Background: an optimization exercise with open tools, aiming at small area. Do not read the settings as production practice. At most, simulation tests tie the RTL to the original design; equivalence was not proved. The series may have gaps, and a smaller design here may also do less where the tests do not look. Only the layout flow was run in runs 3 and 4; the RTL was not checked for function there. Power figures rest on the tool's default switching activity, not on a simulated workload.

==> flow/design.v <==
`timescale 1ns / 10ps
module flex_counter #(
    parameter SIZE = 4
) (
    input logic clk,
    input logic n_rst,
    input logic clear,
    input logic count_enable,
    input logic [SIZE-1:0] rollover_val,
    output logic rollover_flag,
    output logic [SIZE-1:0] count_out
);
logic [SIZE-1:0] next_count;
logic next_rollover_flag;
always_comb begin 
    if(clear) begin
        next_count = 0;
    end
    else if (count_enable) begin
        if (count_out >= rollover_val) begin
            next_count = 1;
        end
        else begin
            next_count = count_out + 1;
        end
    end
    else begin
        next_count = count_out;
    end
    next_rollover_flag = (rollover_val == next_count) ? 1'b1 : 1'b0;
end
always_ff @ (posedge clk, negedge n_rst) begin
    if(~n_rst) begin
        count_out <= 0;
        rollover_flag <= 0;
    end
    else begin
        count_out <= next_count;
        rollover_flag <= next_rollover_flag;
    end
end
endmodule
`timescale 1ns / 10ps
module flex_sr #(
    parameter SIZE = 8,
    parameter MSB_FIRST = 0
) (
    input logic clk,
    input logic n_rst,
    input logic shift_enable,
    input logic load_enable,
    input logic serial_in,
    input logic [SIZE-1:0] parallel_in,
    output logic serial_out,
    output logic [SIZE-1:0] parallel_out
);
logic [SIZE-1:0] next_parallel_out;
always_comb begin 
    if (load_enable) begin
        next_parallel_out = parallel_in;
    end
    else if (shift_enable) begin 
        if(!MSB_FIRST) begin
            next_parallel_out = {serial_in, parallel_out[SIZE-1:1]};
        end
        else begin
            next_parallel_out = {parallel_out[SIZE-2:0], serial_in};
        end 
    end
    else begin
        next_parallel_out = parallel_out;
    end
end
always_ff @ ( posedge clk, negedge n_rst) begin
    if (!n_rst) begin 
        parallel_out <= {(SIZE){1'b1}};
        serial_out <= 1;
    end
    else begin
        parallel_out <= next_parallel_out;
        serial_out <= (!MSB_FIRST) ? next_parallel_out[0] : next_parallel_out[SIZE-1];
    end
end
endmodule
`timescale 1ns / 10ps
module sync #(
    parameter RST_VAL = 1'b0
) (
    input logic clk,
    input logic n_rst,
    input logic async_in,
    output logic sync_out
);
logic ff_out;
always_ff @ ( posedge clk, negedge n_rst )
begin
    if(!n_rst) begin
        ff_out <= RST_VAL;
        sync_out <= RST_VAL;
    end
    else begin
        ff_out <= async_in;
        sync_out <= ff_out;
    end
end
endmodule
`timescale 1ns / 10ps
module EOP_det #(
) (
    input logic clk, n_rst,en,
    input logic dp_in, dm_in, clear,
    output logic eop, eop_error
);
logic [1:0] eop_count, next_eop_count;
logic prev_dp_in,prev_dm_in;
always_ff @(posedge clk, negedge n_rst) begin   
    if(~n_rst) begin
        eop_count <= 0;        
        prev_dm_in <= 0;
        prev_dp_in <= 1;
    end
    else if(clear) begin;
        eop_count <= 0; 
    end
    else if(en) begin
        eop_count <= next_eop_count;
        prev_dm_in <= dm_in;
        prev_dp_in <= dp_in;
    end
end
always_comb begin
    if(~prev_dp_in && ~prev_dm_in) begin
        next_eop_count = eop_count + 1;
    end
    else begin
        next_eop_count = 0;
    end
end
always_comb begin
    if(eop_count == 2'b10 && next_eop_count != 2'b11) begin
        eop = 1;
        eop_error = 0;
    end
    else if((eop_count == 2'b01 && next_eop_count == 2'b00) || (next_eop_count == 2'b11)) begin
        eop_error = 1;
        eop = 0;
    end
    else begin
        eop = 0;
        eop_error = 0;
    end
end
endmodule
`timescale 1ns / 10ps
module NRZI_decoder  (
    input logic clk, n_rst, en,
    input logic dp_in,
    output logic d_orig, d_edge
);
logic dp_in_prev;
logic dp_in_r;
always_ff @(posedge clk, negedge n_rst) begin
    if(~n_rst) begin
        dp_in_prev <= 1;
    end
    else begin
        dp_in_prev <= dp_in_r;
    end
end
always_comb begin
    d_orig =  ~(dp_in ^ dp_in_prev);  
    d_edge = dp_in ^ dp_in_prev;  
end
always_comb begin
    dp_in_r = dp_in_prev;
    if(en)
        dp_in_r = dp_in;
end
endmodule
`timescale 1ns / 10ps
module clk_div (
    input logic clk, n_rst, counter_clear,
    input logic en_clk_div,
    output logic clk_divider
);
    logic c8_rollover_flag, c3_rollover_flag, cnt_en, n_cnt_en, tx_packet_flag;
    logic [3:0] zero;
    flex_counter #(4) counter8 (.clk(clk), .n_rst(n_rst), .clear(counter_clear), .count_enable(cnt_en), .rollover_val(4'd8), .count_out(zero), .rollover_flag(c8_rollover_flag));
    flex_counter #(3) counter3 (.clk(clk), .n_rst(n_rst), .clear(counter_clear), .count_enable(c8_rollover_flag), .rollover_val(3'd3), .count_out(), .rollover_flag(c3_rollover_flag));
    always_ff @( posedge clk, negedge n_rst ) begin
        if (n_rst == 0) begin
            cnt_en <= 0;
        end
        else begin
            cnt_en <= n_cnt_en;
        end
    end
    always_comb begin : counter_enable
        if (en_clk_div != 0) begin
            if (cnt_en == 0) begin
                n_cnt_en = 1;
            end
            else begin
                if ((c8_rollover_flag == 1) & (c3_rollover_flag == 1)) begin
                    n_cnt_en = 0;
                end
                else begin
                    n_cnt_en = 1;
                end
            end
        end
        else begin
            n_cnt_en = 0;
        end
        clk_divider = ((c8_rollover_flag && !c3_rollover_flag) || !cnt_en) && en_clk_div && (zero != 0);
    end
endmodule
`timescale 1ns / 10ps
module clk_div_rx (
    input logic clk, n_rst, counter_clear,
    input logic en_clk_div, readjust,
    output logic clk_divider
);
    logic c8_rollover_flag, c3_rollover_flag, cnt_en, n_cnt_en, last_readjust;
    logic [3:0] zero;
    flex_counter #(4) counter8 (.clk(clk), .n_rst(n_rst), .clear(counter_clear), .count_enable(cnt_en), .rollover_val(4'd8), .count_out(zero), .rollover_flag(c8_rollover_flag));
    flex_counter #(3) counter3 (.clk(clk), .n_rst(n_rst), .clear(counter_clear), .count_enable(c8_rollover_flag), .rollover_val(3'd3), .count_out(), .rollover_flag(c3_rollover_flag));
    always_ff @( posedge clk, negedge n_rst ) begin
        if (n_rst == 0) begin
            cnt_en <= 0;
        end
        else begin
            cnt_en <= n_cnt_en;
        end
    end
    always_ff @( posedge clk, negedge n_rst ) begin
        if (n_rst == 0) begin
            last_readjust <= 0;
        end
        else begin
            last_readjust <= readjust;
        end
    end
    always_comb begin : counter_enable
        if (en_clk_div != 0) begin
            if (cnt_en == 0) begin
                n_cnt_en = 1;
            end
            else begin
                if ((c8_rollover_flag == 1) & (c3_rollover_flag == 1)) begin
                    n_cnt_en = 0;
                end
                else begin
                    n_cnt_en = 1;
                end
            end
        end
        else begin
            n_cnt_en = 0;
        end
        clk_divider = ((c8_rollover_flag && !c3_rollover_flag) || !cnt_en) && en_clk_div  && (zero != 0) && ~last_readjust;
    end
endmodule
`timescale 1ns / 10ps
module data_reg (
    input  logic clk, n_rst,
    input  logic shift_in, store_data, flush, send_packet,store_packet, addr_check,
    input  logic [7:0] packet_data,
    output logic [2:0] rx_packet,
    output logic [7:0] rx_packet_data,
    output logic addr_right, addr_wrong
);
    logic [15:0] data_register, next_data_register;
    logic [7:0] rx_packet_data_r, next_rx_packet_data;
    logic [2:0] rx_packet_r, next_rx_packet;
    assign rx_packet_data = rx_packet_data_r;
    assign rx_packet = send_packet ? rx_packet_r : rx_packet_r;
    always_ff @(posedge clk or negedge n_rst) begin
        if (~n_rst) begin
            data_register <= 16'b0;
            rx_packet_data_r <= 8'b0;
            rx_packet_r <= 3'b0;
        end 
        else begin
            data_register <= next_data_register;
            rx_packet_data_r <= next_rx_packet_data;
            rx_packet_r <= next_rx_packet;
        end
    end
    always_comb begin
         if (shift_in) begin
            next_data_register = {packet_data, data_register[15:8]};
        end
        else
            next_data_register = data_register;
    end
always_comb begin
    if (store_data) begin
        next_rx_packet_data = data_register[7:0];
    end
    else
        next_rx_packet_data = rx_packet_data_r;
end
always_comb begin
    next_rx_packet = rx_packet_r;
    if(store_packet) begin
            case (next_data_register[11:8])
            4'b0001: next_rx_packet = 3'b001;  
            4'b1001: next_rx_packet = 3'b010;  
            4'b0010: next_rx_packet = 3'b011;  
            4'b0011: next_rx_packet = 3'b100;  
            4'b1011: next_rx_packet = 3'b101;  
            default: next_rx_packet = 3'b000;
        endcase
    end
end
always_comb begin
    if(addr_check) begin
        if(data_register[10:0] == 11'b10111010101) begin
            addr_right = 1;
            addr_wrong = 0;
        end
        else begin
            addr_wrong = 1;
            addr_right = 0;
        end
    end
    else begin
        addr_right = 0;
        addr_wrong = 0;
    end
end
endmodule
`timescale 1ns / 10ps
module nrzi_encoder(
    input logic [7:0] data,
    output logic [7:0] encoded_data
);
    assign encoded_data[7] = data[7] ? 1 : 0;
    assign encoded_data[6] = data[6] ? encoded_data[7] : ~encoded_data[7];
    assign encoded_data[5] = data[5] ? encoded_data[6] : ~encoded_data[6];
    assign encoded_data[4] = data[4] ? encoded_data[5] : ~encoded_data[5];
    assign encoded_data[3] = data[3] ? encoded_data[4] : ~encoded_data[4];
    assign encoded_data[2] = data[2] ? encoded_data[3] : ~encoded_data[3];
    assign encoded_data[1] = data[1] ? encoded_data[2] : ~encoded_data[2];
    assign encoded_data[0] = data[0] ? encoded_data[1] : ~encoded_data[1];
endmodule
`timescale 1ns / 10ps
module rx_controller #(
) (
    input logic clk, n_rst, clk_div,
    input logic byte_strobe ,bitstuff_error, d_edge,
    input logic [6:0] buffer_occupancy,
    input logic [7:0] packet_data, 
    input logic  eop, eop_error,crc_right,crc_wrong,addr_right, addr_wrong,rollover_flag_3,
    output logic flush, rx_error, rx_dr, rx_busy, store_rx_data, crc_check, en_clk_div, addr_check, clk_4_en,
    output logic store_data, shift_in, send_packet, store_packet, clear, shift_en, clear_clk, count_en, EOP_en, NRZI_en, clear_4clk
);
logic buffer_full;  
typedef enum logic [5:0]  {IDLE,START, SAMPLE, SYNC_WAIT, SYNC, PID_WAIT, PID,FLUSH,FLUSH_WAIT, START_SHIFT, DATA_WAIT, DATA_WAIT2, DATA_SHIFT, STORE_DATA, DATA_CRC,
                           CRC_WAIT, DATA_EOP, DATA_IDLE, DATA_ERROR, TOKEN_SHIFT,TOKEN_WAIT1,TOKEN_WAIT2,TOKEN_WAIT3, TOKEN_DATA1, TOKEN_DATA2,TOKEN_ADDR_WAIT, TOKEN_ADDR, TOKEN_CRC, TOKEN_CRC_WAIT, TOKEN_EOP,
                           ACK_SHIFT,ACK_WAIT,ACK_SEND, EIDLE, EOP_CHECK} state_t;
state_t state, next_state;
always_ff @(posedge clk, negedge n_rst) begin
    if(~n_rst) begin
        state <= IDLE;
    end
    else begin
        state <= next_state;
    end
end
always_comb begin
    next_state = state;
    case(state)
    IDLE: next_state = eop ? EIDLE : d_edge ? START : IDLE ; 
    START: next_state = eop ? EIDLE : rollover_flag_3 ? SAMPLE : START;
    SAMPLE: next_state = eop? EIDLE : SYNC_WAIT;
    SYNC_WAIT: next_state = eop ? EIDLE : byte_strobe ? SYNC : SYNC_WAIT ; 
    SYNC: next_state = eop ? EIDLE: (packet_data == 8'h80) ? PID_WAIT : EIDLE ;
    PID_WAIT: next_state = eop  ? EIDLE : byte_strobe? PID : PID_WAIT;
    PID: begin
        if(eop)
            next_state = EIDLE;
        case(packet_data)
        8'b11100001, 8'b01101001: next_state = TOKEN_SHIFT;  
        8'b11000011, 8'b01001011: next_state = FLUSH;  
        8'b11010010: next_state = ACK_SHIFT;  
        default: next_state = EIDLE;
        endcase
    end
    FLUSH: next_state = (eop ||bitstuff_error) ? EIDLE : FLUSH_WAIT; 
    FLUSH_WAIT: next_state = (eop ||bitstuff_error) ? EIDLE : byte_strobe ? START_SHIFT : FLUSH_WAIT;
    START_SHIFT: next_state = (eop || bitstuff_error) ? EIDLE : byte_strobe ? DATA_WAIT : START_SHIFT;
    DATA_WAIT: next_state = (eop_error ||bitstuff_error) ? EIDLE : eop ? DATA_CRC : byte_strobe ? DATA_SHIFT : DATA_WAIT;
    DATA_SHIFT: next_state = (eop_error || bitstuff_error || buffer_full) ? DATA_ERROR : eop ? DATA_CRC : DATA_WAIT2;
    DATA_WAIT2: next_state = (eop_error || bitstuff_error) ? DATA_ERROR : eop ? DATA_CRC : byte_strobe ? STORE_DATA : DATA_WAIT2;
    STORE_DATA: next_state = (eop_error || bitstuff_error || buffer_full) ? DATA_ERROR : eop ? DATA_CRC : DATA_SHIFT;
    DATA_ERROR: next_state = EIDLE;
    DATA_CRC: next_state = eop_error ? DATA_ERROR : CRC_WAIT;
    CRC_WAIT: next_state = crc_wrong ? EIDLE : crc_right ? DATA_EOP : CRC_WAIT; 
    DATA_EOP: next_state = DATA_IDLE; 
    DATA_IDLE : next_state = d_edge ? START : DATA_IDLE;
    TOKEN_SHIFT: next_state =  (eop || bitstuff_error) ? EIDLE : TOKEN_WAIT1;
    TOKEN_WAIT1:next_state = (eop || bitstuff_error) ? EIDLE : byte_strobe ? TOKEN_DATA1 : TOKEN_WAIT1;
    TOKEN_DATA1: next_state = (eop|| bitstuff_error) ? EIDLE : TOKEN_WAIT2;
    TOKEN_WAIT2: next_state = (eop || bitstuff_error) ? EIDLE : byte_strobe ? TOKEN_DATA2 : TOKEN_WAIT2;
    TOKEN_DATA2: next_state = (eop || bitstuff_error) ? EIDLE : TOKEN_WAIT3;
    TOKEN_WAIT3: next_state = (eop_error || bitstuff_error || addr_wrong) ? EIDLE : eop ? TOKEN_ADDR_WAIT : TOKEN_WAIT3;
    TOKEN_ADDR_WAIT: next_state = (eop_error) ? EIDLE : TOKEN_ADDR;
    TOKEN_ADDR: next_state = (eop_error || addr_wrong) ? EIDLE : addr_right ?  TOKEN_CRC : TOKEN_ADDR;
    TOKEN_CRC: next_state = TOKEN_CRC_WAIT;
    TOKEN_CRC_WAIT: next_state = (crc_wrong || eop_error || bitstuff_error) ? EIDLE : crc_right ? TOKEN_EOP : TOKEN_CRC_WAIT;
    TOKEN_EOP: next_state = IDLE;
    ACK_SHIFT: next_state = (eop_error ||bitstuff_error) ? EIDLE: ACK_WAIT;
    ACK_WAIT: next_state = (eop_error ||bitstuff_error) ? EIDLE: eop? ACK_SEND : ACK_WAIT;
    ACK_SEND: next_state = EOP_CHECK;
    EOP_CHECK: next_state = eop_error ? EIDLE : eop? EOP_CHECK : IDLE;
    EIDLE: next_state = d_edge ? START : EIDLE;
    default: next_state = IDLE;
    endcase
end
always_comb begin
    flush = 0;
    rx_error = 0; 
    rx_dr = 0;
    rx_busy = 1;
    store_rx_data = 0;
    store_data = 0;
    crc_check = 0;
    send_packet = 0;
    shift_in = 0;
    clear = 0;
    en_clk_div = 1;
    store_packet = 0;
    addr_check = 0;
    shift_en = ((clk_div == 1) || (rollover_flag_3 == 1 ));
    NRZI_en = ((clk_div == 1)) || (rollover_flag_3 == 1);
    count_en = ((clk_div == 1)) || (rollover_flag_3 == 1);
    EOP_en = clk_div;
    clear_clk = 0;
    clk_4_en = 0;
    clear_4clk = 0;
    case(state)
    IDLE: begin
        en_clk_div = 0;
        rx_busy = 0;
        clear = 1;
        clear_4clk = 1;
        send_packet = 1;
        shift_en = 0;
        count_en = 0;
        clear_clk = 1;
    end
    START: begin
        en_clk_div = 0;
        clk_4_en = 1;
    end
    SAMPLE: begin
        en_clk_div = 1;
        clear_4clk = 1;
    end
    SYNC_WAIT: begin
        en_clk_div = 1;
    end
    SYNC: begin
        en_clk_div = 1;
        clear = 1;    
    end
    PID_WAIT: begin
        en_clk_div = 1; 
    end
    PID: begin  
        en_clk_div = 1;
        clear = 1;
    end
    FLUSH: begin
        flush = 1;
        shift_in  = 1;
        en_clk_div = 1;        
    end
    FLUSH_WAIT: begin
        flush = 0;
        shift_in = 0;
        store_packet = 1;
    end
    START_SHIFT: begin
        en_clk_div = 1;
        shift_in = 1;
        store_data = 0;
        clear = 1;
    end
    DATA_WAIT: begin 
        en_clk_div = 1;
        shift_in = 0;
    end
    DATA_SHIFT: begin
        en_clk_div = 1;
        store_data = 0;
        shift_in = 1;
        clear = 1;
    end
    DATA_WAIT2: begin 
        en_clk_div = 1;
        shift_in = 0;
    end
    STORE_DATA: begin
        en_clk_div = 1;
        store_data = 1;
        shift_in  = 0;
        store_rx_data = 1;
        clear = 1;
    end
    DATA_ERROR: begin
        rx_error = 1;
        flush = 1;  
        clear = 1;
    end
    DATA_CRC: begin
        en_clk_div = 1;
        store_data = 0;
        crc_check = 1;
        shift_in = 0;
        store_data = 0; 
    end
    CRC_WAIT: begin
        en_clk_div = 1;
        crc_check = 0;
    end
    DATA_EOP: begin
        en_clk_div = 1;
        rx_dr = 1;  
        clear = 1;
    end
    DATA_IDLE: begin
        rx_dr = 1;
        rx_busy = 0;
        clear = 1;
        send_packet = 1;
        clear_clk = 1;
        clear_4clk = 1;
        en_clk_div = 0;
    end
    TOKEN_SHIFT:begin
        en_clk_div = 1;
        shift_in = 1;
        store_packet  = 1;
        clear = 1;
    end
    TOKEN_WAIT1:begin
        en_clk_div = 1;
        shift_in = 0;
    end
    TOKEN_DATA1: begin
        en_clk_div = 1;
        shift_in= 1;
        clear = 1;
    end
    TOKEN_WAIT2:begin
        en_clk_div = 1;
        shift_in = 0;
    end
    TOKEN_DATA2: begin
        en_clk_div = 1;
        shift_in= 1;
        clear = 1;
    end
    TOKEN_WAIT3:begin
        en_clk_div = 1;
        shift_in = 0;
    end
    TOKEN_ADDR_WAIT: begin
        en_clk_div = 1;
        addr_check = 1;
    end
    TOKEN_ADDR: begin
        en_clk_div = 1;
        addr_check = 1;
    end
    TOKEN_CRC: begin
        en_clk_div = 1;
        crc_check = 1;
    end
    TOKEN_CRC_WAIT: begin 
        en_clk_div = 1;
        crc_check = 0;
    end
    TOKEN_EOP: begin
        send_packet = 1;
        clear = 1;
    end
    ACK_SHIFT: begin
        shift_in = 1; 
    end
    ACK_WAIT: begin
        store_packet = 1;
    end
    ACK_SEND: begin
        send_packet = 1;
    end
    EOP_CHECK: begin
        clear = 1;
    end
    EIDLE: begin
        rx_error = 1;
        rx_busy = 0;  
        clear = 1;
        clear_clk = 1;
        clear_4clk = 1;
        en_clk_div = 0;
    end
    endcase
end
always_comb begin
    if(buffer_occupancy == 7'd64)
        buffer_full = 1;
    else 
        buffer_full = 0;
end
endmodule
`timescale 1ns / 10ps
module usb_rx #(
) (
    input logic clk, n_rst, 
    input logic dp_in, dm_in, crc_right, crc_wrong,bitstuff_error,
    input logic [6:0] buffer_occupancy,
    output logic RX_data_ready, RX_transfer_active, RX_error,
    output logic flush, store_RX_packet_data,
    output logic [2:0] RX_packet,
    output logic [7:0] RX_packet_data
);
    logic dp_in_sync, dm_in_sync;
    logic clk_div; 
    logic d_edge; 
    logic  d_orig; 
    logic [7:0]  packet_data; 
    logic eop, eop_error; 
    logic EOP_en;
    logic crc_check;
    logic clear; 
    logic byte_strobe;
    logic en_clk_div;
    logic shift_in;
    logic store_data;
    logic send_packet;
    logic NRZI_en;
    logic rollover_flag_3;
    logic clear_4clk;
    logic clear_clk;
    logic addr_right;
    logic addr_wrong;
    logic store_packet;
    logic shift_enable;
    logic clk_4_en;
    logic count_en;
    logic readjust;
    logic clear_diff_count;
    logic addr_check;
sync #(1)DPIN (.clk(clk), .n_rst(n_rst), .async_in(dp_in), .sync_out(dp_in_sync));
sync #(0)DMIN(.clk(clk), .n_rst(n_rst), .async_in(dm_in), .sync_out(dm_in_sync));
EOP_det EOP(.clk(clk), .n_rst(n_rst), .dp_in(dp_in_sync) , .dm_in(dm_in_sync), .eop(eop), .eop_error(eop_error), .clear(clear), .en(EOP_en));
clk_div_rx TWLV_MHZ(.clk(clk), .n_rst(n_rst), .counter_clear(clear_clk), .en_clk_div(en_clk_div & ~readjust), .readjust(readjust), .clk_divider(clk_div) );
NRZI_decoder NRZI(.clk(clk), .n_rst(n_rst), .dp_in(dp_in_sync), .d_edge(d_edge), .d_orig(d_orig)  ,.en(NRZI_en));
data_reg BUFF(.clk(clk) , .n_rst(n_rst), .shift_in(shift_in), .store_data(store_data), .send_packet(send_packet), .addr_right(addr_right),.addr_wrong(addr_wrong),.addr_check(addr_check) ,
              .packet_data(packet_data) ,.rx_packet(RX_packet), .rx_packet_data(RX_packet_data), .store_packet(store_packet), .flush(flush));
rx_controller   RX_CONTROLLER(
    .clk                 (clk),
    .clk_div             (clk_div),
    .n_rst               (n_rst),
    .byte_strobe         (byte_strobe),
    .bitstuff_error      (bitstuff_error),
    .d_edge              (d_edge),
    .buffer_occupancy    (buffer_occupancy),
    .packet_data         (packet_data),
    .eop                 (eop),
    .eop_error           (eop_error),
    .EOP_en              (EOP_en),
    .crc_right           (crc_right),
    .crc_wrong           (crc_wrong),
    .flush               (flush),
    .rx_error            (RX_error),
    .rx_dr               (RX_data_ready),
    .rx_busy             (RX_transfer_active),
    .store_rx_data       (store_RX_packet_data),
    .crc_check           (crc_check),
    .en_clk_div          (en_clk_div),
    .store_data          (store_data),
    .shift_in            (shift_in),
    .send_packet         (send_packet),
    .clear               (clear),
    .addr_right(addr_right),
    .addr_wrong(addr_wrong),
    .addr_check(addr_check),
    .shift_en(shift_enable),
    .clear_clk(clear_clk),
    .count_en(count_en),
    .store_packet(store_packet),
    .rollover_flag_3 (rollover_flag_3),
    .clk_4_en (clk_4_en),
    .NRZI_en(NRZI_en),
    .clear_4clk (clear_4clk)
);
always_ff @(posedge clk, negedge n_rst) begin
    if(~n_rst) begin
        clear_diff_count <= 0 ;
    end
    else begin
        clear_diff_count <= readjust;
    end
end
flex_sr STP8(.clk(clk), .n_rst(n_rst), .shift_enable(shift_enable), .load_enable(1'b0), .serial_in(d_orig) , .parallel_in(8'h00) , .serial_out(), .parallel_out(packet_data));
flex_counter #(4) BYTE_COUNTS(.clk(clk), .n_rst(n_rst) ,.clear(clear), .count_enable(count_en), .rollover_val(4'd8), .count_out() ,.rollover_flag(byte_strobe));
flex_counter #(3) FOUR_clk(.clk(clk), .n_rst(n_rst) ,.clear(clear_4clk), .count_enable(clk_4_en), .rollover_val(3'd2), .count_out() ,.rollover_flag(rollover_flag_3));
flex_counter #(8) DIV_COUNT(.clk(clk), .n_rst(n_rst), .clear(clear_diff_count), .count_enable(clk_div) , .rollover_val(8'd45) , .rollover_flag(readjust));
endmodule
`timescale 1ns / 10ps
module usb_tx_fsm (
    input logic clk, n_rst, c8bit_rollover_flag, clk_div,
    input logic [2:0] tx_packet,
    input logic [6:0] buff_occupancy,
    input logic [7:0] encoded_tx_packet_data, pidbyte,
    output logic packet_done, get_tx_packet_data, tx_transfer_active, clear, counter_clear, bit_counter_en,
    output logic DP_OUT, DM_OUT
);
    logic [7:0] syncbyte, crcbyte1, crcbyte2, parallel_in;
    logic shift_enable, load_enable;
    logic serial_out;
    logic serial_out_dp, serial_out_sr;
    assign syncbyte = 8'b01010100;
    assign crcbyte1 = 8'b00010001;
    assign crcbyte2 = 8'b00100010;
    typedef enum logic [4:0] {
        IDLE,
        LoadSYNC,
        ShiftSYNC,
        SYNCWait,
        LoadPID,
        PIDWait,
        ShiftPID,
        LoadCRC1,
        CRC1Wait,
        ShiftCRC1,
        LoadCRC2,
        CRC2Wait,
        ShiftCRC2,
        LoadDATA,
        DATAWait,
        ShiftDATA,
        LoadEOP,
        ShiftEOP,
        EOPWait,
        PacketDone
    } tx_states;
    tx_states state, n_state;
    always_ff @( posedge clk, negedge n_rst ) begin
        if (n_rst == 0) begin
            state <= IDLE;
        end
        else begin
            state <= n_state;
        end
    end
    always_comb begin : Transition
        case (state)
            IDLE : begin
                if ((tx_packet > 0) && (tx_packet < 6)) begin
                    n_state = LoadSYNC;
                end
                else begin
                    n_state = IDLE;
                end
            end
            LoadSYNC : begin
                n_state = SYNCWait;
            end
            ShiftSYNC : begin
                n_state = SYNCWait;
            end
            SYNCWait : begin
                if ((clk_div == 1) && (c8bit_rollover_flag != 1)) begin
                    n_state = ShiftSYNC;
                end
                else if (((clk_div == 1) && (c8bit_rollover_flag == 1))) begin
                    n_state = LoadPID;
                end
                else begin
                    n_state = SYNCWait;
                end
            end
            LoadPID : begin
                n_state = PIDWait;
            end
            ShiftPID : begin
                    n_state = PIDWait;
            end
            PIDWait : begin
                if ((clk_div == 1) && (c8bit_rollover_flag != 1)) begin
                    n_state = ShiftPID;
                end
                else if ((clk_div == 1) && (c8bit_rollover_flag == 1) && ((tx_packet == 1) || (tx_packet == 2)) ) begin
                    n_state = LoadDATA;
                end
                else if ((clk_div == 1) && (c8bit_rollover_flag == 1))begin
                    n_state = LoadCRC1;
                end
                else begin
                    n_state = PIDWait;
                end
            end
            LoadDATA : begin
                n_state = DATAWait;
            end
            ShiftDATA : begin
                n_state = DATAWait;
            end
            DATAWait : begin
                if ((clk_div == 1) && (c8bit_rollover_flag != 1)) begin
                    n_state = ShiftDATA;
                end
                else if ((clk_div == 1) && (c8bit_rollover_flag == 1) && (buff_occupancy != 0)) begin
                    n_state = LoadDATA;
                end
                else if ((clk_div == 1) && (c8bit_rollover_flag == 1) && (buff_occupancy == 0))begin
                    n_state = LoadCRC1;
                end
                else begin
                    n_state = DATAWait;
                end
            end
            LoadCRC1 : begin
                n_state = CRC1Wait;
            end
            ShiftCRC1 : begin
                n_state = CRC1Wait;
            end
            CRC1Wait : begin
                if ((clk_div == 1) && (c8bit_rollover_flag != 1)) begin
                    n_state = ShiftCRC1;
                end
                else if ((clk_div == 1) && (c8bit_rollover_flag == 1)) begin
                    n_state = LoadCRC2;
                end
                else begin
                    n_state = CRC1Wait;
                end
            end
            LoadCRC2 : begin
                n_state = CRC2Wait;
            end
            ShiftCRC2 : begin
                n_state = CRC2Wait;
            end
            CRC2Wait : begin
                if ((clk_div == 1) && (c8bit_rollover_flag != 1)) begin
                    n_state = ShiftCRC2;
                end
                else if ((clk_div == 1) && (c8bit_rollover_flag == 1)) begin
                    n_state = LoadEOP;
                end
                else begin
                    n_state = CRC2Wait;
                end
            end
            LoadEOP : begin
                if (clk_div == 1) begin
                    n_state = ShiftEOP;
                end
                else begin
                    n_state = state;
                end
            end
            ShiftEOP : n_state = EOPWait;
            EOPWait : begin
                if (clk_div == 1) begin
                    n_state = PacketDone;
                end
                else begin
                    n_state = state;
                end
            end
            PacketDone : n_state = IDLE;
            default: n_state = IDLE;
        endcase
    end
    always_comb begin : Output
        parallel_in = '0;
        serial_out_dp = 0;
        case (state)
            IDLE : begin
                clear = 0;
                counter_clear = 1;
                tx_transfer_active = 0;
                packet_done = 0;
                shift_enable = 0;
                load_enable = 1;
                bit_counter_en = 0;
                parallel_in = 8'h80;
                get_tx_packet_data = 0;
            end
            LoadSYNC : begin
                clear = 0;
                counter_clear = 0;
                tx_transfer_active = 1;
                packet_done = 0;
                shift_enable = 1;
                load_enable = 1;
                bit_counter_en = 0;
                parallel_in = syncbyte;  
                get_tx_packet_data = 0;
            end
            ShiftSYNC : begin
                clear = 0;
                counter_clear = 0;
                tx_transfer_active = 1;
                packet_done = 0;
                shift_enable = 1;
                load_enable = 0;
                bit_counter_en = 1;
                get_tx_packet_data = 0;
            end
            SYNCWait : begin
                clear = 0;
                counter_clear = 0;
                tx_transfer_active = 1;
                packet_done = 0;
                shift_enable = 0;
                load_enable = 0;
                bit_counter_en = 0;
                get_tx_packet_data = 0;
            end
            LoadPID : begin
                clear = 0;
                counter_clear = 1;
                tx_transfer_active = 1;
                packet_done = 0;
                shift_enable = 1;
                load_enable = 1;
                bit_counter_en = 0;
                parallel_in = pidbyte;
                get_tx_packet_data = 0;
            end
            PIDWait : begin
                clear = 0;
                counter_clear = 0;
                tx_transfer_active = 1;
                packet_done = 0;
                shift_enable = 0;
                load_enable = 0;
                bit_counter_en = 0;
                get_tx_packet_data = 0;
            end
            ShiftPID : begin
                clear = 0;
                counter_clear = 0;
                tx_transfer_active = 1;
                packet_done = 0;
                shift_enable = 1;
                load_enable = 0;
                bit_counter_en = 1;
                get_tx_packet_data = 0;
            end
            LoadDATA : begin
                clear = 0;
                counter_clear = 1;
                tx_transfer_active = 1;
                packet_done = 0;
                shift_enable = 1;
                load_enable = 1;
                bit_counter_en = 0;
                parallel_in = encoded_tx_packet_data;
                get_tx_packet_data = 1;
            end
            DATAWait : begin
                clear = 0;
                counter_clear = 0;
                tx_transfer_active = 1;
                packet_done = 0;
                shift_enable = 0;
                load_enable = 0;
                bit_counter_en = 0;
                get_tx_packet_data = 0;
            end
            ShiftDATA : begin
                clear = 0;
                counter_clear = 0;
                tx_transfer_active = 1;
                packet_done = 0;
                shift_enable = 1;
                load_enable = 0;
                bit_counter_en = 1;
                get_tx_packet_data = 0;
            end
            LoadCRC1 : begin
                clear = 0;
                counter_clear = 1;
                tx_transfer_active = 1;
                packet_done = 0;
                shift_enable = 1;
                load_enable = 1;
                bit_counter_en = 0;
                parallel_in = crcbyte1;
                get_tx_packet_data = 0;
            end
            CRC1Wait : begin
                clear = 0;
                counter_clear = 0;
                tx_transfer_active = 1;
                packet_done = 0;
                shift_enable = 0;
                load_enable = 0;
                bit_counter_en = 0;
                get_tx_packet_data = 0;
            end
            ShiftCRC1 : begin
                clear = 0;
                counter_clear = 0;
                tx_transfer_active = 1;
                packet_done = 0;
                shift_enable = 1;
                load_enable = 0;
                bit_counter_en = 1;
                get_tx_packet_data = 0;
            end
            LoadCRC2 : begin
                clear = 0;
                counter_clear = 1;
                tx_transfer_active = 1;
                packet_done = 0;
                shift_enable = 1;
                load_enable = 1;
                bit_counter_en = 1;
                parallel_in = crcbyte2;
                get_tx_packet_data = 0;
            end
            CRC2Wait : begin
                clear = 0;
                counter_clear = 0;
                tx_transfer_active = 1;
                packet_done = 0;
                shift_enable = 0;
                load_enable = 0;
                bit_counter_en = 0;
                get_tx_packet_data = 0;
            end
            ShiftCRC2 : begin
                clear = 0;
                counter_clear = 0;
                tx_transfer_active = 1;
                packet_done = 0;
                shift_enable = 1;
                load_enable = 0;
                bit_counter_en = 1;
                get_tx_packet_data = 0;
            end
            LoadEOP : begin
                clear = 0;
                counter_clear = 1;
                tx_transfer_active = 1;
                packet_done = 0;
                shift_enable = 1;
                load_enable = 1;
                bit_counter_en = 0;
                get_tx_packet_data = 0;
            end
            ShiftEOP : begin
                clear = 0;
                counter_clear = 0;
                tx_transfer_active = 1;
                packet_done = 0;
                shift_enable = 1;
                load_enable = 0;
                bit_counter_en = 1;
                get_tx_packet_data = 0;
            end
            EOPWait : begin
                clear = 0;
                counter_clear = 0;
                tx_transfer_active = 1;
                packet_done = 0;
                shift_enable = 0;
                load_enable = 0;
                bit_counter_en = 0;
                get_tx_packet_data = 0;
            end
            PacketDone : begin
                clear = 1;
                counter_clear = 1;
                tx_transfer_active = 0;
                packet_done = 1;
                shift_enable = 0;
                load_enable = 1;
                bit_counter_en = 0;
                get_tx_packet_data = 0;
                parallel_in = 8'h80;
                serial_out_dp = 1;
            end
            default: begin
                clear = 1;
                counter_clear = 1;
                tx_transfer_active = 0;
                packet_done = 0;
                shift_enable = 0;
                load_enable = 1;
                bit_counter_en = 0;
                get_tx_packet_data = 0;
            end
        endcase
    end
    flex_sr #(.MSB_FIRST(1)) bit8sr (.clk(clk), .n_rst(n_rst), .shift_enable(shift_enable), .load_enable(load_enable), .serial_in(1'b0), .parallel_in(parallel_in), .serial_out(serial_out_sr), .parallel_out());
    assign serial_out = serial_out_sr || serial_out_dp;
    assign DP_OUT = serial_out;
    always_comb begin
        if ((state == LoadEOP) || (state == ShiftEOP) || (state == EOPWait)) begin
            DM_OUT = 0;
        end
        else begin
            DM_OUT = ~serial_out;
        end
    end
endmodule
`timescale 1ns / 10ps
module usb_tx_wrapper (
    input logic clk, n_rst,
    input logic [6:0] buffer_occupancy,
    input logic [2:0] TX_packet,
    input logic [7:0] TX_packet_data,
    output logic TX_error, packet_done, get_TX_packet_data, TX_transfer_active, dp_out, dm_out
);
    logic [7:0] encoded_TX_packet_data, parallel_in, pidbyte;
    logic c8bit_rollover_flag, clk_div, shift_enable, load_enable, clear, counter_clear, bit_counter_en, serial_out;
    logic en_clk_div;
    always_comb begin
        pidbyte = 8'h01;  
        case (TX_packet)
            1 : pidbyte = 8'b11010111;
            2 : pidbyte = 8'b00100111;
            3 : pidbyte = 8'b11001001;
            4 : pidbyte = 8'b00111001;
            5 : pidbyte = 8'b01000001;
            default: pidbyte = 8'h01;
        endcase
    end
    assign en_clk_div = (TX_packet < 6) && (TX_packet != 0);
    flex_counter #(4) bit_counter (.clk(clk), .n_rst(n_rst), .clear(counter_clear), .count_enable(bit_counter_en), .rollover_val(4'd8), .count_out(), .rollover_flag(c8bit_rollover_flag));
    clk_div divider (.clk(clk), .n_rst(n_rst), .counter_clear(clear), .en_clk_div(en_clk_div), .clk_divider(clk_div));
    nrzi_encoder encoder (.data(TX_packet_data), .encoded_data(encoded_TX_packet_data));
    usb_tx_fsm fsm (.clk(clk), .n_rst(n_rst), .c8bit_rollover_flag(c8bit_rollover_flag), .clk_div(clk_div), .tx_packet(TX_packet), .buff_occupancy(buffer_occupancy), .encoded_tx_packet_data(encoded_TX_packet_data), .pidbyte(pidbyte), .packet_done(packet_done), .get_tx_packet_data(get_TX_packet_data), .tx_transfer_active(TX_transfer_active), .clear(clear), .counter_clear(counter_clear), .bit_counter_en(bit_counter_en), .DP_OUT(dp_out), .DM_OUT(dm_out));
    always_comb begin
        if (TX_packet > 5) begin
            TX_error = 1;
        end
        else begin
            TX_error = 0;
        end
    end
endmodule
`timescale 1ns / 10ps
module data_buffer (
    input logic clk, n_rst, clear, flush, store_TX_data, store_RX_packet_data, get_RX_data, get_TX_packet_data,
    input logic [7:0] TX_data, RX_packet_data,
    output logic clear_done,
    output logic [7:0] RX_data, TX_packet_data,
    output logic [6:0] buffer_occupancy
);
    logic wcnt_enable, last_store_TX_data, last_store_RX_data;
    logic [6:0] waddr;
    logic [7:0] wdata;
    logic [63:0] wen;
    logic [63:0] [7:0] data_out;
    logic clear_flag;
    assign clear_flag = clear | flush;
    always_ff @( posedge clk, negedge n_rst ) begin
        if(~n_rst) begin
            last_store_TX_data <= 0;
            last_store_RX_data <= 0;
        end else begin
            last_store_TX_data <= store_TX_data;
            last_store_RX_data <= store_RX_packet_data;
        end
    end
    always_comb begin : writeCounter
        if (waddr < 64) begin
            wcnt_enable = last_store_RX_data | last_store_TX_data;
        end
        else begin
            wcnt_enable = 0;
        end
    end
    flex_counter #(7) wcounter (.clk(clk), .n_rst(n_rst), .clear(clear_flag), .count_enable(wcnt_enable), .rollover_val(7'd64), .count_out(waddr), .rollover_flag());
    always_comb begin
        if (last_store_RX_data == 1) begin
            wdata = RX_packet_data;
        end
        else begin
            wdata = TX_data;
        end
    end
    always_comb begin : writeEnable
        if (waddr < 64) begin
            if ((last_store_TX_data == 1) || (last_store_RX_data == 1)) begin
                wen = '0;
                wen[waddr[5:0]] = 1;
            end
            else begin
                wen = '0;
            end
        end
        else begin
            wen = '0;
        end
    end
    bit8x64_data_reg dataregs (.clk(clk), .n_rst(n_rst), .clear(clear), .flush(flush), .waddr(waddr), .wen(wen), .wdata(wdata), .data_out(data_out));
    logic rcnt_enable;
    logic [6:0] raddr_temp;
    flex_counter #(7) rcounter (.clk(clk), .n_rst(n_rst), .clear(clear_flag) , .count_enable(rcnt_enable), .rollover_val(7'd64), .count_out(raddr_temp), .rollover_flag());
    always_comb begin : readEnable
        if (raddr_temp < waddr) begin
            rcnt_enable = get_TX_packet_data || get_RX_data;
        end
        else begin
            rcnt_enable = 0;
        end
    end
    logic [7:0] rdata, data, n_data;
    assign rdata = raddr_temp[6] ? 8'h00 : data_out[raddr_temp[5:0]];
    always_comb begin
        TX_packet_data = '0;
        RX_data = '0;
        if ((get_RX_data == 1)) begin
            RX_data = rdata; 
        end
        else if (get_TX_packet_data == 1)begin
            TX_packet_data = rdata; 
        end
        else begin
            TX_packet_data = '0;
            RX_data = '0;
        end
    end
    logic [6:0] buff_temp;
    logic count_en;
    always_comb begin
        if (buff_temp < 64) begin
            if ((last_store_RX_data == 1) || (last_store_TX_data == 1)) begin
                count_en = 1;
            end
            else begin
                count_en = 0;
            end
        end
        else begin
            count_en = 0;
        end
        if ((clear == 1) || (flush == 1)) begin
            clear_done = 1;
        end
        else begin
            clear_done = 0;
        end
    end
    flex_counter #(7) buff_counter (.clk(clk), .n_rst(n_rst), .clear(clear_flag), .count_enable(count_en), .rollover_val(7'd64), .count_out(buff_temp), .rollover_flag());
    assign buffer_occupancy = buff_temp - raddr_temp;
endmodule
`timescale 1ns / 10ps
module bit8x64_data_reg (
    input logic clk, n_rst, clear, flush,
    input logic [6:0] waddr,
    input logic [63:0] wen,
    input logic [7:0] wdata,
    output logic [63:0] [7:0]  data_out 
);
    logic [7:0] n_data;
    logic [63:0] [7:0]  data ;
    always_ff @( posedge clk, negedge n_rst ) begin : blockName
        if (n_rst == 0) begin
            data <= '0;
        end
        else begin
            if (!waddr[6]) data[waddr[5:0]] <= n_data;
        end
    end
    always_comb begin
        if ((clear == 1) || (flush == 1)) begin
            n_data = '0;
        end
        else if (wen[waddr[5:0]] == 1) begin
            n_data = wdata;
        end
        else begin
            n_data = data[waddr[5:0]];
        end
    end
    assign data_out = data;
endmodule
`timescale 1ns / 10ps
module ahb_lite_satellite (
    input logic clk,
    input logic n_rst,
    input logic [2:0] RX_packet,
    input logic RX_data_ready,
    input logic RX_transfer_active,
    input logic RX_error,
    input logic [6:0] buffer_occupancy, raddr,
    input logic [7:0] RX_data,
    input logic clear_done,
    output logic d_mode,
    output logic get_RX_data,
    output logic store_TX_data,
    output logic [7:0] TX_data,
    output logic clear,
    input logic TX_error,
    input logic TX_transfer_active,
    input logic packet_done,
    output logic [2:0] TX_packet,
    input logic hsel,
    input logic [3:0] haddr,
    input logic [2:0] hsize,
    input logic [1:0] htrans,
    input logic hwrite,
    input logic [2:0] hburst,
    input logic [31:0] hwdata,
    output logic hready,
    output logic [31:0] hrdata,
    output logic hresp
);
    logic stall, error, last_hwrite, RX_transfer_ready, last_hwrite_RAW;
    logic [31:0] data_buffer_reg;
    logic [31:0] next_data_buffer_reg;
    logic [7:0] next_tx_packet_control_reg, next_flush_buffer_control_reg;
    logic [15:0] error_reg, status_reg;
    logic [7:0] buffer_occupancy_reg, tx_packet_control_reg, flush_buffer_control_reg;
    logic [3:0] last_haddr, last_haddr_RAW;
    logic TX_transfer_ready;
    logic w_error, r_error;
    logic [2:0] last_hsize;
    typedef enum logic [4:0] {TX_IDLE, LOAD0, LOAD1, LOAD2, LOAD3, WAIT0, WAIT1, WAIT2, WAIT3} TX_state_t; 
    TX_state_t TX_state, next_TX_state;
    logic [1:0] TX_current_hsize, next_TX_current_hsize;
    typedef enum logic [4:0] {WAIT_RX_READY, RX_IDLE, ADDR0, ADDR1, ADDR2, ADDR3, WAIT_ADDR0, WAIT_ADDR1, WAIT_ADDR2, WAIT_ADDR3} RX_state_t; 
    RX_state_t RX_state, next_RX_state;
    logic [1:0] RX_current_hsize, next_RX_current_hsize;
    typedef enum logic [1:0] {WAIT, ERROR1, ERROR2, HIGH} hready_state_t;
    hready_state_t hready_state, next_hready_state;
    assign d_mode = TX_transfer_active;
    assign error = w_error || r_error;
    typedef enum logic [1:0] {
        IDLE = 0,
        BUSY = 1, 
        NONSEQ = 2, 
        SEQ = 3
    }state_t;
    state_t state, last_state, last_state_RX;
    assign state = (htrans <= 3) ? state_t'(htrans) : IDLE;
    always_ff @( posedge clk, negedge n_rst ) begin
        if (~n_rst) begin
            last_hwrite <= 0;
            last_haddr <= 0;
            last_hsize <= 0;
            last_state_RX <= IDLE;
        end else if (hready) begin
            last_hwrite <= hwrite;
            last_haddr <= haddr;
            last_hsize <= hsize;
            last_state_RX <= state;
        end 
    end
    always_ff @( posedge clk, negedge n_rst ) begin
        if (~n_rst) begin
            last_hwrite_RAW <= 0;
            last_haddr_RAW <= 0;
            last_state <= IDLE;
        end else begin
            last_hwrite_RAW <= hwrite;
            last_haddr_RAW<= haddr;
            last_state <= state;
        end 
    end
    assign TX_transfer_ready = (hsel && (state == NONSEQ || state == SEQ) && hwrite && (haddr == 0 || haddr == 1 || haddr == 2 || haddr == 3)) ? 1 : 0;
    assign RX_transfer_ready = (hsel && (state == NONSEQ || state == SEQ) && ~hwrite && (haddr == 0 || haddr == 1 || haddr == 2 || haddr == 3)) ? 1 : 0;
    always_comb begin
    next_hready_state = hready_state;
    case(hready_state)
        HIGH: begin
            hready = 1;
            hresp = 0;
            if(error) next_hready_state = ERROR1;
            else if (stall) next_hready_state = WAIT;
            else next_hready_state = HIGH;
        end
        ERROR1: begin
            hready = 0;
            hresp = 1;
            next_hready_state = ERROR2;
        end
        ERROR2: begin
            hready = 1;
            hresp = 1;
            if(error) next_hready_state = ERROR1;
            else if (stall) next_hready_state = WAIT;
            else next_hready_state = HIGH;
        end
        WAIT: begin
            hready = 0;
            hresp = 0;
            if(error) next_hready_state = ERROR1;
            else if (stall) next_hready_state = WAIT;
            else next_hready_state = HIGH;
        end
        default: begin
            hready = 1;
            hresp = 0;
            if(error) next_hready_state = ERROR1;
            else if (stall) next_hready_state = WAIT;
            else next_hready_state = HIGH;
        end
    endcase
    if(hsel && (state == NONSEQ || state == SEQ) && ~hwrite && last_hwrite_RAW && (last_haddr_RAW == haddr)) hready = 0;
    end
    assign TX_packet = tx_packet_control_reg[2:0];
    assign status_reg = {7'b0, TX_transfer_active, RX_transfer_active, 3'b0, RX_packet, RX_data_ready}; 
    assign error_reg = {7'b0, TX_error, 7'b0,RX_error};
    assign buffer_occupancy_reg = {1'b0, buffer_occupancy};
    assign clear = flush_buffer_control_reg[0];
    always_ff @( posedge clk, negedge n_rst ) begin
        if(~n_rst)begin
            data_buffer_reg <= 0;
            tx_packet_control_reg <= 0;
            flush_buffer_control_reg <= 0;
            hready_state <= HIGH;
        end else begin
            hready_state <= next_hready_state;
            data_buffer_reg <= next_data_buffer_reg;
            tx_packet_control_reg <= next_tx_packet_control_reg;
            flush_buffer_control_reg <= next_flush_buffer_control_reg;
        end
    end
    always_comb begin
        next_data_buffer_reg = data_buffer_reg;
        next_flush_buffer_control_reg = flush_buffer_control_reg;
        next_tx_packet_control_reg = tx_packet_control_reg;
        stall = 0;
        if(hsel && (last_state == NONSEQ || last_state == SEQ)) begin 
            if(last_hwrite) begin
                case(last_hsize)
                    0: begin
                        case(last_haddr)
                            4'h0: next_data_buffer_reg[7:0] = hwdata[7:0];
                            4'h1: next_data_buffer_reg[15:8] = hwdata[15:8];
                            4'h2: next_data_buffer_reg[23:16] = hwdata[23:16];
                            4'h3: next_data_buffer_reg[31:24] = hwdata[31:24];
                            4'hC: next_tx_packet_control_reg[7:0] = hwdata[7:0];
                            4'hD: next_flush_buffer_control_reg[7:0] = hwdata[15:8];
                        endcase
                    end
                    1: begin
                        case(last_haddr)
                            4'h0: next_data_buffer_reg[15:0] = hwdata[15:0];
                            4'h2: next_data_buffer_reg[31:16] = hwdata[31:16];
                            4'hC: begin
                                next_tx_packet_control_reg[7:0] = hwdata[7:0];
                                next_flush_buffer_control_reg[7:0] = hwdata[15:8];
                            end
                            4'hD: next_flush_buffer_control_reg[7:0] = hwdata[15:8];
                        endcase
                    end
                    2: begin
                        case(last_haddr)
                            4'h0: next_data_buffer_reg = hwdata;
                            4'hC: begin
                                next_tx_packet_control_reg[7:0] = hwdata[7:0];
                                next_flush_buffer_control_reg[7:0] = hwdata[15:8];
                            end
                            4'hD: next_flush_buffer_control_reg[7:0] = hwdata[15:8];
                        endcase
                    end
                endcase
            end
        end
        TX_data = 0;
        store_TX_data = 0;
        case(TX_state)
            TX_IDLE: begin
                stall = (TX_transfer_ready) ? 1 : 0;
                store_TX_data = 0;
            end
            LOAD0: begin
                stall = 1;
                TX_data = data_buffer_reg[7:0];
                store_TX_data = 1;  
            end
            LOAD1: begin 
                stall = 1;
                TX_data = data_buffer_reg[15:8];
                store_TX_data = 1;
            end
            LOAD2: begin
                stall = 1;
                TX_data = data_buffer_reg[23:16];
                store_TX_data = 1;
            end
            LOAD3: begin 
                stall = 1;
                TX_data = data_buffer_reg[31:24];
                store_TX_data = 1;
            end
            WAIT0: begin
                if (TX_current_hsize == 1) stall = 1;
                else if (TX_current_hsize == 2) stall = 1;
                else stall = 0;
                TX_data = data_buffer_reg[7:0];
                store_TX_data = 0;
            end
            WAIT1: begin
                if (TX_current_hsize == 2) stall = 1;
                else stall = 0;
                TX_data = data_buffer_reg[15:8];
                store_TX_data = 0;
            end
            WAIT2: begin
                if (TX_current_hsize == 1) stall = 1;
                else if (TX_current_hsize == 2) stall = 1;
                else stall = 0;
                TX_data = data_buffer_reg[23:16];
                store_TX_data = 0;
            end
            WAIT3: begin 
                stall = 0;
                TX_data = data_buffer_reg[31:24];
                store_TX_data = 0;
            end
        endcase   
        get_RX_data = 0;
        case(RX_state)
            RX_IDLE: begin 
                stall = (RX_transfer_ready) ? 1 : (stall);
                get_RX_data = 0;
            end
            WAIT_RX_READY: begin
                stall = 1;
                get_RX_data = 0;
            end
            ADDR0:begin 
                stall = 1;
                next_data_buffer_reg[7:0] = RX_data;
                get_RX_data = 1;
            end
            ADDR1:begin
                stall = 1;
                get_RX_data = 1; 
                next_data_buffer_reg[15:8] = RX_data;
            end
            ADDR2:begin 
                stall = 1;
                get_RX_data = 1;
                next_data_buffer_reg[23:16] = RX_data;
            end
            ADDR3:begin 
                stall = 1;
                get_RX_data = 1;
                next_data_buffer_reg[31:24] = RX_data;
            end
            WAIT_ADDR0: begin 
                if (RX_current_hsize == 1) stall = 1;
                else if (RX_current_hsize == 2) stall = 1;
                else stall = 0;
                get_RX_data = 0;
            end
            WAIT_ADDR1: begin 
                if (RX_current_hsize == 2) stall = 1;
                else stall = 0;
                get_RX_data = 0;
            end
            WAIT_ADDR2: begin 
                if (RX_current_hsize == 1) stall = 1;
                else if (RX_current_hsize == 2) stall = 1;
                else stall = 0;
                get_RX_data = 0;
            end
            WAIT_ADDR3: begin
                stall = 0;
                get_RX_data = 0;
            end
            default: begin
                stall = (RX_transfer_ready) ? 1 : 0; 
                get_RX_data = 0;
            end
        endcase
        if(clear_done) next_flush_buffer_control_reg = 0;
        if(packet_done) next_tx_packet_control_reg = 0;
    end
    always_comb begin
        r_error = 0;
        w_error = 0;
        hrdata = 0;
        if(hsel && (state == NONSEQ || state == SEQ) && ~hresp) begin 
            if(~hwrite) begin
                case(hsize)
                    0: begin
                        case(haddr)
                            4'h0: r_error = 0;
                            4'h1: r_error = 0;
                            4'h2: r_error = 0;
                            4'h3: r_error = 0;
                            4'h4: r_error = 0;
                            4'h5: r_error = 0;
                            4'h6: r_error = 0;
                            4'h7: r_error = 0;
                            4'h8: r_error = 0;
                            4'hC: r_error = 0;
                            4'hD: r_error = 0;
                            default: r_error = 1;
                        endcase
                    end
                    1: begin
                        case(haddr)
                            4'h0: r_error = 0;
                            4'h2: r_error = 0;
                            4'h4: r_error = 0;
                            4'h6: r_error = 0;
                            4'h8: r_error = 0;
                            4'hC: begin
                                r_error = 0;
                            end
                            4'hD: r_error = 0;
                            default: r_error = 1;
                        endcase
                    end
                    2: begin
                        case(haddr)
                            4'h0: r_error = 0;
                            4'h4: r_error = 0;
                            4'h6: r_error = 0;
                            4'h8: r_error = 0;
                            4'hC: begin
                                r_error = 0;
                                r_error = 0;
                            end
                            4'hD: r_error = 0;
                            default: r_error = 1;
                        endcase
                    end
                endcase 
            end
            if(hwrite) begin
                case(hsize)
                    0: begin
                        case(haddr)
                            4'h0: w_error = 0;
                            4'h1: w_error = 0;
                            4'h2: w_error = 0;
                            4'h3: w_error = 0;
                            4'hC: w_error = 0;
                            4'hD: w_error = 0;
                            default: w_error = 1;
                        endcase
                    end
                    1: begin
                        case(haddr)
                            4'h0: w_error = 0;
                            4'h2: w_error = 0;
                            4'hC: w_error = 0;
                            4'hD: w_error = 0;
                            default: w_error = 1;
                        endcase
                    end
                    2: begin
                        case(haddr)
                            4'h0: w_error = 0;
                            4'hC: w_error = 0;
                            4'hD: w_error = 0;
                            default: w_error = 1;
                        endcase
                    end
                endcase
            end
        end
        if(hsel && (last_state_RX == NONSEQ || last_state_RX == SEQ) && ~hresp) begin 
            if(~last_hwrite) begin
                case(last_hsize)
                    0: begin
                        case(last_haddr)
                            4'h0: hrdata[7:0] = data_buffer_reg[7:0];
                            4'h1: hrdata[15:8] = data_buffer_reg[15:8];
                            4'h2: hrdata[23:16] = data_buffer_reg[23:16];
                            4'h3: hrdata[31:24] = data_buffer_reg[31:24];
                            4'h4: hrdata[7:0] = status_reg[7:0];
                            4'h5: hrdata[15:8] = status_reg[15:8];
                            4'h6: hrdata[23:16] = error_reg[7:0];
                            4'h7: hrdata[31:24] = error_reg[15:8];
                            4'h8: hrdata[7:0] = buffer_occupancy_reg[7:0];
                            4'hC: hrdata[7:0] = tx_packet_control_reg[7:0];
                            4'hD: hrdata[15:8] = flush_buffer_control_reg[7:0];
                        endcase
                    end
                    1: begin
                        case(last_haddr)
                            4'h0: hrdata[15:0] = data_buffer_reg[15:0];
                            4'h2: hrdata[31:16] = data_buffer_reg[31:16];
                            4'h4: hrdata[15:0] = status_reg[15:0];
                            4'h6: hrdata[31:16] = error_reg[15:0];
                            4'h8: hrdata[7:0] = buffer_occupancy_reg[7:0];
                            4'hC: begin
                                hrdata[7:0] = tx_packet_control_reg[7:0];
                                hrdata[15:8] = flush_buffer_control_reg[7:0];
                            end
                            4'hD: hrdata[15:8] = flush_buffer_control_reg[7:0];
                        endcase
                    end
                    2: begin
                        case(last_haddr)
                            4'h0: hrdata[31:0] = data_buffer_reg[31:0];
                            4'h4: hrdata[15:0] = status_reg[15:0];
                            4'h6: hrdata[31:16] = error_reg[15:0];
                            4'h8: hrdata[7:0] = buffer_occupancy_reg[7:0];
                            4'hC: begin
                                hrdata[7:0] = tx_packet_control_reg[7:0];
                                hrdata[15:8] = flush_buffer_control_reg[7:0];
                            end
                            4'hD: hrdata[15:8] = flush_buffer_control_reg[7:0];
                        endcase
                    end
                endcase 
            end
        end
    end
    always_ff @( posedge clk, negedge n_rst ) begin
        if (~n_rst) begin
            TX_state <= TX_IDLE;
            TX_current_hsize <= 0;
        end else begin
            TX_state <= next_TX_state;
            TX_current_hsize <= next_TX_current_hsize;
        end
    end
    always_comb begin
        next_TX_current_hsize = TX_current_hsize;
        case(TX_state)
            TX_IDLE: begin
                if (TX_transfer_ready && ~hresp) begin
                    next_TX_current_hsize = hsize;
                    case(haddr)
                        0: next_TX_state = LOAD0;
                        1: next_TX_state = LOAD1;
                        2: next_TX_state = LOAD2;
                        3: next_TX_state = LOAD3;
                        default: next_TX_state = TX_IDLE;
                    endcase
                end else begin
                    next_TX_state = TX_IDLE;
                    next_TX_current_hsize = 0;
                end
            end
            LOAD0: begin
                next_TX_state = WAIT0;
            end
            LOAD1: next_TX_state = WAIT1;
            LOAD2: next_TX_state = WAIT2;
            LOAD3: next_TX_state = WAIT3;
            WAIT0: begin
                if (TX_current_hsize == 1) next_TX_state = LOAD1;
                else if (TX_current_hsize == 2) next_TX_state = LOAD1;
                else next_TX_state = TX_IDLE;
            end
            WAIT1: begin
                if (TX_current_hsize == 2) next_TX_state = LOAD2;
                else next_TX_state = TX_IDLE;
            end
            WAIT2: begin
                if (TX_current_hsize == 1) next_TX_state = LOAD3;
                else if (TX_current_hsize == 2) next_TX_state = LOAD3;
                else next_TX_state = TX_IDLE;
            end
            WAIT3: next_TX_state = TX_IDLE;
            default: next_TX_state = TX_IDLE;
        endcase        
    end
    always_ff @( posedge clk, negedge n_rst ) begin
        if (~n_rst) begin
            RX_state <= RX_IDLE;
            RX_current_hsize <= 0;
        end else begin
            RX_state <= next_RX_state;
            RX_current_hsize <= next_RX_current_hsize;
        end
    end
    always_comb begin
        next_RX_current_hsize = RX_current_hsize;
        case(RX_state)
            RX_IDLE: begin 
                if (RX_transfer_ready && ~hresp) begin
                    next_RX_state = WAIT_RX_READY;
                end else begin
                    next_RX_state = RX_IDLE;
                end
                next_RX_current_hsize = hsize;
            end
            WAIT_RX_READY: begin
                if (RX_data_ready) begin
                    case(last_haddr)
                        0: next_RX_state = ADDR0;
                        1: next_RX_state = ADDR1;
                        2: next_RX_state = ADDR2;
                        3: next_RX_state = ADDR3;
                        default: next_RX_state = RX_IDLE;
                    endcase
                end else begin
                    next_RX_state = WAIT_RX_READY;
                end
            end
            ADDR0:begin 
                next_RX_state = WAIT_ADDR0;
            end
            ADDR1:begin 
                next_RX_state = WAIT_ADDR1;
            end
            ADDR2:begin 
                next_RX_state = WAIT_ADDR2;
            end
            ADDR3:begin 
                next_RX_state = WAIT_ADDR3;
            end
            WAIT_ADDR0: begin 
                if((RX_current_hsize == 1) || (RX_current_hsize == 2))next_RX_state = ADDR1;
                else next_RX_state = RX_IDLE;
            end
            WAIT_ADDR1: begin 
                if((RX_current_hsize == 2))next_RX_state = ADDR2;
                else next_RX_state = RX_IDLE;
            end
            WAIT_ADDR2: begin 
                if((RX_current_hsize == 1) || (RX_current_hsize == 2))next_RX_state = ADDR3;
                else next_RX_state = RX_IDLE;
            end
            WAIT_ADDR3: begin
                next_RX_state = RX_IDLE;
            end
            default: begin 
                next_RX_state = RX_IDLE; 
            end
        endcase
    end
endmodule
`timescale 1ns / 10ps
module ahb_usb #(
) (
    input clk, n_rst,
    input logic hsel,
    input logic [3:0] haddr,
    input logic [2:0] hsize,
    input logic [1:0] htrans,
    input logic hwrite,
    input logic [2:0] hburst,
    input logic [31:0] hwdata,
    output logic hready,
    output logic [31:0] hrdata,
    output logic hresp,
    input logic dp_in,
    input logic dm_in,
    output logic dp_out,
    output logic dm_out,
    output logic d_mode
);
    logic [2:0] RX_packet, TX_packet;
    logic RX_data_ready, RX_transfer_active, RX_error;
    logic [6:0] buffer_occupancy, raddr;
    logic [7:0] RX_data, TX_data;
    logic clear_done, get_RX_data, store_TX_data, clear, TX_error, TX_transfer_active, packet_done;
    logic flush, store_RX_packet_data, get_TX_packet_data;
    logic [7:0] RX_packet_data, TX_packet_data;
    logic crc_right, crc_wrong, bitstuff_error;
    assign crc_right = 1;
    assign crc_wrong = 0;
    assign bitstuff_error = 0;
    ahb_lite_satellite AHB (.*);
    data_buffer DB (.*);
    usb_tx_wrapper TX (.*);
    usb_rx RX (.*);
endmodule
==> flow/run.sh <==
#!/bin/bash
# synth_recipe.tcl (not shown) runs the flow's synth.tcl, then flattens the netlist and writes it again
# the make line also repeats each setting of config.mk as NAME=value (left out here)
make -C /OpenROAD-flow-scripts/flow DESIGN_CONFIG=/design/flow/config.mk WORK_HOME=/design/flow/orfs CLKGATE_MAP_FILE= SYNTH_SCRIPT=/design/flow/synth_recipe.tcl finish
==> flow/config.mk <==
export PLATFORM = sky130hd
export DESIGN_NAME = ahb_usb
export DESIGN_NICKNAME = ahb_usb
export VERILOG_FILES = /design/flow/design.v
export SDC_FILE = /design/flow/constraint.sdc
export NUM_CORES = 4
export LEC_CHECK = 0
export CAP_MARGIN = 20
export CORE_MARGIN = 2
export CORE_UTILIZATION = 40
export SLEW_MARGIN = 20
==> flow/constraint.sdc <==
create_clock -name core_clock -period 10.0 [get_ports {clk}]
set_input_delay 2.0000 -clock core_clock [delete_from_list [all_inputs] [get_ports {clk}]]
set_output_delay 2.0000 -clock core_clock [all_outputs]
set_load 0.01 [all_outputs]
==> run_1/pdn.png <==
Drawn at 1 px/um. Pins as bars on the die edge. Tap cells in grey.
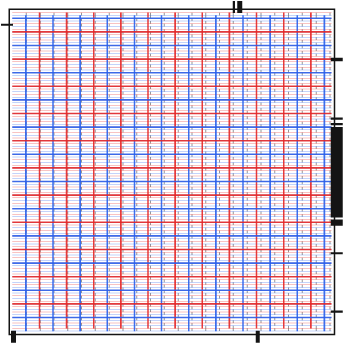
| net | colour |
|---|---|
| VDD | red |
| VSS | blue |
met5 straps: 23
met1 rails: 118
signal pins: 87
met4 straps: 23

==> run_1/cell_classes.png <==
Drawn at 2 px/um. Fill, decap, tap and diode cells in grey.
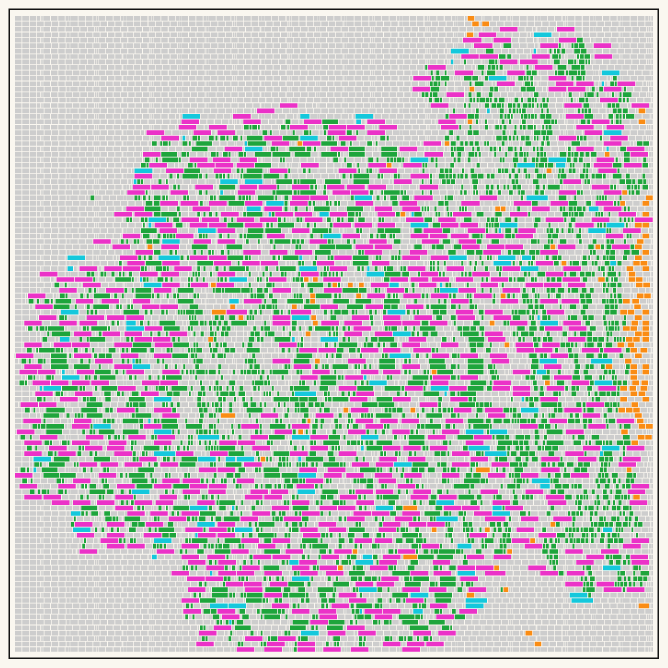
| class | colour | cells | share of their area |
|---|---|---|---|
| clock drivers and dummy loads | cyan | 156 | 6.7% |
| all other logic | green | 3,063 | 49% |
| flip-flops | magenta | 719 | 41% |
| other buffers and delay cells | orange | 141 | 3.0% |

==> run_1/clock_map.png <==
Drawn at 2 px/um.
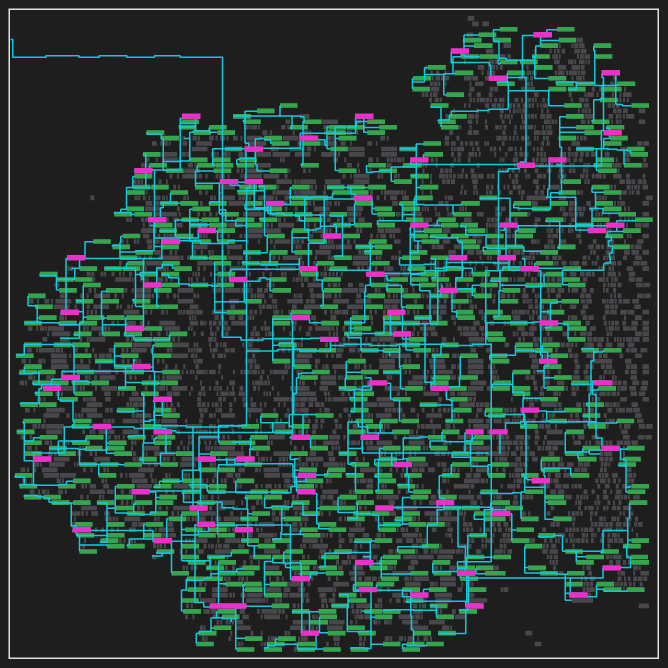
[flip-flops] green | count: 719
[clock wires] cyan | length: 10,400 um
[cells driving clock nets] magenta | count: 84
flops lie: widely spread
routed clock nets: 85

==> impl_metrics.env, run 1 <==
export IMPL_status="finished clean"
export IMPL_multi_input_comb_area_um2=21300
export IMPL_tritoncts="yes"
export IMPL_grt_max_degree=177
export IMPL_sh_seq_area_pct=39.6
export IMPL_fin_crit_ns=6.59
export IMPL_synth_warning_count=20
export IMPL_synth_most_common_cell="nand2_1"
export IMPL_final_fill_count=9703
export IMPL_whs_ns=0.344
export IMPL_globalRouteOverflowTotal=0
export IMPL_synthMuxAreaShare_pct=18.6
export IMPL_min_from="RX.DMIN.ff_out$_DFF_PN0_"
export IMPL_drt_first_pass_iters=6
export IMPL_buf_share_pct=2.92
export IMPL_synth_top_area_share_pct=42.6
export IMPL_row_count=117
export IMPL_synth_area_top_cells="dfrtp_1 43%, mux4_2 13%, nand2_1 7.8%"
export IMPL_busiest_layer="met2"
export IMPL_multi_input_gates=2995
export IMPL_clk_pin_slew_ns=0.06
export IMPL_routedWlPerCell_um=24.7
export IMPL_cts_max_level=3
export IMPL_final_common_cell="nand2_1"
export IMPL_slew_headroom_pct=25.8
export IMPL_required_ns=8.00
export IMPL_end_kind="primary output"
export IMPL_largest_reg_flops=512
export IMPL_io_buffers=82
export IMPL_inv_count=68
export IMPL_cp_start_kind="flip-flop"
export IMPL_ctsResizeCount=0
export IMPL_grt_use_total_pct=25.7
export IMPL_synth_edf_count=0
export IMPL_diodes=3
export IMPL_post_cts_buffers=0
export IMPL_r2r_start="DB.wcounter.count_out[1]$_DFFE_PN0P_"
export IMPL_max_freq_mhz=152
export IMPL_p_sw_share_pct=38.9
export IMPL_stdcell_count=5450
export IMPL_multi_input_area_share_pct=46.7
export IMPL_combPwrFrac_pct=33.9
-- run 1: stage by stage --
| stage | instance area [um^2] | setup WS [ns] |
|---|---|---|
| 5_1_grt | 45600 | 3.17 |
| 3_5_place_dp | 42600 | 3.12 |
| 6_report | 45600 | 3.41 |
| 3_3_place_gp | 42600 | 3.10 |
| 2_1_floorplan | 40900 | 5.01 |
| 4_1_cts | 45500 | 3.10 |
-- run 1: worst max path at each step --
stage,start,endpoint,slack [ns],cells after the start
floorplan,haddr[1],hready,5.01,5
global placement,hsel,hrdata[31],3.10,6
detailed placement,hsel,hrdata[31],3.12,6
CTS,hsel,hrdata[31],3.10,6
global route,DB.wcounter.count_out[1]$_DFFE_PN0P_,DB.dataregs.data[153]$_DFFE_PN0N_,3.17,14
finish,DB.rcounter.count_out[2]$_DFFE_PN0P_,hrdata[6],3.41,13
-- run 1: routing by layer --
layer	vias up	share of wire, %	wire (um)
li1	14800	-	-
met1	16500	43	57400
met2	1413	45	60100
met3	305	8.2	11000
met4	4	4.5	6020
met5	-	0.025	34
==> run_1/final_congestion.png <==
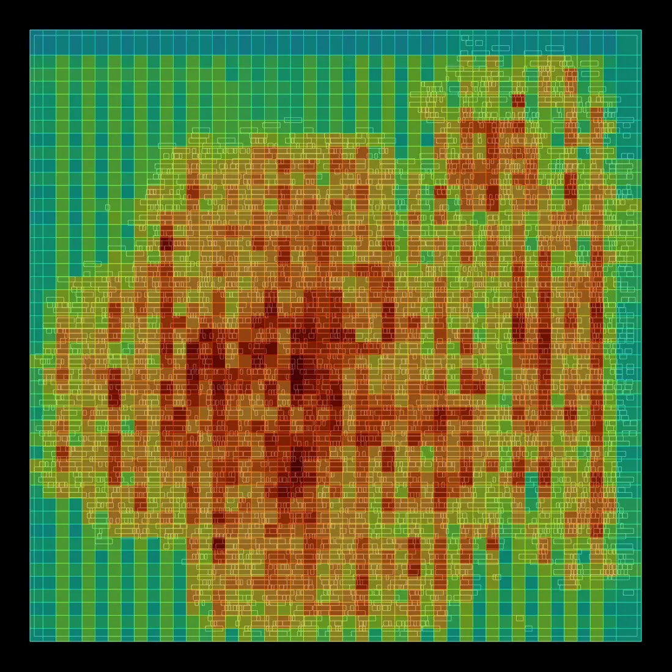

==> run 2, diff against run 1 <==
--- a/flow/design.v
+++ b/flow/design.v
@@ -1161,135 +1161,45 @@
     output logic [7:0] RX_data, TX_packet_data,
     output logic [6:0] buffer_occupancy
 );
-    logic wcnt_enable, last_store_TX_data, last_store_RX_data;
-    logic [6:0] waddr;
-    logic [7:0] wdata;
-    logic [63:0] wen;
-    logic [63:0] [7:0] data_out;
-    logic clear_flag;
+    logic last_store_TX_data, last_store_RX_data;
+    logic [6:0] waddr, raddr, hw;
+    logic [63:0][7:0] mem;
+    logic clear_flag, any_store, wr, rd;
+    logic [7:0] wval, rdata;
     assign clear_flag = clear | flush;
-    always_ff @( posedge clk, negedge n_rst ) begin
-        if(~n_rst) begin
+    assign clear_done = clear_flag;
+    assign any_store = last_store_TX_data | last_store_RX_data;
+    assign wr = (clear_flag | any_store) & ~waddr[6];
+    assign wval = clear_flag ? 8'h00 : (last_store_RX_data ? RX_packet_data : TX_data);
+    assign rd = (raddr < waddr) & (get_TX_packet_data | get_RX_data);
+    always_ff @(posedge clk, negedge n_rst) begin
+        if (~n_rst) begin
             last_store_TX_data <= 0;
             last_store_RX_data <= 0;
+            waddr <= 0;
+            raddr <= 0;
+            hw <= 0;
         end else begin
             last_store_TX_data <= store_TX_data;
             last_store_RX_data <= store_RX_packet_data;
-        end
-    end
-    always_comb begin : writeCounter
-        if (waddr < 64) begin
-            wcnt_enable = last_store_RX_data | last_store_TX_data;
-        end
-        else begin
-            wcnt_enable = 0;
-        end
-    end
-    flex_counter #(7) wcounter (.clk(clk), .n_rst(n_rst), .clear(clear_flag), .count_enable(wcnt_enable), .rollover_val(7'd64), .count_out(waddr), .rollover_flag());
-    always_comb begin
-        if (last_store_RX_data == 1) begin
-            wdata = RX_packet_data;
-        end
-        else begin
-            wdata = TX_data;
-        end
-    end
-    always_comb begin : writeEnable
-        if (waddr < 64) begin
-            if ((last_store_TX_data == 1) || (last_store_RX_data == 1)) begin
-                wen = '0;
-                wen[waddr[5:0]] = 1;
-            end
-            else begin
-                wen = '0;
-            end
-        end
-        else begin
-            wen = '0;
-        end
-    end
-    bit8x64_data_reg dataregs (.clk(clk), .n_rst(n_rst), .clear(clear), .flush(flush), .waddr(waddr), .wen(wen), .wdata(wdata), .data_out(data_out));
-    logic rcnt_enable;
-    logic [6:0] raddr_temp;
-    flex_counter #(7) rcounter (.clk(clk), .n_rst(n_rst), .clear(clear_flag) , .count_enable(rcnt_enable), .rollover_val(7'd64), .count_out(raddr_temp), .rollover_flag());
-    always_comb begin : readEnable
-        if (raddr_temp < waddr) begin
-            rcnt_enable = get_TX_packet_data || get_RX_data;
-        end
-        else begin
-            rcnt_enable = 0;
-        end
-    end
-    logic [7:0] rdata, data, n_data;
-    assign rdata = raddr_temp[6] ? 8'h00 : data_out[raddr_temp[5:0]];
-    always_comb begin
-        TX_packet_data = '0;
-        RX_data = '0;
-        if ((get_RX_data == 1)) begin
-            RX_data = rdata; 
-        end
-        else if (get_TX_packet_data == 1)begin
-            TX_packet_data = rdata; 
-        end
-        else begin
-            TX_packet_data = '0;
-            RX_data = '0;
-        end
-    end
-    logic [6:0] buff_temp;
-    logic count_en;
-    always_comb begin
-        if (buff_temp < 64) begin
-            if ((last_store_RX_data == 1) || (last_store_TX_data == 1)) begin
-                count_en = 1;
-            end
-            else begin
-                count_en = 0;
-            end
-        end
-        else begin
-            count_en = 0;
-        end
-        if ((clear == 1) || (flush == 1)) begin
-            clear_done = 1;
-        end
-        else begin
-            clear_done = 0;
-        end
-    end
-    flex_counter #(7) buff_counter (.clk(clk), .n_rst(n_rst), .clear(clear_flag), .count_enable(count_en), .rollover_val(7'd64), .count_out(buff_temp), .rollover_flag());
-    assign buffer_occupancy = buff_temp - raddr_temp;
-endmodule
-`timescale 1ns / 10ps
-module bit8x64_data_reg (
-    input logic clk, n_rst, clear, flush,
-    input logic [6:0] waddr,
-    input logic [63:0] wen,
-    input logic [7:0] wdata,
-    output logic [63:0] [7:0]  data_out 
-);
-    logic [7:0] n_data;
-    logic [63:0] [7:0]  data ;
-    always_ff @( posedge clk, negedge n_rst ) begin : blockName
-        if (n_rst == 0) begin
-            data <= '0;
-        end
-        else begin
-            if (!waddr[6]) data[waddr[5:0]] <= n_data;
-        end
-    end
-    always_comb begin
-        if ((clear == 1) || (flush == 1)) begin
-            n_data = '0;
-        end
-        else if (wen[waddr[5:0]] == 1) begin
-            n_data = wdata;
-        end
-        else begin
-            n_data = data[waddr[5:0]];
-        end
-    end
-    assign data_out = data;
+            if (clear_flag) waddr <= 0;
+            else if (any_store & ~waddr[6]) waddr <= waddr + 1;
+            if (clear_flag) raddr <= 0;
+            else if (rd) raddr <= raddr + 1;
+            if (wr && (waddr == hw)) hw <= hw + 1;
+        end
+    end
+    logic [63:0] we;
+    always_comb
+        for (int i = 0; i < 64; i++) we[i] = wr & (waddr[5:0] == i[5:0]);
+    always_ff @(posedge clk) begin
+        for (int i = 0; i < 64; i++)
+            mem[i] <= mem[i] ^ ({8{we[i]}} & (mem[i] ^ wval));
+    end
+    assign rdata = (raddr < hw) ? mem[raddr[5:0]] : 8'h00;
+    assign RX_data = get_RX_data ? rdata : 8'h00;
+    assign TX_packet_data = (~get_RX_data & get_TX_packet_data) ? rdata : 8'h00;
+    assign buffer_occupancy = waddr - raddr;
 endmodule
 `timescale 1ns / 10ps
 module ahb_lite_satellite (
==> run_2/final_congestion.png <==
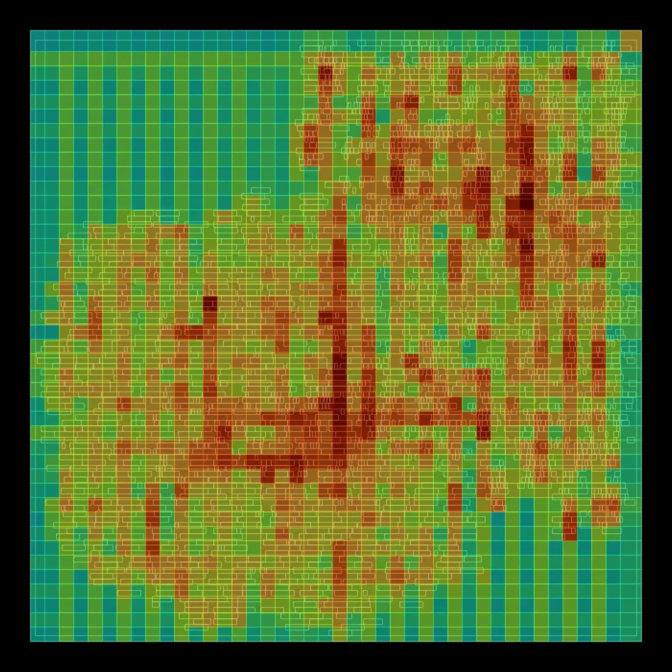
WL/cell: 24.1 um
GR Util met1: 28.3%
Tot GR Track Use: 20.6%
most used routing layer: met2
Core Util, Final: 46.0%

==> run 2 against run 1 <==
Sequential power grew 3%. Synthesized cell count shrank 39%. Design area shrank 17%. Area after synthesis shrank 18%. Clock-buffer cell count shrank 25. Combinational power shrank 49%. Maximum frequency grew 3.3%. Register-to-register slack gained 1.5 ns.
==> impl_metrics.env, run 2 <==
export IMPL_synth_area_top_cells="edfxtp_1 46%, dfrtp_1 14%, mux4_2 8.9%"
export IMPL_wl_met3_um=5800
export IMPL_slew_headroom_pct=23.2
export IMPL_synth_warning_count=18
export IMPL_post_cts_buffers=0
export IMPL_cp_start_kind="flip-flop"
export IMPL_multi_input_comb_area_um2=12000
export IMPL_final_common_cell="edfxtp_1"
export IMPL_drt_first_pass_iters=5
export IMPL_synthMuxAreaShare_pct=13.3
export IMPL_buf_share_pct=2.96
export IMPL_synth_most_common_cell="edfxtp_1"
export IMPL_multi_input_area_share_pct=31.6
export IMPL_final_fill_count=7240
export IMPL_tritoncts="yes"
export IMPL_synth_edf_count=512
export IMPL_diodes=0
export IMPL_met2_length_um=42300
export IMPL_use_met2_pct=33.3
export IMPL_inv_count=65
export IMPL_fin_crit_ns=6.38
export IMPL_status="finished clean"
export IMPL_row_count=105
export IMPL_multi_input_gates=1554
export IMPL_globalRouteOverflowTotal=0
export IMPL_p_sw_share_pct=32.2
export IMPL_drt_met1_wl_um=38000
export IMPL_clk_pin_slew_ns=0.07
export IMPL_top_layer="met4"
export IMPL_synth_largest_area_cell="edfxtp_1"
export IMPL_vias=21500
export IMPL_grt_max_degree=101
export IMPL_required_ns=8.00
==> run_2/pdn.png <==
Drawn at 1 px/um. Pins as bars on the die edge. Tap cells in grey.
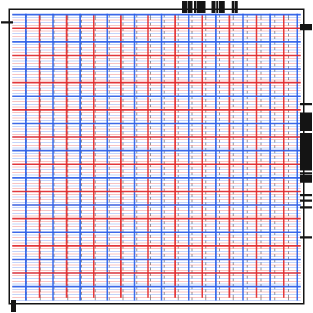
| net | colour |
|---|---|
| VSS | blue |
| VDD | red |
met4 straps: 21
rows: 105
met5 straps: 21
tap cells: 1,070
Worst IR Drop VDD: 0.121 mV
Die H: 293 um
Placeable Area: 82,400 um^2

-- run 2: metrics by stage --
stage	std cells	area (um^2)	setup WS (ns)	hold WS, ns	util, %
after detailed placement	3528	35200	3.67	0.347	42.8
after CTS	3677	37900	3.65	0.354	46.0
after floorplan	2482	33400	4.71	0.331	-
final	3677	37900	3.62	0.350	46.0
after global routing	3677	37900	3.36	0.360	46.0
after global placement	3528	35200	3.68	0.342	42.8
-- run 2: worst paths after layout --
kind | startpoint | endpoint | slack (ns) | cells after the start
max reg2reg | DB.raddr[1]$_DFFE_PN0P_ | TX.fsm.bit8sr.parallel_out[0]$_DFFE_PN1P_ | 4.97 | 11
min | RX.DPIN.ff_out$_DFF_PN1_ | RX.DPIN.sync_out$_DFF_PN1_ | 0.35 | 0
min in group asynchronous | n_rst | TX.divider.counter8.count_out[1]$_DFF_PN0_ | 1.39 | 1
min reg2reg | RX.DPIN.ff_out$_DFF_PN1_ | RX.DPIN.sync_out$_DFF_PN1_ | 0.35 | 0
max in group asynchronous | n_rst | AHB.data_buffer_reg[19]$_DFFE_PN0P_ | 6.57 | 3
max | DB.raddr[4]$_DFFE_PN0P_ | hrdata[6] | 3.62 | 9
==> run_2/clock_map.png <==
Drawn at 2 px/um.
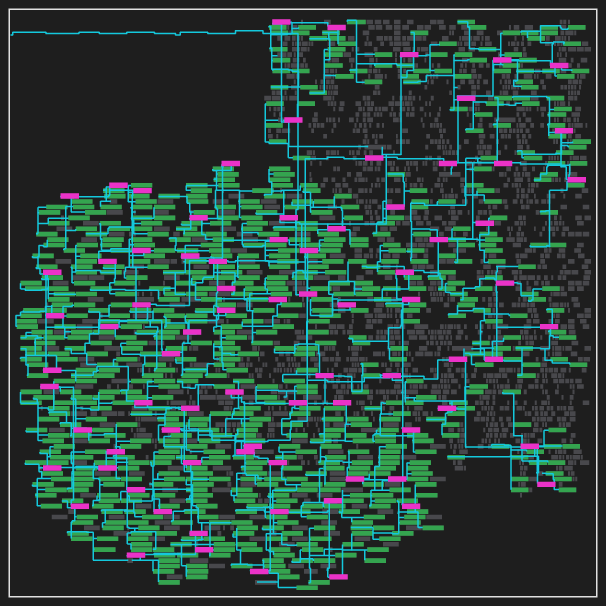

==> run 3: a larger rewrite; changed files in full <==
==> flow/design.v <==
`timescale 1ns / 10ps
module flex_counter #(
    parameter SIZE = 4
) (
    input logic clk,
    input logic n_rst,
    input logic clear,
    input logic count_enable,
    input logic [SIZE-1:0] rollover_val,
    output logic rollover_flag,
    output logic [SIZE-1:0] count_out
);
always_ff @ (posedge clk, negedge n_rst) begin
    if(~n_rst)
        count_out <= 0;
    else if (clear)
        count_out <= 0;
    else if (count_enable)
        count_out <= (count_out == rollover_val) ? 1 : count_out + 1;
end
assign rollover_flag = (count_out == rollover_val);
endmodule
`timescale 1ns / 10ps
module flex_sr #(
    parameter SIZE = 8,
    parameter MSB_FIRST = 0
) (
    input logic clk,
    input logic n_rst,
    input logic shift_enable,
    input logic load_enable,
    input logic serial_in,
    input logic [SIZE-1:0] parallel_in,
    output logic serial_out,
    output logic [SIZE-1:0] parallel_out
);
always_ff @ ( posedge clk, negedge n_rst) begin
    if (!n_rst)
        parallel_out <= {(SIZE){1'b1}};
    else if (load_enable)
        parallel_out <= parallel_in;
    else if (shift_enable) begin
        if (!MSB_FIRST)
            parallel_out <= {serial_in, parallel_out[SIZE-1:1]};
        else
            parallel_out <= {parallel_out[SIZE-2:0], serial_in};
    end
end
assign serial_out = MSB_FIRST ? parallel_out[SIZE-1] : parallel_out[0];
endmodule
`timescale 1ns / 10ps
module sync #(
    parameter RST_VAL = 1'b0
) (
    input logic clk,
    input logic n_rst,
    input logic async_in,
    output logic sync_out
);
logic ff_out;
always_ff @ ( posedge clk, negedge n_rst )
begin
    if(!n_rst) begin
        ff_out <= RST_VAL;
        sync_out <= RST_VAL;
    end
    else begin
        ff_out <= async_in;
        sync_out <= ff_out;
    end
end
endmodule
`timescale 1ns / 10ps
module EOP_det #(
) (
    input logic clk, n_rst,en,
    input logic dp_in, dm_in, clear,
    output logic eop, eop_error
);
logic [1:0] eop_count, next_eop_count;
logic prev_dp_in,prev_dm_in;
always_ff @(posedge clk, negedge n_rst) begin   
    if(~n_rst) begin
        eop_count <= 0;        
        prev_dm_in <= 0;
        prev_dp_in <= 1;
    end
    else if(clear) begin;
        eop_count <= 0; 
    end
    else if(en) begin
        eop_count <= next_eop_count;
        prev_dm_in <= dm_in;
        prev_dp_in <= dp_in;
    end
end
always_comb begin
    if(~prev_dp_in && ~prev_dm_in) begin
        next_eop_count = eop_count + 1;
    end
    else begin
        next_eop_count = 0;
    end
end
always_comb begin
    if(eop_count == 2'b10 && next_eop_count != 2'b11) begin
        eop = 1;
        eop_error = 0;
    end
    else if((eop_count == 2'b01 && next_eop_count == 2'b00) || (next_eop_count == 2'b11)) begin
        eop_error = 1;
        eop = 0;
    end
    else begin
        eop = 0;
        eop_error = 0;
    end
end
endmodule
`timescale 1ns / 10ps
module NRZI_decoder  (
    input logic clk, n_rst, en,
    input logic dp_in,
    output logic d_orig, d_edge
);
logic dp_in_prev;
logic dp_in_r;
always_ff @(posedge clk, negedge n_rst) begin
    if(~n_rst) begin
        dp_in_prev <= 1;
    end
    else begin
        dp_in_prev <= dp_in_r;
    end
end
always_comb begin
    d_orig =  ~(dp_in ^ dp_in_prev);  
    d_edge = dp_in ^ dp_in_prev;  
end
always_comb begin
    dp_in_r = dp_in_prev;
    if(en)
        dp_in_r = dp_in;
end
endmodule
`timescale 1ns / 10ps
module clk_div (
    input logic clk, n_rst, counter_clear,
    input logic en_clk_div,
    output logic clk_divider
);
    logic c8_rollover_flag, c3_rollover_flag, cnt_en, n_cnt_en, tx_packet_flag;
    logic [3:0] zero;
    flex_counter #(4) counter8 (.clk(clk), .n_rst(n_rst), .clear(counter_clear), .count_enable(cnt_en), .rollover_val(4'd8), .count_out(zero), .rollover_flag(c8_rollover_flag));
    flex_counter #(2) counter3 (.clk(clk), .n_rst(n_rst), .clear(counter_clear), .count_enable(c8_rollover_flag), .rollover_val(2'd3), .count_out(), .rollover_flag(c3_rollover_flag));
    always_ff @( posedge clk, negedge n_rst ) begin
        if (n_rst == 0) begin
            cnt_en <= 0;
        end
        else begin
            cnt_en <= n_cnt_en;
        end
    end
    always_comb begin : counter_enable
        if (en_clk_div != 0) begin
            if (cnt_en == 0) begin
                n_cnt_en = 1;
            end
            else begin
                if ((c8_rollover_flag == 1) & (c3_rollover_flag == 1)) begin
                    n_cnt_en = 0;
                end
                else begin
                    n_cnt_en = 1;
                end
            end
        end
        else begin
            n_cnt_en = 0;
        end
        clk_divider = ((c8_rollover_flag && !c3_rollover_flag) || !cnt_en) && en_clk_div && (zero != 0);
    end
endmodule
`timescale 1ns / 10ps
module clk_div_rx (
    input logic clk, n_rst, counter_clear,
    input logic en_clk_div, last_readjust,
    output logic clk_divider
);
    logic c8_rollover_flag, c3_rollover_flag, cnt_en, n_cnt_en;
    logic [3:0] zero;
    flex_counter #(4) counter8 (.clk(clk), .n_rst(n_rst), .clear(counter_clear), .count_enable(cnt_en), .rollover_val(4'd8), .count_out(zero), .rollover_flag(c8_rollover_flag));
    flex_counter #(2) counter3 (.clk(clk), .n_rst(n_rst), .clear(counter_clear), .count_enable(c8_rollover_flag), .rollover_val(2'd3), .count_out(), .rollover_flag(c3_rollover_flag));
    always_ff @( posedge clk, negedge n_rst ) begin
        if (n_rst == 0) begin
            cnt_en <= 0;
        end
        else begin
            cnt_en <= n_cnt_en;
        end
    end
    always_comb begin : counter_enable
        if (en_clk_div != 0) begin
            if (cnt_en == 0) begin
                n_cnt_en = 1;
            end
            else begin
                if ((c8_rollover_flag == 1) & (c3_rollover_flag == 1)) begin
                    n_cnt_en = 0;
                end
                else begin
                    n_cnt_en = 1;
                end
            end
        end
        else begin
            n_cnt_en = 0;
        end
        clk_divider = ((c8_rollover_flag && !c3_rollover_flag) || !cnt_en) && en_clk_div  && (zero != 0) && ~last_readjust;
    end
endmodule
`timescale 1ns / 10ps
module data_reg (
    input  logic clk, n_rst,
    input  logic shift_in, store_data, flush, send_packet,store_packet, addr_check,
    input  logic [7:0] packet_data,
    output logic [2:0] rx_packet,
    output logic [7:0] rx_packet_data,
    output logic addr_right, addr_wrong
);
    logic [15:0] data_register, next_data_register;
    logic [2:0] rx_packet_r, next_rx_packet;
    assign rx_packet_data = data_register[7:0];
    assign rx_packet = send_packet ? rx_packet_r : rx_packet_r;
    always_ff @(posedge clk or negedge n_rst) begin
        if (~n_rst) begin
            data_register <= 16'b0;
            rx_packet_r <= 3'b0;
        end 
        else begin
            data_register <= next_data_register;
            rx_packet_r <= next_rx_packet;
        end
    end
    always_comb begin
         if (shift_in) begin
            next_data_register = {packet_data, data_register[15:8]};
        end
        else
            next_data_register = data_register;
    end
always_comb begin
    next_rx_packet = rx_packet_r;
    if(store_packet) begin
            case (next_data_register[11:8])
            4'b0001: next_rx_packet = 3'b001;  
            4'b1001: next_rx_packet = 3'b010;  
            4'b0010: next_rx_packet = 3'b011;  
            4'b0011: next_rx_packet = 3'b100;  
            4'b1011: next_rx_packet = 3'b101;  
            default: next_rx_packet = 3'b000;
        endcase
    end
end
always_comb begin
    if(addr_check) begin
        if(data_register[10:0] == 11'b10111010101) begin
            addr_right = 1;
            addr_wrong = 0;
        end
        else begin
            addr_wrong = 1;
            addr_right = 0;
        end
    end
    else begin
        addr_right = 0;
        addr_wrong = 0;
    end
end
endmodule
`timescale 1ns / 10ps
module nrzi_encoder(
    input logic [7:0] data,
    output logic [7:0] encoded_data
);
    assign encoded_data[7] = data[7] ? 1 : 0;
    assign encoded_data[6] = data[6] ? encoded_data[7] : ~encoded_data[7];
    assign encoded_data[5] = data[5] ? encoded_data[6] : ~encoded_data[6];
    assign encoded_data[4] = data[4] ? encoded_data[5] : ~encoded_data[5];
    assign encoded_data[3] = data[3] ? encoded_data[4] : ~encoded_data[4];
    assign encoded_data[2] = data[2] ? encoded_data[3] : ~encoded_data[3];
    assign encoded_data[1] = data[1] ? encoded_data[2] : ~encoded_data[2];
    assign encoded_data[0] = data[0] ? encoded_data[1] : ~encoded_data[1];
endmodule
`timescale 1ns / 10ps
module rx_controller #(
) (
    input logic clk, n_rst, clk_div,
    input logic byte_strobe ,bitstuff_error, d_edge,
    input logic [6:0] buffer_occupancy,
    input logic [7:0] packet_data, 
    input logic  eop, eop_error,crc_right,crc_wrong,addr_right, addr_wrong,rollover_flag_3,
    output logic flush, rx_error, rx_dr, rx_busy, store_rx_data, crc_check, en_clk_div, addr_check, clk_4_en,
    output logic store_data, shift_in, send_packet, store_packet, clear, shift_en, clear_clk, count_en, EOP_en, NRZI_en, clear_4clk
);
logic buffer_full;  
typedef enum logic [5:0]  {IDLE,START, SAMPLE, SYNC_WAIT, SYNC, PID_WAIT, PID,FLUSH,FLUSH_WAIT, START_SHIFT, DATA_WAIT, DATA_WAIT2, DATA_SHIFT, STORE_DATA, DATA_CRC,
                           CRC_WAIT, DATA_EOP, DATA_IDLE, DATA_ERROR, TOKEN_SHIFT,TOKEN_WAIT1,TOKEN_WAIT2,TOKEN_WAIT3, TOKEN_DATA1, TOKEN_DATA2,TOKEN_ADDR_WAIT, TOKEN_ADDR, TOKEN_CRC, TOKEN_CRC_WAIT, TOKEN_EOP,
                           ACK_SHIFT,ACK_WAIT,ACK_SEND, EIDLE, EOP_CHECK} state_t;
state_t state, next_state;
always_ff @(posedge clk, negedge n_rst) begin
    if(~n_rst) begin
        state <= IDLE;
    end
    else begin
        state <= next_state;
    end
end
always_comb begin
    next_state = state;
    case(state)
    IDLE: next_state = eop ? EIDLE : d_edge ? START : IDLE ; 
    START: next_state = eop ? EIDLE : rollover_flag_3 ? SAMPLE : START;
    SAMPLE: next_state = eop? EIDLE : SYNC_WAIT;
    SYNC_WAIT: next_state = eop ? EIDLE : byte_strobe ? SYNC : SYNC_WAIT ; 
    SYNC: next_state = eop ? EIDLE: (packet_data == 8'h80) ? PID_WAIT : EIDLE ;
    PID_WAIT: next_state = eop  ? EIDLE : byte_strobe? PID : PID_WAIT;
    PID: begin
        if(eop)
            next_state = EIDLE;
        case(packet_data)
        8'b11100001, 8'b01101001: next_state = TOKEN_SHIFT;  
        8'b11000011, 8'b01001011: next_state = FLUSH;  
        8'b11010010: next_state = ACK_SHIFT;  
        default: next_state = EIDLE;
        endcase
    end
    FLUSH: next_state = (eop ||bitstuff_error) ? EIDLE : FLUSH_WAIT; 
    FLUSH_WAIT: next_state = (eop ||bitstuff_error) ? EIDLE : byte_strobe ? START_SHIFT : FLUSH_WAIT;
    START_SHIFT: next_state = (eop || bitstuff_error) ? EIDLE : byte_strobe ? DATA_WAIT : START_SHIFT;
    DATA_WAIT: next_state = (eop_error ||bitstuff_error) ? EIDLE : eop ? DATA_CRC : byte_strobe ? DATA_SHIFT : DATA_WAIT;
    DATA_SHIFT: next_state = (eop_error || bitstuff_error || buffer_full) ? DATA_ERROR : eop ? DATA_CRC : DATA_WAIT2;
    DATA_WAIT2: next_state = (eop_error || bitstuff_error) ? DATA_ERROR : eop ? DATA_CRC : byte_strobe ? STORE_DATA : DATA_WAIT2;
    STORE_DATA: next_state = (eop_error || bitstuff_error || buffer_full) ? DATA_ERROR : eop ? DATA_CRC : DATA_SHIFT;
    DATA_ERROR: next_state = EIDLE;
    DATA_CRC: next_state = eop_error ? DATA_ERROR : CRC_WAIT;
    CRC_WAIT: next_state = crc_wrong ? EIDLE : crc_right ? DATA_EOP : CRC_WAIT; 
    DATA_EOP: next_state = DATA_IDLE; 
    DATA_IDLE : next_state = d_edge ? START : DATA_IDLE;
    TOKEN_SHIFT: next_state =  (eop || bitstuff_error) ? EIDLE : TOKEN_WAIT1;
    TOKEN_WAIT1:next_state = (eop || bitstuff_error) ? EIDLE : byte_strobe ? TOKEN_DATA1 : TOKEN_WAIT1;
    TOKEN_DATA1: next_state = (eop|| bitstuff_error) ? EIDLE : TOKEN_WAIT2;
    TOKEN_WAIT2: next_state = (eop || bitstuff_error) ? EIDLE : byte_strobe ? TOKEN_DATA2 : TOKEN_WAIT2;
    TOKEN_DATA2: next_state = (eop || bitstuff_error) ? EIDLE : TOKEN_WAIT3;
    TOKEN_WAIT3: next_state = (eop_error || bitstuff_error || addr_wrong) ? EIDLE : eop ? TOKEN_ADDR_WAIT : TOKEN_WAIT3;
    TOKEN_ADDR_WAIT: next_state = (eop_error) ? EIDLE : TOKEN_ADDR;
    TOKEN_ADDR: next_state = (eop_error || addr_wrong) ? EIDLE : addr_right ?  TOKEN_CRC : TOKEN_ADDR;
    TOKEN_CRC: next_state = TOKEN_CRC_WAIT;
    TOKEN_CRC_WAIT: next_state = (crc_wrong || eop_error || bitstuff_error) ? EIDLE : crc_right ? TOKEN_EOP : TOKEN_CRC_WAIT;
    TOKEN_EOP: next_state = IDLE;
    ACK_SHIFT: next_state = (eop_error ||bitstuff_error) ? EIDLE: ACK_WAIT;
    ACK_WAIT: next_state = (eop_error ||bitstuff_error) ? EIDLE: eop? ACK_SEND : ACK_WAIT;
    ACK_SEND: next_state = EOP_CHECK;
    EOP_CHECK: next_state = eop_error ? EIDLE : eop? EOP_CHECK : IDLE;
    EIDLE: next_state = d_edge ? START : EIDLE;
    default: next_state = IDLE;
    endcase
end
always_comb begin
    flush = 0;
    rx_error = 0; 
    rx_dr = 0;
    rx_busy = 1;
    store_rx_data = 0;
    store_data = 0;
    crc_check = 0;
    send_packet = 0;
    shift_in = 0;
    clear = 0;
    en_clk_div = 1;
    store_packet = 0;
    addr_check = 0;
    shift_en = ((clk_div == 1) || (rollover_flag_3 == 1 ));
    NRZI_en = ((clk_div == 1)) || (rollover_flag_3 == 1);
    count_en = ((clk_div == 1)) || (rollover_flag_3 == 1);
    EOP_en = clk_div;
    clear_clk = 0;
    clk_4_en = 0;
    clear_4clk = 0;
    case(state)
    IDLE: begin
        en_clk_div = 0;
        rx_busy = 0;
        clear = 1;
        clear_4clk = 1;
        send_packet = 1;
        shift_en = 0;
        count_en = 0;
        clear_clk = 1;
    end
    START: begin
        en_clk_div = 0;
        clk_4_en = 1;
    end
    SAMPLE: begin
        en_clk_div = 1;
        clear_4clk = 1;
    end
    SYNC_WAIT: begin
        en_clk_div = 1;
    end
    SYNC: begin
        en_clk_div = 1;
        clear = 1;    
    end
    PID_WAIT: begin
        en_clk_div = 1; 
    end
    PID: begin  
        en_clk_div = 1;
        clear = 1;
    end
    FLUSH: begin
        flush = 1;
        shift_in  = 1;
        en_clk_div = 1;        
    end
    FLUSH_WAIT: begin
        flush = 0;
        shift_in = 0;
        store_packet = 1;
    end
    START_SHIFT: begin
        en_clk_div = 1;
        shift_in = 1;
        store_data = 0;
        clear = 1;
    end
    DATA_WAIT: begin 
        en_clk_div = 1;
        shift_in = 0;
    end
    DATA_SHIFT: begin
        en_clk_div = 1;
        store_data = 0;
        shift_in = 1;
        clear = 1;
    end
    DATA_WAIT2: begin 
        en_clk_div = 1;
        shift_in = 0;
    end
    STORE_DATA: begin
        en_clk_div = 1;
        store_data = 1;
        shift_in  = 0;
        store_rx_data = 1;
        clear = 1;
    end
    DATA_ERROR: begin
        rx_error = 1;
        flush = 1;  
        clear = 1;
    end
    DATA_CRC: begin
        en_clk_div = 1;
        store_data = 0;
        crc_check = 1;
        shift_in = 0;
        store_data = 0; 
    end
    CRC_WAIT: begin
        en_clk_div = 1;
        crc_check = 0;
    end
    DATA_EOP: begin
        en_clk_div = 1;
        rx_dr = 1;  
        clear = 1;
    end
    DATA_IDLE: begin
        rx_dr = 1;
        rx_busy = 0;
        clear = 1;
        send_packet = 1;
        clear_clk = 1;
        clear_4clk = 1;
        en_clk_div = 0;
    end
    TOKEN_SHIFT:begin
        en_clk_div = 1;
        shift_in = 1;
        store_packet  = 1;
        clear = 1;
    end
    TOKEN_WAIT1:begin
        en_clk_div = 1;
        shift_in = 0;
    end
    TOKEN_DATA1: begin
        en_clk_div = 1;
        shift_in= 1;
        clear = 1;
    end
    TOKEN_WAIT2:begin
        en_clk_div = 1;
        shift_in = 0;
    end
    TOKEN_DATA2: begin
        en_clk_div = 1;
        shift_in= 1;
        clear = 1;
    end
    TOKEN_WAIT3:begin
        en_clk_div = 1;
        shift_in = 0;
    end
    TOKEN_ADDR_WAIT: begin
        en_clk_div = 1;
        addr_check = 1;
    end
    TOKEN_ADDR: begin
        en_clk_div = 1;
        addr_check = 1;
    end
    TOKEN_CRC: begin
        en_clk_div = 1;
        crc_check = 1;
    end
    TOKEN_CRC_WAIT: begin 
        en_clk_div = 1;
        crc_check = 0;
    end
    TOKEN_EOP: begin
        send_packet = 1;
        clear = 1;
    end
    ACK_SHIFT: begin
        shift_in = 1; 
    end
    ACK_WAIT: begin
        store_packet = 1;
    end
    ACK_SEND: begin
        send_packet = 1;
    end
    EOP_CHECK: begin
        clear = 1;
    end
    EIDLE: begin
        rx_error = 1;
        rx_busy = 0;  
        clear = 1;
        clear_clk = 1;
        clear_4clk = 1;
        en_clk_div = 0;
    end
    endcase
end
always_comb begin
    if(buffer_occupancy == 7'd64)
        buffer_full = 1;
    else 
        buffer_full = 0;
end
endmodule
`timescale 1ns / 10ps
module usb_rx #(
) (
    input logic clk, n_rst, 
    input logic dp_in, dm_in, crc_right, crc_wrong,bitstuff_error,
    input logic [6:0] buffer_occupancy,
    output logic RX_data_ready, RX_transfer_active, RX_error,
    output logic flush, store_RX_packet_data,
    output logic [2:0] RX_packet,
    output logic [7:0] RX_packet_data
);
    logic dp_in_sync, dm_in_sync;
    logic clk_div; 
    logic d_edge; 
    logic  d_orig; 
    logic [7:0]  packet_data; 
    logic eop, eop_error; 
    logic EOP_en;
    logic crc_check;
    logic clear; 
    logic byte_strobe;
    logic en_clk_div;
    logic shift_in;
    logic store_data;
    logic send_packet;
    logic NRZI_en;
    logic rollover_flag_3;
    logic clear_4clk;
    logic clear_clk;
    logic addr_right;
    logic addr_wrong;
    logic store_packet;
    logic shift_enable;
    logic clk_4_en;
    logic count_en;
    logic readjust;
    logic clear_diff_count;
    logic addr_check;
sync #(1)DPIN (.clk(clk), .n_rst(n_rst), .async_in(dp_in), .sync_out(dp_in_sync));
sync #(0)DMIN(.clk(clk), .n_rst(n_rst), .async_in(dm_in), .sync_out(dm_in_sync));
EOP_det EOP(.clk(clk), .n_rst(n_rst), .dp_in(dp_in_sync) , .dm_in(dm_in_sync), .eop(eop), .eop_error(eop_error), .clear(clear), .en(EOP_en));
clk_div_rx TWLV_MHZ(.clk(clk), .n_rst(n_rst), .counter_clear(clear_clk), .en_clk_div(en_clk_div & ~readjust), .last_readjust(clear_diff_count), .clk_divider(clk_div) );
NRZI_decoder NRZI(.clk(clk), .n_rst(n_rst), .dp_in(dp_in_sync), .d_edge(d_edge), .d_orig(d_orig)  ,.en(NRZI_en));
data_reg BUFF(.clk(clk) , .n_rst(n_rst), .shift_in(shift_in), .store_data(store_data), .send_packet(send_packet), .addr_right(addr_right),.addr_wrong(addr_wrong),.addr_check(addr_check) ,
              .packet_data(packet_data) ,.rx_packet(RX_packet), .rx_packet_data(RX_packet_data), .store_packet(store_packet), .flush(flush));
rx_controller   RX_CONTROLLER(
    .clk                 (clk),
    .clk_div             (clk_div),
    .n_rst               (n_rst),
    .byte_strobe         (byte_strobe),
    .bitstuff_error      (bitstuff_error),
    .d_edge              (d_edge),
    .buffer_occupancy    (buffer_occupancy),
    .packet_data         (packet_data),
    .eop                 (eop),
    .eop_error           (eop_error),
    .EOP_en              (EOP_en),
    .crc_right           (crc_right),
    .crc_wrong           (crc_wrong),
    .flush               (flush),
    .rx_error            (RX_error),
    .rx_dr               (RX_data_ready),
    .rx_busy             (RX_transfer_active),
    .store_rx_data       (store_RX_packet_data),
    .crc_check           (crc_check),
    .en_clk_div          (en_clk_div),
    .store_data          (store_data),
    .shift_in            (shift_in),
    .send_packet         (send_packet),
    .clear               (clear),
    .addr_right(addr_right),
    .addr_wrong(addr_wrong),
    .addr_check(addr_check),
    .shift_en(shift_enable),
    .clear_clk(clear_clk),
    .count_en(count_en),
    .store_packet(store_packet),
    .rollover_flag_3 (rollover_flag_3),
    .clk_4_en (clk_4_en),
    .NRZI_en(NRZI_en),
    .clear_4clk (clear_4clk)
);
always_ff @(posedge clk, negedge n_rst) begin
    if(~n_rst) begin
        clear_diff_count <= 0 ;
    end
    else begin
        clear_diff_count <= readjust;
    end
end
flex_sr STP8(.clk(clk), .n_rst(n_rst), .shift_enable(shift_enable), .load_enable(1'b0), .serial_in(d_orig) , .parallel_in(8'h00) , .serial_out(), .parallel_out(packet_data));
flex_counter #(4) BYTE_COUNTS(.clk(clk), .n_rst(n_rst) ,.clear(clear), .count_enable(count_en), .rollover_val(4'd8), .count_out() ,.rollover_flag(byte_strobe));
flex_counter #(2) FOUR_clk(.clk(clk), .n_rst(n_rst) ,.clear(clear_4clk), .count_enable(clk_4_en), .rollover_val(2'd2), .count_out() ,.rollover_flag(rollover_flag_3));
flex_counter #(6) DIV_COUNT(.clk(clk), .n_rst(n_rst), .clear(clear_diff_count), .count_enable(clk_div) , .rollover_val(6'd45) , .rollover_flag(readjust));
endmodule
`timescale 1ns / 10ps
module usb_tx_fsm (
    input logic clk, n_rst, c8bit_rollover_flag, clk_div,
    input logic [2:0] tx_packet,
    input logic [6:0] buff_occupancy,
    input logic [7:0] encoded_tx_packet_data, pidbyte,
    output logic packet_done, get_tx_packet_data, tx_transfer_active, clear, counter_clear, bit_counter_en,
    output logic DP_OUT, DM_OUT
);
    logic [7:0] syncbyte, crcbyte1, crcbyte2, parallel_in;
    logic shift_enable, load_enable;
    logic serial_out;
    logic serial_out_dp, serial_out_sr;
    assign syncbyte = 8'b01010100;
    assign crcbyte1 = 8'b00010001;
    assign crcbyte2 = 8'b00100010;
    typedef enum logic [4:0] {
        IDLE,
        LoadSYNC,
        ShiftSYNC,
        SYNCWait,
        LoadPID,
        PIDWait,
        ShiftPID,
        LoadCRC1,
        CRC1Wait,
        ShiftCRC1,
        LoadCRC2,
        CRC2Wait,
        ShiftCRC2,
        LoadDATA,
        DATAWait,
        ShiftDATA,
        LoadEOP,
        ShiftEOP,
        EOPWait,
        PacketDone
    } tx_states;
    tx_states state, n_state;
    always_ff @( posedge clk, negedge n_rst ) begin
        if (n_rst == 0) begin
            state <= IDLE;
        end
        else begin
            state <= n_state;
        end
    end
    always_comb begin : Transition
        case (state)
            IDLE : begin
                if ((tx_packet > 0) && (tx_packet < 6)) begin
                    n_state = LoadSYNC;
                end
                else begin
                    n_state = IDLE;
                end
            end
            LoadSYNC : begin
                n_state = SYNCWait;
            end
            ShiftSYNC : begin
                n_state = SYNCWait;
            end
            SYNCWait : begin
                if ((clk_div == 1) && (c8bit_rollover_flag != 1)) begin
                    n_state = ShiftSYNC;
                end
                else if (((clk_div == 1) && (c8bit_rollover_flag == 1))) begin
                    n_state = LoadPID;
                end
                else begin
                    n_state = SYNCWait;
                end
            end
            LoadPID : begin
                n_state = PIDWait;
            end
            ShiftPID : begin
                    n_state = PIDWait;
            end
            PIDWait : begin
                if ((clk_div == 1) && (c8bit_rollover_flag != 1)) begin
                    n_state = ShiftPID;
                end
                else if ((clk_div == 1) && (c8bit_rollover_flag == 1) && ((tx_packet == 1) || (tx_packet == 2)) ) begin
                    n_state = LoadDATA;
                end
                else if ((clk_div == 1) && (c8bit_rollover_flag == 1))begin
                    n_state = LoadCRC1;
                end
                else begin
                    n_state = PIDWait;
                end
            end
            LoadDATA : begin
                n_state = DATAWait;
            end
            ShiftDATA : begin
                n_state = DATAWait;
            end
            DATAWait : begin
                if ((clk_div == 1) && (c8bit_rollover_flag != 1)) begin
                    n_state = ShiftDATA;
                end
                else if ((clk_div == 1) && (c8bit_rollover_flag == 1) && (buff_occupancy != 0)) begin
                    n_state = LoadDATA;
                end
                else if ((clk_div == 1) && (c8bit_rollover_flag == 1) && (buff_occupancy == 0))begin
                    n_state = LoadCRC1;
                end
                else begin
                    n_state = DATAWait;
                end
            end
            LoadCRC1 : begin
                n_state = CRC1Wait;
            end
            ShiftCRC1 : begin
                n_state = CRC1Wait;
            end
            CRC1Wait : begin
                if ((clk_div == 1) && (c8bit_rollover_flag != 1)) begin
                    n_state = ShiftCRC1;
                end
                else if ((clk_div == 1) && (c8bit_rollover_flag == 1)) begin
                    n_state = LoadCRC2;
                end
                else begin
                    n_state = CRC1Wait;
                end
            end
            LoadCRC2 : begin
                n_state = CRC2Wait;
            end
            ShiftCRC2 : begin
                n_state = CRC2Wait;
            end
            CRC2Wait : begin
                if ((clk_div == 1) && (c8bit_rollover_flag != 1)) begin
                    n_state = ShiftCRC2;
                end
                else if ((clk_div == 1) && (c8bit_rollover_flag == 1)) begin
                    n_state = LoadEOP;
                end
                else begin
                    n_state = CRC2Wait;
                end
            end
            LoadEOP : begin
                if (clk_div == 1) begin
                    n_state = ShiftEOP;
                end
                else begin
                    n_state = state;
                end
            end
            ShiftEOP : n_state = EOPWait;
            EOPWait : begin
                if (clk_div == 1) begin
                    n_state = PacketDone;
                end
                else begin
                    n_state = state;
                end
            end
            PacketDone : n_state = IDLE;
            default: n_state = IDLE;
        endcase
    end
    always_comb begin : Output
        parallel_in = '0;
        serial_out_dp = 0;
        case (state)
            IDLE : begin
                clear = 0;
                counter_clear = 1;
                tx_transfer_active = 0;
                packet_done = 0;
                shift_enable = 0;
                load_enable = 1;
                bit_counter_en = 0;
                parallel_in = 8'h80;
                get_tx_packet_data = 0;
            end
            LoadSYNC : begin
                clear = 0;
                counter_clear = 0;
                tx_transfer_active = 1;
                packet_done = 0;
                shift_enable = 1;
                load_enable = 1;
                bit_counter_en = 0;
                parallel_in = syncbyte;  
                get_tx_packet_data = 0;
            end
            ShiftSYNC : begin
                clear = 0;
                counter_clear = 0;
                tx_transfer_active = 1;
                packet_done = 0;
                shift_enable = 1;
                load_enable = 0;
                bit_counter_en = 1;
                get_tx_packet_data = 0;
            end
            SYNCWait : begin
                clear = 0;
                counter_clear = 0;
                tx_transfer_active = 1;
                packet_done = 0;
                shift_enable = 0;
                load_enable = 0;
                bit_counter_en = 0;
                get_tx_packet_data = 0;
            end
            LoadPID : begin
                clear = 0;
                counter_clear = 1;
                tx_transfer_active = 1;
                packet_done = 0;
                shift_enable = 1;
                load_enable = 1;
                bit_counter_en = 0;
                parallel_in = pidbyte;
                get_tx_packet_data = 0;
            end
            PIDWait : begin
                clear = 0;
                counter_clear = 0;
                tx_transfer_active = 1;
                packet_done = 0;
                shift_enable = 0;
                load_enable = 0;
                bit_counter_en = 0;
                get_tx_packet_data = 0;
            end
            ShiftPID : begin
                clear = 0;
                counter_clear = 0;
                tx_transfer_active = 1;
                packet_done = 0;
                shift_enable = 1;
                load_enable = 0;
                bit_counter_en = 1;
                get_tx_packet_data = 0;
            end
            LoadDATA : begin
                clear = 0;
                counter_clear = 1;
                tx_transfer_active = 1;
                packet_done = 0;
                shift_enable = 1;
                load_enable = 1;
                bit_counter_en = 0;
                parallel_in = encoded_tx_packet_data;
                get_tx_packet_data = 1;
            end
            DATAWait : begin
                clear = 0;
                counter_clear = 0;
                tx_transfer_active = 1;
                packet_done = 0;
                shift_enable = 0;
                load_enable = 0;
                bit_counter_en = 0;
                get_tx_packet_data = 0;
            end
            ShiftDATA : begin
                clear = 0;
                counter_clear = 0;
                tx_transfer_active = 1;
                packet_done = 0;
                shift_enable = 1;
                load_enable = 0;
                bit_counter_en = 1;
                get_tx_packet_data = 0;
            end
            LoadCRC1 : begin
                clear = 0;
                counter_clear = 1;
                tx_transfer_active = 1;
                packet_done = 0;
                shift_enable = 1;
                load_enable = 1;
                bit_counter_en = 0;
                parallel_in = crcbyte1;
                get_tx_packet_data = 0;
            end
            CRC1Wait : begin
                clear = 0;
                counter_clear = 0;
                tx_transfer_active = 1;
                packet_done = 0;
                shift_enable = 0;
                load_enable = 0;
                bit_counter_en = 0;
                get_tx_packet_data = 0;
            end
            ShiftCRC1 : begin
                clear = 0;
                counter_clear = 0;
                tx_transfer_active = 1;
                packet_done = 0;
                shift_enable = 1;
                load_enable = 0;
                bit_counter_en = 1;
                get_tx_packet_data = 0;
            end
            LoadCRC2 : begin
                clear = 0;
                counter_clear = 1;
                tx_transfer_active = 1;
                packet_done = 0;
                shift_enable = 1;
                load_enable = 1;
                bit_counter_en = 1;
                parallel_in = crcbyte2;
                get_tx_packet_data = 0;
            end
            CRC2Wait : begin
                clear = 0;
                counter_clear = 0;
                tx_transfer_active = 1;
                packet_done = 0;
                shift_enable = 0;
                load_enable = 0;
                bit_counter_en = 0;
                get_tx_packet_data = 0;
            end
            ShiftCRC2 : begin
                clear = 0;
                counter_clear = 0;
                tx_transfer_active = 1;
                packet_done = 0;
                shift_enable = 1;
                load_enable = 0;
                bit_counter_en = 1;
                get_tx_packet_data = 0;
            end
            LoadEOP : begin
                clear = 0;
                counter_clear = 1;
                tx_transfer_active = 1;
                packet_done = 0;
                shift_enable = 1;
                load_enable = 1;
                bit_counter_en = 0;
                get_tx_packet_data = 0;
            end
            ShiftEOP : begin
                clear = 0;
                counter_clear = 0;
                tx_transfer_active = 1;
                packet_done = 0;
                shift_enable = 1;
                load_enable = 0;
                bit_counter_en = 1;
                get_tx_packet_data = 0;
            end
            EOPWait : begin
                clear = 0;
                counter_clear = 0;
                tx_transfer_active = 1;
                packet_done = 0;
                shift_enable = 0;
                load_enable = 0;
                bit_counter_en = 0;
                get_tx_packet_data = 0;
            end
            PacketDone : begin
                clear = 1;
                counter_clear = 1;
                tx_transfer_active = 0;
                packet_done = 1;
                shift_enable = 0;
                load_enable = 1;
                bit_counter_en = 0;
                get_tx_packet_data = 0;
                parallel_in = 8'h80;
                serial_out_dp = 1;
            end
            default: begin
                clear = 1;
                counter_clear = 1;
                tx_transfer_active = 0;
                packet_done = 0;
                shift_enable = 0;
                load_enable = 1;
                bit_counter_en = 0;
                get_tx_packet_data = 0;
            end
        endcase
    end
    flex_sr #(.MSB_FIRST(1)) bit8sr (.clk(clk), .n_rst(n_rst), .shift_enable(shift_enable), .load_enable(load_enable), .serial_in(1'b0), .parallel_in(parallel_in), .serial_out(serial_out_sr), .parallel_out());
    assign serial_out = serial_out_sr || serial_out_dp;
    assign DP_OUT = serial_out;
    always_comb begin
        if ((state == LoadEOP) || (state == ShiftEOP) || (state == EOPWait)) begin
            DM_OUT = 0;
        end
        else begin
            DM_OUT = ~serial_out;
        end
    end
endmodule
`timescale 1ns / 10ps
module usb_tx_wrapper (
    input logic clk, n_rst,
    input logic [6:0] buffer_occupancy,
    input logic [2:0] TX_packet,
    input logic [7:0] TX_packet_data,
    output logic TX_error, packet_done, get_TX_packet_data, TX_transfer_active, dp_out, dm_out
);
    logic [7:0] encoded_TX_packet_data, parallel_in, pidbyte;
    logic c8bit_rollover_flag, clk_div, shift_enable, load_enable, clear, counter_clear, bit_counter_en, serial_out;
    logic en_clk_div;
    always_comb begin
        pidbyte = 8'h01;  
        case (TX_packet)
            1 : pidbyte = 8'b11010111;
            2 : pidbyte = 8'b00100111;
            3 : pidbyte = 8'b11001001;
            4 : pidbyte = 8'b00111001;
            5 : pidbyte = 8'b01000001;
            default: pidbyte = 8'h01;
        endcase
    end
    assign en_clk_div = (TX_packet < 6) && (TX_packet != 0);
    flex_counter #(4) bit_counter (.clk(clk), .n_rst(n_rst), .clear(counter_clear), .count_enable(bit_counter_en), .rollover_val(4'd8), .count_out(), .rollover_flag(c8bit_rollover_flag));
    clk_div divider (.clk(clk), .n_rst(n_rst), .counter_clear(clear), .en_clk_div(en_clk_div), .clk_divider(clk_div));
    nrzi_encoder encoder (.data(TX_packet_data), .encoded_data(encoded_TX_packet_data));
    usb_tx_fsm fsm (.clk(clk), .n_rst(n_rst), .c8bit_rollover_flag(c8bit_rollover_flag), .clk_div(clk_div), .tx_packet(TX_packet), .buff_occupancy(buffer_occupancy), .encoded_tx_packet_data(encoded_TX_packet_data), .pidbyte(pidbyte), .packet_done(packet_done), .get_tx_packet_data(get_TX_packet_data), .tx_transfer_active(TX_transfer_active), .clear(clear), .counter_clear(counter_clear), .bit_counter_en(bit_counter_en), .DP_OUT(dp_out), .DM_OUT(dm_out));
    always_comb begin
        if (TX_packet > 5) begin
            TX_error = 1;
        end
        else begin
            TX_error = 0;
        end
    end
endmodule
`timescale 1ns / 10ps
module data_buffer (
    input logic clk, n_rst, clear, flush, store_TX_data, store_RX_packet_data, get_RX_data, get_TX_packet_data,
    input logic [7:0] TX_data, RX_packet_data,
    output logic clear_done,
    output logic [7:0] RX_data, TX_packet_data,
    output logic [6:0] buffer_occupancy
);
    logic last_store_TX_data, last_store_RX_data;
    logic [6:0] waddr, raddr, hw;
    logic [63:0][7:0] mem;
    logic clear_flag, any_store, wr, rd;
    logic [7:0] wval, rdata;
    assign clear_flag = clear | flush;
    assign clear_done = clear_flag;
    assign any_store = last_store_TX_data | last_store_RX_data;
    assign wr = (clear_flag | any_store) & ~waddr[6];
    assign wval = clear_flag ? 8'h00 : (last_store_RX_data ? RX_packet_data : TX_data);
    assign rd = (raddr < waddr) & (get_TX_packet_data | get_RX_data);
    always_ff @(posedge clk, negedge n_rst) begin
        if (~n_rst) begin
            last_store_TX_data <= 0;
            last_store_RX_data <= 0;
            waddr <= 0;
            raddr <= 0;
            hw <= 0;
        end else begin
            last_store_TX_data <= store_TX_data;
            last_store_RX_data <= store_RX_packet_data;
            if (clear_flag) waddr <= 0;
            else if (any_store & ~waddr[6]) waddr <= waddr + 1;
            if (clear_flag) raddr <= 0;
            else if (rd) raddr <= raddr + 1;
            if (wr && (waddr == hw)) hw <= hw + 1;
        end
    end
    logic [63:0] we;
    always_comb
        for (int i = 0; i < 64; i++) we[i] = wr & (waddr[5:0] == i[5:0]);
    always_ff @(posedge clk) begin
        for (int i = 0; i < 64; i++)
            mem[i] <= mem[i] ^ ({8{we[i]}} & (mem[i] ^ wval));
    end
    assign rdata = (raddr < hw) ? mem[raddr[5:0]] : 8'h00;
    assign RX_data = get_RX_data ? rdata : 8'h00;
    assign TX_packet_data = (~get_RX_data & get_TX_packet_data) ? rdata : 8'h00;
    assign buffer_occupancy = waddr - raddr;
endmodule
`timescale 1ns / 10ps
module ahb_lite_satellite (
    input logic clk,
    input logic n_rst,
    input logic [2:0] RX_packet,
    input logic RX_data_ready,
    input logic RX_transfer_active,
    input logic RX_error,
    input logic [6:0] buffer_occupancy, raddr,
    input logic [7:0] RX_data,
    input logic clear_done,
    output logic d_mode,
    output logic get_RX_data,
    output logic store_TX_data,
    output logic [7:0] TX_data,
    output logic clear,
    input logic TX_error,
    input logic TX_transfer_active,
    input logic packet_done,
    output logic [2:0] TX_packet,
    input logic hsel,
    input logic [3:0] haddr,
    input logic [2:0] hsize,
    input logic [1:0] htrans,
    input logic hwrite,
    input logic [2:0] hburst,
    input logic [31:0] hwdata,
    output logic hready,
    output logic [31:0] hrdata,
    output logic hresp
);
    logic act;
    assign act = hsel & htrans[1];
    logic l_wr, l_t1;
    logic [3:0] l_addr;
    logic [1:0] l_sz;
    logic r_wr, r_t1;
    logic [3:0] r_addr;
    logic [1:0] hr_state, next_hr_state;
    logic [31:0] dbr;
    logic [7:0] tx_ctl, flush_ctl;
    logic tx_busy, tx_wait;
    logic [1:0] tx_n, tx_hs;
    localparam logic [1:0] RX_IDLE = 2'd0, RX_WRDY = 2'd1, RX_ADDR = 2'd2, RX_WADDR = 2'd3;
    logic [1:0] rx_st, rx_n, rx_hs;
    logic error, stall, raw, tx_ready, rx_ready, tx_cont, rx_cont, tx_stall;
    logic r_error, w_error;
    assign hresp = hr_state[1];
    assign raw = act & ~hwrite & r_wr & (r_addr == haddr);
    assign hready = ~hr_state[0] & ~raw;
    assign d_mode = TX_transfer_active;
    assign TX_packet = tx_ctl[2:0];
    assign clear = flush_ctl[0];
    assign tx_ready = act & hwrite & (haddr[3:2] == 2'b00);
    assign rx_ready = act & ~hwrite & (haddr[3:2] == 2'b00);
    function automatic logic cont(input logic [1:0] n, input logic [1:0] hs);
        case (n)
            2'd0, 2'd2: cont = (hs == 2'd1) || (hs == 2'd2);
            2'd1: cont = (hs == 2'd2);
            default: cont = 1'b0;
        endcase
    endfunction
    assign tx_cont = cont(tx_n, tx_hs);
    assign rx_cont = cont(rx_n, rx_hs);
    assign tx_stall = tx_busy ? (~tx_wait | tx_cont) : tx_ready;
    always_comb begin
        case (rx_st)
            RX_IDLE: stall = rx_ready | tx_stall;
            RX_WADDR: stall = rx_cont;
            default: stall = 1'b1;
        endcase
    end
    always_comb begin
        case (hsize)
            3'd0: r_error = ~((haddr <= 4'h8) || (haddr == 4'hC) || (haddr == 4'hD));
            3'd1: r_error = ~((haddr == 4'h0) || (haddr == 4'h2) || (haddr == 4'h4) || (haddr == 4'h6) || (haddr == 4'h8) || (haddr == 4'hC) || (haddr == 4'hD));
            3'd2: r_error = ~((haddr == 4'h0) || (haddr == 4'h4) || (haddr == 4'h6) || (haddr == 4'h8) || (haddr == 4'hC) || (haddr == 4'hD));
            default: r_error = 1'b0;
        endcase
        case (hsize)
            3'd0: w_error = ~((haddr[3:2] == 2'b00) || (haddr == 4'hC) || (haddr == 4'hD));
            3'd1: w_error = ~((haddr == 4'h0) || (haddr == 4'h2) || (haddr == 4'hC) || (haddr == 4'hD));
            3'd2: w_error = ~((haddr == 4'h0) || (haddr == 4'hC) || (haddr == 4'hD));
            default: w_error = 1'b0;
        endcase
    end
    assign error = act & ~hresp & (hwrite ? w_error : r_error);
    always_comb begin
        if (hr_state == 2'b11) next_hr_state = 2'b10;
        else if (error) next_hr_state = 2'b11;
        else if (stall) next_hr_state = 2'b01;
        else next_hr_state = 2'b00;
    end
    logic we;
    logic [3:0] lane_we;
    logic tx_we, flush_we;
    assign we = hsel & r_t1 & l_wr;
    always_comb begin
        lane_we = 4'b0000;
        tx_we = 1'b0;
        flush_we = 1'b0;
        case (l_sz)
            2'd0: begin
                if (l_addr[3:2] == 2'b00) lane_we[l_addr[1:0]] = 1'b1;
                tx_we = (l_addr == 4'hC);
                flush_we = (l_addr == 4'hD);
            end
            2'd1: begin
                if (l_addr == 4'h0) lane_we = 4'b0011;
                if (l_addr == 4'h2) lane_we = 4'b1100;
                tx_we = (l_addr == 4'hC);
                flush_we = (l_addr == 4'hC) || (l_addr == 4'hD);
            end
            2'd2: begin
                if (l_addr == 4'h0) lane_we = 4'b1111;
                tx_we = (l_addr == 4'hC);
                flush_we = (l_addr == 4'hC) || (l_addr == 4'hD);
            end
            default: ;
        endcase
    end
    always_ff @(posedge clk, negedge n_rst) begin
        if (~n_rst) begin
            l_wr <= 0;
            l_t1 <= 0;
            l_addr <= 0;
            l_sz <= 0;
            r_wr <= 0;
            r_t1 <= 0;
            r_addr <= 0;
            hr_state <= 2'b00;
            dbr <= 0;
            tx_ctl <= 0;
            flush_ctl <= 0;
            tx_busy <= 0;
            tx_wait <= 0;
            tx_n <= 0;
            tx_hs <= 0;
            rx_st <= RX_IDLE;
            rx_n <= 0;
            rx_hs <= 0;
        end else begin
            if (hready) begin
                l_wr <= hwrite;
                l_t1 <= htrans[1];
                l_addr <= haddr;
                l_sz <= (hsize[2] | (hsize[1] & hsize[0])) ? 2'd3 : hsize[1:0];
            end
            r_wr <= hwrite;
            r_t1 <= htrans[1];
            r_addr <= haddr;
            hr_state <= next_hr_state;
            for (int k = 0; k < 4; k++) begin
                if (rx_st == RX_ADDR && rx_n == k[1:0]) dbr[8*k +: 8] <= RX_data;
                else if (we & lane_we[k]) dbr[8*k +: 8] <= hwdata[8*k +: 8];
            end
            if (packet_done) tx_ctl <= 0;
            else if (we & tx_we) tx_ctl <= hwdata[7:0];
            if (clear_done) flush_ctl <= 0;
            else if (we & flush_we) flush_ctl <= hwdata[15:8];
            if (!tx_busy) begin
                tx_hs <= hsize[1:0];
                tx_n <= haddr[1:0];
                tx_wait <= 1'b0;
                tx_busy <= tx_ready & ~hresp;
            end else if (!tx_wait) begin
                tx_wait <= 1'b1;
            end else begin
                tx_wait <= 1'b0;
                tx_n <= tx_n + 2'd1;
                tx_busy <= tx_cont;
            end
            case (rx_st)
                RX_IDLE: begin
                    rx_hs <= hsize[1:0];
                    if (rx_ready & ~hresp) rx_st <= RX_WRDY;
                end
                RX_WRDY: begin
                    rx_n <= l_addr[1:0];
                    if (RX_data_ready) rx_st <= (l_addr[3:2] == 2'b00) ? RX_ADDR : RX_IDLE;
                end
                RX_ADDR: rx_st <= RX_WADDR;
                default: begin
                    rx_n <= rx_n + 2'd1;
                    rx_st <= rx_cont ? RX_ADDR : RX_IDLE;
                end
            endcase
        end
    end
    assign store_TX_data = tx_busy & ~tx_wait;
    assign get_RX_data = (rx_st == RX_ADDR);
    assign TX_data = dbr[8*tx_n +: 8];
    logic [15:0] status_reg, error_reg;
    assign status_reg = {7'b0, TX_transfer_active, RX_transfer_active, 3'b0, RX_packet, RX_data_ready};
    assign error_reg = {7'b0, TX_error, 7'b0, RX_error};
    always_comb begin
        hrdata = 32'h0;
        if (hsel && l_t1 && ~hresp && ~l_wr) begin
            case (l_sz)
                2'd0: begin
                    case (l_addr)
                        4'h0: hrdata[7:0] = dbr[7:0];
                        4'h1: hrdata[15:8] = dbr[15:8];
                        4'h2: hrdata[23:16] = dbr[23:16];
                        4'h3: hrdata[31:24] = dbr[31:24];
                        4'h4: hrdata[7:0] = status_reg[7:0];
                        4'h5: hrdata[15:8] = status_reg[15:8];
                        4'h6: hrdata[23:16] = error_reg[7:0];
                        4'h7: hrdata[31:24] = error_reg[15:8];
                        4'h8: hrdata[7:0] = {1'b0, buffer_occupancy};
                        4'hC: hrdata[7:0] = tx_ctl;
                        4'hD: hrdata[15:8] = flush_ctl;
                        default: ;
                    endcase
                end
                2'd1: begin
                    case (l_addr)
                        4'h0: hrdata[15:0] = dbr[15:0];
                        4'h2: hrdata[31:16] = dbr[31:16];
                        4'h4: hrdata[15:0] = status_reg;
                        4'h6: hrdata[31:16] = error_reg;
                        4'h8: hrdata[7:0] = {1'b0, buffer_occupancy};
                        4'hC: hrdata[15:0] = {flush_ctl, tx_ctl};
                        4'hD: hrdata[15:8] = flush_ctl;
                        default: ;
                    endcase
                end
                2'd2: begin
                    case (l_addr)
                        4'h0: hrdata = dbr;
                        4'h4: hrdata[15:0] = status_reg;
                        4'h6: hrdata[31:16] = error_reg;
                        4'h8: hrdata[7:0] = {1'b0, buffer_occupancy};
                        4'hC: hrdata[15:0] = {flush_ctl, tx_ctl};
                        4'hD: hrdata[15:8] = flush_ctl;
                        default: ;
                    endcase
                end
                default: ;
            endcase
        end
    end
endmodule
`timescale 1ns / 10ps
module ahb_usb #(
) (
    input clk, n_rst,
    input logic hsel,
    input logic [3:0] haddr,
    input logic [2:0] hsize,
    input logic [1:0] htrans,
    input logic hwrite,
    input logic [2:0] hburst,
    input logic [31:0] hwdata,
    output logic hready,
    output logic [31:0] hrdata,
    output logic hresp,
    input logic dp_in,
    input logic dm_in,
    output logic dp_out,
    output logic dm_out,
    output logic d_mode
);
    logic [2:0] RX_packet, TX_packet;
    logic RX_data_ready, RX_transfer_active, RX_error;
    logic [6:0] buffer_occupancy, raddr;
    logic [7:0] RX_data, TX_data;
    logic clear_done, get_RX_data, store_TX_data, clear, TX_error, TX_transfer_active, packet_done;
    logic flush, store_RX_packet_data, get_TX_packet_data;
    logic [7:0] RX_packet_data, TX_packet_data;
    logic crc_right, crc_wrong, bitstuff_error;
    assign crc_right = 1;
    assign crc_wrong = 0;
    assign bitstuff_error = 0;
    ahb_lite_satellite AHB (.*);
    data_buffer DB (.*);
    usb_tx_wrapper TX (.*);
    usb_rx RX (.*);
endmodule
==> flow/config.mk <==
export PLATFORM = sky130hd
export DESIGN_NAME = ahb_usb
export DESIGN_NICKNAME = ahb_usb
export VERILOG_FILES = /design/flow/design.v
export SDC_FILE = /design/flow/constraint.sdc
export NUM_CORES = 4
export LEC_CHECK = 0
export CAP_MARGIN = 20
export CORE_MARGIN = 2
export CORE_UTILIZATION = 60
export CTS_BUF_LIST = sky130_fd_sc_hd__clkbuf_16
export CTS_CLUSTER_DIAMETER = 60
export CTS_CLUSTER_SIZE = 30
export SLEW_MARGIN = 20
==> run_3/clock_map.png <==
Drawn at 2 px/um.
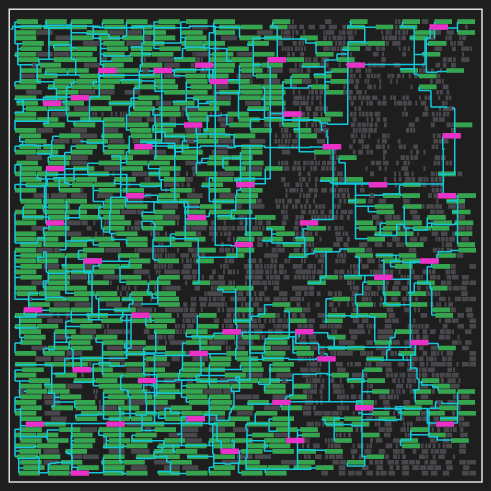
[flip-flops] green | count: 696
[clock wires] cyan | length: 7,470 um
[cells driving clock nets] magenta | count: 44
routed clock nets: 45

==> run 3 against run 2 <==
Still clean. First-iteration DRC count rose by 1.4%. Global-route usage is 8.4 points higher. Non-clock buffer count decreased by 10. Sequential share of layout area rose by 2.6 points. Clock power fell by 32%. Wire length decreased by 10%. Setup slack got worse by 0.24 ns. Utilization up 21 points. Maximum frequency decreased by 3.6%. Critical path depth increased by 2. Via count down 7.3%. Clock-buffer cell count is 55 lower. Largest cell class unchanged. Largest power group unchanged. Highest routed layer unchanged.
==> impl_metrics.env, run 3 <==
export IMPL_cp_startpoint="DB.raddr[1]$_DFFE_PN0P_"
export IMPL_wl_met3_um=4920
export IMPL_post_cts_buffers=0
export IMPL_dpl_instance_area_um2=33600
export IMPL_routedWlPerCell_um=26.0
export IMPL_globalRouteOverflowTotal=0
export IMPL_synth_warning_count=18
export IMPL_synth_area_top_cells="edfxtp_1 48%, dfrtp_1 13%, mux4_2 11%"
export IMPL_synth_edf_count=512
export IMPL_whs_ns=0.363
export IMPL_busiest_layer="met2"
export IMPL_synth_most_common_cell="edfxtp_1"
export IMPL_slew_headroom_pct=29.5
export IMPL_tritoncts="yes"
export IMPL_top_layer="met4"
export IMPL_min_from="RX.DPIN.ff_out$_DFF_PN1_"
export IMPL_ff2ff_setup_slack_ns=4.48
export IMPL_final_common_cell="edfxtp_1"
export IMPL_fin_area_um2=35100
export IMPL_grt_max_degree=113
export IMPL_fin_crit_ns=6.62
export IMPL_cp_start_kind="flip-flop"
export IMPL_vias=20000
export IMPL_final_fill_count=3741
export IMPL_grt_util_met1_pct=41.5
export IMPL_synth_largest_area_cell="edfxtp_1"
export IMPL_required_ns=8.00
export IMPL_status="finished clean"
export IMPL_r2r_cells=12
export IMPL_met2_length_um=39400
export IMPL_hold_depth=0
export IMPL_crit_cells=11
export IMPL_clk_pin_slew_ns=0.07
export IMPL_use_met2_pct=47.6
export IMPL_hold_path_end="RX.DPIN.sync_out$_DFF_PN1_"
export IMPL_p_sw_share_pct=37.7
export IMPL_worst_slack_ns=3.38
==> run_3/metal_stack.png <==
Drawn at 3 px/um.
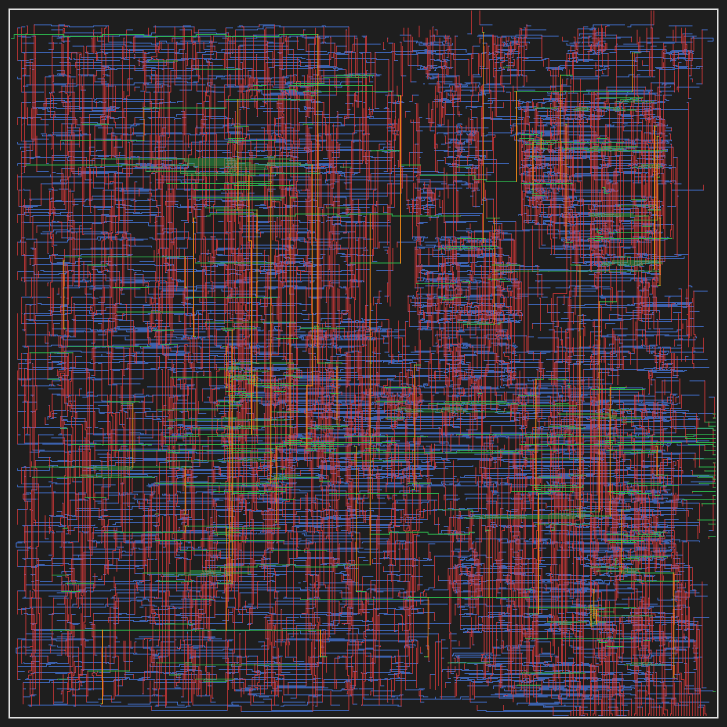
| layer | colour | wire length |
|---|---|---|
| met4 | orange | 1,970 um |
| met3 | green | 4,920 um |
| met2 | red | 39.4 mm |
| met1 | blue | 33.2 mm |
Tot GR Track Use: 28.9%
Routed WL: 79,400 um

[run 3: area by class of cell]
| type | count | area share (%) |
|---|---|---|
| tap | 688 | 2.45 |
| inverter | 67 | 0.716 |
| multi-input combinational | 1411 | 32.6 |
| timing repair buffer | 110 | 2.94 |
| antenna | 1 | 0.00712 |
| sequential | 696 | 56.9 |
| clock buffer | 45 | 3.20 |
| clock inverter | 36 | 1.14 |
[run 3: power by group through the flow]
stage / sequential [mW] / combinational (mW) / clock (mW)
2_1_floorplan: 4.16 / 2.69 / 0
3_3_place_gp: 4.41 / 3.54 / 0
4_1_cts: 4.36 / 3.66 / 2.02
5_1_grt: 4.42 / 3.97 / 2.11
6_report: 4.37 / 3.67 / 1.99
3_5_place_dp: 4.42 / 3.65 / 0
[run 3: per-stage QoR]
stage               utilization [%]  total power [mW]
floorplan                         -              6.84
global placement               63.7              7.95
detailed placement             63.7              8.07
CTS                            66.6              10.0
global route                   66.6              10.5
finish                         66.6              10.0
==> run_3/cell_classes.png <==
Drawn at 2 px/um. Fill, decap, tap and diode cells in grey.
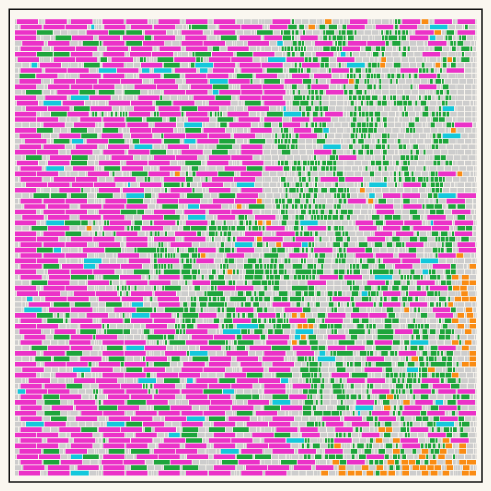

==> run 4, diff against run 3 <==
--- a/flow/config.mk
+++ b/flow/config.mk
@@ -8,7 +8,7 @@
 export CAP_MARGIN = 20
 export CORE_MARGIN = 2
 export CORE_UTILIZATION = 60
-export CTS_BUF_LIST = sky130_fd_sc_hd__clkbuf_16
-export CTS_CLUSTER_DIAMETER = 60
-export CTS_CLUSTER_SIZE = 30
+export CTS_BUF_LIST = sky130_fd_sc_hd__clkbuf_8
+export CTS_CLUSTER_DIAMETER = 50
+export CTS_CLUSTER_SIZE = 20
 export SLEW_MARGIN = 20
==> run_4/cell_classes.png <==
Drawn at 2 px/um. Fill, decap, tap and diode cells in grey.
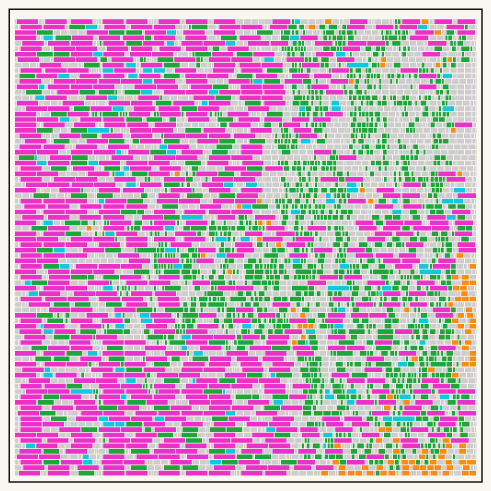
| class | colour | cells | share of their area |
|---|---|---|---|
| all other logic | green | 1,478 | 34% |
| flip-flops | magenta | 696 | 58% |
| other buffers and delay cells | orange | 110 | 3.0% |
| clock drivers and dummy loads | cyan | 130 | 5.1% |
Core Util, Final: 67.1%
design area: 35,400 um^2
FP Rows: 84
sequential share of cell area: 56.6%

==> run_4/pdn.png <==
Drawn at 1.5 px/um. Pins as bars on the die edge. Tap cells in grey.
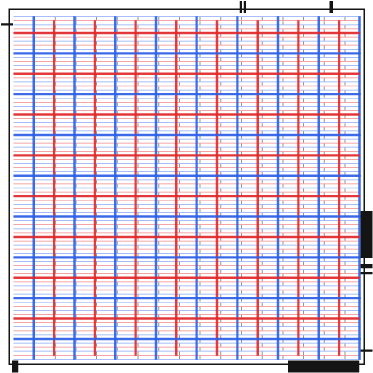
| net | colour |
|---|---|
| VSS | blue |
| VDD | red |
rows: 84
met4 straps: 17
tap cells: 688
signal pins: 87

==> run 4 against run 3 <==
Synthesized cell count stayed put. Cell count is 1.6% higher. Non-clock buffer count stayed put. Largest cell class unchanged. First-iteration DRC count is 3.4% higher. Largest power group unchanged. Still clean. Design area is 0.67% higher. Sequential power hardly changed. Wire length is 1.2% higher. Clock power is 8% higher. Sequential cell count stayed put. Maximum frequency is 0.86% lower. Clock-buffer cell count is 28 higher.
==> impl_metrics.env, run 4 <==
export IMPL_path_cells="clkinv_1, ha_1, nor2b_1, o21ai_0, a21oi_1, o21ai_0, a21boi_0, o31ai_1, nand2_1, a21oi_1, clkdlybuf4s50_1"
export IMPL_slew_headroom_pct=31.9
export IMPL_irDropWorstVdd_mv=0.318
export IMPL_synth_top_area_share_pct=47.8
export IMPL_tritoncts="yes"
export IMPL_crit_fanout=28
export IMPL_dpl_instance_area_um2=33600
export IMPL_required_ns=8.00
export IMPL_drive_gt1_share_pct=16.4
export IMPL_grt_util_met1_pct=41.5
export IMPL_synth_largest_area_cell="edfxtp_1"
export IMPL_seq_power_mw=4.37
export IMPL_synthFlopType="edfxtp_1"
export IMPL_synth_top_family_by_area="multiplexers"
export IMPL_grt_pass1_vias=19500
export IMPL_grt_use_total_pct=29.3
export IMPL_post_dp_hpwl_um=52900
export IMPL_stdcell_count=3103
export IMPL_hold_class="reg2reg"
export IMPL_vias=20100
export IMPL_io_buffers=82
export IMPL_slowest_stage="dfrtp_4"
export IMPL_wl_met3_um=5480
export IMPL_p_int_mw=6.30
export IMPL_critPathKind="reg2out"
export IMPL_synth_edf_count=512
export IMPL_globalRouteOverflowTotal=0
export IMPL_p_sw_share_pct=38.2
export IMPL_wirelength_um=80400
export IMPL_whs_ns=0.365
export IMPL_power_top_group="registers"
export IMPL_post_cts_buffers=0
export IMPL_busiest_layer="met2"
export IMPL_routedWlPerCell_um=25.9
export IMPL_comb_power_mw=3.68
export IMPL_worst_slack_ns=3.32
export IMPL_synth_warning_count=18
export IMPL_synth_simple_area_share_pct=9.15
export IMPL_clk_pin_slew_ns=0.09
export IMPL_setup_viol=0
export IMPL_status="finished clean"
export IMPL_met2_length_um=39500
export IMPL_final_common_cell="edfxtp_1"
export IMPL_hold_viol=0
export IMPL_gp_congestion=0.902
export IMPL_grt_max_degree=113
export IMPL_synth_area_top_cells="edfxtp_1 48%, dfrtp_1 13%, mux4_2 11%"
export IMPL_combPwrFrac_pct=36.1
export IMPL_final_fill_count=3735
export IMPL_ys_types=82
export IMPL_use_met2_pct=47.5
export IMPL_fin_crit_ns=6.68
export IMPL_fin_total_pwr_mw=10.2
export IMPL_clockRootBuffer="clkbuf_8"
export IMPL_rsz0062_at_grt="no"
export IMPL_powerClk_mw=2.14
export IMPL_cp_start_kind="flip-flop"
export IMPL_top_layer="met4"
export IMPL_synth_most_common_cell="edfxtp_1"
[run 4: cell counts after synthesis]
Identical to the previous run, type by type.
[run 4: path summary, 6_finish.rpt]
kind                                     startpoint                                         to  slack [ns]  cells after the start
hold reg to reg            RX.DPIN.ff_out$_DFF_PN1_                 RX.DPIN.sync_out$_DFF_PN1_        0.37                      0
setup reg to reg            DB.raddr[0]$_DFFE_PN0P_  TX.fsm.bit8sr.parallel_out[1]$_DFFE_PN1P_        4.39                     12
max in group asynchronous                     n_rst                    DB.raddr[1]$_DFFE_PN0P_        6.90                      2
min in group asynchronous                     n_rst                       AHB.l_t1$_DFFE_PN0P_        1.47                      1
hold / removal             RX.DPIN.ff_out$_DFF_PN1_                 RX.DPIN.sync_out$_DFF_PN1_        0.37                      0
setup / recovery            DB.raddr[1]$_DFFE_PN0P_                                  hrdata[5]        3.32                     11
[run 4: cell type report]
cell class                      count  area (um^2)  area share, %
Clock inverter                     57          757           2.14
Clock buffer                       73         1000           2.84
Tap cell                          688          861           2.43
Sequential cell                   696        20000           56.6
Inverter                           67          251          0.711
Timing Repair Buffer              110         1030           2.92
Antenna cell                        1         2.50        0.00707
Multi-Input combinational cell   1411        11500           32.4
==> run_4/clock_map.png <==
Drawn at 2 px/um.
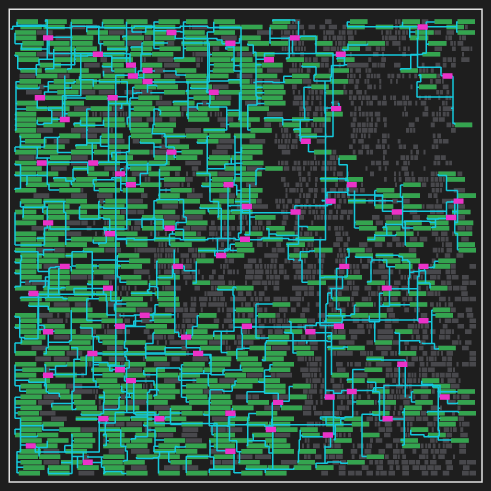

==> run 5, diff against run 4 <==
--- a/flow/design.v
+++ b/flow/design.v
@@ -1119,7 +1119,10 @@
     assign any_store = last_store_TX_data | last_store_RX_data;
     assign wr = (clear_flag | any_store) & ~waddr[6];
     assign wval = clear_flag ? 8'h00 : (last_store_RX_data ? RX_packet_data : TX_data);
-    assign rd = (raddr < waddr) & (get_TX_packet_data | get_RX_data);
+    logic eq_rw, at_hw;
+    assign eq_rw = (raddr == waddr);
+    assign at_hw = (waddr == hw);
+    assign rd = ~eq_rw & (get_TX_packet_data | get_RX_data);
     always_ff @(posedge clk, negedge n_rst) begin
         if (~n_rst) begin
             last_store_TX_data <= 0;
@@ -1134,7 +1137,7 @@
             else if (any_store & ~waddr[6]) waddr <= waddr + 1;
             if (clear_flag) raddr <= 0;
             else if (rd) raddr <= raddr + 1;
-            if (wr && (waddr == hw)) hw <= hw + 1;
+            if (wr && at_hw) hw <= hw + 1;
         end
     end
     logic [63:0] we;
@@ -1144,7 +1147,7 @@
         for (int i = 0; i < 64; i++)
             mem[i] <= mem[i] ^ ({8{we[i]}} & (mem[i] ^ wval));
     end
-    assign rdata = (raddr < hw) ? mem[raddr[5:0]] : 8'h00;
+    assign rdata = (eq_rw & at_hw) ? 8'h00 : mem[raddr[5:0]];
     assign RX_data = get_RX_data ? rdata : 8'h00;
     assign TX_packet_data = (~get_RX_data & get_TX_packet_data) ? rdata : 8'h00;
     assign buffer_occupancy = waddr - raddr;
--- a/flow/config.mk
+++ b/flow/config.mk
@@ -8,7 +8,7 @@
 export CAP_MARGIN = 20
 export CORE_MARGIN = 2
 export CORE_UTILIZATION = 60
-export CTS_BUF_LIST = sky130_fd_sc_hd__clkbuf_8
-export CTS_CLUSTER_DIAMETER = 50
-export CTS_CLUSTER_SIZE = 20
+export CTS_BUF_LIST = sky130_fd_sc_hd__clkbuf_16
+export CTS_CLUSTER_DIAMETER = 60
+export CTS_CLUSTER_SIZE = 30
 export SLEW_MARGIN = 20
==> run_5/clock_map.png <==
Drawn at 2 px/um.
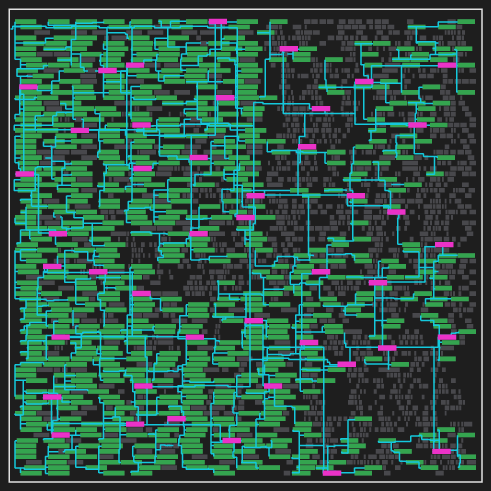
[cells driving clock nets] magenta | count: 44
[clock wires] cyan | length: 7,240 um
[flip-flops] green | count: 696
routed clock nets: 45
flops lie: widely spread

==> run 5 against run 4 <==
Still clean on timing, DRC and antenna. Sequential cell count unchanged. Global-route usage is 0.077 points lower. Power is 10% higher. Area after synthesis barely moved. Critical path depth down 5. Cell count fell by 1.4%. Sequential power is 5.7% higher. Maximum frequency grew 1.4%. Non-clock buffer count is 4 higher. Highest routed layer unchanged.
==> impl_metrics.env, run 5 <==
export IMPL_grt_pass1_vias=19600
export IMPL_synthFlopType="edfxtp_1"
export IMPL_met2_length_um=38700
export IMPL_r2r_start="DB.raddr[0]$_DFFE_PN0P_"
export IMPL_slowest_stage="nor2_1"
export IMPL_stdcell_count=3059
export IMPL_grt_max_degree=111
export IMPL_clk_pin_slew_ns=0.08
export IMPL_io_buffers=82
export IMPL_wl_met3_um=5500
export IMPL_fin_total_pwr_mw=11.2
export IMPL_synth_most_common_cell="edfxtp_1"
export IMPL_combPwrFrac_pct=41.0
export IMPL_worstReg2RegEnd="TX.fsm.bit8sr.parallel_out[0]$_DFFE_PN1P_"
export IMPL_p_sw_share_pct=39.9
export IMPL_comb_power_mw=4.61
export IMPL_cp_start_kind="input pin"
export IMPL_ff2ff_setup_slack_ns=4.59
export IMPL_fin_crit_ns=6.59
export IMPL_rsz0062_at_grt="no"
export IMPL_required_ns=8.00
export IMPL_grt_util_met1_pct=42.1
export IMPL_crit_path_end="hrdata[19]"
export IMPL_synth_largest_area_cell="edfxtp_1"
export IMPL_diodes=0
export IMPL_hold_viol=0
export IMPL_critPathKind="in2out"
export IMPL_hold_path_end="RX.DMIN.sync_out$_DFF_PN0_"
export IMPL_powerClk_mw=2.01
export IMPL_wirelength_um=79900
export IMPL_synth_area_top_cells="edfxtp_1 48%, dfrtp_1 13%, mux4_2 9.9%"
export IMPL_p_int_mw=6.75
export IMPL_min_from="RX.DMIN.ff_out$_DFF_PN0_"
export IMPL_post_cts_buffers=0
export IMPL_busiest_layer="met2"
export IMPL_ys_types=85
export IMPL_synth_warning_count=18
export IMPL_hold_depth=0
export IMPL_top_layer="met4"
export IMPL_routedWlPerCell_um=26.1
export IMPL_crit_cells=6
export IMPL_tritoncts="yes"
export IMPL_setup_viol=0
export IMPL_gp_congestion=0.890
export IMPL_use_met2_pct=47.5
export IMPL_slew_headroom_pct=25.0
export IMPL_status="finished clean"
export IMPL_grt_use_total_pct=29.2
export IMPL_seq_power_mw=4.62
export IMPL_post_dp_hpwl_um=52800
export IMPL_path_cells="clkdlybuf4s50_1, nor2b_1, nand3_1, nor2_1, and2_1, clkdlybuf4s50_1"
export IMPL_synth_edf_count=512
export IMPL_clockRootBuffer="clkbuf_16"
==> run_5/cell_classes.png <==
Drawn at 2 px/um. Fill, decap, tap and diode cells in grey.
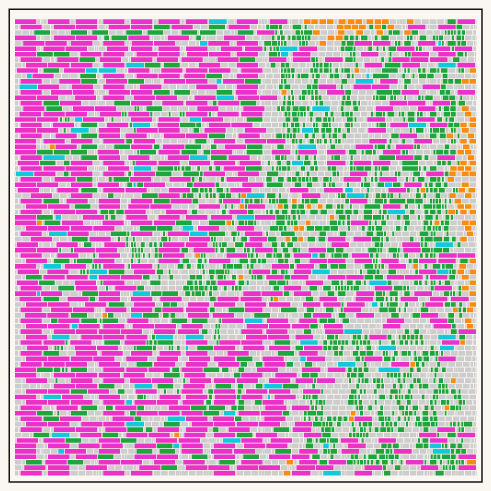
| class | colour | cells | share of their area |
|---|---|---|---|
| all other logic | green | 1,479 | 34% |
| other buffers and delay cells | orange | 114 | 3.1% |
| clock drivers and dummy loads | cyan | 82 | 4.6% |
| flip-flops | magenta | 696 | 58% |
Placeable Area: 52,800 um^2
sequential share of cell area: 57.0%
Core Util, Final: 66.5%
design area: 35,100 um^2

-- run 5: cell count changes after synthesis, moves of 12 or more --
cell and delta:
a221oi_1 +18, mux2_2 +22, o21ai_0 +17, nor2_1 -32
a21oi_1 -12, and3_1 +13, inv_1 -12
-- run 5: stage by stage --
step / hold WS, ns / instance area (um^2)
2_1_floorplan: 0.331 / 32200
3_3_place_gp: 0.332 / 33500
3_5_place_dp: 0.342 / 33500
4_1_cts: 0.360 / 35100
5_1_grt: 0.363 / 35100
6_report: 0.357 / 35100
-- run 5: layout make-up --
cell class | count | area [um^2]
inverter | 50 | 188
clock buffer | 46 | 1150
multi-input combinational | 1429 | 11400
tap | 688 | 861
fill | 3745 | 17700
timing repair buffer | 114 | 1060
clock inverter | 36 | 418
sequential | 696 | 20000
-- run 5: kinds of logic after synthesis --
kind of cell	Yosys count	synth area share [%]
multiplexers	278	14.3
adder cells (fa/ha/maj)	50	1.96
AND/OR/NAND/NOR	656	9.53
AO/OA/AOI/OAI	398	8.04
XOR/XNOR	47	1.34
buffers and inverters	182	2.65
flip-flops	696	62.1
==> run_5/final_congestion.png <==
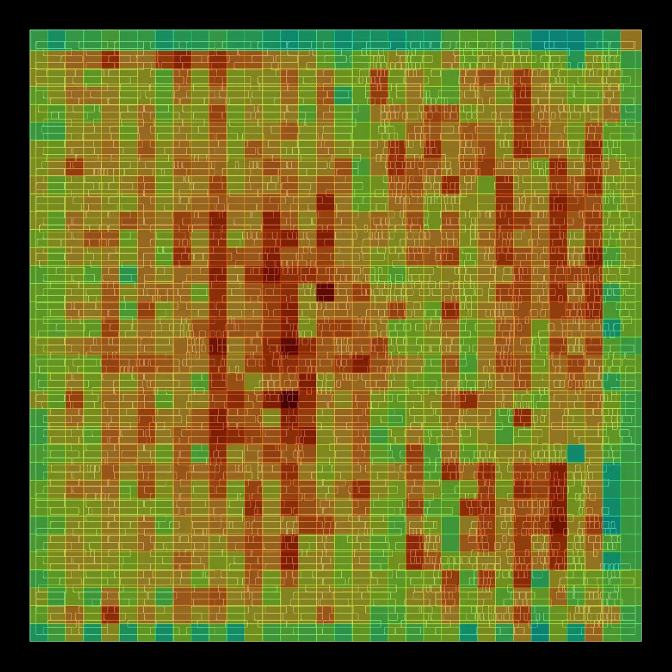

==> run 6, diff against run 5 <==
==> flow/flow/run.sh (new file) <==
#!/bin/bash
# Standard ORFS layout (standard.sh, standard synthesis unchanged) with
# a few layout-only knobs:


#  - buffer the ports with the smallest buffer
#  - clock tree from clkbuf_16 with larger sink clusters and no dummy loads
#  - power recovery (downsizing of cells off the critical paths) after
#    global routing
set -euo pipefail

export RECOVER_POWER=100
export BUFFER_PORTS_ARGS="-buffer_cell sky130_fd_sc_hd__buf_1"
export CTS_ARGS="-sink_clustering_enable -repair_clock_nets -sink_clustering_size 30 -sink_clustering_max_diameter 60 -buf_list sky130_fd_sc_hd__clkbuf_16 -dont_use_dummy_load"
bash standard.sh > standard.log 2>&1
==> flow/standard.sh (new file) <==
#!/bin/bash
# synth_recipe.tcl (not shown) runs the flow's synth.tcl, then flattens the netlist and writes it again
# the make line also repeats each setting of config.mk as NAME=value (left out here)
make -C /OpenROAD-flow-scripts/flow DESIGN_CONFIG=/design/flow/config.mk WORK_HOME=/design/flow/orfs CLKGATE_MAP_FILE= SYNTH_SCRIPT=/design/flow/synth_recipe.tcl "${@:-finish}"
removed: flow/run.sh
==> run_6/final_congestion.png <==
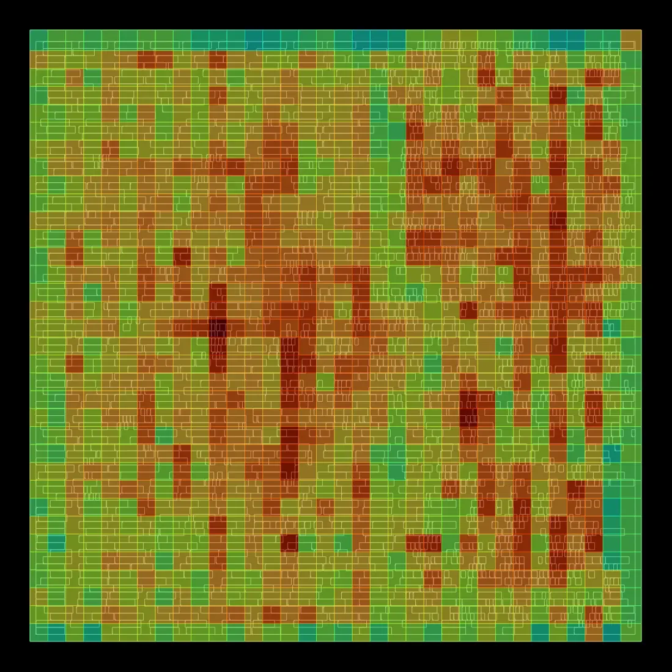
GR Util met1: 41.7%
GR Layer Usage met3: 3.67%
met2 usage: 46.6%

==> run_6/cell_classes.png <==
Drawn at 2 px/um. Fill, decap, tap and diode cells in grey.
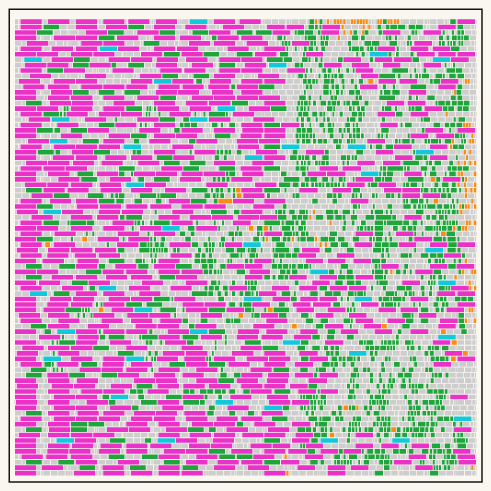
| class | colour | cells | share of their area |
|---|---|---|---|
| all other logic | green | 1,479 | 35% |
| cells driving clock nets | cyan | 44 | 3.3% |
| flip-flops | magenta | 696 | 60% |
| other buffers and delay cells | orange | 115 | 1.6% |

==> run 6 against run 5 <==
The layout now fails its checks (capacitance limit, slew limit). Clock skew is 0.016 ns higher. Power is 2.7% lower. Combinational power is 1% lower. Die area stayed put. Hold slack better by 0.0053 ns. Synthesized cell count stayed put. Sequential share of layout area is 1.7 points higher. Clock-buffer cell count is 2 lower. Via count is 0.71% lower. First-iteration DRC count is 13% lower. Register-to-register slack worse by 1.6 ns. Setup slack worse by 0.71 ns. Critical path type is now reg2out. Largest power group unchanged.
==> impl_metrics.env, run 6 <==
export IMPL_cp_start_kind="flip-flop"
export IMPL_synth_compound_area_share_pct=8.04
export IMPL_ys_types=85
export IMPL_required_ns=8.00
export IMPL_slowest_stage="dfrtp_1"
export IMPL_wl_met3_um=5160
export IMPL_synth_largest_area_cell="edfxtp_1"
export IMPL_diodes=0
export IMPL_synth_simple_area_share_pct=9.53
export IMPL_synth_most_common_cell="edfxtp_1"
export IMPL_maxCapViolations=11
export IMPL_synth_edf_count=512
export IMPL_clockRootBuffer="clkbuf_16"
export IMPL_violations="capacitance limit, slew limit"
export IMPL_grt_max_degree=101
export IMPL_slew_viol_final=662
export IMPL_path_cells="inv_1, ha_1, nor2b_1, o21ai_0, a21oi_1, o21ai_0, nor3b_1, o31ai_1, a22oi_1, nor2_1, buf_1"
export IMPL_hold_viol=0
export IMPL_clk_pin_slew_ns=0.09
export IMPL_gp_congestion=0.930
export IMPL_io_buffers=82
export IMPL_ff2ff_setup_slack_ns=2.98
export IMPL_status="finished with violations"
export IMPL_grt_use_total_pct=28.8
export IMPL_synthFlopType="edfxtp_1"
export IMPL_rsz0062_at_grt="no"
[run 6: cell counts after synthesis]
Identical to the previous run, type by type.
[run 6: worst paths after layout]
check | end | startpoint | depth (start not counted)
hold / removal | RX.DPIN.sync_out$_DFF_PN1_ | RX.DPIN.ff_out$_DFF_PN1_ | 0
setup / recovery | hrdata[5] | DB.raddr[1]$_DFFE_PN0P_ | 11
hold reg to reg | RX.DPIN.sync_out$_DFF_PN1_ | RX.DPIN.ff_out$_DFF_PN1_ | 0
min in group asynchronous | RX.BYTE_COUNTS.count_out[1]$_DFFE_PN0P_ | n_rst | 1
setup reg to reg | TX.fsm.bit8sr.parallel_out[0]$_DFFE_PN1P_ | DB.raddr[1]$_DFFE_PN0P_ | 11
max in group asynchronous | DB.raddr[0]$_DFFE_PN0P_ | n_rst | 1
[run 6: final cells by class]
type	count	area, um^2
sequential	696	20000
fill	3843	18700
multi-input combinational	1429	11400
clock buffer	44	1100
tap	688	861
timing repair buffer	115	531
inverter	50	188
[run 6: report_power, final]
part	leakage [nW]	switching (mW)	internal (mW)
clock	0.542	0.894	0.780
combinational	4.40	2.88	1.67
sequential	6.81	0.503	4.20
total	11.7	4.27	6.66
==> run_6/metal_stack.png <==
Drawn at 3 px/um.
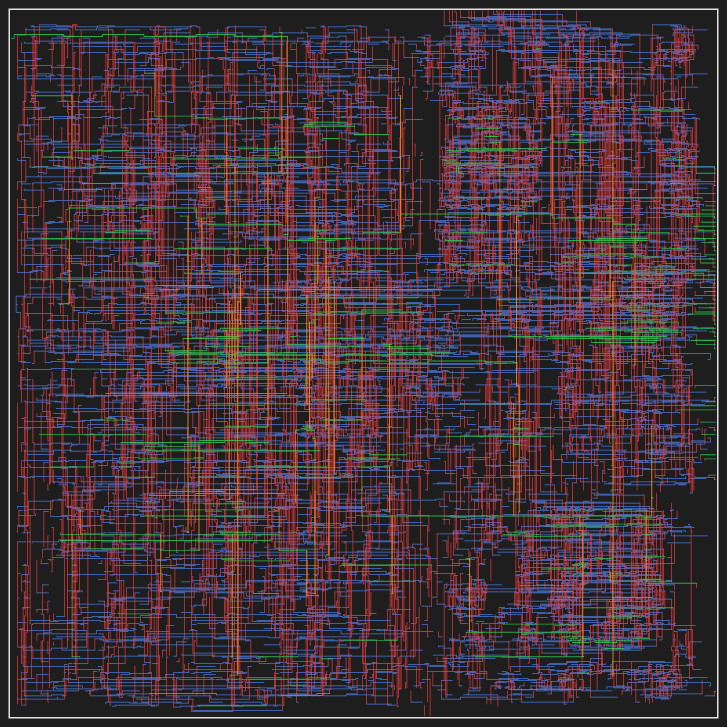

==> run 7, diff against run 6 <==
==> flow/flow/run.sh (replaced) <==
#!/bin/bash
# Standard ORFS layout (standard.sh, standard synthesis unchanged) with
# a few layout-only knobs:
#  - remove the buffers ABC put into the netlist; the resizer re-buffers
#    where timing or slew needs it
#  - buffer the ports with the smallest buffer
#  - clock tree from clkbuf_16 with larger sink clusters and no dummy loads
#  - power recovery (downsizing of cells off the critical paths) after
#    global routing
set -euo pipefail
export REMOVE_ABC_BUFFERS=1
export RECOVER_POWER=100
export BUFFER_PORTS_ARGS="-buffer_cell sky130_fd_sc_hd__buf_1"
export CTS_ARGS="-sink_clustering_enable -repair_clock_nets -sink_clustering_size 30 -sink_clustering_max_diameter 60 -buf_list sky130_fd_sc_hd__clkbuf_16 -dont_use_dummy_load"
bash standard.sh > standard.log 2>&1
==> run_7/metal_stack.png <==
Drawn at 3 px/um.
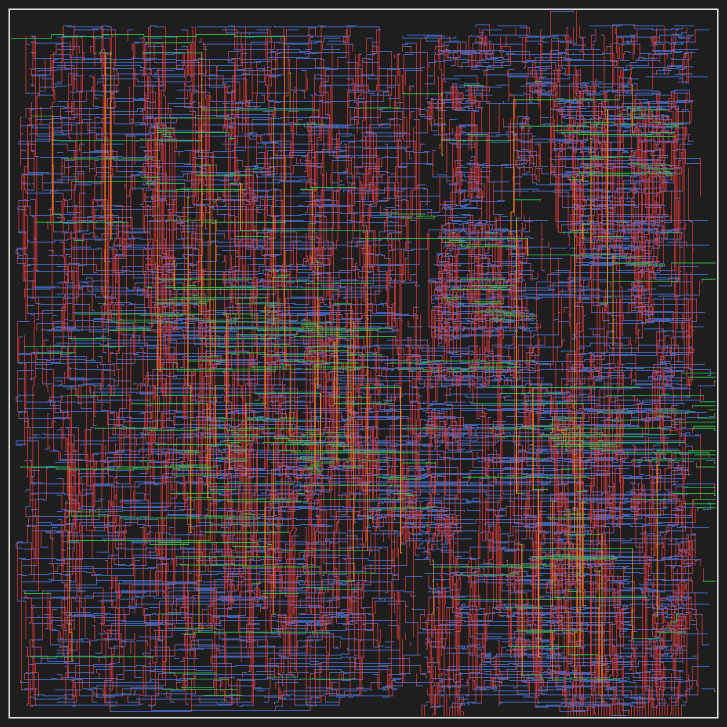
| layer | colour | wire length |
|---|---|---|
| met2 | red | 39.5 mm |
| met1 | blue | 32.6 mm |
| met4 | orange | 2,830 um |
| met3 | green | 5,360 um |
Tot GR Track Use: 29.2%
WL/cell: 26.6 um
routed via count: 20,100

==> run_7/pdn.png <==
Drawn at 1.5 px/um. Pins as bars on the die edge. Tap cells in grey.
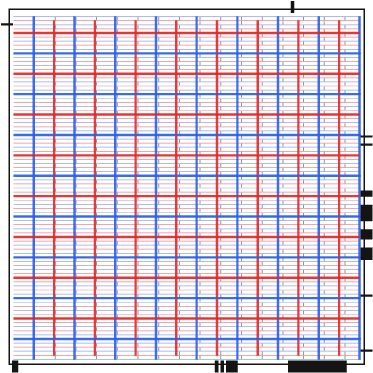
| net | colour |
|---|---|
| VDD | red |
| VSS | blue |
tap cells: 688
met5 straps: 16
signal pins: 87
met1 rails: 85
Worst IR Drop VDD: 0.461 mV
Die Wd: 236 um
Die H: 236 um

==> run 7 against run 6 <==
The layout still fails its checks (capacitance limit, slew limit). Wire length increased by 0.90%. Die area unchanged. Sequential share of layout area increased by 0.069 points. Global-route usage increased by 0.36 points. Clock skew increased by 0.034 ns. Sequential power about the same. Clock power about the same. Design area about the same. Cell count about the same. Sequential cell count unchanged. Utilization decreased by 0.064 points. Critical endpoint is now hrdata[6].
==> impl_metrics.env, run 7 <==
export IMPL_status="finished with violations"
export IMPL_violations="capacitance limit, slew limit"
export IMPL_use_met2_pct=48.2
export IMPL_seq_area_um2=20000
export IMPL_crit_path_end="hrdata[6]"
export IMPL_r2r_start="RX.RX_CONTROLLER.state[5]$_DFF_PN0_"
export IMPL_io_buffers=82
export IMPL_hold_depth=0
export IMPL_ff2ff_setup_slack_ns=3.71
export IMPL_hold_path_end="RX.DPIN.sync_out$_DFF_PN1_"
export IMPL_maxCapViolations=11
export IMPL_slew_viol_final=626
export IMPL_path_cells="clkbuf_1, inv_1, ha_1, a21oi_1, o21bai_1, a21o_1, a21o_1, xor2_1, o21ai_0, a22oi_1, nor2_1, buf_1"
export IMPL_rsz0062_at_grt="no"
export IMPL_synthFlopType="edfxtp_1"
export IMPL_hold_viol=0
export IMPL_diodes=0
export IMPL_synth_largest_area_cell="edfxtp_1"
export IMPL_cp_startpoint="DB.raddr[2]$_DFFE_PN0P_"
export IMPL_crit_cells=12
export IMPL_r2r_cells=8
export IMPL_min_from="RX.DPIN.ff_out$_DFF_PN1_"
export IMPL_grt_util_met1_pct=40.6
export IMPL_fin_util_pct=64.5
export IMPL_final_fill_count=3902
export IMPL_clockRootBuffer="clkbuf_16"
export IMPL_required_ns=8.00
export IMPL_clk_pin_slew_ns=0.07
-- run 7: where the power goes --
part / internal, mW / leakage, nW / switching (mW)
combinational: 1.65 / 4.38 / 2.90
sequential: 4.21 / 6.80 / 0.497
clock: 0.763 / 0.530 / 0.886
-- run 7: layout make-up --
type | count | area share (%)
sequential | 696 | 58.8
multi-input combinational | 1429 | 33.5
inverter | 50 | 0.551
timing repair buffer | 113 | 1.48
tap | 688 | 2.53
clock buffer | 43 | 3.16
-- run 7: cell families (layout without fill, tap and decap cells) --
logic type / after synthesis / count (layout) / share of synthesized area, %
AOI/OAI and AO/OA: 398 / 398 / 8.04
xor gates and xnor gates: 47 / 47 / 1.34
adders and majority gates: 50 / 50 / 1.96
buffers and inverters: 182 / 206 / 2.65
DFF: 696 / 696 / 62.1
muxes: 278 / 278 / 14.3
and+or+nand+nor: 656 / 656 / 9.53
-- run 7: layer usage --
layer  share of wire (%)  wire length [um]
met1                  41             32600
met2                  49             39500
met3                 6.7              5360
met4                 3.5              2830
met5                   0                 0
==> run_7/clock_map.png <==
Drawn at 2 px/um.
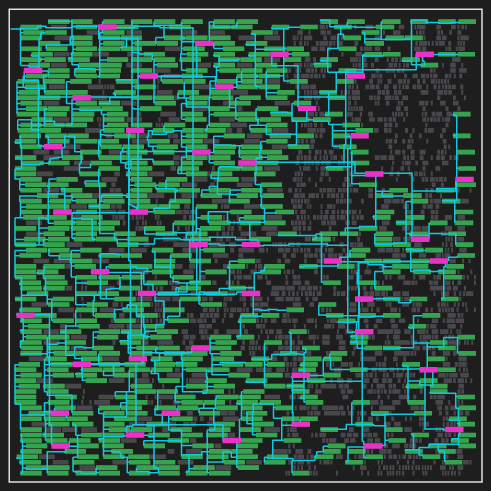

## Run 8: files that changed since run 7, shown whole
removed: flow/flow/run.sh
removed: flow/standard.sh
==> flow/design.v <==
`timescale 1ns / 10ps
module ahb_usb #(
) (
    input clk, n_rst,
    input logic hsel,
    input logic [3:0] haddr,
    input logic [2:0] hsize,
    input logic [1:0] htrans,
    input logic hwrite,
    input logic [2:0] hburst,
    input logic [31:0] hwdata,
    output logic hready,
    output logic [31:0] hrdata,
    output logic hresp,
    input logic dp_in,
    input logic dm_in,
    output logic dp_out,
    output logic dm_out,
    output logic d_mode
);
    logic [2:0] RX_packet, TX_packet;
    logic RX_data_ready, RX_transfer_active, RX_error;
    logic [6:0] buffer_occupancy;
    logic [7:0] RX_data, TX_data;
    logic clear_done, get_RX_data, store_TX_data, clear, TX_error, TX_transfer_active, packet_done;
    logic flush, store_RX_packet_data, get_TX_packet_data;
    logic [7:0] RX_packet_data, TX_packet_data;
    logic last_store_TX_data, last_store_RX_data;
    logic [6:0] waddr, raddr, hw;
    logic [63:0][7:0] mem, mem_d;
    logic clear_flag, any_store, wr, rd;
    logic [7:0] wval, nwval, rdata;
    assign clear_flag = clear | flush;
    assign clear_done = clear_flag;
    assign any_store = last_store_TX_data | last_store_RX_data;
    assign wr = (clear_flag | any_store) & ~waddr[6];
    assign wval = clear_flag ? 8'h00 : (last_store_RX_data ? RX_packet_data : TX_data);
    assign nwval = ~wval;
    logic eq_rw, at_hw;
    assign eq_rw = (raddr == waddr);
    assign at_hw = (waddr == hw);
    assign rd = ~eq_rw & (get_TX_packet_data | get_RX_data);
    always_ff @(posedge clk, negedge n_rst) begin
        if (~n_rst) begin
            last_store_TX_data <= 0;
            last_store_RX_data <= 0;
            waddr <= 0;
            raddr <= 0;
            hw <= 0;
        end else begin
            last_store_TX_data <= store_TX_data;
            last_store_RX_data <= store_RX_packet_data;
            if (clear_flag) waddr <= 0;
            else if (any_store & ~waddr[6]) waddr <= waddr + 1;
            if (clear_flag) raddr <= 0;
            else if (rd) raddr <= raddr + 1;
            if (wr && at_hw) hw <= hw + 1;
        end
    end
    logic [63:0] we;
    always_comb
        for (int i = 0; i < 64; i++) we[i] = wr & (waddr[5:0] == i[5:0]);
    logic [63:0] nwe;
    assign nwe = ~we;
    genvar gi, gb;
    generate
        for (gi = 0; gi < 64; gi++) begin : g_byte
            for (gb = 0; gb < 8; gb++) begin : g_bit
                logic hold_n;
                db_nand2 u_h (.a(mem[gi][gb]), .b(nwe[gi]), .y(hold_n));
                db_o21ai u_d (.a1(nwval[gb]), .a2(nwe[gi]), .b1(hold_n), .y(mem_d[gi][gb]));
            end
        end
    endgenerate
    always_ff @(posedge clk)
        mem <= mem_d;
    logic rvalid;
    logic [7:0] rs_lo, rs_hi;
    logic [63:0] rsel;
    assign rvalid = ~(eq_rw & at_hw);
    always_comb begin
        for (int i = 0; i < 8; i++) begin
            rs_lo[i] = (raddr[2:0] == i[2:0]);
            rs_hi[i] = (raddr[5:3] == i[2:0]) & rvalid;
        end
        for (int i = 0; i < 64; i++) rsel[i] = rs_lo[i % 8] & rs_hi[i / 8];
    end
    generate
        for (gb = 0; gb < 8; gb++) begin : g_rd
            logic [21:0] t_n;
            logic [5:0] u;
            logic [2:0] v_n;
            for (gi = 0; gi < 21; gi++) begin : g_t
                db_a222oi u_t (.a1(rsel[3*gi]), .a2(mem[3*gi][gb]),
                               .b1(rsel[3*gi+1]), .b2(mem[3*gi+1][gb]),
                               .c1(rsel[3*gi+2]), .c2(mem[3*gi+2][gb]), .y(t_n[gi]));
            end
            db_nand2 u_t21 (.a(rsel[63]), .b(mem[63][gb]), .y(t_n[21]));
            for (gi = 0; gi < 5; gi++) begin : g_u
                db_nand4 u_u (.a(t_n[4*gi]), .b(t_n[4*gi+1]), .c(t_n[4*gi+2]), .d(t_n[4*gi+3]), .y(u[gi]));
            end
            db_nand2 u_u5 (.a(t_n[20]), .b(t_n[21]), .y(u[5]));
            db_nor2 u_v0 (.a(u[0]), .b(u[1]), .y(v_n[0]));
            db_nor2 u_v1 (.a(u[2]), .b(u[3]), .y(v_n[1]));
            db_nor2 u_v2 (.a(u[4]), .b(u[5]), .y(v_n[2]));
            db_nand3 u_w (.a(v_n[0]), .b(v_n[1]), .c(v_n[2]), .y(rdata[gb]));
        end
    endgenerate
    assign RX_data = get_RX_data ? rdata : 8'h00;
    assign TX_packet_data = (~get_RX_data & get_TX_packet_data) ? rdata : 8'h00;
    assign buffer_occupancy = waddr - raddr;
    if (1) begin : g_ahb
    logic act;
    assign act = hsel & htrans[1];
    logic l_wr, l_t1;
    logic [3:0] l_addr;
    logic [1:0] l_sz;
    logic r_wr, r_t1;
    logic [3:0] r_addr;
    logic [1:0] hr_state, next_hr_state;
    logic [31:0] dbr;
    logic [7:0] tx_ctl, flush_ctl;
    logic tx_busy, tx_wait;
    logic [1:0] tx_n, tx_hs;
    localparam logic [1:0] RX_IDLE = 2'd0, RX_WRDY = 2'd1, RX_ADDR = 2'd2, RX_WADDR = 2'd3;
    logic [1:0] rx_st, rx_n, rx_hs;
    logic error, stall, raw, tx_ready, rx_ready, tx_cont, rx_cont, tx_stall;
    logic r_error, w_error;
    assign hresp = hr_state[1];
    assign raw = act & ~hwrite & r_wr & (r_addr == haddr);
    assign hready = ~hr_state[0] & ~raw;
    assign d_mode = TX_transfer_active;
    assign TX_packet = tx_ctl[2:0];
    assign clear = flush_ctl[0];
    assign tx_ready = act & hwrite & (haddr[3:2] == 2'b00);
    assign rx_ready = act & ~hwrite & (haddr[3:2] == 2'b00);
    assign tx_cont = ~tx_n[0] ? ((tx_hs == 2'd1) || (tx_hs == 2'd2)) : (~tx_n[1] & (tx_hs == 2'd2));
    assign rx_cont = ~rx_n[0] ? ((rx_hs == 2'd1) || (rx_hs == 2'd2)) : (~rx_n[1] & (rx_hs == 2'd2));
    assign tx_stall = tx_busy ? (~tx_wait | tx_cont) : tx_ready;
    always_comb begin
        case (rx_st)
            RX_IDLE: stall = rx_ready | tx_stall;
            RX_WADDR: stall = rx_cont;
            default: stall = 1'b1;
        endcase
    end
    always_comb begin
        case (hsize)
            3'd0: r_error = ~((haddr <= 4'h8) || (haddr == 4'hC) || (haddr == 4'hD));
            3'd1: r_error = ~((haddr == 4'h0) || (haddr == 4'h2) || (haddr == 4'h4) || (haddr == 4'h6) || (haddr == 4'h8) || (haddr == 4'hC) || (haddr == 4'hD));
            3'd2: r_error = ~((haddr == 4'h0) || (haddr == 4'h4) || (haddr == 4'h6) || (haddr == 4'h8) || (haddr == 4'hC) || (haddr == 4'hD));
            default: r_error = 1'b0;
        endcase
        case (hsize)
            3'd0: w_error = ~((haddr[3:2] == 2'b00) || (haddr == 4'hC) || (haddr == 4'hD));
            3'd1: w_error = ~((haddr == 4'h0) || (haddr == 4'h2) || (haddr == 4'hC) || (haddr == 4'hD));
            3'd2: w_error = ~((haddr == 4'h0) || (haddr == 4'hC) || (haddr == 4'hD));
            default: w_error = 1'b0;
        endcase
    end
    assign error = act & ~hresp & (hwrite ? w_error : r_error);
    always_comb begin
        if (hr_state == 2'b11) next_hr_state = 2'b10;
        else if (error) next_hr_state = 2'b11;
        else if (stall) next_hr_state = 2'b01;
        else next_hr_state = 2'b00;
    end
    logic we;
    logic [3:0] lane_we;
    logic tx_we, flush_we;
    assign we = hsel & r_t1 & l_wr;
    always_comb begin
        lane_we = 4'b0000;
        tx_we = 1'b0;
        flush_we = 1'b0;
        case (l_sz)
            2'd0: begin
                if (l_addr[3:2] == 2'b00) lane_we[l_addr[1:0]] = 1'b1;
                tx_we = (l_addr == 4'hC);
                flush_we = (l_addr == 4'hD);
            end
            2'd1: begin
                if (l_addr == 4'h0) lane_we = 4'b0011;
                if (l_addr == 4'h2) lane_we = 4'b1100;
                tx_we = (l_addr == 4'hC);
                flush_we = (l_addr == 4'hC) || (l_addr == 4'hD);
            end
            2'd2: begin
                if (l_addr == 4'h0) lane_we = 4'b1111;
                tx_we = (l_addr == 4'hC);
                flush_we = (l_addr == 4'hC) || (l_addr == 4'hD);
            end
            default: ;
        endcase
    end
    always_ff @(posedge clk, negedge n_rst) begin
        if (~n_rst) begin
            l_wr <= 0;
            l_t1 <= 0;
            l_addr <= 0;
            l_sz <= 0;
            r_wr <= 0;
            r_t1 <= 0;
            r_addr <= 0;
            hr_state <= 2'b00;
            dbr <= 0;
            tx_ctl <= 0;
            flush_ctl <= 0;
            tx_busy <= 0;
            tx_wait <= 0;
            tx_n <= 0;
            tx_hs <= 0;
            rx_st <= RX_IDLE;
            rx_n <= 0;
            rx_hs <= 0;
        end else begin
            if (hready) begin
                l_wr <= hwrite;
                l_t1 <= htrans[1];
                l_addr <= haddr;
                l_sz <= (hsize[2] | (hsize[1] & hsize[0])) ? 2'd3 : hsize[1:0];
            end
            r_wr <= hwrite;
            r_t1 <= htrans[1];
            r_addr <= haddr;
            hr_state <= next_hr_state;
            for (int k = 0; k < 4; k++) begin
                if (rx_st == RX_ADDR && rx_n == k[1:0]) dbr[8*k +: 8] <= RX_data;
                else if (we & lane_we[k]) dbr[8*k +: 8] <= hwdata[8*k +: 8];
            end
            if (packet_done) tx_ctl <= 0;
            else if (we & tx_we) tx_ctl <= hwdata[7:0];
            if (clear_done) flush_ctl <= 0;
            else if (we & flush_we) flush_ctl <= hwdata[15:8];
            if (!tx_busy) begin
                tx_hs <= hsize[1:0];
                tx_n <= haddr[1:0];
                tx_wait <= 1'b0;
                tx_busy <= tx_ready & ~hresp;
            end else if (!tx_wait) begin
                tx_wait <= 1'b1;
            end else begin
                tx_wait <= 1'b0;
                tx_n <= tx_n + 2'd1;
                tx_busy <= tx_cont;
            end
            case (rx_st)
                RX_IDLE: begin
                    rx_hs <= hsize[1:0];
                    if (rx_ready & ~hresp) rx_st <= RX_WRDY;
                end
                RX_WRDY: begin
                    rx_n <= l_addr[1:0];
                    if (RX_data_ready) rx_st <= (l_addr[3:2] == 2'b00) ? RX_ADDR : RX_IDLE;
                end
                RX_ADDR: rx_st <= RX_WADDR;
                default: begin
                    rx_n <= rx_n + 2'd1;
                    rx_st <= rx_cont ? RX_ADDR : RX_IDLE;
                end
            endcase
        end
    end
    assign store_TX_data = tx_busy & ~tx_wait;
    assign get_RX_data = (rx_st == RX_ADDR);
    assign TX_data = dbr[8*tx_n +: 8];
    logic [15:0] status_reg, error_reg;
    assign status_reg = {7'b0, TX_transfer_active, RX_transfer_active, 3'b0, RX_packet, RX_data_ready};
    assign error_reg = {7'b0, TX_error, 7'b0, RX_error};
    always_comb begin
        hrdata = 32'h0;
        if (hsel && l_t1 && ~hresp && ~l_wr) begin
            case (l_sz)
                2'd0: begin
                    case (l_addr)
                        4'h0: hrdata[7:0] = dbr[7:0];
                        4'h1: hrdata[15:8] = dbr[15:8];
                        4'h2: hrdata[23:16] = dbr[23:16];
                        4'h3: hrdata[31:24] = dbr[31:24];
                        4'h4: hrdata[7:0] = status_reg[7:0];
                        4'h5: hrdata[15:8] = status_reg[15:8];
                        4'h6: hrdata[23:16] = error_reg[7:0];
                        4'h7: hrdata[31:24] = error_reg[15:8];
                        4'h8: hrdata[7:0] = {1'b0, buffer_occupancy};
                        4'hC: hrdata[7:0] = tx_ctl;
                        4'hD: hrdata[15:8] = flush_ctl;
                        default: ;
                    endcase
                end
                2'd1: begin
                    case (l_addr)
                        4'h0: hrdata[15:0] = dbr[15:0];
                        4'h2: hrdata[31:16] = dbr[31:16];
                        4'h4: hrdata[15:0] = status_reg;
                        4'h6: hrdata[31:16] = error_reg;
                        4'h8: hrdata[7:0] = {1'b0, buffer_occupancy};
                        4'hC: hrdata[15:0] = {flush_ctl, tx_ctl};
                        4'hD: hrdata[15:8] = flush_ctl;
                        default: ;
                    endcase
                end
                2'd2: begin
                    case (l_addr)
                        4'h0: hrdata = dbr;
                        4'h4: hrdata[15:0] = status_reg;
                        4'h6: hrdata[31:16] = error_reg;
                        4'h8: hrdata[7:0] = {1'b0, buffer_occupancy};
                        4'hC: hrdata[15:0] = {flush_ctl, tx_ctl};
                        4'hD: hrdata[15:8] = flush_ctl;
                        default: ;
                    endcase
                end
                default: ;
            endcase
        end
    end
    end
    logic [7:0] encoded_TX_packet_data, pidbyte;
    logic c8bit_rollover_flag, tx_clk_div, tx_clear, counter_clear, bit_counter_en;
    logic en_clk_div_tx;
    always_comb begin
        case (TX_packet)
            1 : pidbyte = 8'b11010111;
            2 : pidbyte = 8'b00100111;
            3 : pidbyte = 8'b11001001;
            4 : pidbyte = 8'b00111001;
            5 : pidbyte = 8'b01000001;
            default: pidbyte = 8'h01;
        endcase
    end
    assign en_clk_div_tx = (TX_packet < 6) && (TX_packet != 0);
    assign TX_error = (TX_packet > 5);
    logic [3:0] tx_bitc;
    always_ff @(posedge clk, negedge n_rst) begin
        if (~n_rst) tx_bitc <= 0;
        else if (counter_clear) tx_bitc <= 0;
        else if (bit_counter_en) tx_bitc <= (tx_bitc == 4'd8) ? 4'd1 : tx_bitc + 4'd1;
    end
    assign c8bit_rollover_flag = (tx_bitc == 4'd8);
    logic [3:0] tx_c8;
    logic [1:0] tx_c3;
    logic tx_cnt_en, tx_c8f, tx_c3f;
    assign tx_c8f = (tx_c8 == 4'd8);
    assign tx_c3f = (tx_c3 == 2'd3);
    always_ff @(posedge clk, negedge n_rst) begin
        if (~n_rst) begin
            tx_c8 <= 0;
            tx_c3 <= 0;
            tx_cnt_en <= 0;
        end else begin
            if (tx_clear) tx_c8 <= 0;
            else if (tx_cnt_en) tx_c8 <= tx_c8f ? 4'd1 : tx_c8 + 4'd1;
            if (tx_clear) tx_c3 <= 0;
            else if (tx_c8f) tx_c3 <= tx_c3f ? 2'd1 : tx_c3 + 2'd1;
            tx_cnt_en <= en_clk_div_tx & (~tx_cnt_en | ~(tx_c8f & tx_c3f));
        end
    end
    assign tx_clk_div = ((tx_c8f & ~tx_c3f) | ~tx_cnt_en) & en_clk_div_tx & (tx_c8 != 4'd0);
    assign encoded_TX_packet_data[7] = TX_packet_data[7];
    always_comb
        for (int i = 6; i >= 0; i--)
            encoded_TX_packet_data[i] = TX_packet_data[i] ? encoded_TX_packet_data[i+1] : ~encoded_TX_packet_data[i+1];
    if (1) begin : g_txf
        logic  clk_div;
        assign clk_div = tx_clk_div;
        logic [2:0] tx_packet;
        assign tx_packet = TX_packet;
        logic  buff_empty;
        assign buff_empty = (buffer_occupancy == 7'd0);
        logic [7:0] encoded_tx_packet_data;
        assign encoded_tx_packet_data = encoded_TX_packet_data;
        logic  get_tx_packet_data;
        assign get_TX_packet_data = get_tx_packet_data;
        logic  tx_transfer_active;
        assign TX_transfer_active = tx_transfer_active;
        logic  clear;
        assign tx_clear = clear;
        logic  DP_OUT;
        assign dp_out = DP_OUT;
        logic  DM_OUT;
        assign dm_out = DM_OUT;
    logic [7:0] syncbyte, crcbyte1, crcbyte2, parallel_in;
    logic shift_enable, load_enable;
    logic serial_out;
    logic serial_out_dp, serial_out_sr;
    assign syncbyte = 8'b01010100;
    assign crcbyte1 = 8'b00010001;
    assign crcbyte2 = 8'b00100010;
        localparam logic [4:0] IDLE = 5'd0;
    localparam logic [4:0] LoadSYNC = 5'd1;
    localparam logic [4:0] ShiftSYNC = 5'd2;
    localparam logic [4:0] SYNCWait = 5'd3;
    localparam logic [4:0] LoadPID = 5'd4;
    localparam logic [4:0] PIDWait = 5'd5;
    localparam logic [4:0] ShiftPID = 5'd6;
    localparam logic [4:0] LoadCRC1 = 5'd7;
    localparam logic [4:0] CRC1Wait = 5'd8;
    localparam logic [4:0] ShiftCRC1 = 5'd9;
    localparam logic [4:0] LoadCRC2 = 5'd10;
    localparam logic [4:0] CRC2Wait = 5'd11;
    localparam logic [4:0] ShiftCRC2 = 5'd12;
    localparam logic [4:0] LoadDATA = 5'd13;
    localparam logic [4:0] DATAWait = 5'd14;
    localparam logic [4:0] ShiftDATA = 5'd15;
    localparam logic [4:0] LoadEOP = 5'd16;
    localparam logic [4:0] ShiftEOP = 5'd17;
    localparam logic [4:0] EOPWait = 5'd18;
    localparam logic [4:0] PacketDone = 5'd19;
    logic [4:0] state, n_state;
    always_ff @( posedge clk, negedge n_rst ) begin
        if (n_rst == 0) begin
            state <= IDLE;
        end
        else begin
            state <= n_state;
        end
    end
    always_comb begin : Transition
        case (state)
            IDLE : begin
                if ((tx_packet > 0) && (tx_packet < 6)) begin
                    n_state = LoadSYNC;
                end
                else begin
                    n_state = IDLE;
                end
            end
            LoadSYNC : begin
                n_state = SYNCWait;
            end
            ShiftSYNC : begin
                n_state = SYNCWait;
            end
            SYNCWait : begin
                if ((clk_div == 1) && (c8bit_rollover_flag != 1)) begin
                    n_state = ShiftSYNC;
                end
                else if (((clk_div == 1) && (c8bit_rollover_flag == 1))) begin
                    n_state = LoadPID;
                end
                else begin
                    n_state = SYNCWait;
                end
            end
            LoadPID : begin
                n_state = PIDWait;
            end
            ShiftPID : begin
                    n_state = PIDWait;
            end
            PIDWait : begin
                if ((clk_div == 1) && (c8bit_rollover_flag != 1)) begin
                    n_state = ShiftPID;
                end
                else if ((clk_div == 1) && (c8bit_rollover_flag == 1) && ((tx_packet == 1) || (tx_packet == 2)) ) begin
                    n_state = LoadDATA;
                end
                else if ((clk_div == 1) && (c8bit_rollover_flag == 1))begin
                    n_state = LoadCRC1;
                end
                else begin
                    n_state = PIDWait;
                end
            end
            LoadDATA : begin
                n_state = DATAWait;
            end
            ShiftDATA : begin
                n_state = DATAWait;
            end
            DATAWait : begin
                if ((clk_div == 1) && (c8bit_rollover_flag != 1)) begin
                    n_state = ShiftDATA;
                end
                else if ((clk_div == 1) && (c8bit_rollover_flag == 1) && (!buff_empty)) begin
                    n_state = LoadDATA;
                end
                else if ((clk_div == 1) && (c8bit_rollover_flag == 1) && (buff_empty))begin
                    n_state = LoadCRC1;
                end
                else begin
                    n_state = DATAWait;
                end
            end
            LoadCRC1 : begin
                n_state = CRC1Wait;
            end
            ShiftCRC1 : begin
                n_state = CRC1Wait;
            end
            CRC1Wait : begin
                if ((clk_div == 1) && (c8bit_rollover_flag != 1)) begin
                    n_state = ShiftCRC1;
                end
                else if ((clk_div == 1) && (c8bit_rollover_flag == 1)) begin
                    n_state = LoadCRC2;
                end
                else begin
                    n_state = CRC1Wait;
                end
            end
            LoadCRC2 : begin
                n_state = CRC2Wait;
            end
            ShiftCRC2 : begin
                n_state = CRC2Wait;
            end
            CRC2Wait : begin
                if ((clk_div == 1) && (c8bit_rollover_flag != 1)) begin
                    n_state = ShiftCRC2;
                end
                else if ((clk_div == 1) && (c8bit_rollover_flag == 1)) begin
                    n_state = LoadEOP;
                end
                else begin
                    n_state = CRC2Wait;
                end
            end
            LoadEOP : begin
                if (clk_div == 1) begin
                    n_state = ShiftEOP;
                end
                else begin
                    n_state = state;
                end
            end
            ShiftEOP : n_state = EOPWait;
            EOPWait : begin
                if (clk_div == 1) begin
                    n_state = PacketDone;
                end
                else begin
                    n_state = state;
                end
            end
            PacketDone : n_state = IDLE;
            default: n_state = IDLE;
        endcase
    end
    always_comb begin : Output
        parallel_in = '0;
        serial_out_dp = 0;
        case (state)
            IDLE : begin
                clear = 0;
                counter_clear = 1;
                tx_transfer_active = 0;
                packet_done = 0;
                shift_enable = 0;
                load_enable = 1;
                bit_counter_en = 0;
                parallel_in = 8'h80;
                get_tx_packet_data = 0;
            end
            LoadSYNC : begin
                clear = 0;
                counter_clear = 0;
                tx_transfer_active = 1;
                packet_done = 0;
                shift_enable = 1;
                load_enable = 1;
                bit_counter_en = 0;
                parallel_in = syncbyte;  
                get_tx_packet_data = 0;
            end
            ShiftSYNC : begin
                clear = 0;
                counter_clear = 0;
                tx_transfer_active = 1;
                packet_done = 0;
                shift_enable = 1;
                load_enable = 0;
                bit_counter_en = 1;
                get_tx_packet_data = 0;
            end
            SYNCWait : begin
                clear = 0;
                counter_clear = 0;
                tx_transfer_active = 1;
                packet_done = 0;
                shift_enable = 0;
                load_enable = 0;
                bit_counter_en = 0;
                get_tx_packet_data = 0;
            end
            LoadPID : begin
                clear = 0;
                counter_clear = 1;
                tx_transfer_active = 1;
                packet_done = 0;
                shift_enable = 1;
                load_enable = 1;
                bit_counter_en = 0;
                parallel_in = pidbyte;
                get_tx_packet_data = 0;
            end
            PIDWait : begin
                clear = 0;
                counter_clear = 0;
                tx_transfer_active = 1;
                packet_done = 0;
                shift_enable = 0;
                load_enable = 0;
                bit_counter_en = 0;
                get_tx_packet_data = 0;
            end
            ShiftPID : begin
                clear = 0;
                counter_clear = 0;
                tx_transfer_active = 1;
                packet_done = 0;
                shift_enable = 1;
                load_enable = 0;
                bit_counter_en = 1;
                get_tx_packet_data = 0;
            end
            LoadDATA : begin
                clear = 0;
                counter_clear = 1;
                tx_transfer_active = 1;
                packet_done = 0;
                shift_enable = 1;
                load_enable = 1;
                bit_counter_en = 0;
                parallel_in = encoded_tx_packet_data;
                get_tx_packet_data = 1;
            end
            DATAWait : begin
                clear = 0;
                counter_clear = 0;
                tx_transfer_active = 1;
                packet_done = 0;
                shift_enable = 0;
                load_enable = 0;
                bit_counter_en = 0;
                get_tx_packet_data = 0;
            end
            ShiftDATA : begin
                clear = 0;
                counter_clear = 0;
                tx_transfer_active = 1;
                packet_done = 0;
                shift_enable = 1;
                load_enable = 0;
                bit_counter_en = 1;
                get_tx_packet_data = 0;
            end
            LoadCRC1 : begin
                clear = 0;
                counter_clear = 1;
                tx_transfer_active = 1;
                packet_done = 0;
                shift_enable = 1;
                load_enable = 1;
                bit_counter_en = 0;
                parallel_in = crcbyte1;
                get_tx_packet_data = 0;
            end
            CRC1Wait : begin
                clear = 0;
                counter_clear = 0;
                tx_transfer_active = 1;
                packet_done = 0;
                shift_enable = 0;
                load_enable = 0;
                bit_counter_en = 0;
                get_tx_packet_data = 0;
            end
            ShiftCRC1 : begin
                clear = 0;
                counter_clear = 0;
                tx_transfer_active = 1;
                packet_done = 0;
                shift_enable = 1;
                load_enable = 0;
                bit_counter_en = 1;
                get_tx_packet_data = 0;
            end
            LoadCRC2 : begin
                clear = 0;
                counter_clear = 1;
                tx_transfer_active = 1;
                packet_done = 0;
                shift_enable = 1;
                load_enable = 1;
                bit_counter_en = 1;
                parallel_in = crcbyte2;
                get_tx_packet_data = 0;
            end
            CRC2Wait : begin
                clear = 0;
                counter_clear = 0;
                tx_transfer_active = 1;
                packet_done = 0;
                shift_enable = 0;
                load_enable = 0;
                bit_counter_en = 0;
                get_tx_packet_data = 0;
            end
            ShiftCRC2 : begin
                clear = 0;
                counter_clear = 0;
                tx_transfer_active = 1;
                packet_done = 0;
                shift_enable = 1;
                load_enable = 0;
                bit_counter_en = 1;
                get_tx_packet_data = 0;
            end
            LoadEOP : begin
                clear = 0;
                counter_clear = 1;
                tx_transfer_active = 1;
                packet_done = 0;
                shift_enable = 1;
                load_enable = 1;
                bit_counter_en = 0;
                get_tx_packet_data = 0;
            end
            ShiftEOP : begin
                clear = 0;
                counter_clear = 0;
                tx_transfer_active = 1;
                packet_done = 0;
                shift_enable = 1;
                load_enable = 0;
                bit_counter_en = 1;
                get_tx_packet_data = 0;
            end
            EOPWait : begin
                clear = 0;
                counter_clear = 0;
                tx_transfer_active = 1;
                packet_done = 0;
                shift_enable = 0;
                load_enable = 0;
                bit_counter_en = 0;
                get_tx_packet_data = 0;
            end
            PacketDone : begin
                clear = 1;
                counter_clear = 1;
                tx_transfer_active = 0;
                packet_done = 1;
                shift_enable = 0;
                load_enable = 1;
                bit_counter_en = 0;
                get_tx_packet_data = 0;
                parallel_in = 8'h80;
                serial_out_dp = 1;
            end
            default: begin
                clear = 1;
                counter_clear = 1;
                tx_transfer_active = 0;
                packet_done = 0;
                shift_enable = 0;
                load_enable = 1;
                bit_counter_en = 0;
                get_tx_packet_data = 0;
            end
        endcase
    end
    logic [7:0] sr;
    always_ff @( posedge clk, negedge n_rst ) begin
        if (!n_rst)
            sr <= 8'hFF;
        else if (load_enable)
            sr <= parallel_in;
        else if (shift_enable)
            sr <= {sr[6:0], 1'b0};
    end
    assign serial_out_sr = sr[7];
    assign serial_out = serial_out_sr || serial_out_dp;
    assign DP_OUT = serial_out;
    always_comb begin
        if ((state == LoadEOP) || (state == ShiftEOP) || (state == EOPWait)) begin
            DM_OUT = 0;
        end
        else begin
            DM_OUT = ~serial_out;
        end
    end
    end
    logic dp_s1, dp_s, dm_s1, dm_s;
    always_ff @(posedge clk, negedge n_rst) begin
        if (~n_rst) begin
            dp_s1 <= 1'b1;
            dp_s <= 1'b1;
            dm_s1 <= 1'b0;
            dm_s <= 1'b0;
        end else begin
            dp_s1 <= dp_in;
            dp_s <= dp_s1;
            dm_s1 <= dm_in;
            dm_s <= dm_s1;
        end
    end
    logic rx_clk_div, d_edge, d_orig, eop, eop_error;
    logic rx_clear, en_clk_div_rx, shift_in, clear_clk, store_packet, shift_enable, count_en;
    logic NRZI_en, clear_4clk, clk_4_en, addr_check, addr_right, addr_wrong;
    logic rollover_flag_3, byte_strobe, readjust, clear_diff_count;
    logic [7:0] packet_data;
    logic [1:0] eop_count;
    logic prev_dp, prev_dm, se0p;
    assign se0p = ~prev_dp & ~prev_dm;
    always_ff @(posedge clk, negedge n_rst) begin
        if (~n_rst) begin
            eop_count <= 0;
            prev_dm <= 0;
            prev_dp <= 1;
        end else if (rx_clear) begin
            eop_count <= 0;
        end else if (rx_clk_div) begin
            eop_count <= se0p ? eop_count + 2'd1 : 2'd0;
            prev_dm <= dm_s;
            prev_dp <= dp_s;
        end
    end
    assign eop = (eop_count == 2'd2) & ~se0p;
    assign eop_error = ((eop_count == 2'd1) & ~se0p) | ((eop_count == 2'd2) & se0p);
    logic [3:0] rx_c8;
    logic [1:0] rx_c3;
    logic rx_cnt_en, rx_c8f, rx_c3f, en_cd_rx;
    assign rx_c8f = (rx_c8 == 4'd8);
    assign rx_c3f = (rx_c3 == 2'd3);
    assign en_cd_rx = en_clk_div_rx & ~readjust;
    always_ff @(posedge clk, negedge n_rst) begin
        if (~n_rst) begin
            rx_c8 <= 0;
            rx_c3 <= 0;
            rx_cnt_en <= 0;
        end else begin
            if (clear_clk) rx_c8 <= 0;
            else if (rx_cnt_en) rx_c8 <= rx_c8f ? 4'd1 : rx_c8 + 4'd1;
            if (clear_clk) rx_c3 <= 0;
            else if (rx_c8f) rx_c3 <= rx_c3f ? 2'd1 : rx_c3 + 2'd1;
            rx_cnt_en <= en_cd_rx & (~rx_cnt_en | ~(rx_c8f & rx_c3f));
        end
    end
    assign rx_clk_div = ((rx_c8f & ~rx_c3f) | ~rx_cnt_en) & en_cd_rx & (rx_c8 != 4'd0) & ~clear_diff_count;
    logic dp_prev;
    always_ff @(posedge clk, negedge n_rst) begin
        if (~n_rst) dp_prev <= 1'b1;
        else if (NRZI_en) dp_prev <= dp_s;
    end
    assign d_orig = ~(dp_s ^ dp_prev);
    assign d_edge = dp_s ^ dp_prev;
    always_ff @(posedge clk, negedge n_rst) begin
        if (~n_rst) packet_data <= 8'hFF;
        else if (shift_enable) packet_data <= {d_orig, packet_data[7:1]};
    end
    logic [15:0] data_register;
    logic [3:0] next_pid;
    logic [2:0] rx_packet_r;
    assign next_pid = shift_in ? packet_data[3:0] : data_register[11:8];
    always_ff @(posedge clk, negedge n_rst) begin
        if (~n_rst) begin
            data_register <= 16'b0;
            rx_packet_r <= 3'b0;
        end else begin
            if (shift_in) data_register <= {packet_data, data_register[15:8]};
            if (store_packet) begin
                case (next_pid)
                    4'b0001: rx_packet_r <= 3'b001;  
                    4'b1001: rx_packet_r <= 3'b010;  
                    4'b0010: rx_packet_r <= 3'b011;  
                    4'b0011: rx_packet_r <= 3'b100;  
                    4'b1011: rx_packet_r <= 3'b101;  
                    default: rx_packet_r <= 3'b000;
                endcase
            end
        end
    end
    assign RX_packet = rx_packet_r;
    assign RX_packet_data = data_register[7:0];
    assign addr_right = addr_check & (data_register[10:0] == 11'b10111010101);
    assign addr_wrong = addr_check & (data_register[10:0] != 11'b10111010101);
    logic [3:0] byte_cnt;
    logic [1:0] four_cnt;
    logic [5:0] div_cnt;
    always_ff @(posedge clk, negedge n_rst) begin
        if (~n_rst) begin
            byte_cnt <= 0;
            four_cnt <= 0;
            div_cnt <= 0;
            clear_diff_count <= 0;
        end else begin
            if (rx_clear) byte_cnt <= 0;
            else if (count_en) byte_cnt <= byte_strobe ? 4'd1 : byte_cnt + 4'd1;
            if (clear_4clk) four_cnt <= 0;
            else if (clk_4_en) four_cnt <= rollover_flag_3 ? 2'd1 : four_cnt + 2'd1;
            if (clear_diff_count) div_cnt <= 0;
            else if (rx_clk_div) div_cnt <= readjust ? 6'd1 : div_cnt + 6'd1;
            clear_diff_count <= readjust;
        end
    end
    assign byte_strobe = (byte_cnt == 4'd8);
    assign rollover_flag_3 = (four_cnt == 2'd2);
    assign readjust = (div_cnt == 6'd45);
    if (1) begin : g_rxc
        logic  clk_div;
        assign clk_div = rx_clk_div;
        logic  buffer_full;
        assign buffer_full = (buffer_occupancy == 7'd64);
        logic  rx_error;
        assign RX_error = rx_error;
        logic  rx_dr;
        assign RX_data_ready = rx_dr;
        logic  rx_busy;
        assign RX_transfer_active = rx_busy;
        logic  store_rx_data;
        assign store_RX_packet_data = store_rx_data;
        logic  en_clk_div;
        assign en_clk_div_rx = en_clk_div;
        logic  clear;
        assign rx_clear = clear;
        logic  shift_en;
        assign shift_enable = shift_en;
localparam logic crc_right = 1'b1, crc_wrong = 1'b0, bitstuff_error = 1'b0;
logic store_data, crc_check, send_packet, EOP_en;
    localparam logic [5:0] IDLE = 6'd0;
    localparam logic [5:0] START = 6'd1;
    localparam logic [5:0] SAMPLE = 6'd2;
    localparam logic [5:0] SYNC_WAIT = 6'd3;
    localparam logic [5:0] SYNC = 6'd4;
    localparam logic [5:0] PID_WAIT = 6'd5;
    localparam logic [5:0] PID = 6'd6;
    localparam logic [5:0] FLUSH = 6'd7;
    localparam logic [5:0] FLUSH_WAIT = 6'd8;
    localparam logic [5:0] START_SHIFT = 6'd9;
    localparam logic [5:0] DATA_WAIT = 6'd10;
    localparam logic [5:0] DATA_WAIT2 = 6'd11;
    localparam logic [5:0] DATA_SHIFT = 6'd12;
    localparam logic [5:0] STORE_DATA = 6'd13;
    localparam logic [5:0] DATA_CRC = 6'd14;
    localparam logic [5:0] CRC_WAIT = 6'd15;
    localparam logic [5:0] DATA_EOP = 6'd16;
    localparam logic [5:0] DATA_IDLE = 6'd17;
    localparam logic [5:0] DATA_ERROR = 6'd18;
    localparam logic [5:0] TOKEN_SHIFT = 6'd19;
    localparam logic [5:0] TOKEN_WAIT1 = 6'd20;
    localparam logic [5:0] TOKEN_WAIT2 = 6'd21;
    localparam logic [5:0] TOKEN_WAIT3 = 6'd22;
    localparam logic [5:0] TOKEN_DATA1 = 6'd23;
    localparam logic [5:0] TOKEN_DATA2 = 6'd24;
    localparam logic [5:0] TOKEN_ADDR_WAIT = 6'd25;
    localparam logic [5:0] TOKEN_ADDR = 6'd26;
    localparam logic [5:0] TOKEN_CRC = 6'd27;
    localparam logic [5:0] TOKEN_CRC_WAIT = 6'd28;
    localparam logic [5:0] TOKEN_EOP = 6'd29;
    localparam logic [5:0] ACK_SHIFT = 6'd30;
    localparam logic [5:0] ACK_WAIT = 6'd31;
    localparam logic [5:0] ACK_SEND = 6'd32;
    localparam logic [5:0] EIDLE = 6'd33;
    localparam logic [5:0] EOP_CHECK = 6'd34;
    logic [5:0] state, next_state;
always_ff @(posedge clk, negedge n_rst) begin
    if(~n_rst) begin
        state <= IDLE;
    end
    else begin
        state <= next_state;
    end
end
always_comb begin
    next_state = state;
    case(state)
    IDLE: next_state = eop ? EIDLE : d_edge ? START : IDLE ; 
    START: next_state = eop ? EIDLE : rollover_flag_3 ? SAMPLE : START;
    SAMPLE: next_state = eop? EIDLE : SYNC_WAIT;
    SYNC_WAIT: next_state = eop ? EIDLE : byte_strobe ? SYNC : SYNC_WAIT ; 
    SYNC: next_state = eop ? EIDLE: (packet_data == 8'h80) ? PID_WAIT : EIDLE ;
    PID_WAIT: next_state = eop  ? EIDLE : byte_strobe? PID : PID_WAIT;
    PID: begin
        if(eop)
            next_state = EIDLE;
        case(packet_data)
        8'b11100001, 8'b01101001: next_state = TOKEN_SHIFT;  
        8'b11000011, 8'b01001011: next_state = FLUSH;  
        8'b11010010: next_state = ACK_SHIFT;  
        default: next_state = EIDLE;
        endcase
    end
    FLUSH: next_state = (eop ||bitstuff_error) ? EIDLE : FLUSH_WAIT; 
    FLUSH_WAIT: next_state = (eop ||bitstuff_error) ? EIDLE : byte_strobe ? START_SHIFT : FLUSH_WAIT;
    START_SHIFT: next_state = (eop || bitstuff_error) ? EIDLE : byte_strobe ? DATA_WAIT : START_SHIFT;
    DATA_WAIT: next_state = (eop_error ||bitstuff_error) ? EIDLE : eop ? DATA_CRC : byte_strobe ? DATA_SHIFT : DATA_WAIT;
    DATA_SHIFT: next_state = (eop_error || bitstuff_error || buffer_full) ? DATA_ERROR : eop ? DATA_CRC : DATA_WAIT2;
    DATA_WAIT2: next_state = (eop_error || bitstuff_error) ? DATA_ERROR : eop ? DATA_CRC : byte_strobe ? STORE_DATA : DATA_WAIT2;
    STORE_DATA: next_state = (eop_error || bitstuff_error || buffer_full) ? DATA_ERROR : eop ? DATA_CRC : DATA_SHIFT;
    DATA_ERROR: next_state = EIDLE;
    DATA_CRC: next_state = eop_error ? DATA_ERROR : CRC_WAIT;
    CRC_WAIT: next_state = crc_wrong ? EIDLE : crc_right ? DATA_EOP : CRC_WAIT; 
    DATA_EOP: next_state = DATA_IDLE; 
    DATA_IDLE : next_state = d_edge ? START : DATA_IDLE;
    TOKEN_SHIFT: next_state =  (eop || bitstuff_error) ? EIDLE : TOKEN_WAIT1;
    TOKEN_WAIT1:next_state = (eop || bitstuff_error) ? EIDLE : byte_strobe ? TOKEN_DATA1 : TOKEN_WAIT1;
    TOKEN_DATA1: next_state = (eop|| bitstuff_error) ? EIDLE : TOKEN_WAIT2;
    TOKEN_WAIT2: next_state = (eop || bitstuff_error) ? EIDLE : byte_strobe ? TOKEN_DATA2 : TOKEN_WAIT2;
    TOKEN_DATA2: next_state = (eop || bitstuff_error) ? EIDLE : TOKEN_WAIT3;
    TOKEN_WAIT3: next_state = (eop_error || bitstuff_error || addr_wrong) ? EIDLE : eop ? TOKEN_ADDR_WAIT : TOKEN_WAIT3;
    TOKEN_ADDR_WAIT: next_state = (eop_error) ? EIDLE : TOKEN_ADDR;
    TOKEN_ADDR: next_state = (eop_error || addr_wrong) ? EIDLE : addr_right ?  TOKEN_CRC : TOKEN_ADDR;
    TOKEN_CRC: next_state = TOKEN_CRC_WAIT;
    TOKEN_CRC_WAIT: next_state = (crc_wrong || eop_error || bitstuff_error) ? EIDLE : crc_right ? TOKEN_EOP : TOKEN_CRC_WAIT;
    TOKEN_EOP: next_state = IDLE;
    ACK_SHIFT: next_state = (eop_error ||bitstuff_error) ? EIDLE: ACK_WAIT;
    ACK_WAIT: next_state = (eop_error ||bitstuff_error) ? EIDLE: eop? ACK_SEND : ACK_WAIT;
    ACK_SEND: next_state = EOP_CHECK;
    EOP_CHECK: next_state = eop_error ? EIDLE : eop? EOP_CHECK : IDLE;
    EIDLE: next_state = d_edge ? START : EIDLE;
    default: next_state = IDLE;
    endcase
end
always_comb begin
    flush = 0;
    rx_error = 0; 
    rx_dr = 0;
    rx_busy = 1;
    store_rx_data = 0;
    store_data = 0;
    crc_check = 0;
    send_packet = 0;
    shift_in = 0;
    clear = 0;
    en_clk_div = 1;
    store_packet = 0;
    addr_check = 0;
    shift_en = ((clk_div == 1) || (rollover_flag_3 == 1 ));
    NRZI_en = ((clk_div == 1)) || (rollover_flag_3 == 1);
    count_en = ((clk_div == 1)) || (rollover_flag_3 == 1);
    EOP_en = clk_div;
    clear_clk = 0;
    clk_4_en = 0;
    clear_4clk = 0;
    case(state)
    IDLE: begin
        en_clk_div = 0;
        rx_busy = 0;
        clear = 1;
        clear_4clk = 1;
        send_packet = 1;
        shift_en = 0;
        count_en = 0;
        clear_clk = 1;
    end
    START: begin
        en_clk_div = 0;
        clk_4_en = 1;
    end
    SAMPLE: begin
        en_clk_div = 1;
        clear_4clk = 1;
    end
    SYNC_WAIT: begin
        en_clk_div = 1;
    end
    SYNC: begin
        en_clk_div = 1;
        clear = 1;    
    end
    PID_WAIT: begin
        en_clk_div = 1; 
    end
    PID: begin  
        en_clk_div = 1;
        clear = 1;
    end
    FLUSH: begin
        flush = 1;
        shift_in  = 1;
        en_clk_div = 1;        
    end
    FLUSH_WAIT: begin
        flush = 0;
        shift_in = 0;
        store_packet = 1;
    end
    START_SHIFT: begin
        en_clk_div = 1;
        shift_in = 1;
        store_data = 0;
        clear = 1;
    end
    DATA_WAIT: begin 
        en_clk_div = 1;
        shift_in = 0;
    end
    DATA_SHIFT: begin
        en_clk_div = 1;
        store_data = 0;
        shift_in = 1;
        clear = 1;
    end
    DATA_WAIT2: begin 
        en_clk_div = 1;
        shift_in = 0;
    end
    STORE_DATA: begin
        en_clk_div = 1;
        store_data = 1;
        shift_in  = 0;
        store_rx_data = 1;
        clear = 1;
    end
    DATA_ERROR: begin
        rx_error = 1;
        flush = 1;  
        clear = 1;
    end
    DATA_CRC: begin
        en_clk_div = 1;
        store_data = 0;
        crc_check = 1;
        shift_in = 0;
        store_data = 0; 
    end
    CRC_WAIT: begin
        en_clk_div = 1;
        crc_check = 0;
    end
    DATA_EOP: begin
        en_clk_div = 1;
        rx_dr = 1;  
        clear = 1;
    end
    DATA_IDLE: begin
        rx_dr = 1;
        rx_busy = 0;
        clear = 1;
        send_packet = 1;
        clear_clk = 1;
        clear_4clk = 1;
        en_clk_div = 0;
    end
    TOKEN_SHIFT:begin
        en_clk_div = 1;
        shift_in = 1;
        store_packet  = 1;
        clear = 1;
    end
    TOKEN_WAIT1:begin
        en_clk_div = 1;
        shift_in = 0;
    end
    TOKEN_DATA1: begin
        en_clk_div = 1;
        shift_in= 1;
        clear = 1;
    end
    TOKEN_WAIT2:begin
        en_clk_div = 1;
        shift_in = 0;
    end
    TOKEN_DATA2: begin
        en_clk_div = 1;
        shift_in= 1;
        clear = 1;
    end
    TOKEN_WAIT3:begin
        en_clk_div = 1;
        shift_in = 0;
    end
    TOKEN_ADDR_WAIT: begin
        en_clk_div = 1;
        addr_check = 1;
    end
    TOKEN_ADDR: begin
        en_clk_div = 1;
        addr_check = 1;
    end
    TOKEN_CRC: begin
        en_clk_div = 1;
        crc_check = 1;
    end
    TOKEN_CRC_WAIT: begin 
        en_clk_div = 1;
        crc_check = 0;
    end
    TOKEN_EOP: begin
        send_packet = 1;
        clear = 1;
    end
    ACK_SHIFT: begin
        shift_in = 1; 
    end
    ACK_WAIT: begin
        store_packet = 1;
    end
    ACK_SEND: begin
        send_packet = 1;
    end
    EOP_CHECK: begin
        clear = 1;
    end
    EIDLE: begin
        rx_error = 1;
        rx_busy = 0;  
        clear = 1;
        clear_clk = 1;
        clear_4clk = 1;
        en_clk_div = 0;
    end
    endcase
end
    end
endmodule
module db_nor2 (input logic a, b, output logic y);
    assign y = ~(a | b);
endmodule
module db_nand2 (input logic a, b, output logic y);
    assign y = ~(a & b);
endmodule
module db_nand3 (input logic a, b, c, output logic y);
    assign y = ~(a & b & c);
endmodule
module db_nand4 (input logic a, b, c, d, output logic y);
    assign y = ~(a & b & c & d);
endmodule
module db_o21ai (input logic a1, a2, b1, output logic y);
    assign y = ~((a1 | a2) & b1);
endmodule
module db_a222oi (input logic a1, a2, b1, b2, c1, c2, output logic y);
    assign y = ~((a1 & a2) | (b1 & b2) | (c1 & c2));
endmodule
==> flow/run.sh <==
#!/bin/bash
# synth_recipe.tcl (not shown) runs the flow's synth.tcl, then flattens the netlist and writes it again
# the make line also repeats each setting of config.mk as NAME=value (left out here)
make -C /OpenROAD-flow-scripts/flow DESIGN_CONFIG=/design/flow/config.mk WORK_HOME=/design/flow/orfs CLKGATE_MAP_FILE= SYNTH_SCRIPT=/design/flow/synth_recipe.tcl finish
==> flow/config.mk <==
export PLATFORM = sky130hd
export DESIGN_NAME = ahb_usb
export DESIGN_NICKNAME = ahb_usb
export VERILOG_FILES = /design/flow/design.v
export SDC_FILE = /design/flow/constraint.sdc
export NUM_CORES = 4
export LEC_CHECK = 0
export CAP_MARGIN = 20
export CORE_MARGIN = 2
export CORE_UTILIZATION = 60
export CTS_BUF_LIST = sky130_fd_sc_hd__clkbuf_16
export CTS_CLUSTER_DIAMETER = 60
export CTS_CLUSTER_SIZE = 30
export SLEW_MARGIN = 20
export SYNTH_HIERARCHICAL = 1
==> run_8/clock_map.png <==
Drawn at 2 px/um.
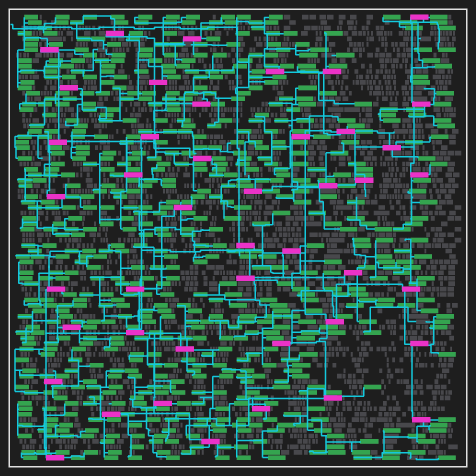
[clock wires] cyan | length: 7,180 um
[cells driving clock nets] magenta | count: 44
[flip-flops] green | count: 696
routed clock nets: 45

==> run 8 against run 7 <==
Now clean on timing, DRC and antenna. Sequential cell count unchanged. Clock power increased by 24%. First-iteration DRC count increased by 56%. Clock skew decreased by 0.069 ns. Maximum frequency increased by 14%. Via count increased by 31%. Area after synthesis decreased by 6.5%. Non-clock buffer count decreased by 10. Wire length increased by 10%.
==> impl_metrics.env, run 8 <==
export IMPL_comb_power_mw=3.44
export IMPL_clockPowerShare_pct=22.2
export IMPL_die_h_um=228
export IMPL_grt_use_total_pct=33.3
export IMPL_combPwrFrac_pct=37.4
export IMPL_irDropWorstVdd_mv=0.326
export IMPL_top_layer="met4"
export IMPL_rsz0062_at_grt="no"
export IMPL_vias=26300
export IMPL_synth_largest_area_cell="dfxtp_1"
export IMPL_seq_area_um2=14900
export IMPL_r2r_start="raddr[2]$_DFFE_PN0P_"
export IMPL_fin_util_pct=66.4
export IMPL_wl_met3_um=7010
export IMPL_clk_pin_slew_ns=0.08
export IMPL_hold_path_end="dp_s$_DFF_PN1_"
export IMPL_min_from="dp_s1$_DFF_PN1_"
export IMPL_r2r_cells=19
export IMPL_crit_path_end="hrdata[2]"
export IMPL_clockBufferDepth=3
export IMPL_hold_viol=0
export IMPL_met2_length_um=39300
export IMPL_drt_met1_wl_um=37800
export IMPL_worstReg2RegEnd="g_txf.sr[2]$_DFFE_PN1P_"
export IMPL_seq_power_mw=3.71
export IMPL_seqPwrFrac_pct=40.4
export IMPL_clockRootBuffer="clkbuf_16"
export IMPL_use_met2_pct=51.9
export IMPL_powerClk_mw=2.04
export IMPL_io_buffers=82
export IMPL_ff2ff_setup_slack_ns=3.90
export IMPL_total_leakage_power_nw=12.5
export IMPL_synth_top_area_share_pct=34.1
export IMPL_synth_most_common_cell="nand2_1"
export IMPL_hold_depth=0
export IMPL_fp_dieW_um=228
export IMPL_p_sw_share_pct=42.6
export IMPL_final_fill_count=4154
export IMPL_p_int_mw=5.28
export IMPL_synthFlopType="dfxtp_1"
export IMPL_maxCapViolations=0
export IMPL_power_top_group="registers"
export IMPL_status="finished clean"
export IMPL_arrival_ns=4.62
export IMPL_p_sw_mw=3.92
export IMPL_cp_startpoint="hsel"
export IMPL_max_freq_mhz=151
export IMPL_slew_viol_final=0
export IMPL_antenna_found_initial=0
export IMPL_path_cells="clkdlybuf4s50_1, nor2b_1, nand3_1, nor2_1, nand2_1, a211oi_1, clkdlybuf4s50_1"
export IMPL_required_ns=8.00
==> run_8/final_congestion.png <==
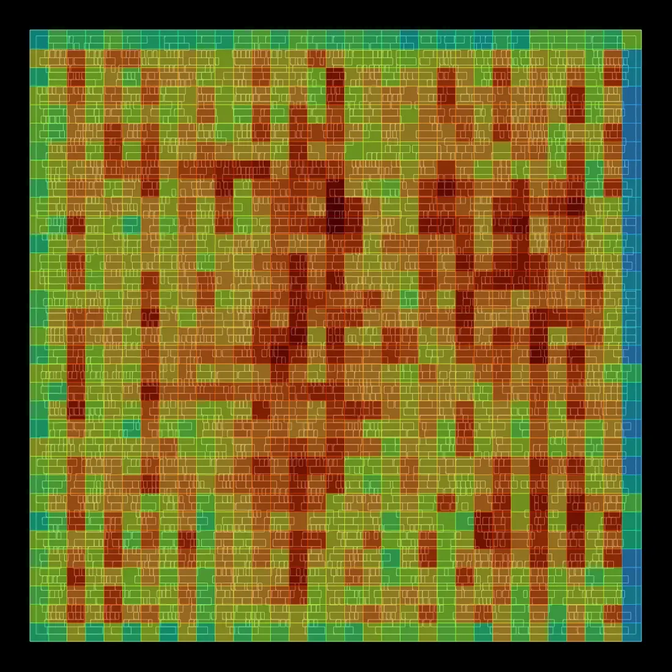
WL/cell: 21.4 um
GR Util met1: 46.3%
GR Layer Usage met3: 4.34%

## run 8: critical path, delay by kind of cell
kind                   cells  cell delay [ns]
and+or+nand+nor            4             1.22
buffers and inverters      2             1.07
AOI/OAI and AO/OA          1             0.32
## run 8: logic make-up after synthesis
group,count (synthesis),share of synthesized area (%)
AO/OA/AOI/OAI,1003,21.1
multiplexers,121,4.69
buffers and inverters,143,2.10
adder cells (fa/ha/maj),53,2.21
XOR/XNOR,50,1.57
AND/OR/NAND/NOR,1308,18.9
flip-flops,696,49.4
## run 8: final cells by class
cell class	instances	share of cell area, %
Sequential cell	696	44.9
Multi-Input combinational cell	2535	44.1
Clock buffer	46	3.48
Timing Repair Buffer	103	2.98
Tap cell	672	2.54
Clock inverter	32	1.29
Inverter	58	0.657
## run 8: per-module statistics from Yosys, one instance, submodules excluded
module / area (um^2) / copies in the design / cells inside / flops+latches
db_a222oi: 10.0 / 168 / 1 / 0
db_nand3: 5.00 / 8 / 1 / 0
db_nor2: 3.75 / 24 / 1 / 0
db_nand2: 3.75 / 528 / 1 / 0
db_nand4: 6.26 / 40 / 1 / 0
db_o21ai: 5.00 / 512 / 1 / 0
ahb_usb: 23500 / 1 / 2094 / 696
==> run_8/cell_classes.png <==
Drawn at 2 px/um. Fill, decap, tap and diode cells in grey.
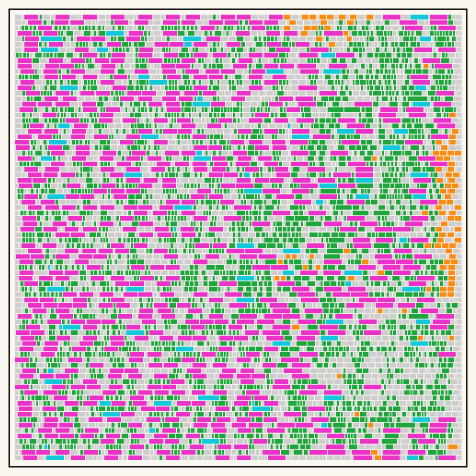

==> run 9, diff against run 8 <==
==> flow/flow/run.sh (new file) <==
#!/bin/bash
# Standard ORFS layout (standard.sh, standard synthesis unchanged) with
# two layout-only knobs:
#  - buffer the ports with the smallest buffer
#  - clock tree from clkbuf_16 with larger sink clusters and no dummy loads
set -euo pipefail
export BUFFER_PORTS_ARGS="-buffer_cell sky130_fd_sc_hd__buf_1"
export CTS_ARGS="-sink_clustering_enable -repair_clock_nets -sink_clustering_size 30 -sink_clustering_max_diameter 60 -buf_list sky130_fd_sc_hd__clkbuf_16 -dont_use_dummy_load"
bash standard.sh > standard.log 2>&1
==> flow/standard.sh (new file) <==
#!/bin/bash
# synth_recipe.tcl (not shown) runs the flow's synth.tcl, then flattens the netlist and writes it again
# the make line also repeats each setting of config.mk as NAME=value (left out here)
make -C /OpenROAD-flow-scripts/flow DESIGN_CONFIG=/design/flow/config.mk WORK_HOME=/design/flow/orfs CLKGATE_MAP_FILE= SYNTH_SCRIPT=/design/flow/synth_recipe.tcl "${@:-finish}"
removed: flow/run.sh
==> run_9/cell_classes.png <==
Drawn at 2 px/um. Fill, decap, tap and diode cells in grey.
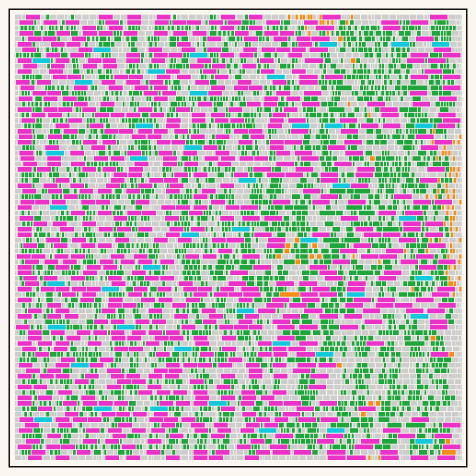
| class | colour | cells | share of their area |
|---|---|---|---|
| all other logic | green | 2,593 | 47% |
| other buffers and delay cells | orange | 102 | 1.6% |
| cells driving clock nets | cyan | 44 | 3.5% |
| flip-flops | magenta | 696 | 48% |

==> run_9/final_congestion.png <==
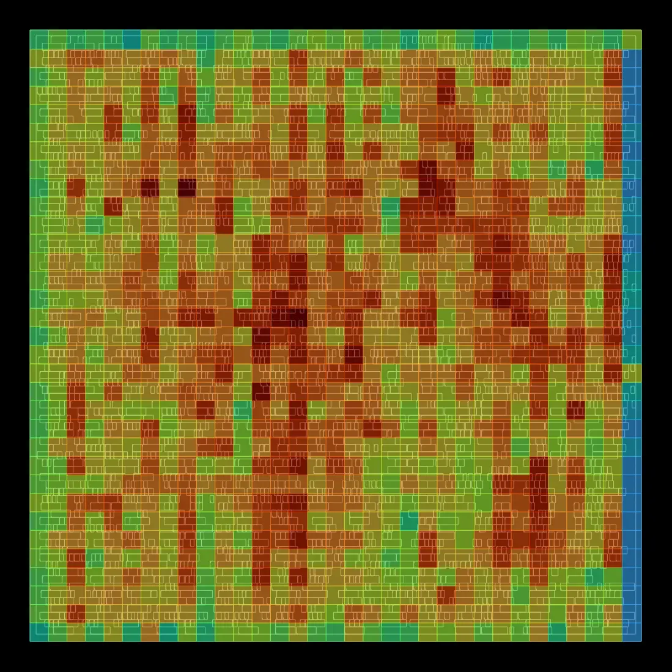
GR Layer Usage met3: 4.64%
GR Util met1: 46.4%
WL/cell: 21.7 um

==> run 9 against run 8 <==
Non-clock buffer count decreased by 1. Still clean on timing, DRC and antenna. Global-route usage is 0.13 points higher. First-iteration DRC count down 5.1%. Sequential power barely moved. Via count increased by 0.39%. Die area unchanged.
==> impl_metrics.env, run 9 <==
export IMPL_synth_largest_area_cell="dfxtp_1"
export IMPL_well_tap_count=672
export IMPL_final_fill_count=4194
export IMPL_path_cells="inv_1, ha_1, inv_1, fa_1, a21o_1, a21oi_1, o21bai_1, a21oi_1, xor2_1, nand2_1, a221oi_1, buf_1"
export IMPL_seq_area_um2=14900
export IMPL_irDropWorstVdd_mv=0.432
export IMPL_crit_path_end="hrdata[6]"
export IMPL_status="finished clean"
export IMPL_fin_util_pct=64.5
export IMPL_dominant_cells="flip-flops and latches"
export IMPL_slew_viol_final=0
export IMPL_worstReg2RegEnd="g_txf.sr[0]$_DFFE_PN1P_"
export IMPL_clockRootBuffer="clkbuf_16"
export IMPL_p_int_mw=5.07
export IMPL_combPwrFrac_pct=38.6
export IMPL_min_from="dp_s1$_DFF_PN1_"
export IMPL_multi_input_gates=2535
export IMPL_rsz0062_at_grt="no"
export IMPL_hold_depth=0
export IMPL_buf_share_pct=1.54
export IMPL_grt_use_total_pct=33.4
export IMPL_powerClk_mw=1.68
export IMPL_path_buf_inv=3
export IMPL_r2r_start="raddr[2]$_DFFE_PN0P_"
export IMPL_maxCapViolations=0
export IMPL_buffers=102
export IMPL_vias=26400
export IMPL_total_leakage_power_nw=12.0
export IMPL_clock_area_share_pct=3.43
export IMPL_synth_most_common_cell="nand2_1"
export IMPL_multi_input_area_share_pct=45.5
export IMPL_synthFlopType="dfxtp_1"
export IMPL_sh_seq_area_pct=46.3
export IMPL_hold_viol=0
export IMPL_ff2ff_setup_slack_ns=3.82
export IMPL_crit_cells=12
export IMPL_cpLargestDelayFamily="compound AO/OA/AOI/OAI gates"
export IMPL_arrival_ns=4.32
export IMPL_sequential_cell_total=696
export IMPL_comb_power_mw=3.40
export IMPL_antenna_found_initial=1
export IMPL_clockPowerShare_pct=19.1
export IMPL_synth_top_area_share_pct=34.1
export IMPL_power_top_group="registers"
export IMPL_inv_count=58
export IMPL_required_ns=8.00
export IMPL_hold_path_end="dp_s$_DFF_PN1_"
==> run 9: cell counts after synthesis <==
No cell type changed its count.
==> run 9: metal layers <==
| layer | vias up | routed length, um | part of all wire (%) | global-route usage [%] |
|---|---|---|---|---|
| met5 | - | 0 | 0 | 0 |
| met4 | 0 | 4540 | 5.1 | 15.1 |
| met3 | 236 | 7520 | 8.4 | 4.64 |
| met2 | 1229 | 39700 | 45 | 52.2 |
| met1 | 12600 | 37400 | 42 | 46.4 |
| li1 | 12400 | - | - | - |
==> run 9: per-module statistics from Yosys, one instance, submodules excluded <==
module	times used	cell area (um^2)	flip-flops and latches	cells
ahb_usb	1	23500	696	2094
db_a222oi	168	10.0	0	1
db_nand4	40	6.26	0	1
db_nand3	8	5.00	0	1
db_o21ai	512	5.00	0	1
db_nand2	528	3.75	0	1
db_nor2	24	3.75	0	1
==> run 9: logic make-up after synthesis <==
logic type / Yosys count / synth area share [%]
buf+inv: 143 / 2.10
compound gates: 1003 / 21.1
flops: 696 / 49.4
mux: 121 / 4.69
fa+ha+maj: 53 / 2.21
xor+xnor: 50 / 1.57
simple gates: 1308 / 18.9
==> run_9/clock_map.png <==
Drawn at 2 px/um.
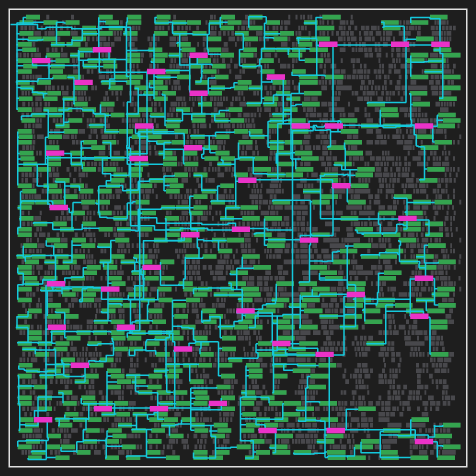

==> run 10, diff against run 9 <==
--- a/flow/design.v
+++ b/flow/design.v
@@ -26,12 +26,14 @@
     logic flush, store_RX_packet_data, get_TX_packet_data;
     logic [7:0] RX_packet_data, TX_packet_data;
     logic last_store_TX_data, last_store_RX_data;
+    logic tx_in_wait;
     logic [6:0] waddr, raddr, hw;
     logic [63:0][7:0] mem, mem_d;
     logic clear_flag, any_store, wr, rd;
     logic [7:0] wval, nwval, rdata;
     assign clear_flag = clear | flush;
     assign clear_done = clear_flag;
+    assign last_store_TX_data = tx_in_wait;
     assign any_store = last_store_TX_data | last_store_RX_data;
     assign wr = (clear_flag | any_store) & ~waddr[6];
     assign wval = clear_flag ? 8'h00 : (last_store_RX_data ? RX_packet_data : TX_data);
@@ -42,13 +44,11 @@
     assign rd = ~eq_rw & (get_TX_packet_data | get_RX_data);
     always_ff @(posedge clk, negedge n_rst) begin
         if (~n_rst) begin
-            last_store_TX_data <= 0;
             last_store_RX_data <= 0;
             waddr <= 0;
             raddr <= 0;
             hw <= 0;
         end else begin
-            last_store_TX_data <= store_TX_data;
             last_store_RX_data <= store_RX_packet_data;
             if (clear_flag) waddr <= 0;
             else if (any_store & ~waddr[6]) waddr <= waddr + 1;
@@ -262,6 +262,7 @@
         end
     end
     assign store_TX_data = tx_busy & ~tx_wait;
+    assign tx_in_wait = tx_busy & tx_wait;
     assign get_RX_data = (rx_st == RX_ADDR);
     assign TX_data = dbr[8*tx_n +: 8];
     logic [15:0] status_reg, error_reg;
@@ -366,7 +367,7 @@
         logic [2:0] tx_packet;
         assign tx_packet = TX_packet;
         logic  buff_empty;
-        assign buff_empty = (buffer_occupancy == 7'd0);
+        assign buff_empty = eq_rw;
         logic [7:0] encoded_tx_packet_data;
         assign encoded_tx_packet_data = encoded_TX_packet_data;
         logic  get_tx_packet_data;
@@ -902,7 +903,7 @@
         logic  clk_div;
         assign clk_div = rx_clk_div;
         logic  buffer_full;
-        assign buffer_full = (buffer_occupancy == 7'd64);
+        assign buffer_full = waddr[6] & (raddr == 7'd0);
         logic  rx_error;
         assign RX_error = rx_error;
         logic  rx_dr;
==> flow/flow/run.sh (replaced) <==
#!/bin/bash
# Standard ORFS layout (standard.sh, standard synthesis unchanged) with
# two layout-only knobs:
#  - buffer the ports with the smallest buffer
#  - clock tree from clkbuf_16 with larger sink clusters and no dummy loads
set -euo pipefail
export BUFFER_PORTS_ARGS="-buffer_cell sky130_fd_sc_hd__buf_1"
export CTS_ARGS="-sink_clustering_enable -repair_clock_nets -sink_clustering_size 40 -sink_clustering_max_diameter 45 -buf_list sky130_fd_sc_hd__clkbuf_16 -dont_use_dummy_load"
bash standard.sh > standard.log 2>&1
==> flow/config.mk (replaced) <==
export PLATFORM = sky130hd
export DESIGN_NAME = ahb_usb
export DESIGN_NICKNAME = ahb_usb
export VERILOG_FILES = /design/flow/design.v
export SDC_FILE = /design/flow/constraint.sdc
export NUM_CORES = 4
export LEC_CHECK = 0
export CAP_MARGIN = 20
export CORE_MARGIN = 2
export CORE_UTILIZATION = 70
export SLEW_MARGIN = 20
export SYNTH_HIERARCHICAL = 1
==> run_10/clock_map.png <==
Drawn at 3 px/um.
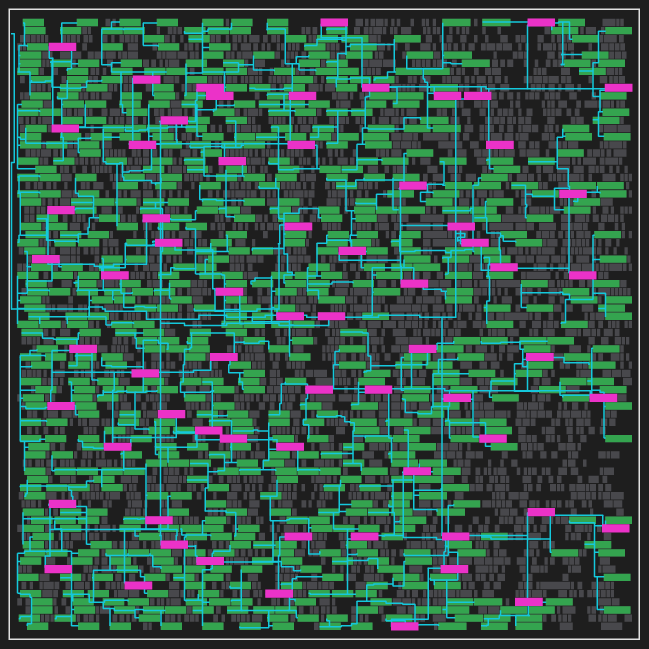
[flip-flops] green | count: 696
[clock wires] cyan | length: 7,030 um
[cells driving clock nets] magenta | count: 66
flops lie: widely spread

==> run_10/cell_classes.png <==
Drawn at 3 px/um. Fill, decap, tap and diode cells in grey.
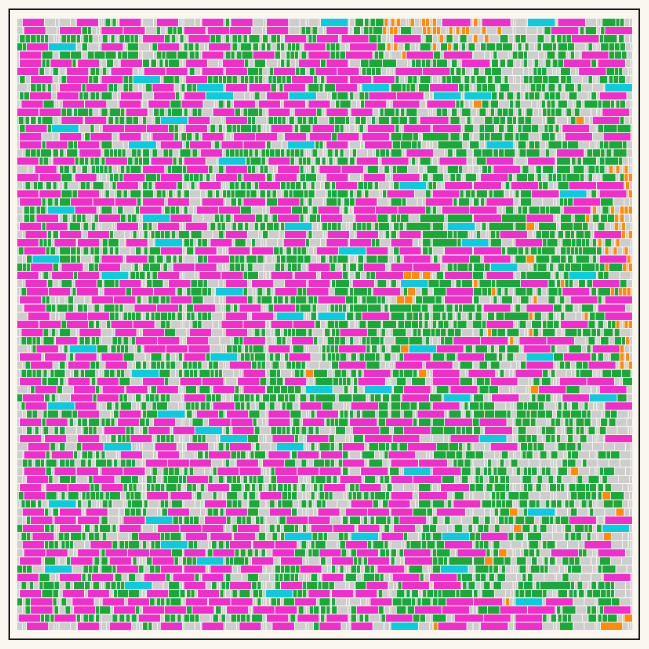
| class | colour | cells | share of their area |
|---|---|---|---|
| all other logic | green | 2,536 | 46% |
| other buffers and delay cells | orange | 105 | 1.6% |
| flip-flops | magenta | 696 | 47% |
| cells driving clock nets | cyan | 66 | 5.3% |
sequential share of cell area: 46.4%
FP Rows: 75

==> run 10 against run 9 <==
Highest routed layer is now met5. Largest cell class unchanged. Synthesized cell count down 1.7%. Power down 3.4%. Critical path depth up 6. Clock power up 26%. Critical endpoint is now g_txf.sr[0]$_DFFE_PN1P_.
==> impl_metrics.env, run 10 <==
export IMPL_status="finished clean"
export IMPL_synth_xor_area_share_pct=1.52
export IMPL_use_met2_pct=58.9
export IMPL_synthAdderAreaFrac_pct=2.14
export IMPL_synth_most_common_cell="nand2_1"
export IMPL_final_fill_count=2995
export IMPL_arrival_ns=6.74
export IMPL_grt_util_met1_pct=51.9
export IMPL_clock_area_share_pct=5.15
export IMPL_grt_use_total_pct=38.5
export IMPL_synthMuxAreaShare_pct=4.42
export IMPL_vias=26800
export IMPL_buf_share_pct=1.55
export IMPL_required_ns=10.43
export IMPL_worstReg2RegEnd="g_txf.sr[0]$_DFFE_PN1P_"
export IMPL_seq_area_um2=14900
export IMPL_crit_path_end="g_txf.sr[0]$_DFFE_PN1P_"
export IMPL_groute_layer_met3_usage_pct=6.64
export IMPL_multi_input_area_share_pct=44.2
export IMPL_buffers=105
export IMPL_irDropWorstVdd_mv=0.387
export IMPL_r2r_start="raddr[2]$_DFFE_PN0P_"
export IMPL_comb_power_mw=2.87
export IMPL_synthFlopType="dfxtp_1"
export IMPL_p_int_mw=5.10
export IMPL_rsz0062_at_grt="no"
export IMPL_power_top_group="registers"
export IMPL_top_layer="met5"
export IMPL_ff2ff_setup_slack_ns=3.69
export IMPL_busiest_layer="met2"
export IMPL_sequential_cell_total=696
export IMPL_synth_top_area_share_pct=34.7
export IMPL_synth_top_family_by_area="compound AO/OA/AOI/OAI gates"
export IMPL_hold_depth=0
export IMPL_total_leakage_power_nw=11.9
export IMPL_wl_met3_um=9010
export IMPL_clockRootBuffer="clkbuf_16"
export IMPL_combPwrFrac_pct=33.8
export IMPL_slew_viol_final=0
export IMPL_well_tap_count=539
export IMPL_met2_length_um=38100
export IMPL_powerClk_mw=2.11
export IMPL_clockPowerShare_pct=24.9
export IMPL_antenna_found_initial=0
export IMPL_dominant_cells="flip-flops and latches"
export IMPL_drt_met1_wl_um=33500
export IMPL_min_from="dm_s1$_DFF_PN0_"
export IMPL_hold_path_end="dm_s$_DFF_PN0_"
export IMPL_multi_input_gates=2483
-- run 10: changes by cell type after synthesis, sizes merged, moves of 6 or more --
cell | previous run | this run
inv | 58 | 52
o22a | 9 | 1
nor2 | 280 | 256
o22ai | 1 | 13
a21boi | 4 | 10
buf | 38 | 15
clkbuf | 47 | 71
nand2 | 737 | 729
nand2b | 20 | 32
a22oi | 22 | 15
nor4b | 1 | 7
and3 | 27 | 12
-- run 10: metrics by stage --
step	std cells	utilization (%)	total power [mW]	hold WS, ns
floorplan	3318	-	5.29	0.331
global placement	3876	72.7	6.21	0.337
detailed placement	3876	72.7	6.32	0.348
CTS	3942	76.7	8.41	0.348
global route	3942	76.7	8.85	0.348
finish	3942	76.7	8.50	0.345
-- run 10: worst max-delay path, cell delays in order, from the launching register on --
cell and delay (ns):
dfrtp_1 0.47, inv_1 0.15, ha_1 0.36, nand2_1 0.06, or3_1 0.49, nor2_1 0.30
nor2_1 0.10, nand2_1 0.38, nor2_1 0.29, a222oi_1 0.57, nand4_1 0.25, nor2_1 0.55
nand3_1 0.55, xnor3_1 0.59, xor2_1 0.18, xnor2_1 0.30, xnor2_1 0.10, o21ai_0 0.24
o311ai_0 0.19
==> run_10/final_congestion.png <==
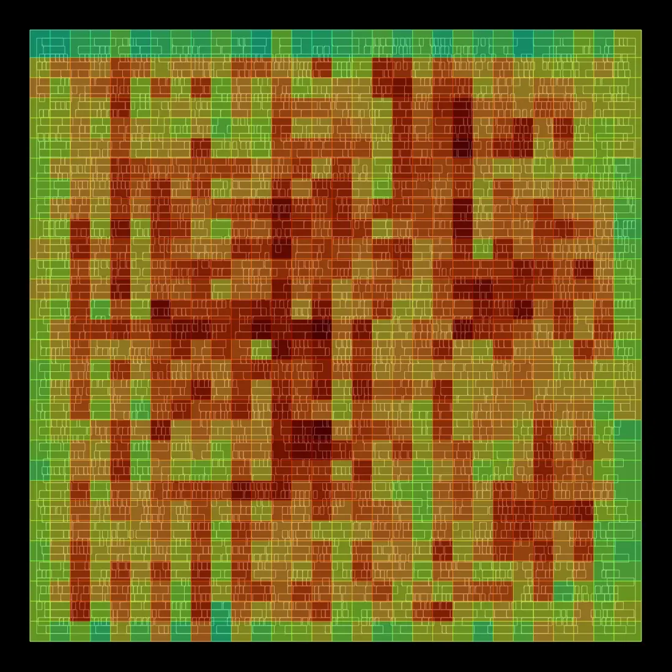

==> run 11, diff against run 10 <==
==> flow/flow/run.sh (replaced) <==
#!/bin/bash
# Standard ORFS layout (standard.sh, standard synthesis unchanged) with
# two layout-only knobs:
#  - buffer the ports with the smallest buffer
#  - clock tree from clkbuf_16 with larger sink clusters and no dummy loads
set -euo pipefail
export BUFFER_PORTS_ARGS="-buffer_cell sky130_fd_sc_hd__buf_1"
export CTS_ARGS="-sink_clustering_enable -repair_clock_nets -sink_clustering_size 33 -sink_clustering_max_diameter 60 -buf_list sky130_fd_sc_hd__clkbuf_16 -dont_use_dummy_load"
bash standard.sh > standard.log 2>&1
==> run_11/final_congestion.png <==
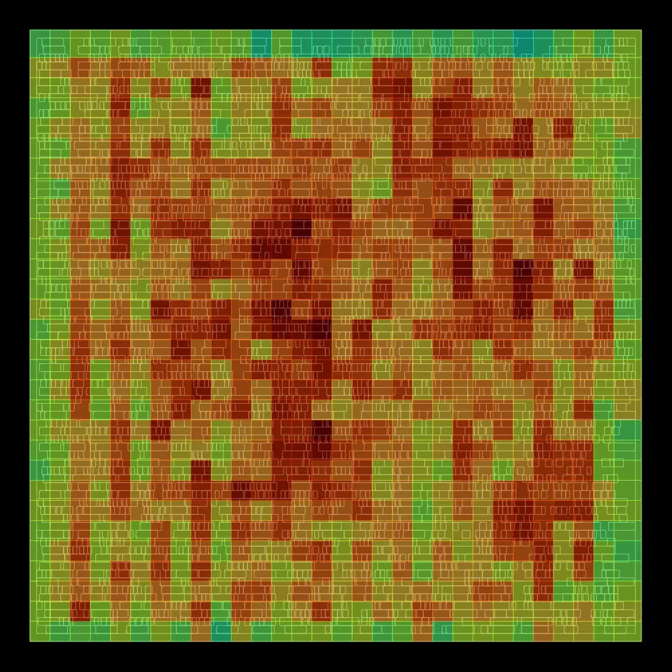
GR Layer Usage met3: 6.88%
GR Util met1: 51.5%
Tot GR Track Use: 38.2%
WL/cell: 21.8 um

==> run_11/pdn.png <==
Drawn at 2 px/um. Pins as bars on the die edge. Tap cells in grey.
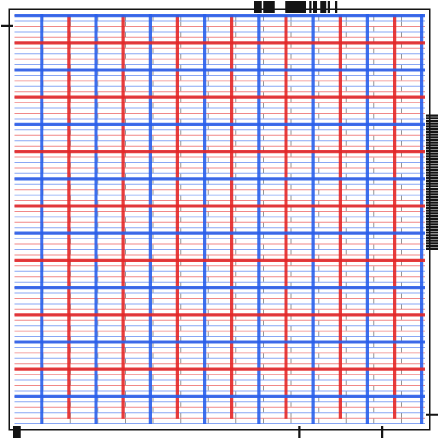
| net | colour |
|---|---|
| VSS | blue |
| VDD | red |
met1 rails: 76
rows: 75
signal pins: 87
tap cells: 539

==> run 11 against run 10 <==
Clock skew rose by 0.020 ns. Hold slack improved by 0.023 ns. Wire length fell by 0.64%. Combinational power barely moved. Sequential share of layout area rose by 0.96 points. Critical path depth rose by 1. Die area did not move. Critical endpoint unchanged. Critical path type unchanged. First-iteration DRC count fell by 1.2%. Synthesized cell count did not move.
==> impl_metrics.env, run 11 <==
export IMPL_rsz0062_at_grt="no"
export IMPL_placed_cells=3876
export IMPL_cpPeakStageDelay_ns=0.60
export IMPL_path_buf_inv=1
export IMPL_crit_path_end="g_txf.sr[0]$_DFFE_PN1P_"
export IMPL_slew_viol_final=0
export IMPL_synthFlopType="dfxtp_1"
export IMPL_seq_area_um2=14900
export IMPL_wl_met3_um=8170
export IMPL_fin_util_pct=75.1
export IMPL_dominant_cells="flip-flops and latches"
export IMPL_cpLargestDelayFamily="simple AND/OR/NAND/NOR gates"
export IMPL_stdcell_count=3916
export IMPL_busiest_layer="met2"
export IMPL_synth_top_area_share_pct=34.7
export IMPL_irDropWorstVdd_mv=0.387
export IMPL_required_ns=10.41
export IMPL_slowest_stage="a222oi_1"
export IMPL_critPathMostFrequentCell="nor2_1"
export IMPL_ff2ff_setup_slack_ns=3.64
export IMPL_crit_cells=19
export IMPL_arrival_ns=6.77
export IMPL_sh_seq_area_pct=47.3
export IMPL_multi_input_gates=2483
export IMPL_status="finished clean"
export IMPL_whs_ns=0.368
export IMPL_top_layer="met5"
export IMPL_path_cells="inv_1, ha_1, nand2_1, or3_1, nor2_1, nor2_1, nand2_1, nor2_1, a222oi_1, nand4_1, nor2_1, nand3_1, xor3_1, xnor3_1, xor2_1, xnor2_1, xnor2_1, o21ai_0, o311ai_0"
export IMPL_fin_total_pwr_mw=7.96
export IMPL_total_leakage_power_nw=11.6
export IMPL_vias=26500
export IMPL_buf_share_pct=1.58
export IMPL_use_met2_pct=59.1
export IMPL_buffers=105
export IMPL_row_count=75
export IMPL_met2_length_um=38200
export IMPL_sequential_cell_total=696
export IMPL_multi_input_area_share_pct=45.1
export IMPL_drt_met1_wl_um=33900
export IMPL_worstReg2RegEnd="g_txf.sr[0]$_DFFE_PN1P_"
## run 11: changes by cell type in the layout (fill, tap and decap cells not counted), sizes merged
cell | before | now
clkbuf | 67 | 41
## run 11: worst register-to-register path, stage by stage (launching register included)
cell,delay (ns)
dfrtp_1,0.49
inv_1,0.15
ha_1,0.37
nand2_1,0.06
or3_1,0.50
nor2_1,0.29
nor2_1,0.09
nand2_1,0.38
nor2_1,0.27
a222oi_1,0.60
nand4_1,0.23
nor2_1,0.36
nand3_1,0.48
xor3_1,0.58
xnor3_1,0.28
xor2_1,0.24
xnor2_1,0.21
xnor2_1,0.12
o21ai_0,0.26
o311ai_0,0.21
## run 11: cell families after synthesis
kind of cell	after synthesis	synth area share, %
simple gates	1259	18.3
compound gates	1013	21.5
flops	696	50.3
buf+inv	139	1.82
mux	113	4.42
fa+ha+maj	50	2.14
xor+xnor	48	1.52
## run 11: report_power, final
group / switching [mW] / leakage [nW] / internal [mW]
registers: 0.403 / 6.43 / 3.11
logic: 2.05 / 4.69 / 0.820
clock network: 0.868 / 0.493 / 0.713
total: 3.32 / 11.6 / 4.65
==> run_11/clock_map.png <==
Drawn at 3 px/um.
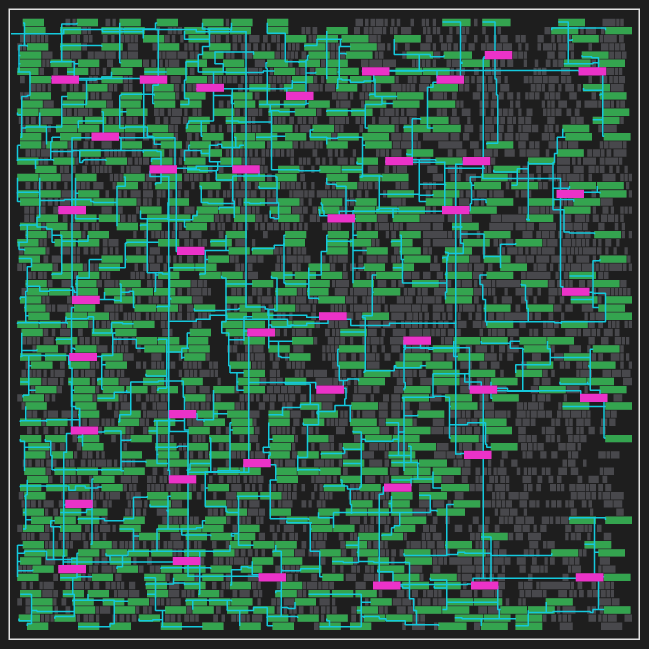

==> run 12, diff against run 11 <==
==> flow/flow/run.sh (replaced) <==
#!/bin/bash
# Standard ORFS layout (standard.sh, standard synthesis unchanged) with
# two layout-only knobs:
#  - buffer the ports with the smallest buffer
#  - clock tree from clkbuf_16 with larger sink clusters and no dummy loads
set -euo pipefail
export BUFFER_PORTS_ARGS="-buffer_cell sky130_fd_sc_hd__buf_1"
export CTS_ARGS="-sink_clustering_enable -repair_clock_nets -sink_clustering_size 36 -sink_clustering_max_diameter 70 -buf_list sky130_fd_sc_hd__clkbuf_16 -dont_use_dummy_load"
bash standard.sh > standard.log 2>&1
--- a/flow/config.mk
+++ b/flow/config.mk
@@ -7,6 +7,6 @@
 export LEC_CHECK = 0
 export CAP_MARGIN = 20
 export CORE_MARGIN = 2
-export CORE_UTILIZATION = 70
+export CORE_UTILIZATION = 80
 export SLEW_MARGIN = 20
 export SYNTH_HIERARCHICAL = 1
==> run_12/clock_map.png <==
Drawn at 3 px/um.
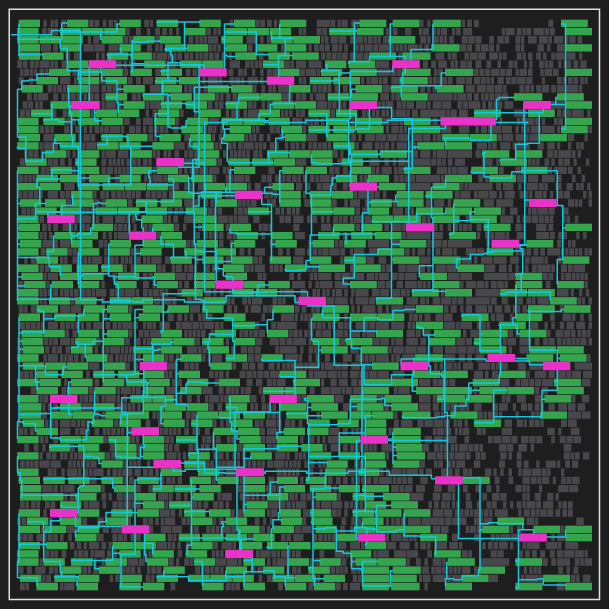
[flip-flops] green | count: 696
[cells driving clock nets] magenta | count: 35
[clock wires] cyan | length: 6,130 um
flops lie: widely spread
Layout Skew: 0.0866 ns
worst skew pair latency: 0.62 ns
Clock net power: 1.47 mW
Clock power frac: 18.5%

==> run_12/final_congestion.png <==
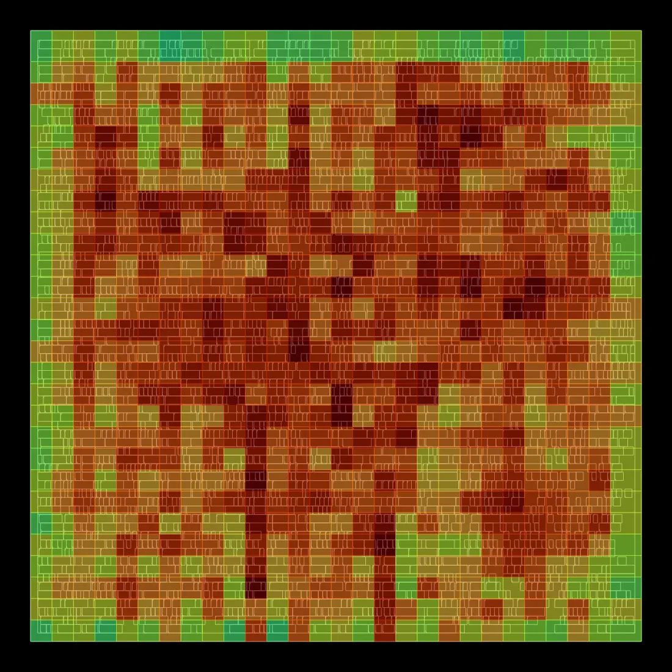
Tot GR Track Use: 45.5%
WL/cell: 23.2 um
GR Util met1: 57.5%
GR Layer Usage met3: 9.99%
Core Util, Final: 85.5%

==> run 12 against run 11 <==
Global-route usage is 7.3 points higher. Combinational power is 2% higher. Power is 0.14% lower. Critical endpoint unchanged. Still clean on timing, DRC and antenna. Die area is 12% lower. Cell count is 2.0% lower. Hold slack worse by 0.0073 ns. Clock skew is 0.0029 ns lower. Synthesized cell count stayed put. Via count is 4.5% higher. Setup slack worse by 0.088 ns. Sequential share of layout area is 0.35 points higher. Largest power group unchanged.
==> impl_metrics.env, run 12 <==
export IMPL_row_count=70
export IMPL_slew_viol_final=0
export IMPL_total_leakage_power_nw=11.5
export IMPL_status="finished clean"
export IMPL_fin_total_pwr_mw=7.95
export IMPL_synthMuxAreaShare_pct=4.42
export IMPL_min_from="dm_s1$_DFF_PN0_"
export IMPL_fin_setup_tns_ns=0
export IMPL_synth_xor_area_share_pct=1.52
export IMPL_synthFlopType="dfxtp_1"
export IMPL_whs_ns=0.361
export IMPL_worstReg2RegEnd="g_txf.sr[0]$_DFFE_PN1P_"
export IMPL_grt_pass1_vias=26200
export IMPL_synthAdderAreaFrac_pct=2.14
export IMPL_stdcell_count=3837
export IMPL_cp_start_kind="flip-flop"
export IMPL_placed_cells=3801
export IMPL_required_ns=10.42
export IMPL_seqPwrFrac_pct=44.6
export IMPL_rsz0062_at_grt="no"
export IMPL_seq_power_mw=3.55
export IMPL_ff2ff_setup_slack_ns=3.56
export IMPL_combPwrFrac_pct=36.9
export IMPL_vias=27700
export IMPL_synth_simple_area_share_pct=18.3
export IMPL_synth_compound_area_share_pct=21.5
export IMPL_irDropWorstVdd_mv=0.445
export IMPL_power_top_group="registers"
export IMPL_end_kind="flip-flop"
export IMPL_arrival_ns=6.87
export IMPL_crit_path_end="g_txf.sr[0]$_DFFE_PN1P_"
export IMPL_p_int_mw=4.56
export IMPL_comb_power_mw=2.93
export IMPL_synth_top_family_by_area="compound AO/OA/AOI/OAI gates"
export IMPL_synth_top_area_share_pct=34.7
run 12: cell counts after synthesis:
No cell type changed its count.
run 12: critical path: stages (launching register included):
cell	delay, ns
dfrtp_1	0.47
inv_1	0.16
ha_1	0.40
nand2_1	0.08
or3_1	0.50
nor2_1	0.32
nor2_1	0.14
nand2_1	0.35
nor2_1	0.24
a222oi_1	0.58
nand4_1	0.32
nor2_1	0.48
nand3_1	0.47
xor3_1	0.56
xnor3_1	0.28
xor2_1	0.24
xnor2_1	0.21
xnor2_1	0.09
o21ai_0	0.20
o311ai_0	0.16
run 12: layer usage:
metal / part of all wire (%) / up-vias / global-route usage (%)
met5: 0.012 / - / 0
met4: 8.0 / 2 / 29.8
met3: 13 / 551 / 9.99
met2: 44 / 2157 / 71.2
met1: 35 / 12800 / 57.5
li1: - / 12200 / -
run 12: area by class of cell:
class | count | area [um^2] | share of cell area, %
timing repair buffer | 102 | 465 | 1.49
multi-input combinational | 2483 | 14200 | 45.5
sequential | 696 | 14900 | 47.7
inverter | 53 | 199 | 0.637
tap | 468 | 586 | 1.88
clock buffer | 35 | 876 | 2.81
==> run_12/metal_stack.png <==
Drawn at 3 px/um.
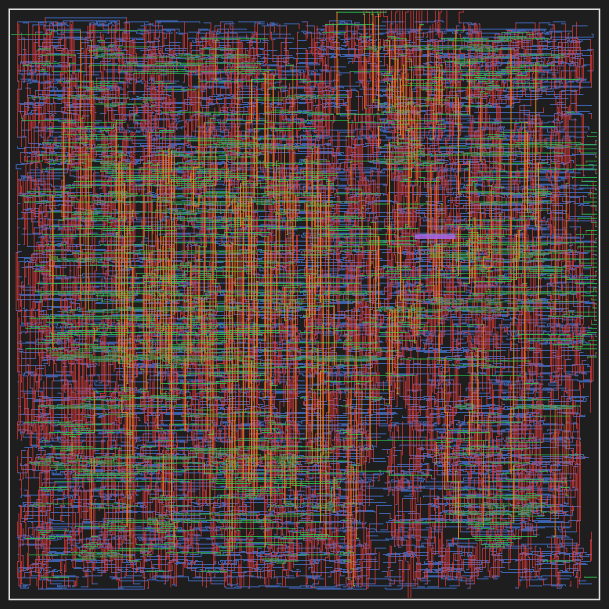

==> run 13, diff against run 12 <==
--- a/flow/config.mk
+++ b/flow/config.mk
@@ -7,6 +7,6 @@
 export LEC_CHECK = 0
 export CAP_MARGIN = 20
 export CORE_MARGIN = 2
-export CORE_UTILIZATION = 80
+export CORE_UTILIZATION = 70
 export SLEW_MARGIN = 20
 export SYNTH_HIERARCHICAL = 1
==> run_13/metal_stack.png <==
Drawn at 3 px/um.
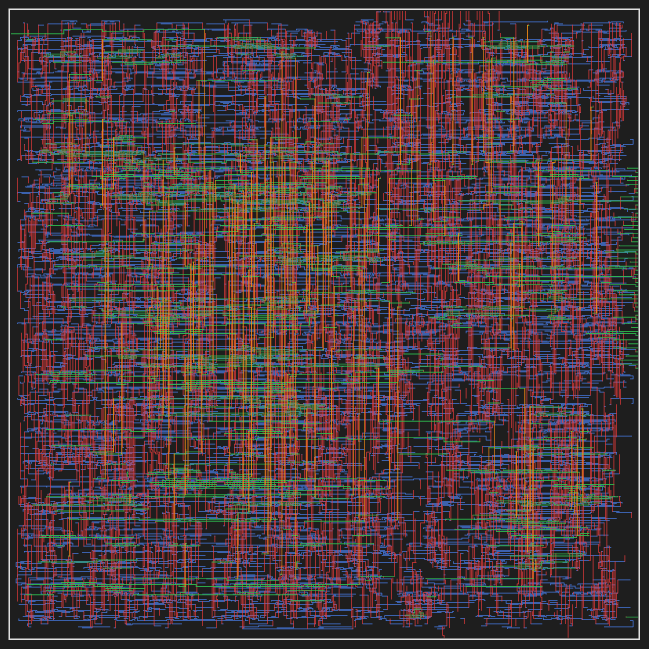
| layer | colour | wire length |
|---|---|---|
| met2 | red | 37.8 mm |
| met4 | orange | 5,210 um |
| met3 | green | 8,710 um |
| met1 | blue | 33.5 mm |
routed via count: 26,500
Routed WL: 85,200 um

==> run_13/cell_classes.png <==
Drawn at 3 px/um. Fill, decap, tap and diode cells in grey.
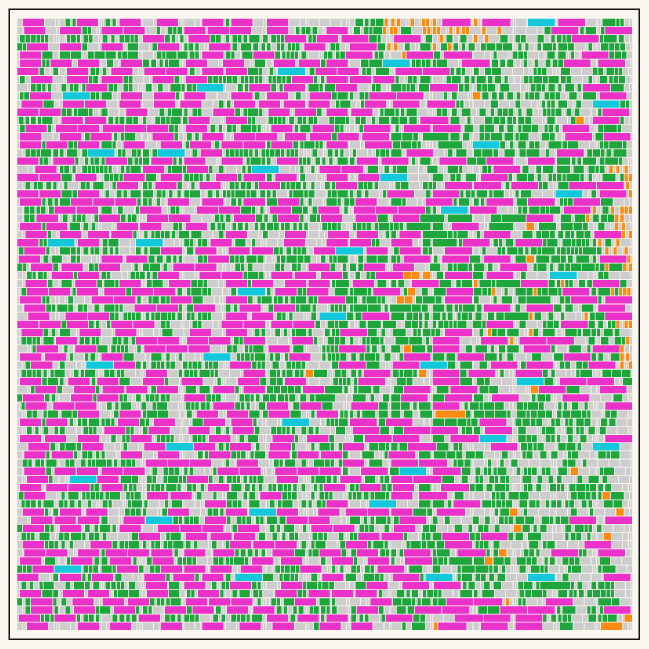
| class | colour | cells | share of their area |
|---|---|---|---|
| cells driving clock nets | cyan | 36 | 2.9% |
| all other logic | green | 2,536 | 47% |
| other buffers and delay cells | orange | 106 | 1.7% |
| flip-flops | magenta | 696 | 48% |
sequential share of cell area: 47.4%
design area: 31,400 um^2

==> run 13 against run 12 <==
Non-clock buffer count rose by 4. Global-route usage fell by 7.4 points. Register-to-register slack better by 0.24 ns. Hold slack got worse by 0.0097 ns. Maximum frequency increased by 3.9%. Utilization is 11 points lower.
==> impl_metrics.env, run 13 <==
export IMPL_clk_latency_ns=0.61
export IMPL_irDropWorstVdd_mv=0.389
export IMPL_clockBufferDepth=3
export IMPL_required_ns=10.43
export IMPL_fin_setup_tns_ns=0
export IMPL_busiest_layer="met2"
export IMPL_synthMuxAreaShare_pct=4.42
export IMPL_yosys_top_cells_count="729 x nand2_1, 515 x o21ai_1, 512 x dfxtp_1"
export IMPL_dpl_instance_area_um2=30400
export IMPL_synth_top_family_by_area="compound AO/OA/AOI/OAI gates"
export IMPL_seqPwrFrac_pct=44.6
export IMPL_cp_start_kind="flip-flop"
export IMPL_post_dp_hpwl_um=57100
export IMPL_routedWlPerCell_um=21.8
export IMPL_clockPowerShare_pct=19.1
export IMPL_status="finished clean"
export IMPL_synth_top_area_share_pct=34.7
export IMPL_drive_gt1_share_pct=4.65
export IMPL_slowest_stage="xor3_1"
export IMPL_grt_use_total_pct=38.1
export IMPL_critPathKind="reg2reg"
export IMPL_synth_compound_area_share_pct=21.5
export IMPL_cpLargestDelayFamily="simple AND/OR/NAND/NOR gates"
export IMPL_whs_ns=0.351
export IMPL_synthFlopType="dfxtp_1"
export IMPL_use_met2_pct=58.6
export IMPL_groute_layer_met3_usage_pct=7.83
export IMPL_placed_cells=3876
export IMPL_p_sw_mw=3.31
export IMPL_p_int_mw=4.58
export IMPL_row_count=75
export IMPL_comb_power_mw=2.87
export IMPL_path_buf_inv=1
export IMPL_synth_xor_area_share_pct=1.52
export IMPL_total_leakage_power_nw=11.6
export IMPL_stdcell_count=3913
export IMPL_path_cells="inv_1, ha_1, nand2_1, or3_1, nor2_1, nor2_1, nand3_1, nor2_1, a222oi_1, nand4_1, nor2_1, nand3_1, xor3_1, xnor3_1, xor2_1, xnor2_1, xnor2_1, o21ai_0, o311ai_0"
export IMPL_arrival_ns=6.63
export IMPL_fp_dieW_um=210
export IMPL_grt_util_met1_pct=51.0
export IMPL_synth_warning_count=7
export IMPL_combPwrFrac_pct=36.4
export IMPL_powerClk_mw=1.50
export IMPL_synthAdderAreaFrac_pct=2.14
export IMPL_synth_simple_area_share_pct=18.3
export IMPL_end_kind="flip-flop"
export IMPL_die_h_um=210
export IMPL_rsz0062_at_grt="no"
export IMPL_fin_util_pct=75.0
export IMPL_slew_viol_final=0
export IMPL_die_area_um2=43900
export IMPL_grt_pass1_vias=24300
export IMPL_fin_total_pwr_mw=7.89
export IMPL_avgSynthCellArea_um2=8.91
export IMPL_drt_first_pass_iters=10
export IMPL_ys_seq_elements=696
export IMPL_critPathMostFrequentCell="nor2_1"
export IMPL_power_top_group="registers"
export IMPL_cpPeakStageDelay_ns=0.64
export IMPL_finClkSkew_ns=0.0691
-- run 13: cell counts after synthesis --
Identical to the previous run, type by type.
-- run 13: metal layers --
layer	vias up	share of wire (%)
met5	-	0
met4	0	6.1
met3	283	10
met2	1504	44
met1	12500	39
li1	12200	-
-- run 13: final cells by class --
type,count,area (um^2)
Clock buffer,36,901
Inverter,53,199
Sequential cell,696,14900
Timing Repair Buffer,106,524
Tap cell,539,674
Fill cell,3096,10500
Multi-Input combinational cell,2483,14200
-- run 13: worst paths after layout --
kind / slack, ns / to / from / depth (start not counted)
worst max-delay path: 3.80 / g_txf.sr[0]$_DFFE_PN1P_ / raddr[5]$_DFFE_PN0P_ / 19
worst min-delay path: 0.35 / dm_s$_DFF_PN0_ / dm_s1$_DFF_PN0_ / 0
worst max register to register: 3.80 / g_txf.sr[0]$_DFFE_PN1P_ / raddr[5]$_DFFE_PN0P_ / 19
worst min register to register: 0.35 / dm_s$_DFF_PN0_ / dm_s1$_DFF_PN0_ / 0
max in group asynchronous: 7.60 / g_txf.state[2]$_DFFE_PN0P_ / n_rst / 3
min in group asynchronous: 1.41 / div_cnt[3]$_DFFE_PN0P_ / n_rst / 2
==> run_13/final_congestion.png <==
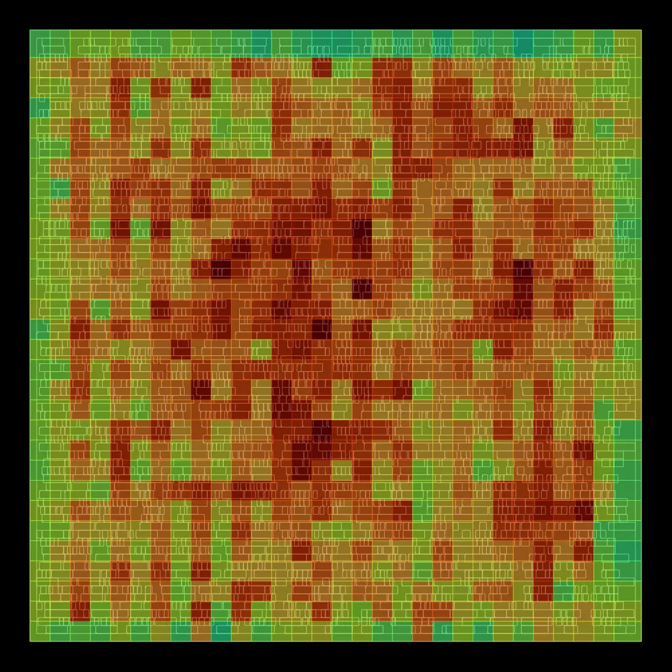

==> run 14, diff against run 13 <==
==> flow/flow/run.sh (replaced) <==
#!/bin/bash
# Standard ORFS layout (standard.sh, standard synthesis unchanged) with
# two layout-only knobs:
#  - buffer the ports with the smallest buffer
#  - clock tree: clkbuf_8 drives the sink clusters, clkbuf_16 above them,
#    no dummy loads
set -euo pipefail
export BUFFER_PORTS_ARGS="-buffer_cell sky130_fd_sc_hd__buf_1"
export CTS_ARGS="-sink_clustering_enable -repair_clock_nets -sink_clustering_size 20 -sink_clustering_max_diameter 50 -buf_list {sky130_fd_sc_hd__clkbuf_8 sky130_fd_sc_hd__clkbuf_16} -sink_clustering_buffer sky130_fd_sc_hd__clkbuf_8 -root_buf sky130_fd_sc_hd__clkbuf_16 -dont_use_dummy_load"
bash standard.sh > standard.log 2>&1
==> run_14/final_congestion.png <==
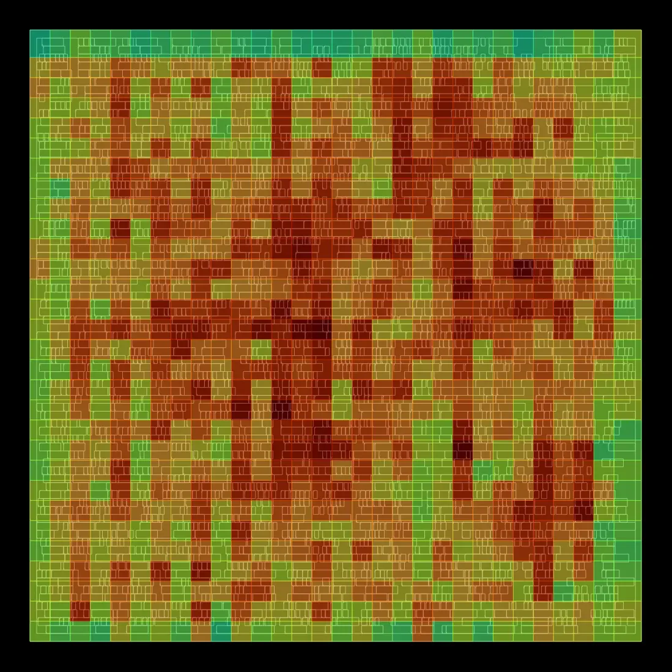
Core Util, Final: 74.6%
GR Util met1: 50.7%
GR Layer Usage met3: 7.27%
Tot GR Track Use: 38.1%
met2 usage: 58.9%

==> run_14/clock_map.png <==
Drawn at 3 px/um.
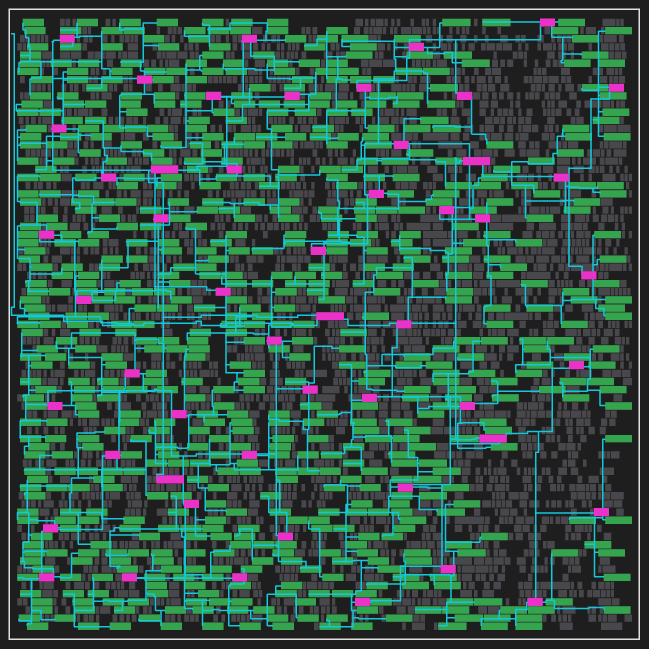
[clock wires] cyan | length: 7,060 um
[cells driving clock nets] magenta | count: 51
[flip-flops] green | count: 696
routed clock nets: 52
flops lie: widely spread

==> run 14 against run 13 <==
Maximum frequency is 0.63% lower. Sequential power barely moved. Synthesized cell count did not move. Die area unchanged. Clock power down 9%. Critical path depth unchanged. Cell count rose by 0.41%. Sequential share of layout area rose by 0.21 points. Wire length fell by 0.12%. Register-to-register slack worse by 0.04 ns. Largest cell class unchanged. Highest routed layer is now met5.
==> impl_metrics.env, run 14 <==
export IMPL_status="finished clean"
export IMPL_routedWlPerCell_um=21.7
export IMPL_top_layer="met5"
export IMPL_critPathKind="reg2reg"
export IMPL_busiest_layer="met2"
export IMPL_total_leakage_power_nw=11.5
export IMPL_end_kind="flip-flop"
export IMPL_worstReg2RegEnd="g_txf.sr[0]$_DFFE_PN1P_"
export IMPL_drt_first_pass_iters=9
export IMPL_post_dp_hpwl_um=57100
export IMPL_combPwrFrac_pct=37.0
export IMPL_grt_pass1_vias=24500
export IMPL_required_ns=10.43
export IMPL_synthFlopType="dfxtp_1"
export IMPL_fin_setup_tns_ns=0
export IMPL_clockPowerShare_pct=17.6
export IMPL_cp_start_kind="flip-flop"
export IMPL_p_int_mw=4.44
export IMPL_avgSynthCellArea_um2=8.91
export IMPL_yosys_top_cells_count="729 x nand2_1, 515 x o21ai_1, 512 x dfxtp_1"
export IMPL_cp_startpoint="raddr[2]$_DFFE_PN0P_"
export IMPL_finClkSkew_ns=0.0845
export IMPL_critPathMostFrequentCell="nor2_1"
export IMPL_crit_path_end="g_txf.sr[0]$_DFFE_PN1P_"
export IMPL_die_area_um2=43900
export IMPL_fin_area_um2=31200
export IMPL_rsz0062_at_grt="no"
export IMPL_drive_gt1_share_pct=5.08
export IMPL_row_count=75
export IMPL_r2r_cells=19
export IMPL_clockBufferDepth=3
export IMPL_min_from="dm_s1$_DFF_PN0_"
export IMPL_slowest_stage="xor3_1"
export IMPL_vias=26500
[run 14: kinds of logic after synthesis]
group | synth area share (%)
buffers and inverters | 1.82
and+or+nand+nor | 18.3
adders and majority gates | 2.14
DFF | 50.3
xor gates and xnor gates | 1.52
AOI/OAI and AO/OA | 21.5
muxes | 4.42
[run 14: cell type report]
type	count	area, um^2
inverter	53	199
antenna	1	2.50
multi-input combinational	2483	14200
clock buffer	51	758
sequential	696	14900
timing repair buffer	106	524
tap	539	674
fill	3158	10600
[run 14: per-stage QoR]
step	power [mW]	utilization, %	setup WS, ns	hold slack (ns)
after CTS	7.65	74.5	3.93	0.354
after global placement	6.21	72.7	4.21	0.337
after detailed placement	6.32	72.7	4.10	0.348
final	7.75	74.6	3.76	0.352
after floorplan	5.29	-	4.97	0.331
after global routing	8.09	74.6	3.60	0.355
[run 14: critical path: cells and delay by family (launching register included)]
kind                     cells  cell delay [ns]
AO/OA/AOI/OAI                3             0.95
AND/OR/NAND/NOR              9             2.56
adder cells (fa/ha/maj)      1             0.37
buffers and inverters        1             0.15
flip-flops                   1             0.50
XOR/XNOR                     5             1.50

==> separate check: timing with driven ports <==
The results above use ideal ports. As a check the final layouts listed here were re-extracted and re-timed, cells and wires unchanged.
Step 1 (the two cells are an assumption about what drives the block):
set clk [get_ports {clk}]
set_driving_cell -lib_cell sky130_fd_sc_hd__clkbuf_16 $clk
set_driving_cell -lib_cell sky130_fd_sc_hd__buf_2 [delete_from_list [all_inputs] $clk]
Step 2 times the ports against the registers' clock, not the clock port: input delays grow and output delays shrink by t, the midpoint of the rising clock arrivals with the driver on.
a / b / c = ideal ports / drivers / drivers and shift; a / b = the first two.
| run | t, ns | setup WS [ns] | worst setup path at the end | clock arrival spread, ns |
|---|---|---|---|---|
| run 1 | 0.744 | 3.406 / 3.337 / 3.409 | input to output | 0.031 / 0.031 |
| run 2 | 0.704 | 3.618 / 3.554 / 3.612 | input to output | 0.055 / 0.054 |
| run 3 | 0.661 | 3.378 / 3.315 / 3.454 | input to output | 0.040 / 0.039 |
| run 4 | 0.734 | 3.320 / 3.262 / 3.454 | input to output | 0.055 / 0.055 |
| run 5 | 0.659 | 3.415 / 3.385 / 3.385 | input to output | 0.057 / 0.057 |
| run 6 | 0.643 | 2.709 / 2.646 / 2.984 | register to register | 0.069 / 0.069 |
| run 7 | 0.656 | 2.427 / 2.367 / 3.023 | register to output | 0.103 / 0.104 |
| run 8 | 0.661 | 3.381 / 3.349 / 3.349 | input to output | 0.037 / 0.037 |
| run 9 | 0.643 | 3.684 / 3.620 / 3.823 | register to register | 0.090 / 0.090 |
| run 10 | 0.632 | 3.693 / 3.693 / 3.693 | register to register | 0.075 / 0.076 |
| run 11 | 0.635 | 3.643 / 3.643 / 3.643 | register to register | 0.090 / 0.091 |
| run 12 | 0.641 | 3.555 / 3.555 / 3.555 | register to register | 0.086 / 0.087 |
| run 13 | 0.631 | 3.800 / 3.800 / 3.800 | register to register | 0.069 / 0.069 |
| run 14 | 0.623 | 3.760 / 3.760 / 3.760 | register to register | 0.085 / 0.084 |
The setup slack of run 8, which loses most, moves by -0.032 ns with the drivers and by -0.032 ns with both steps.
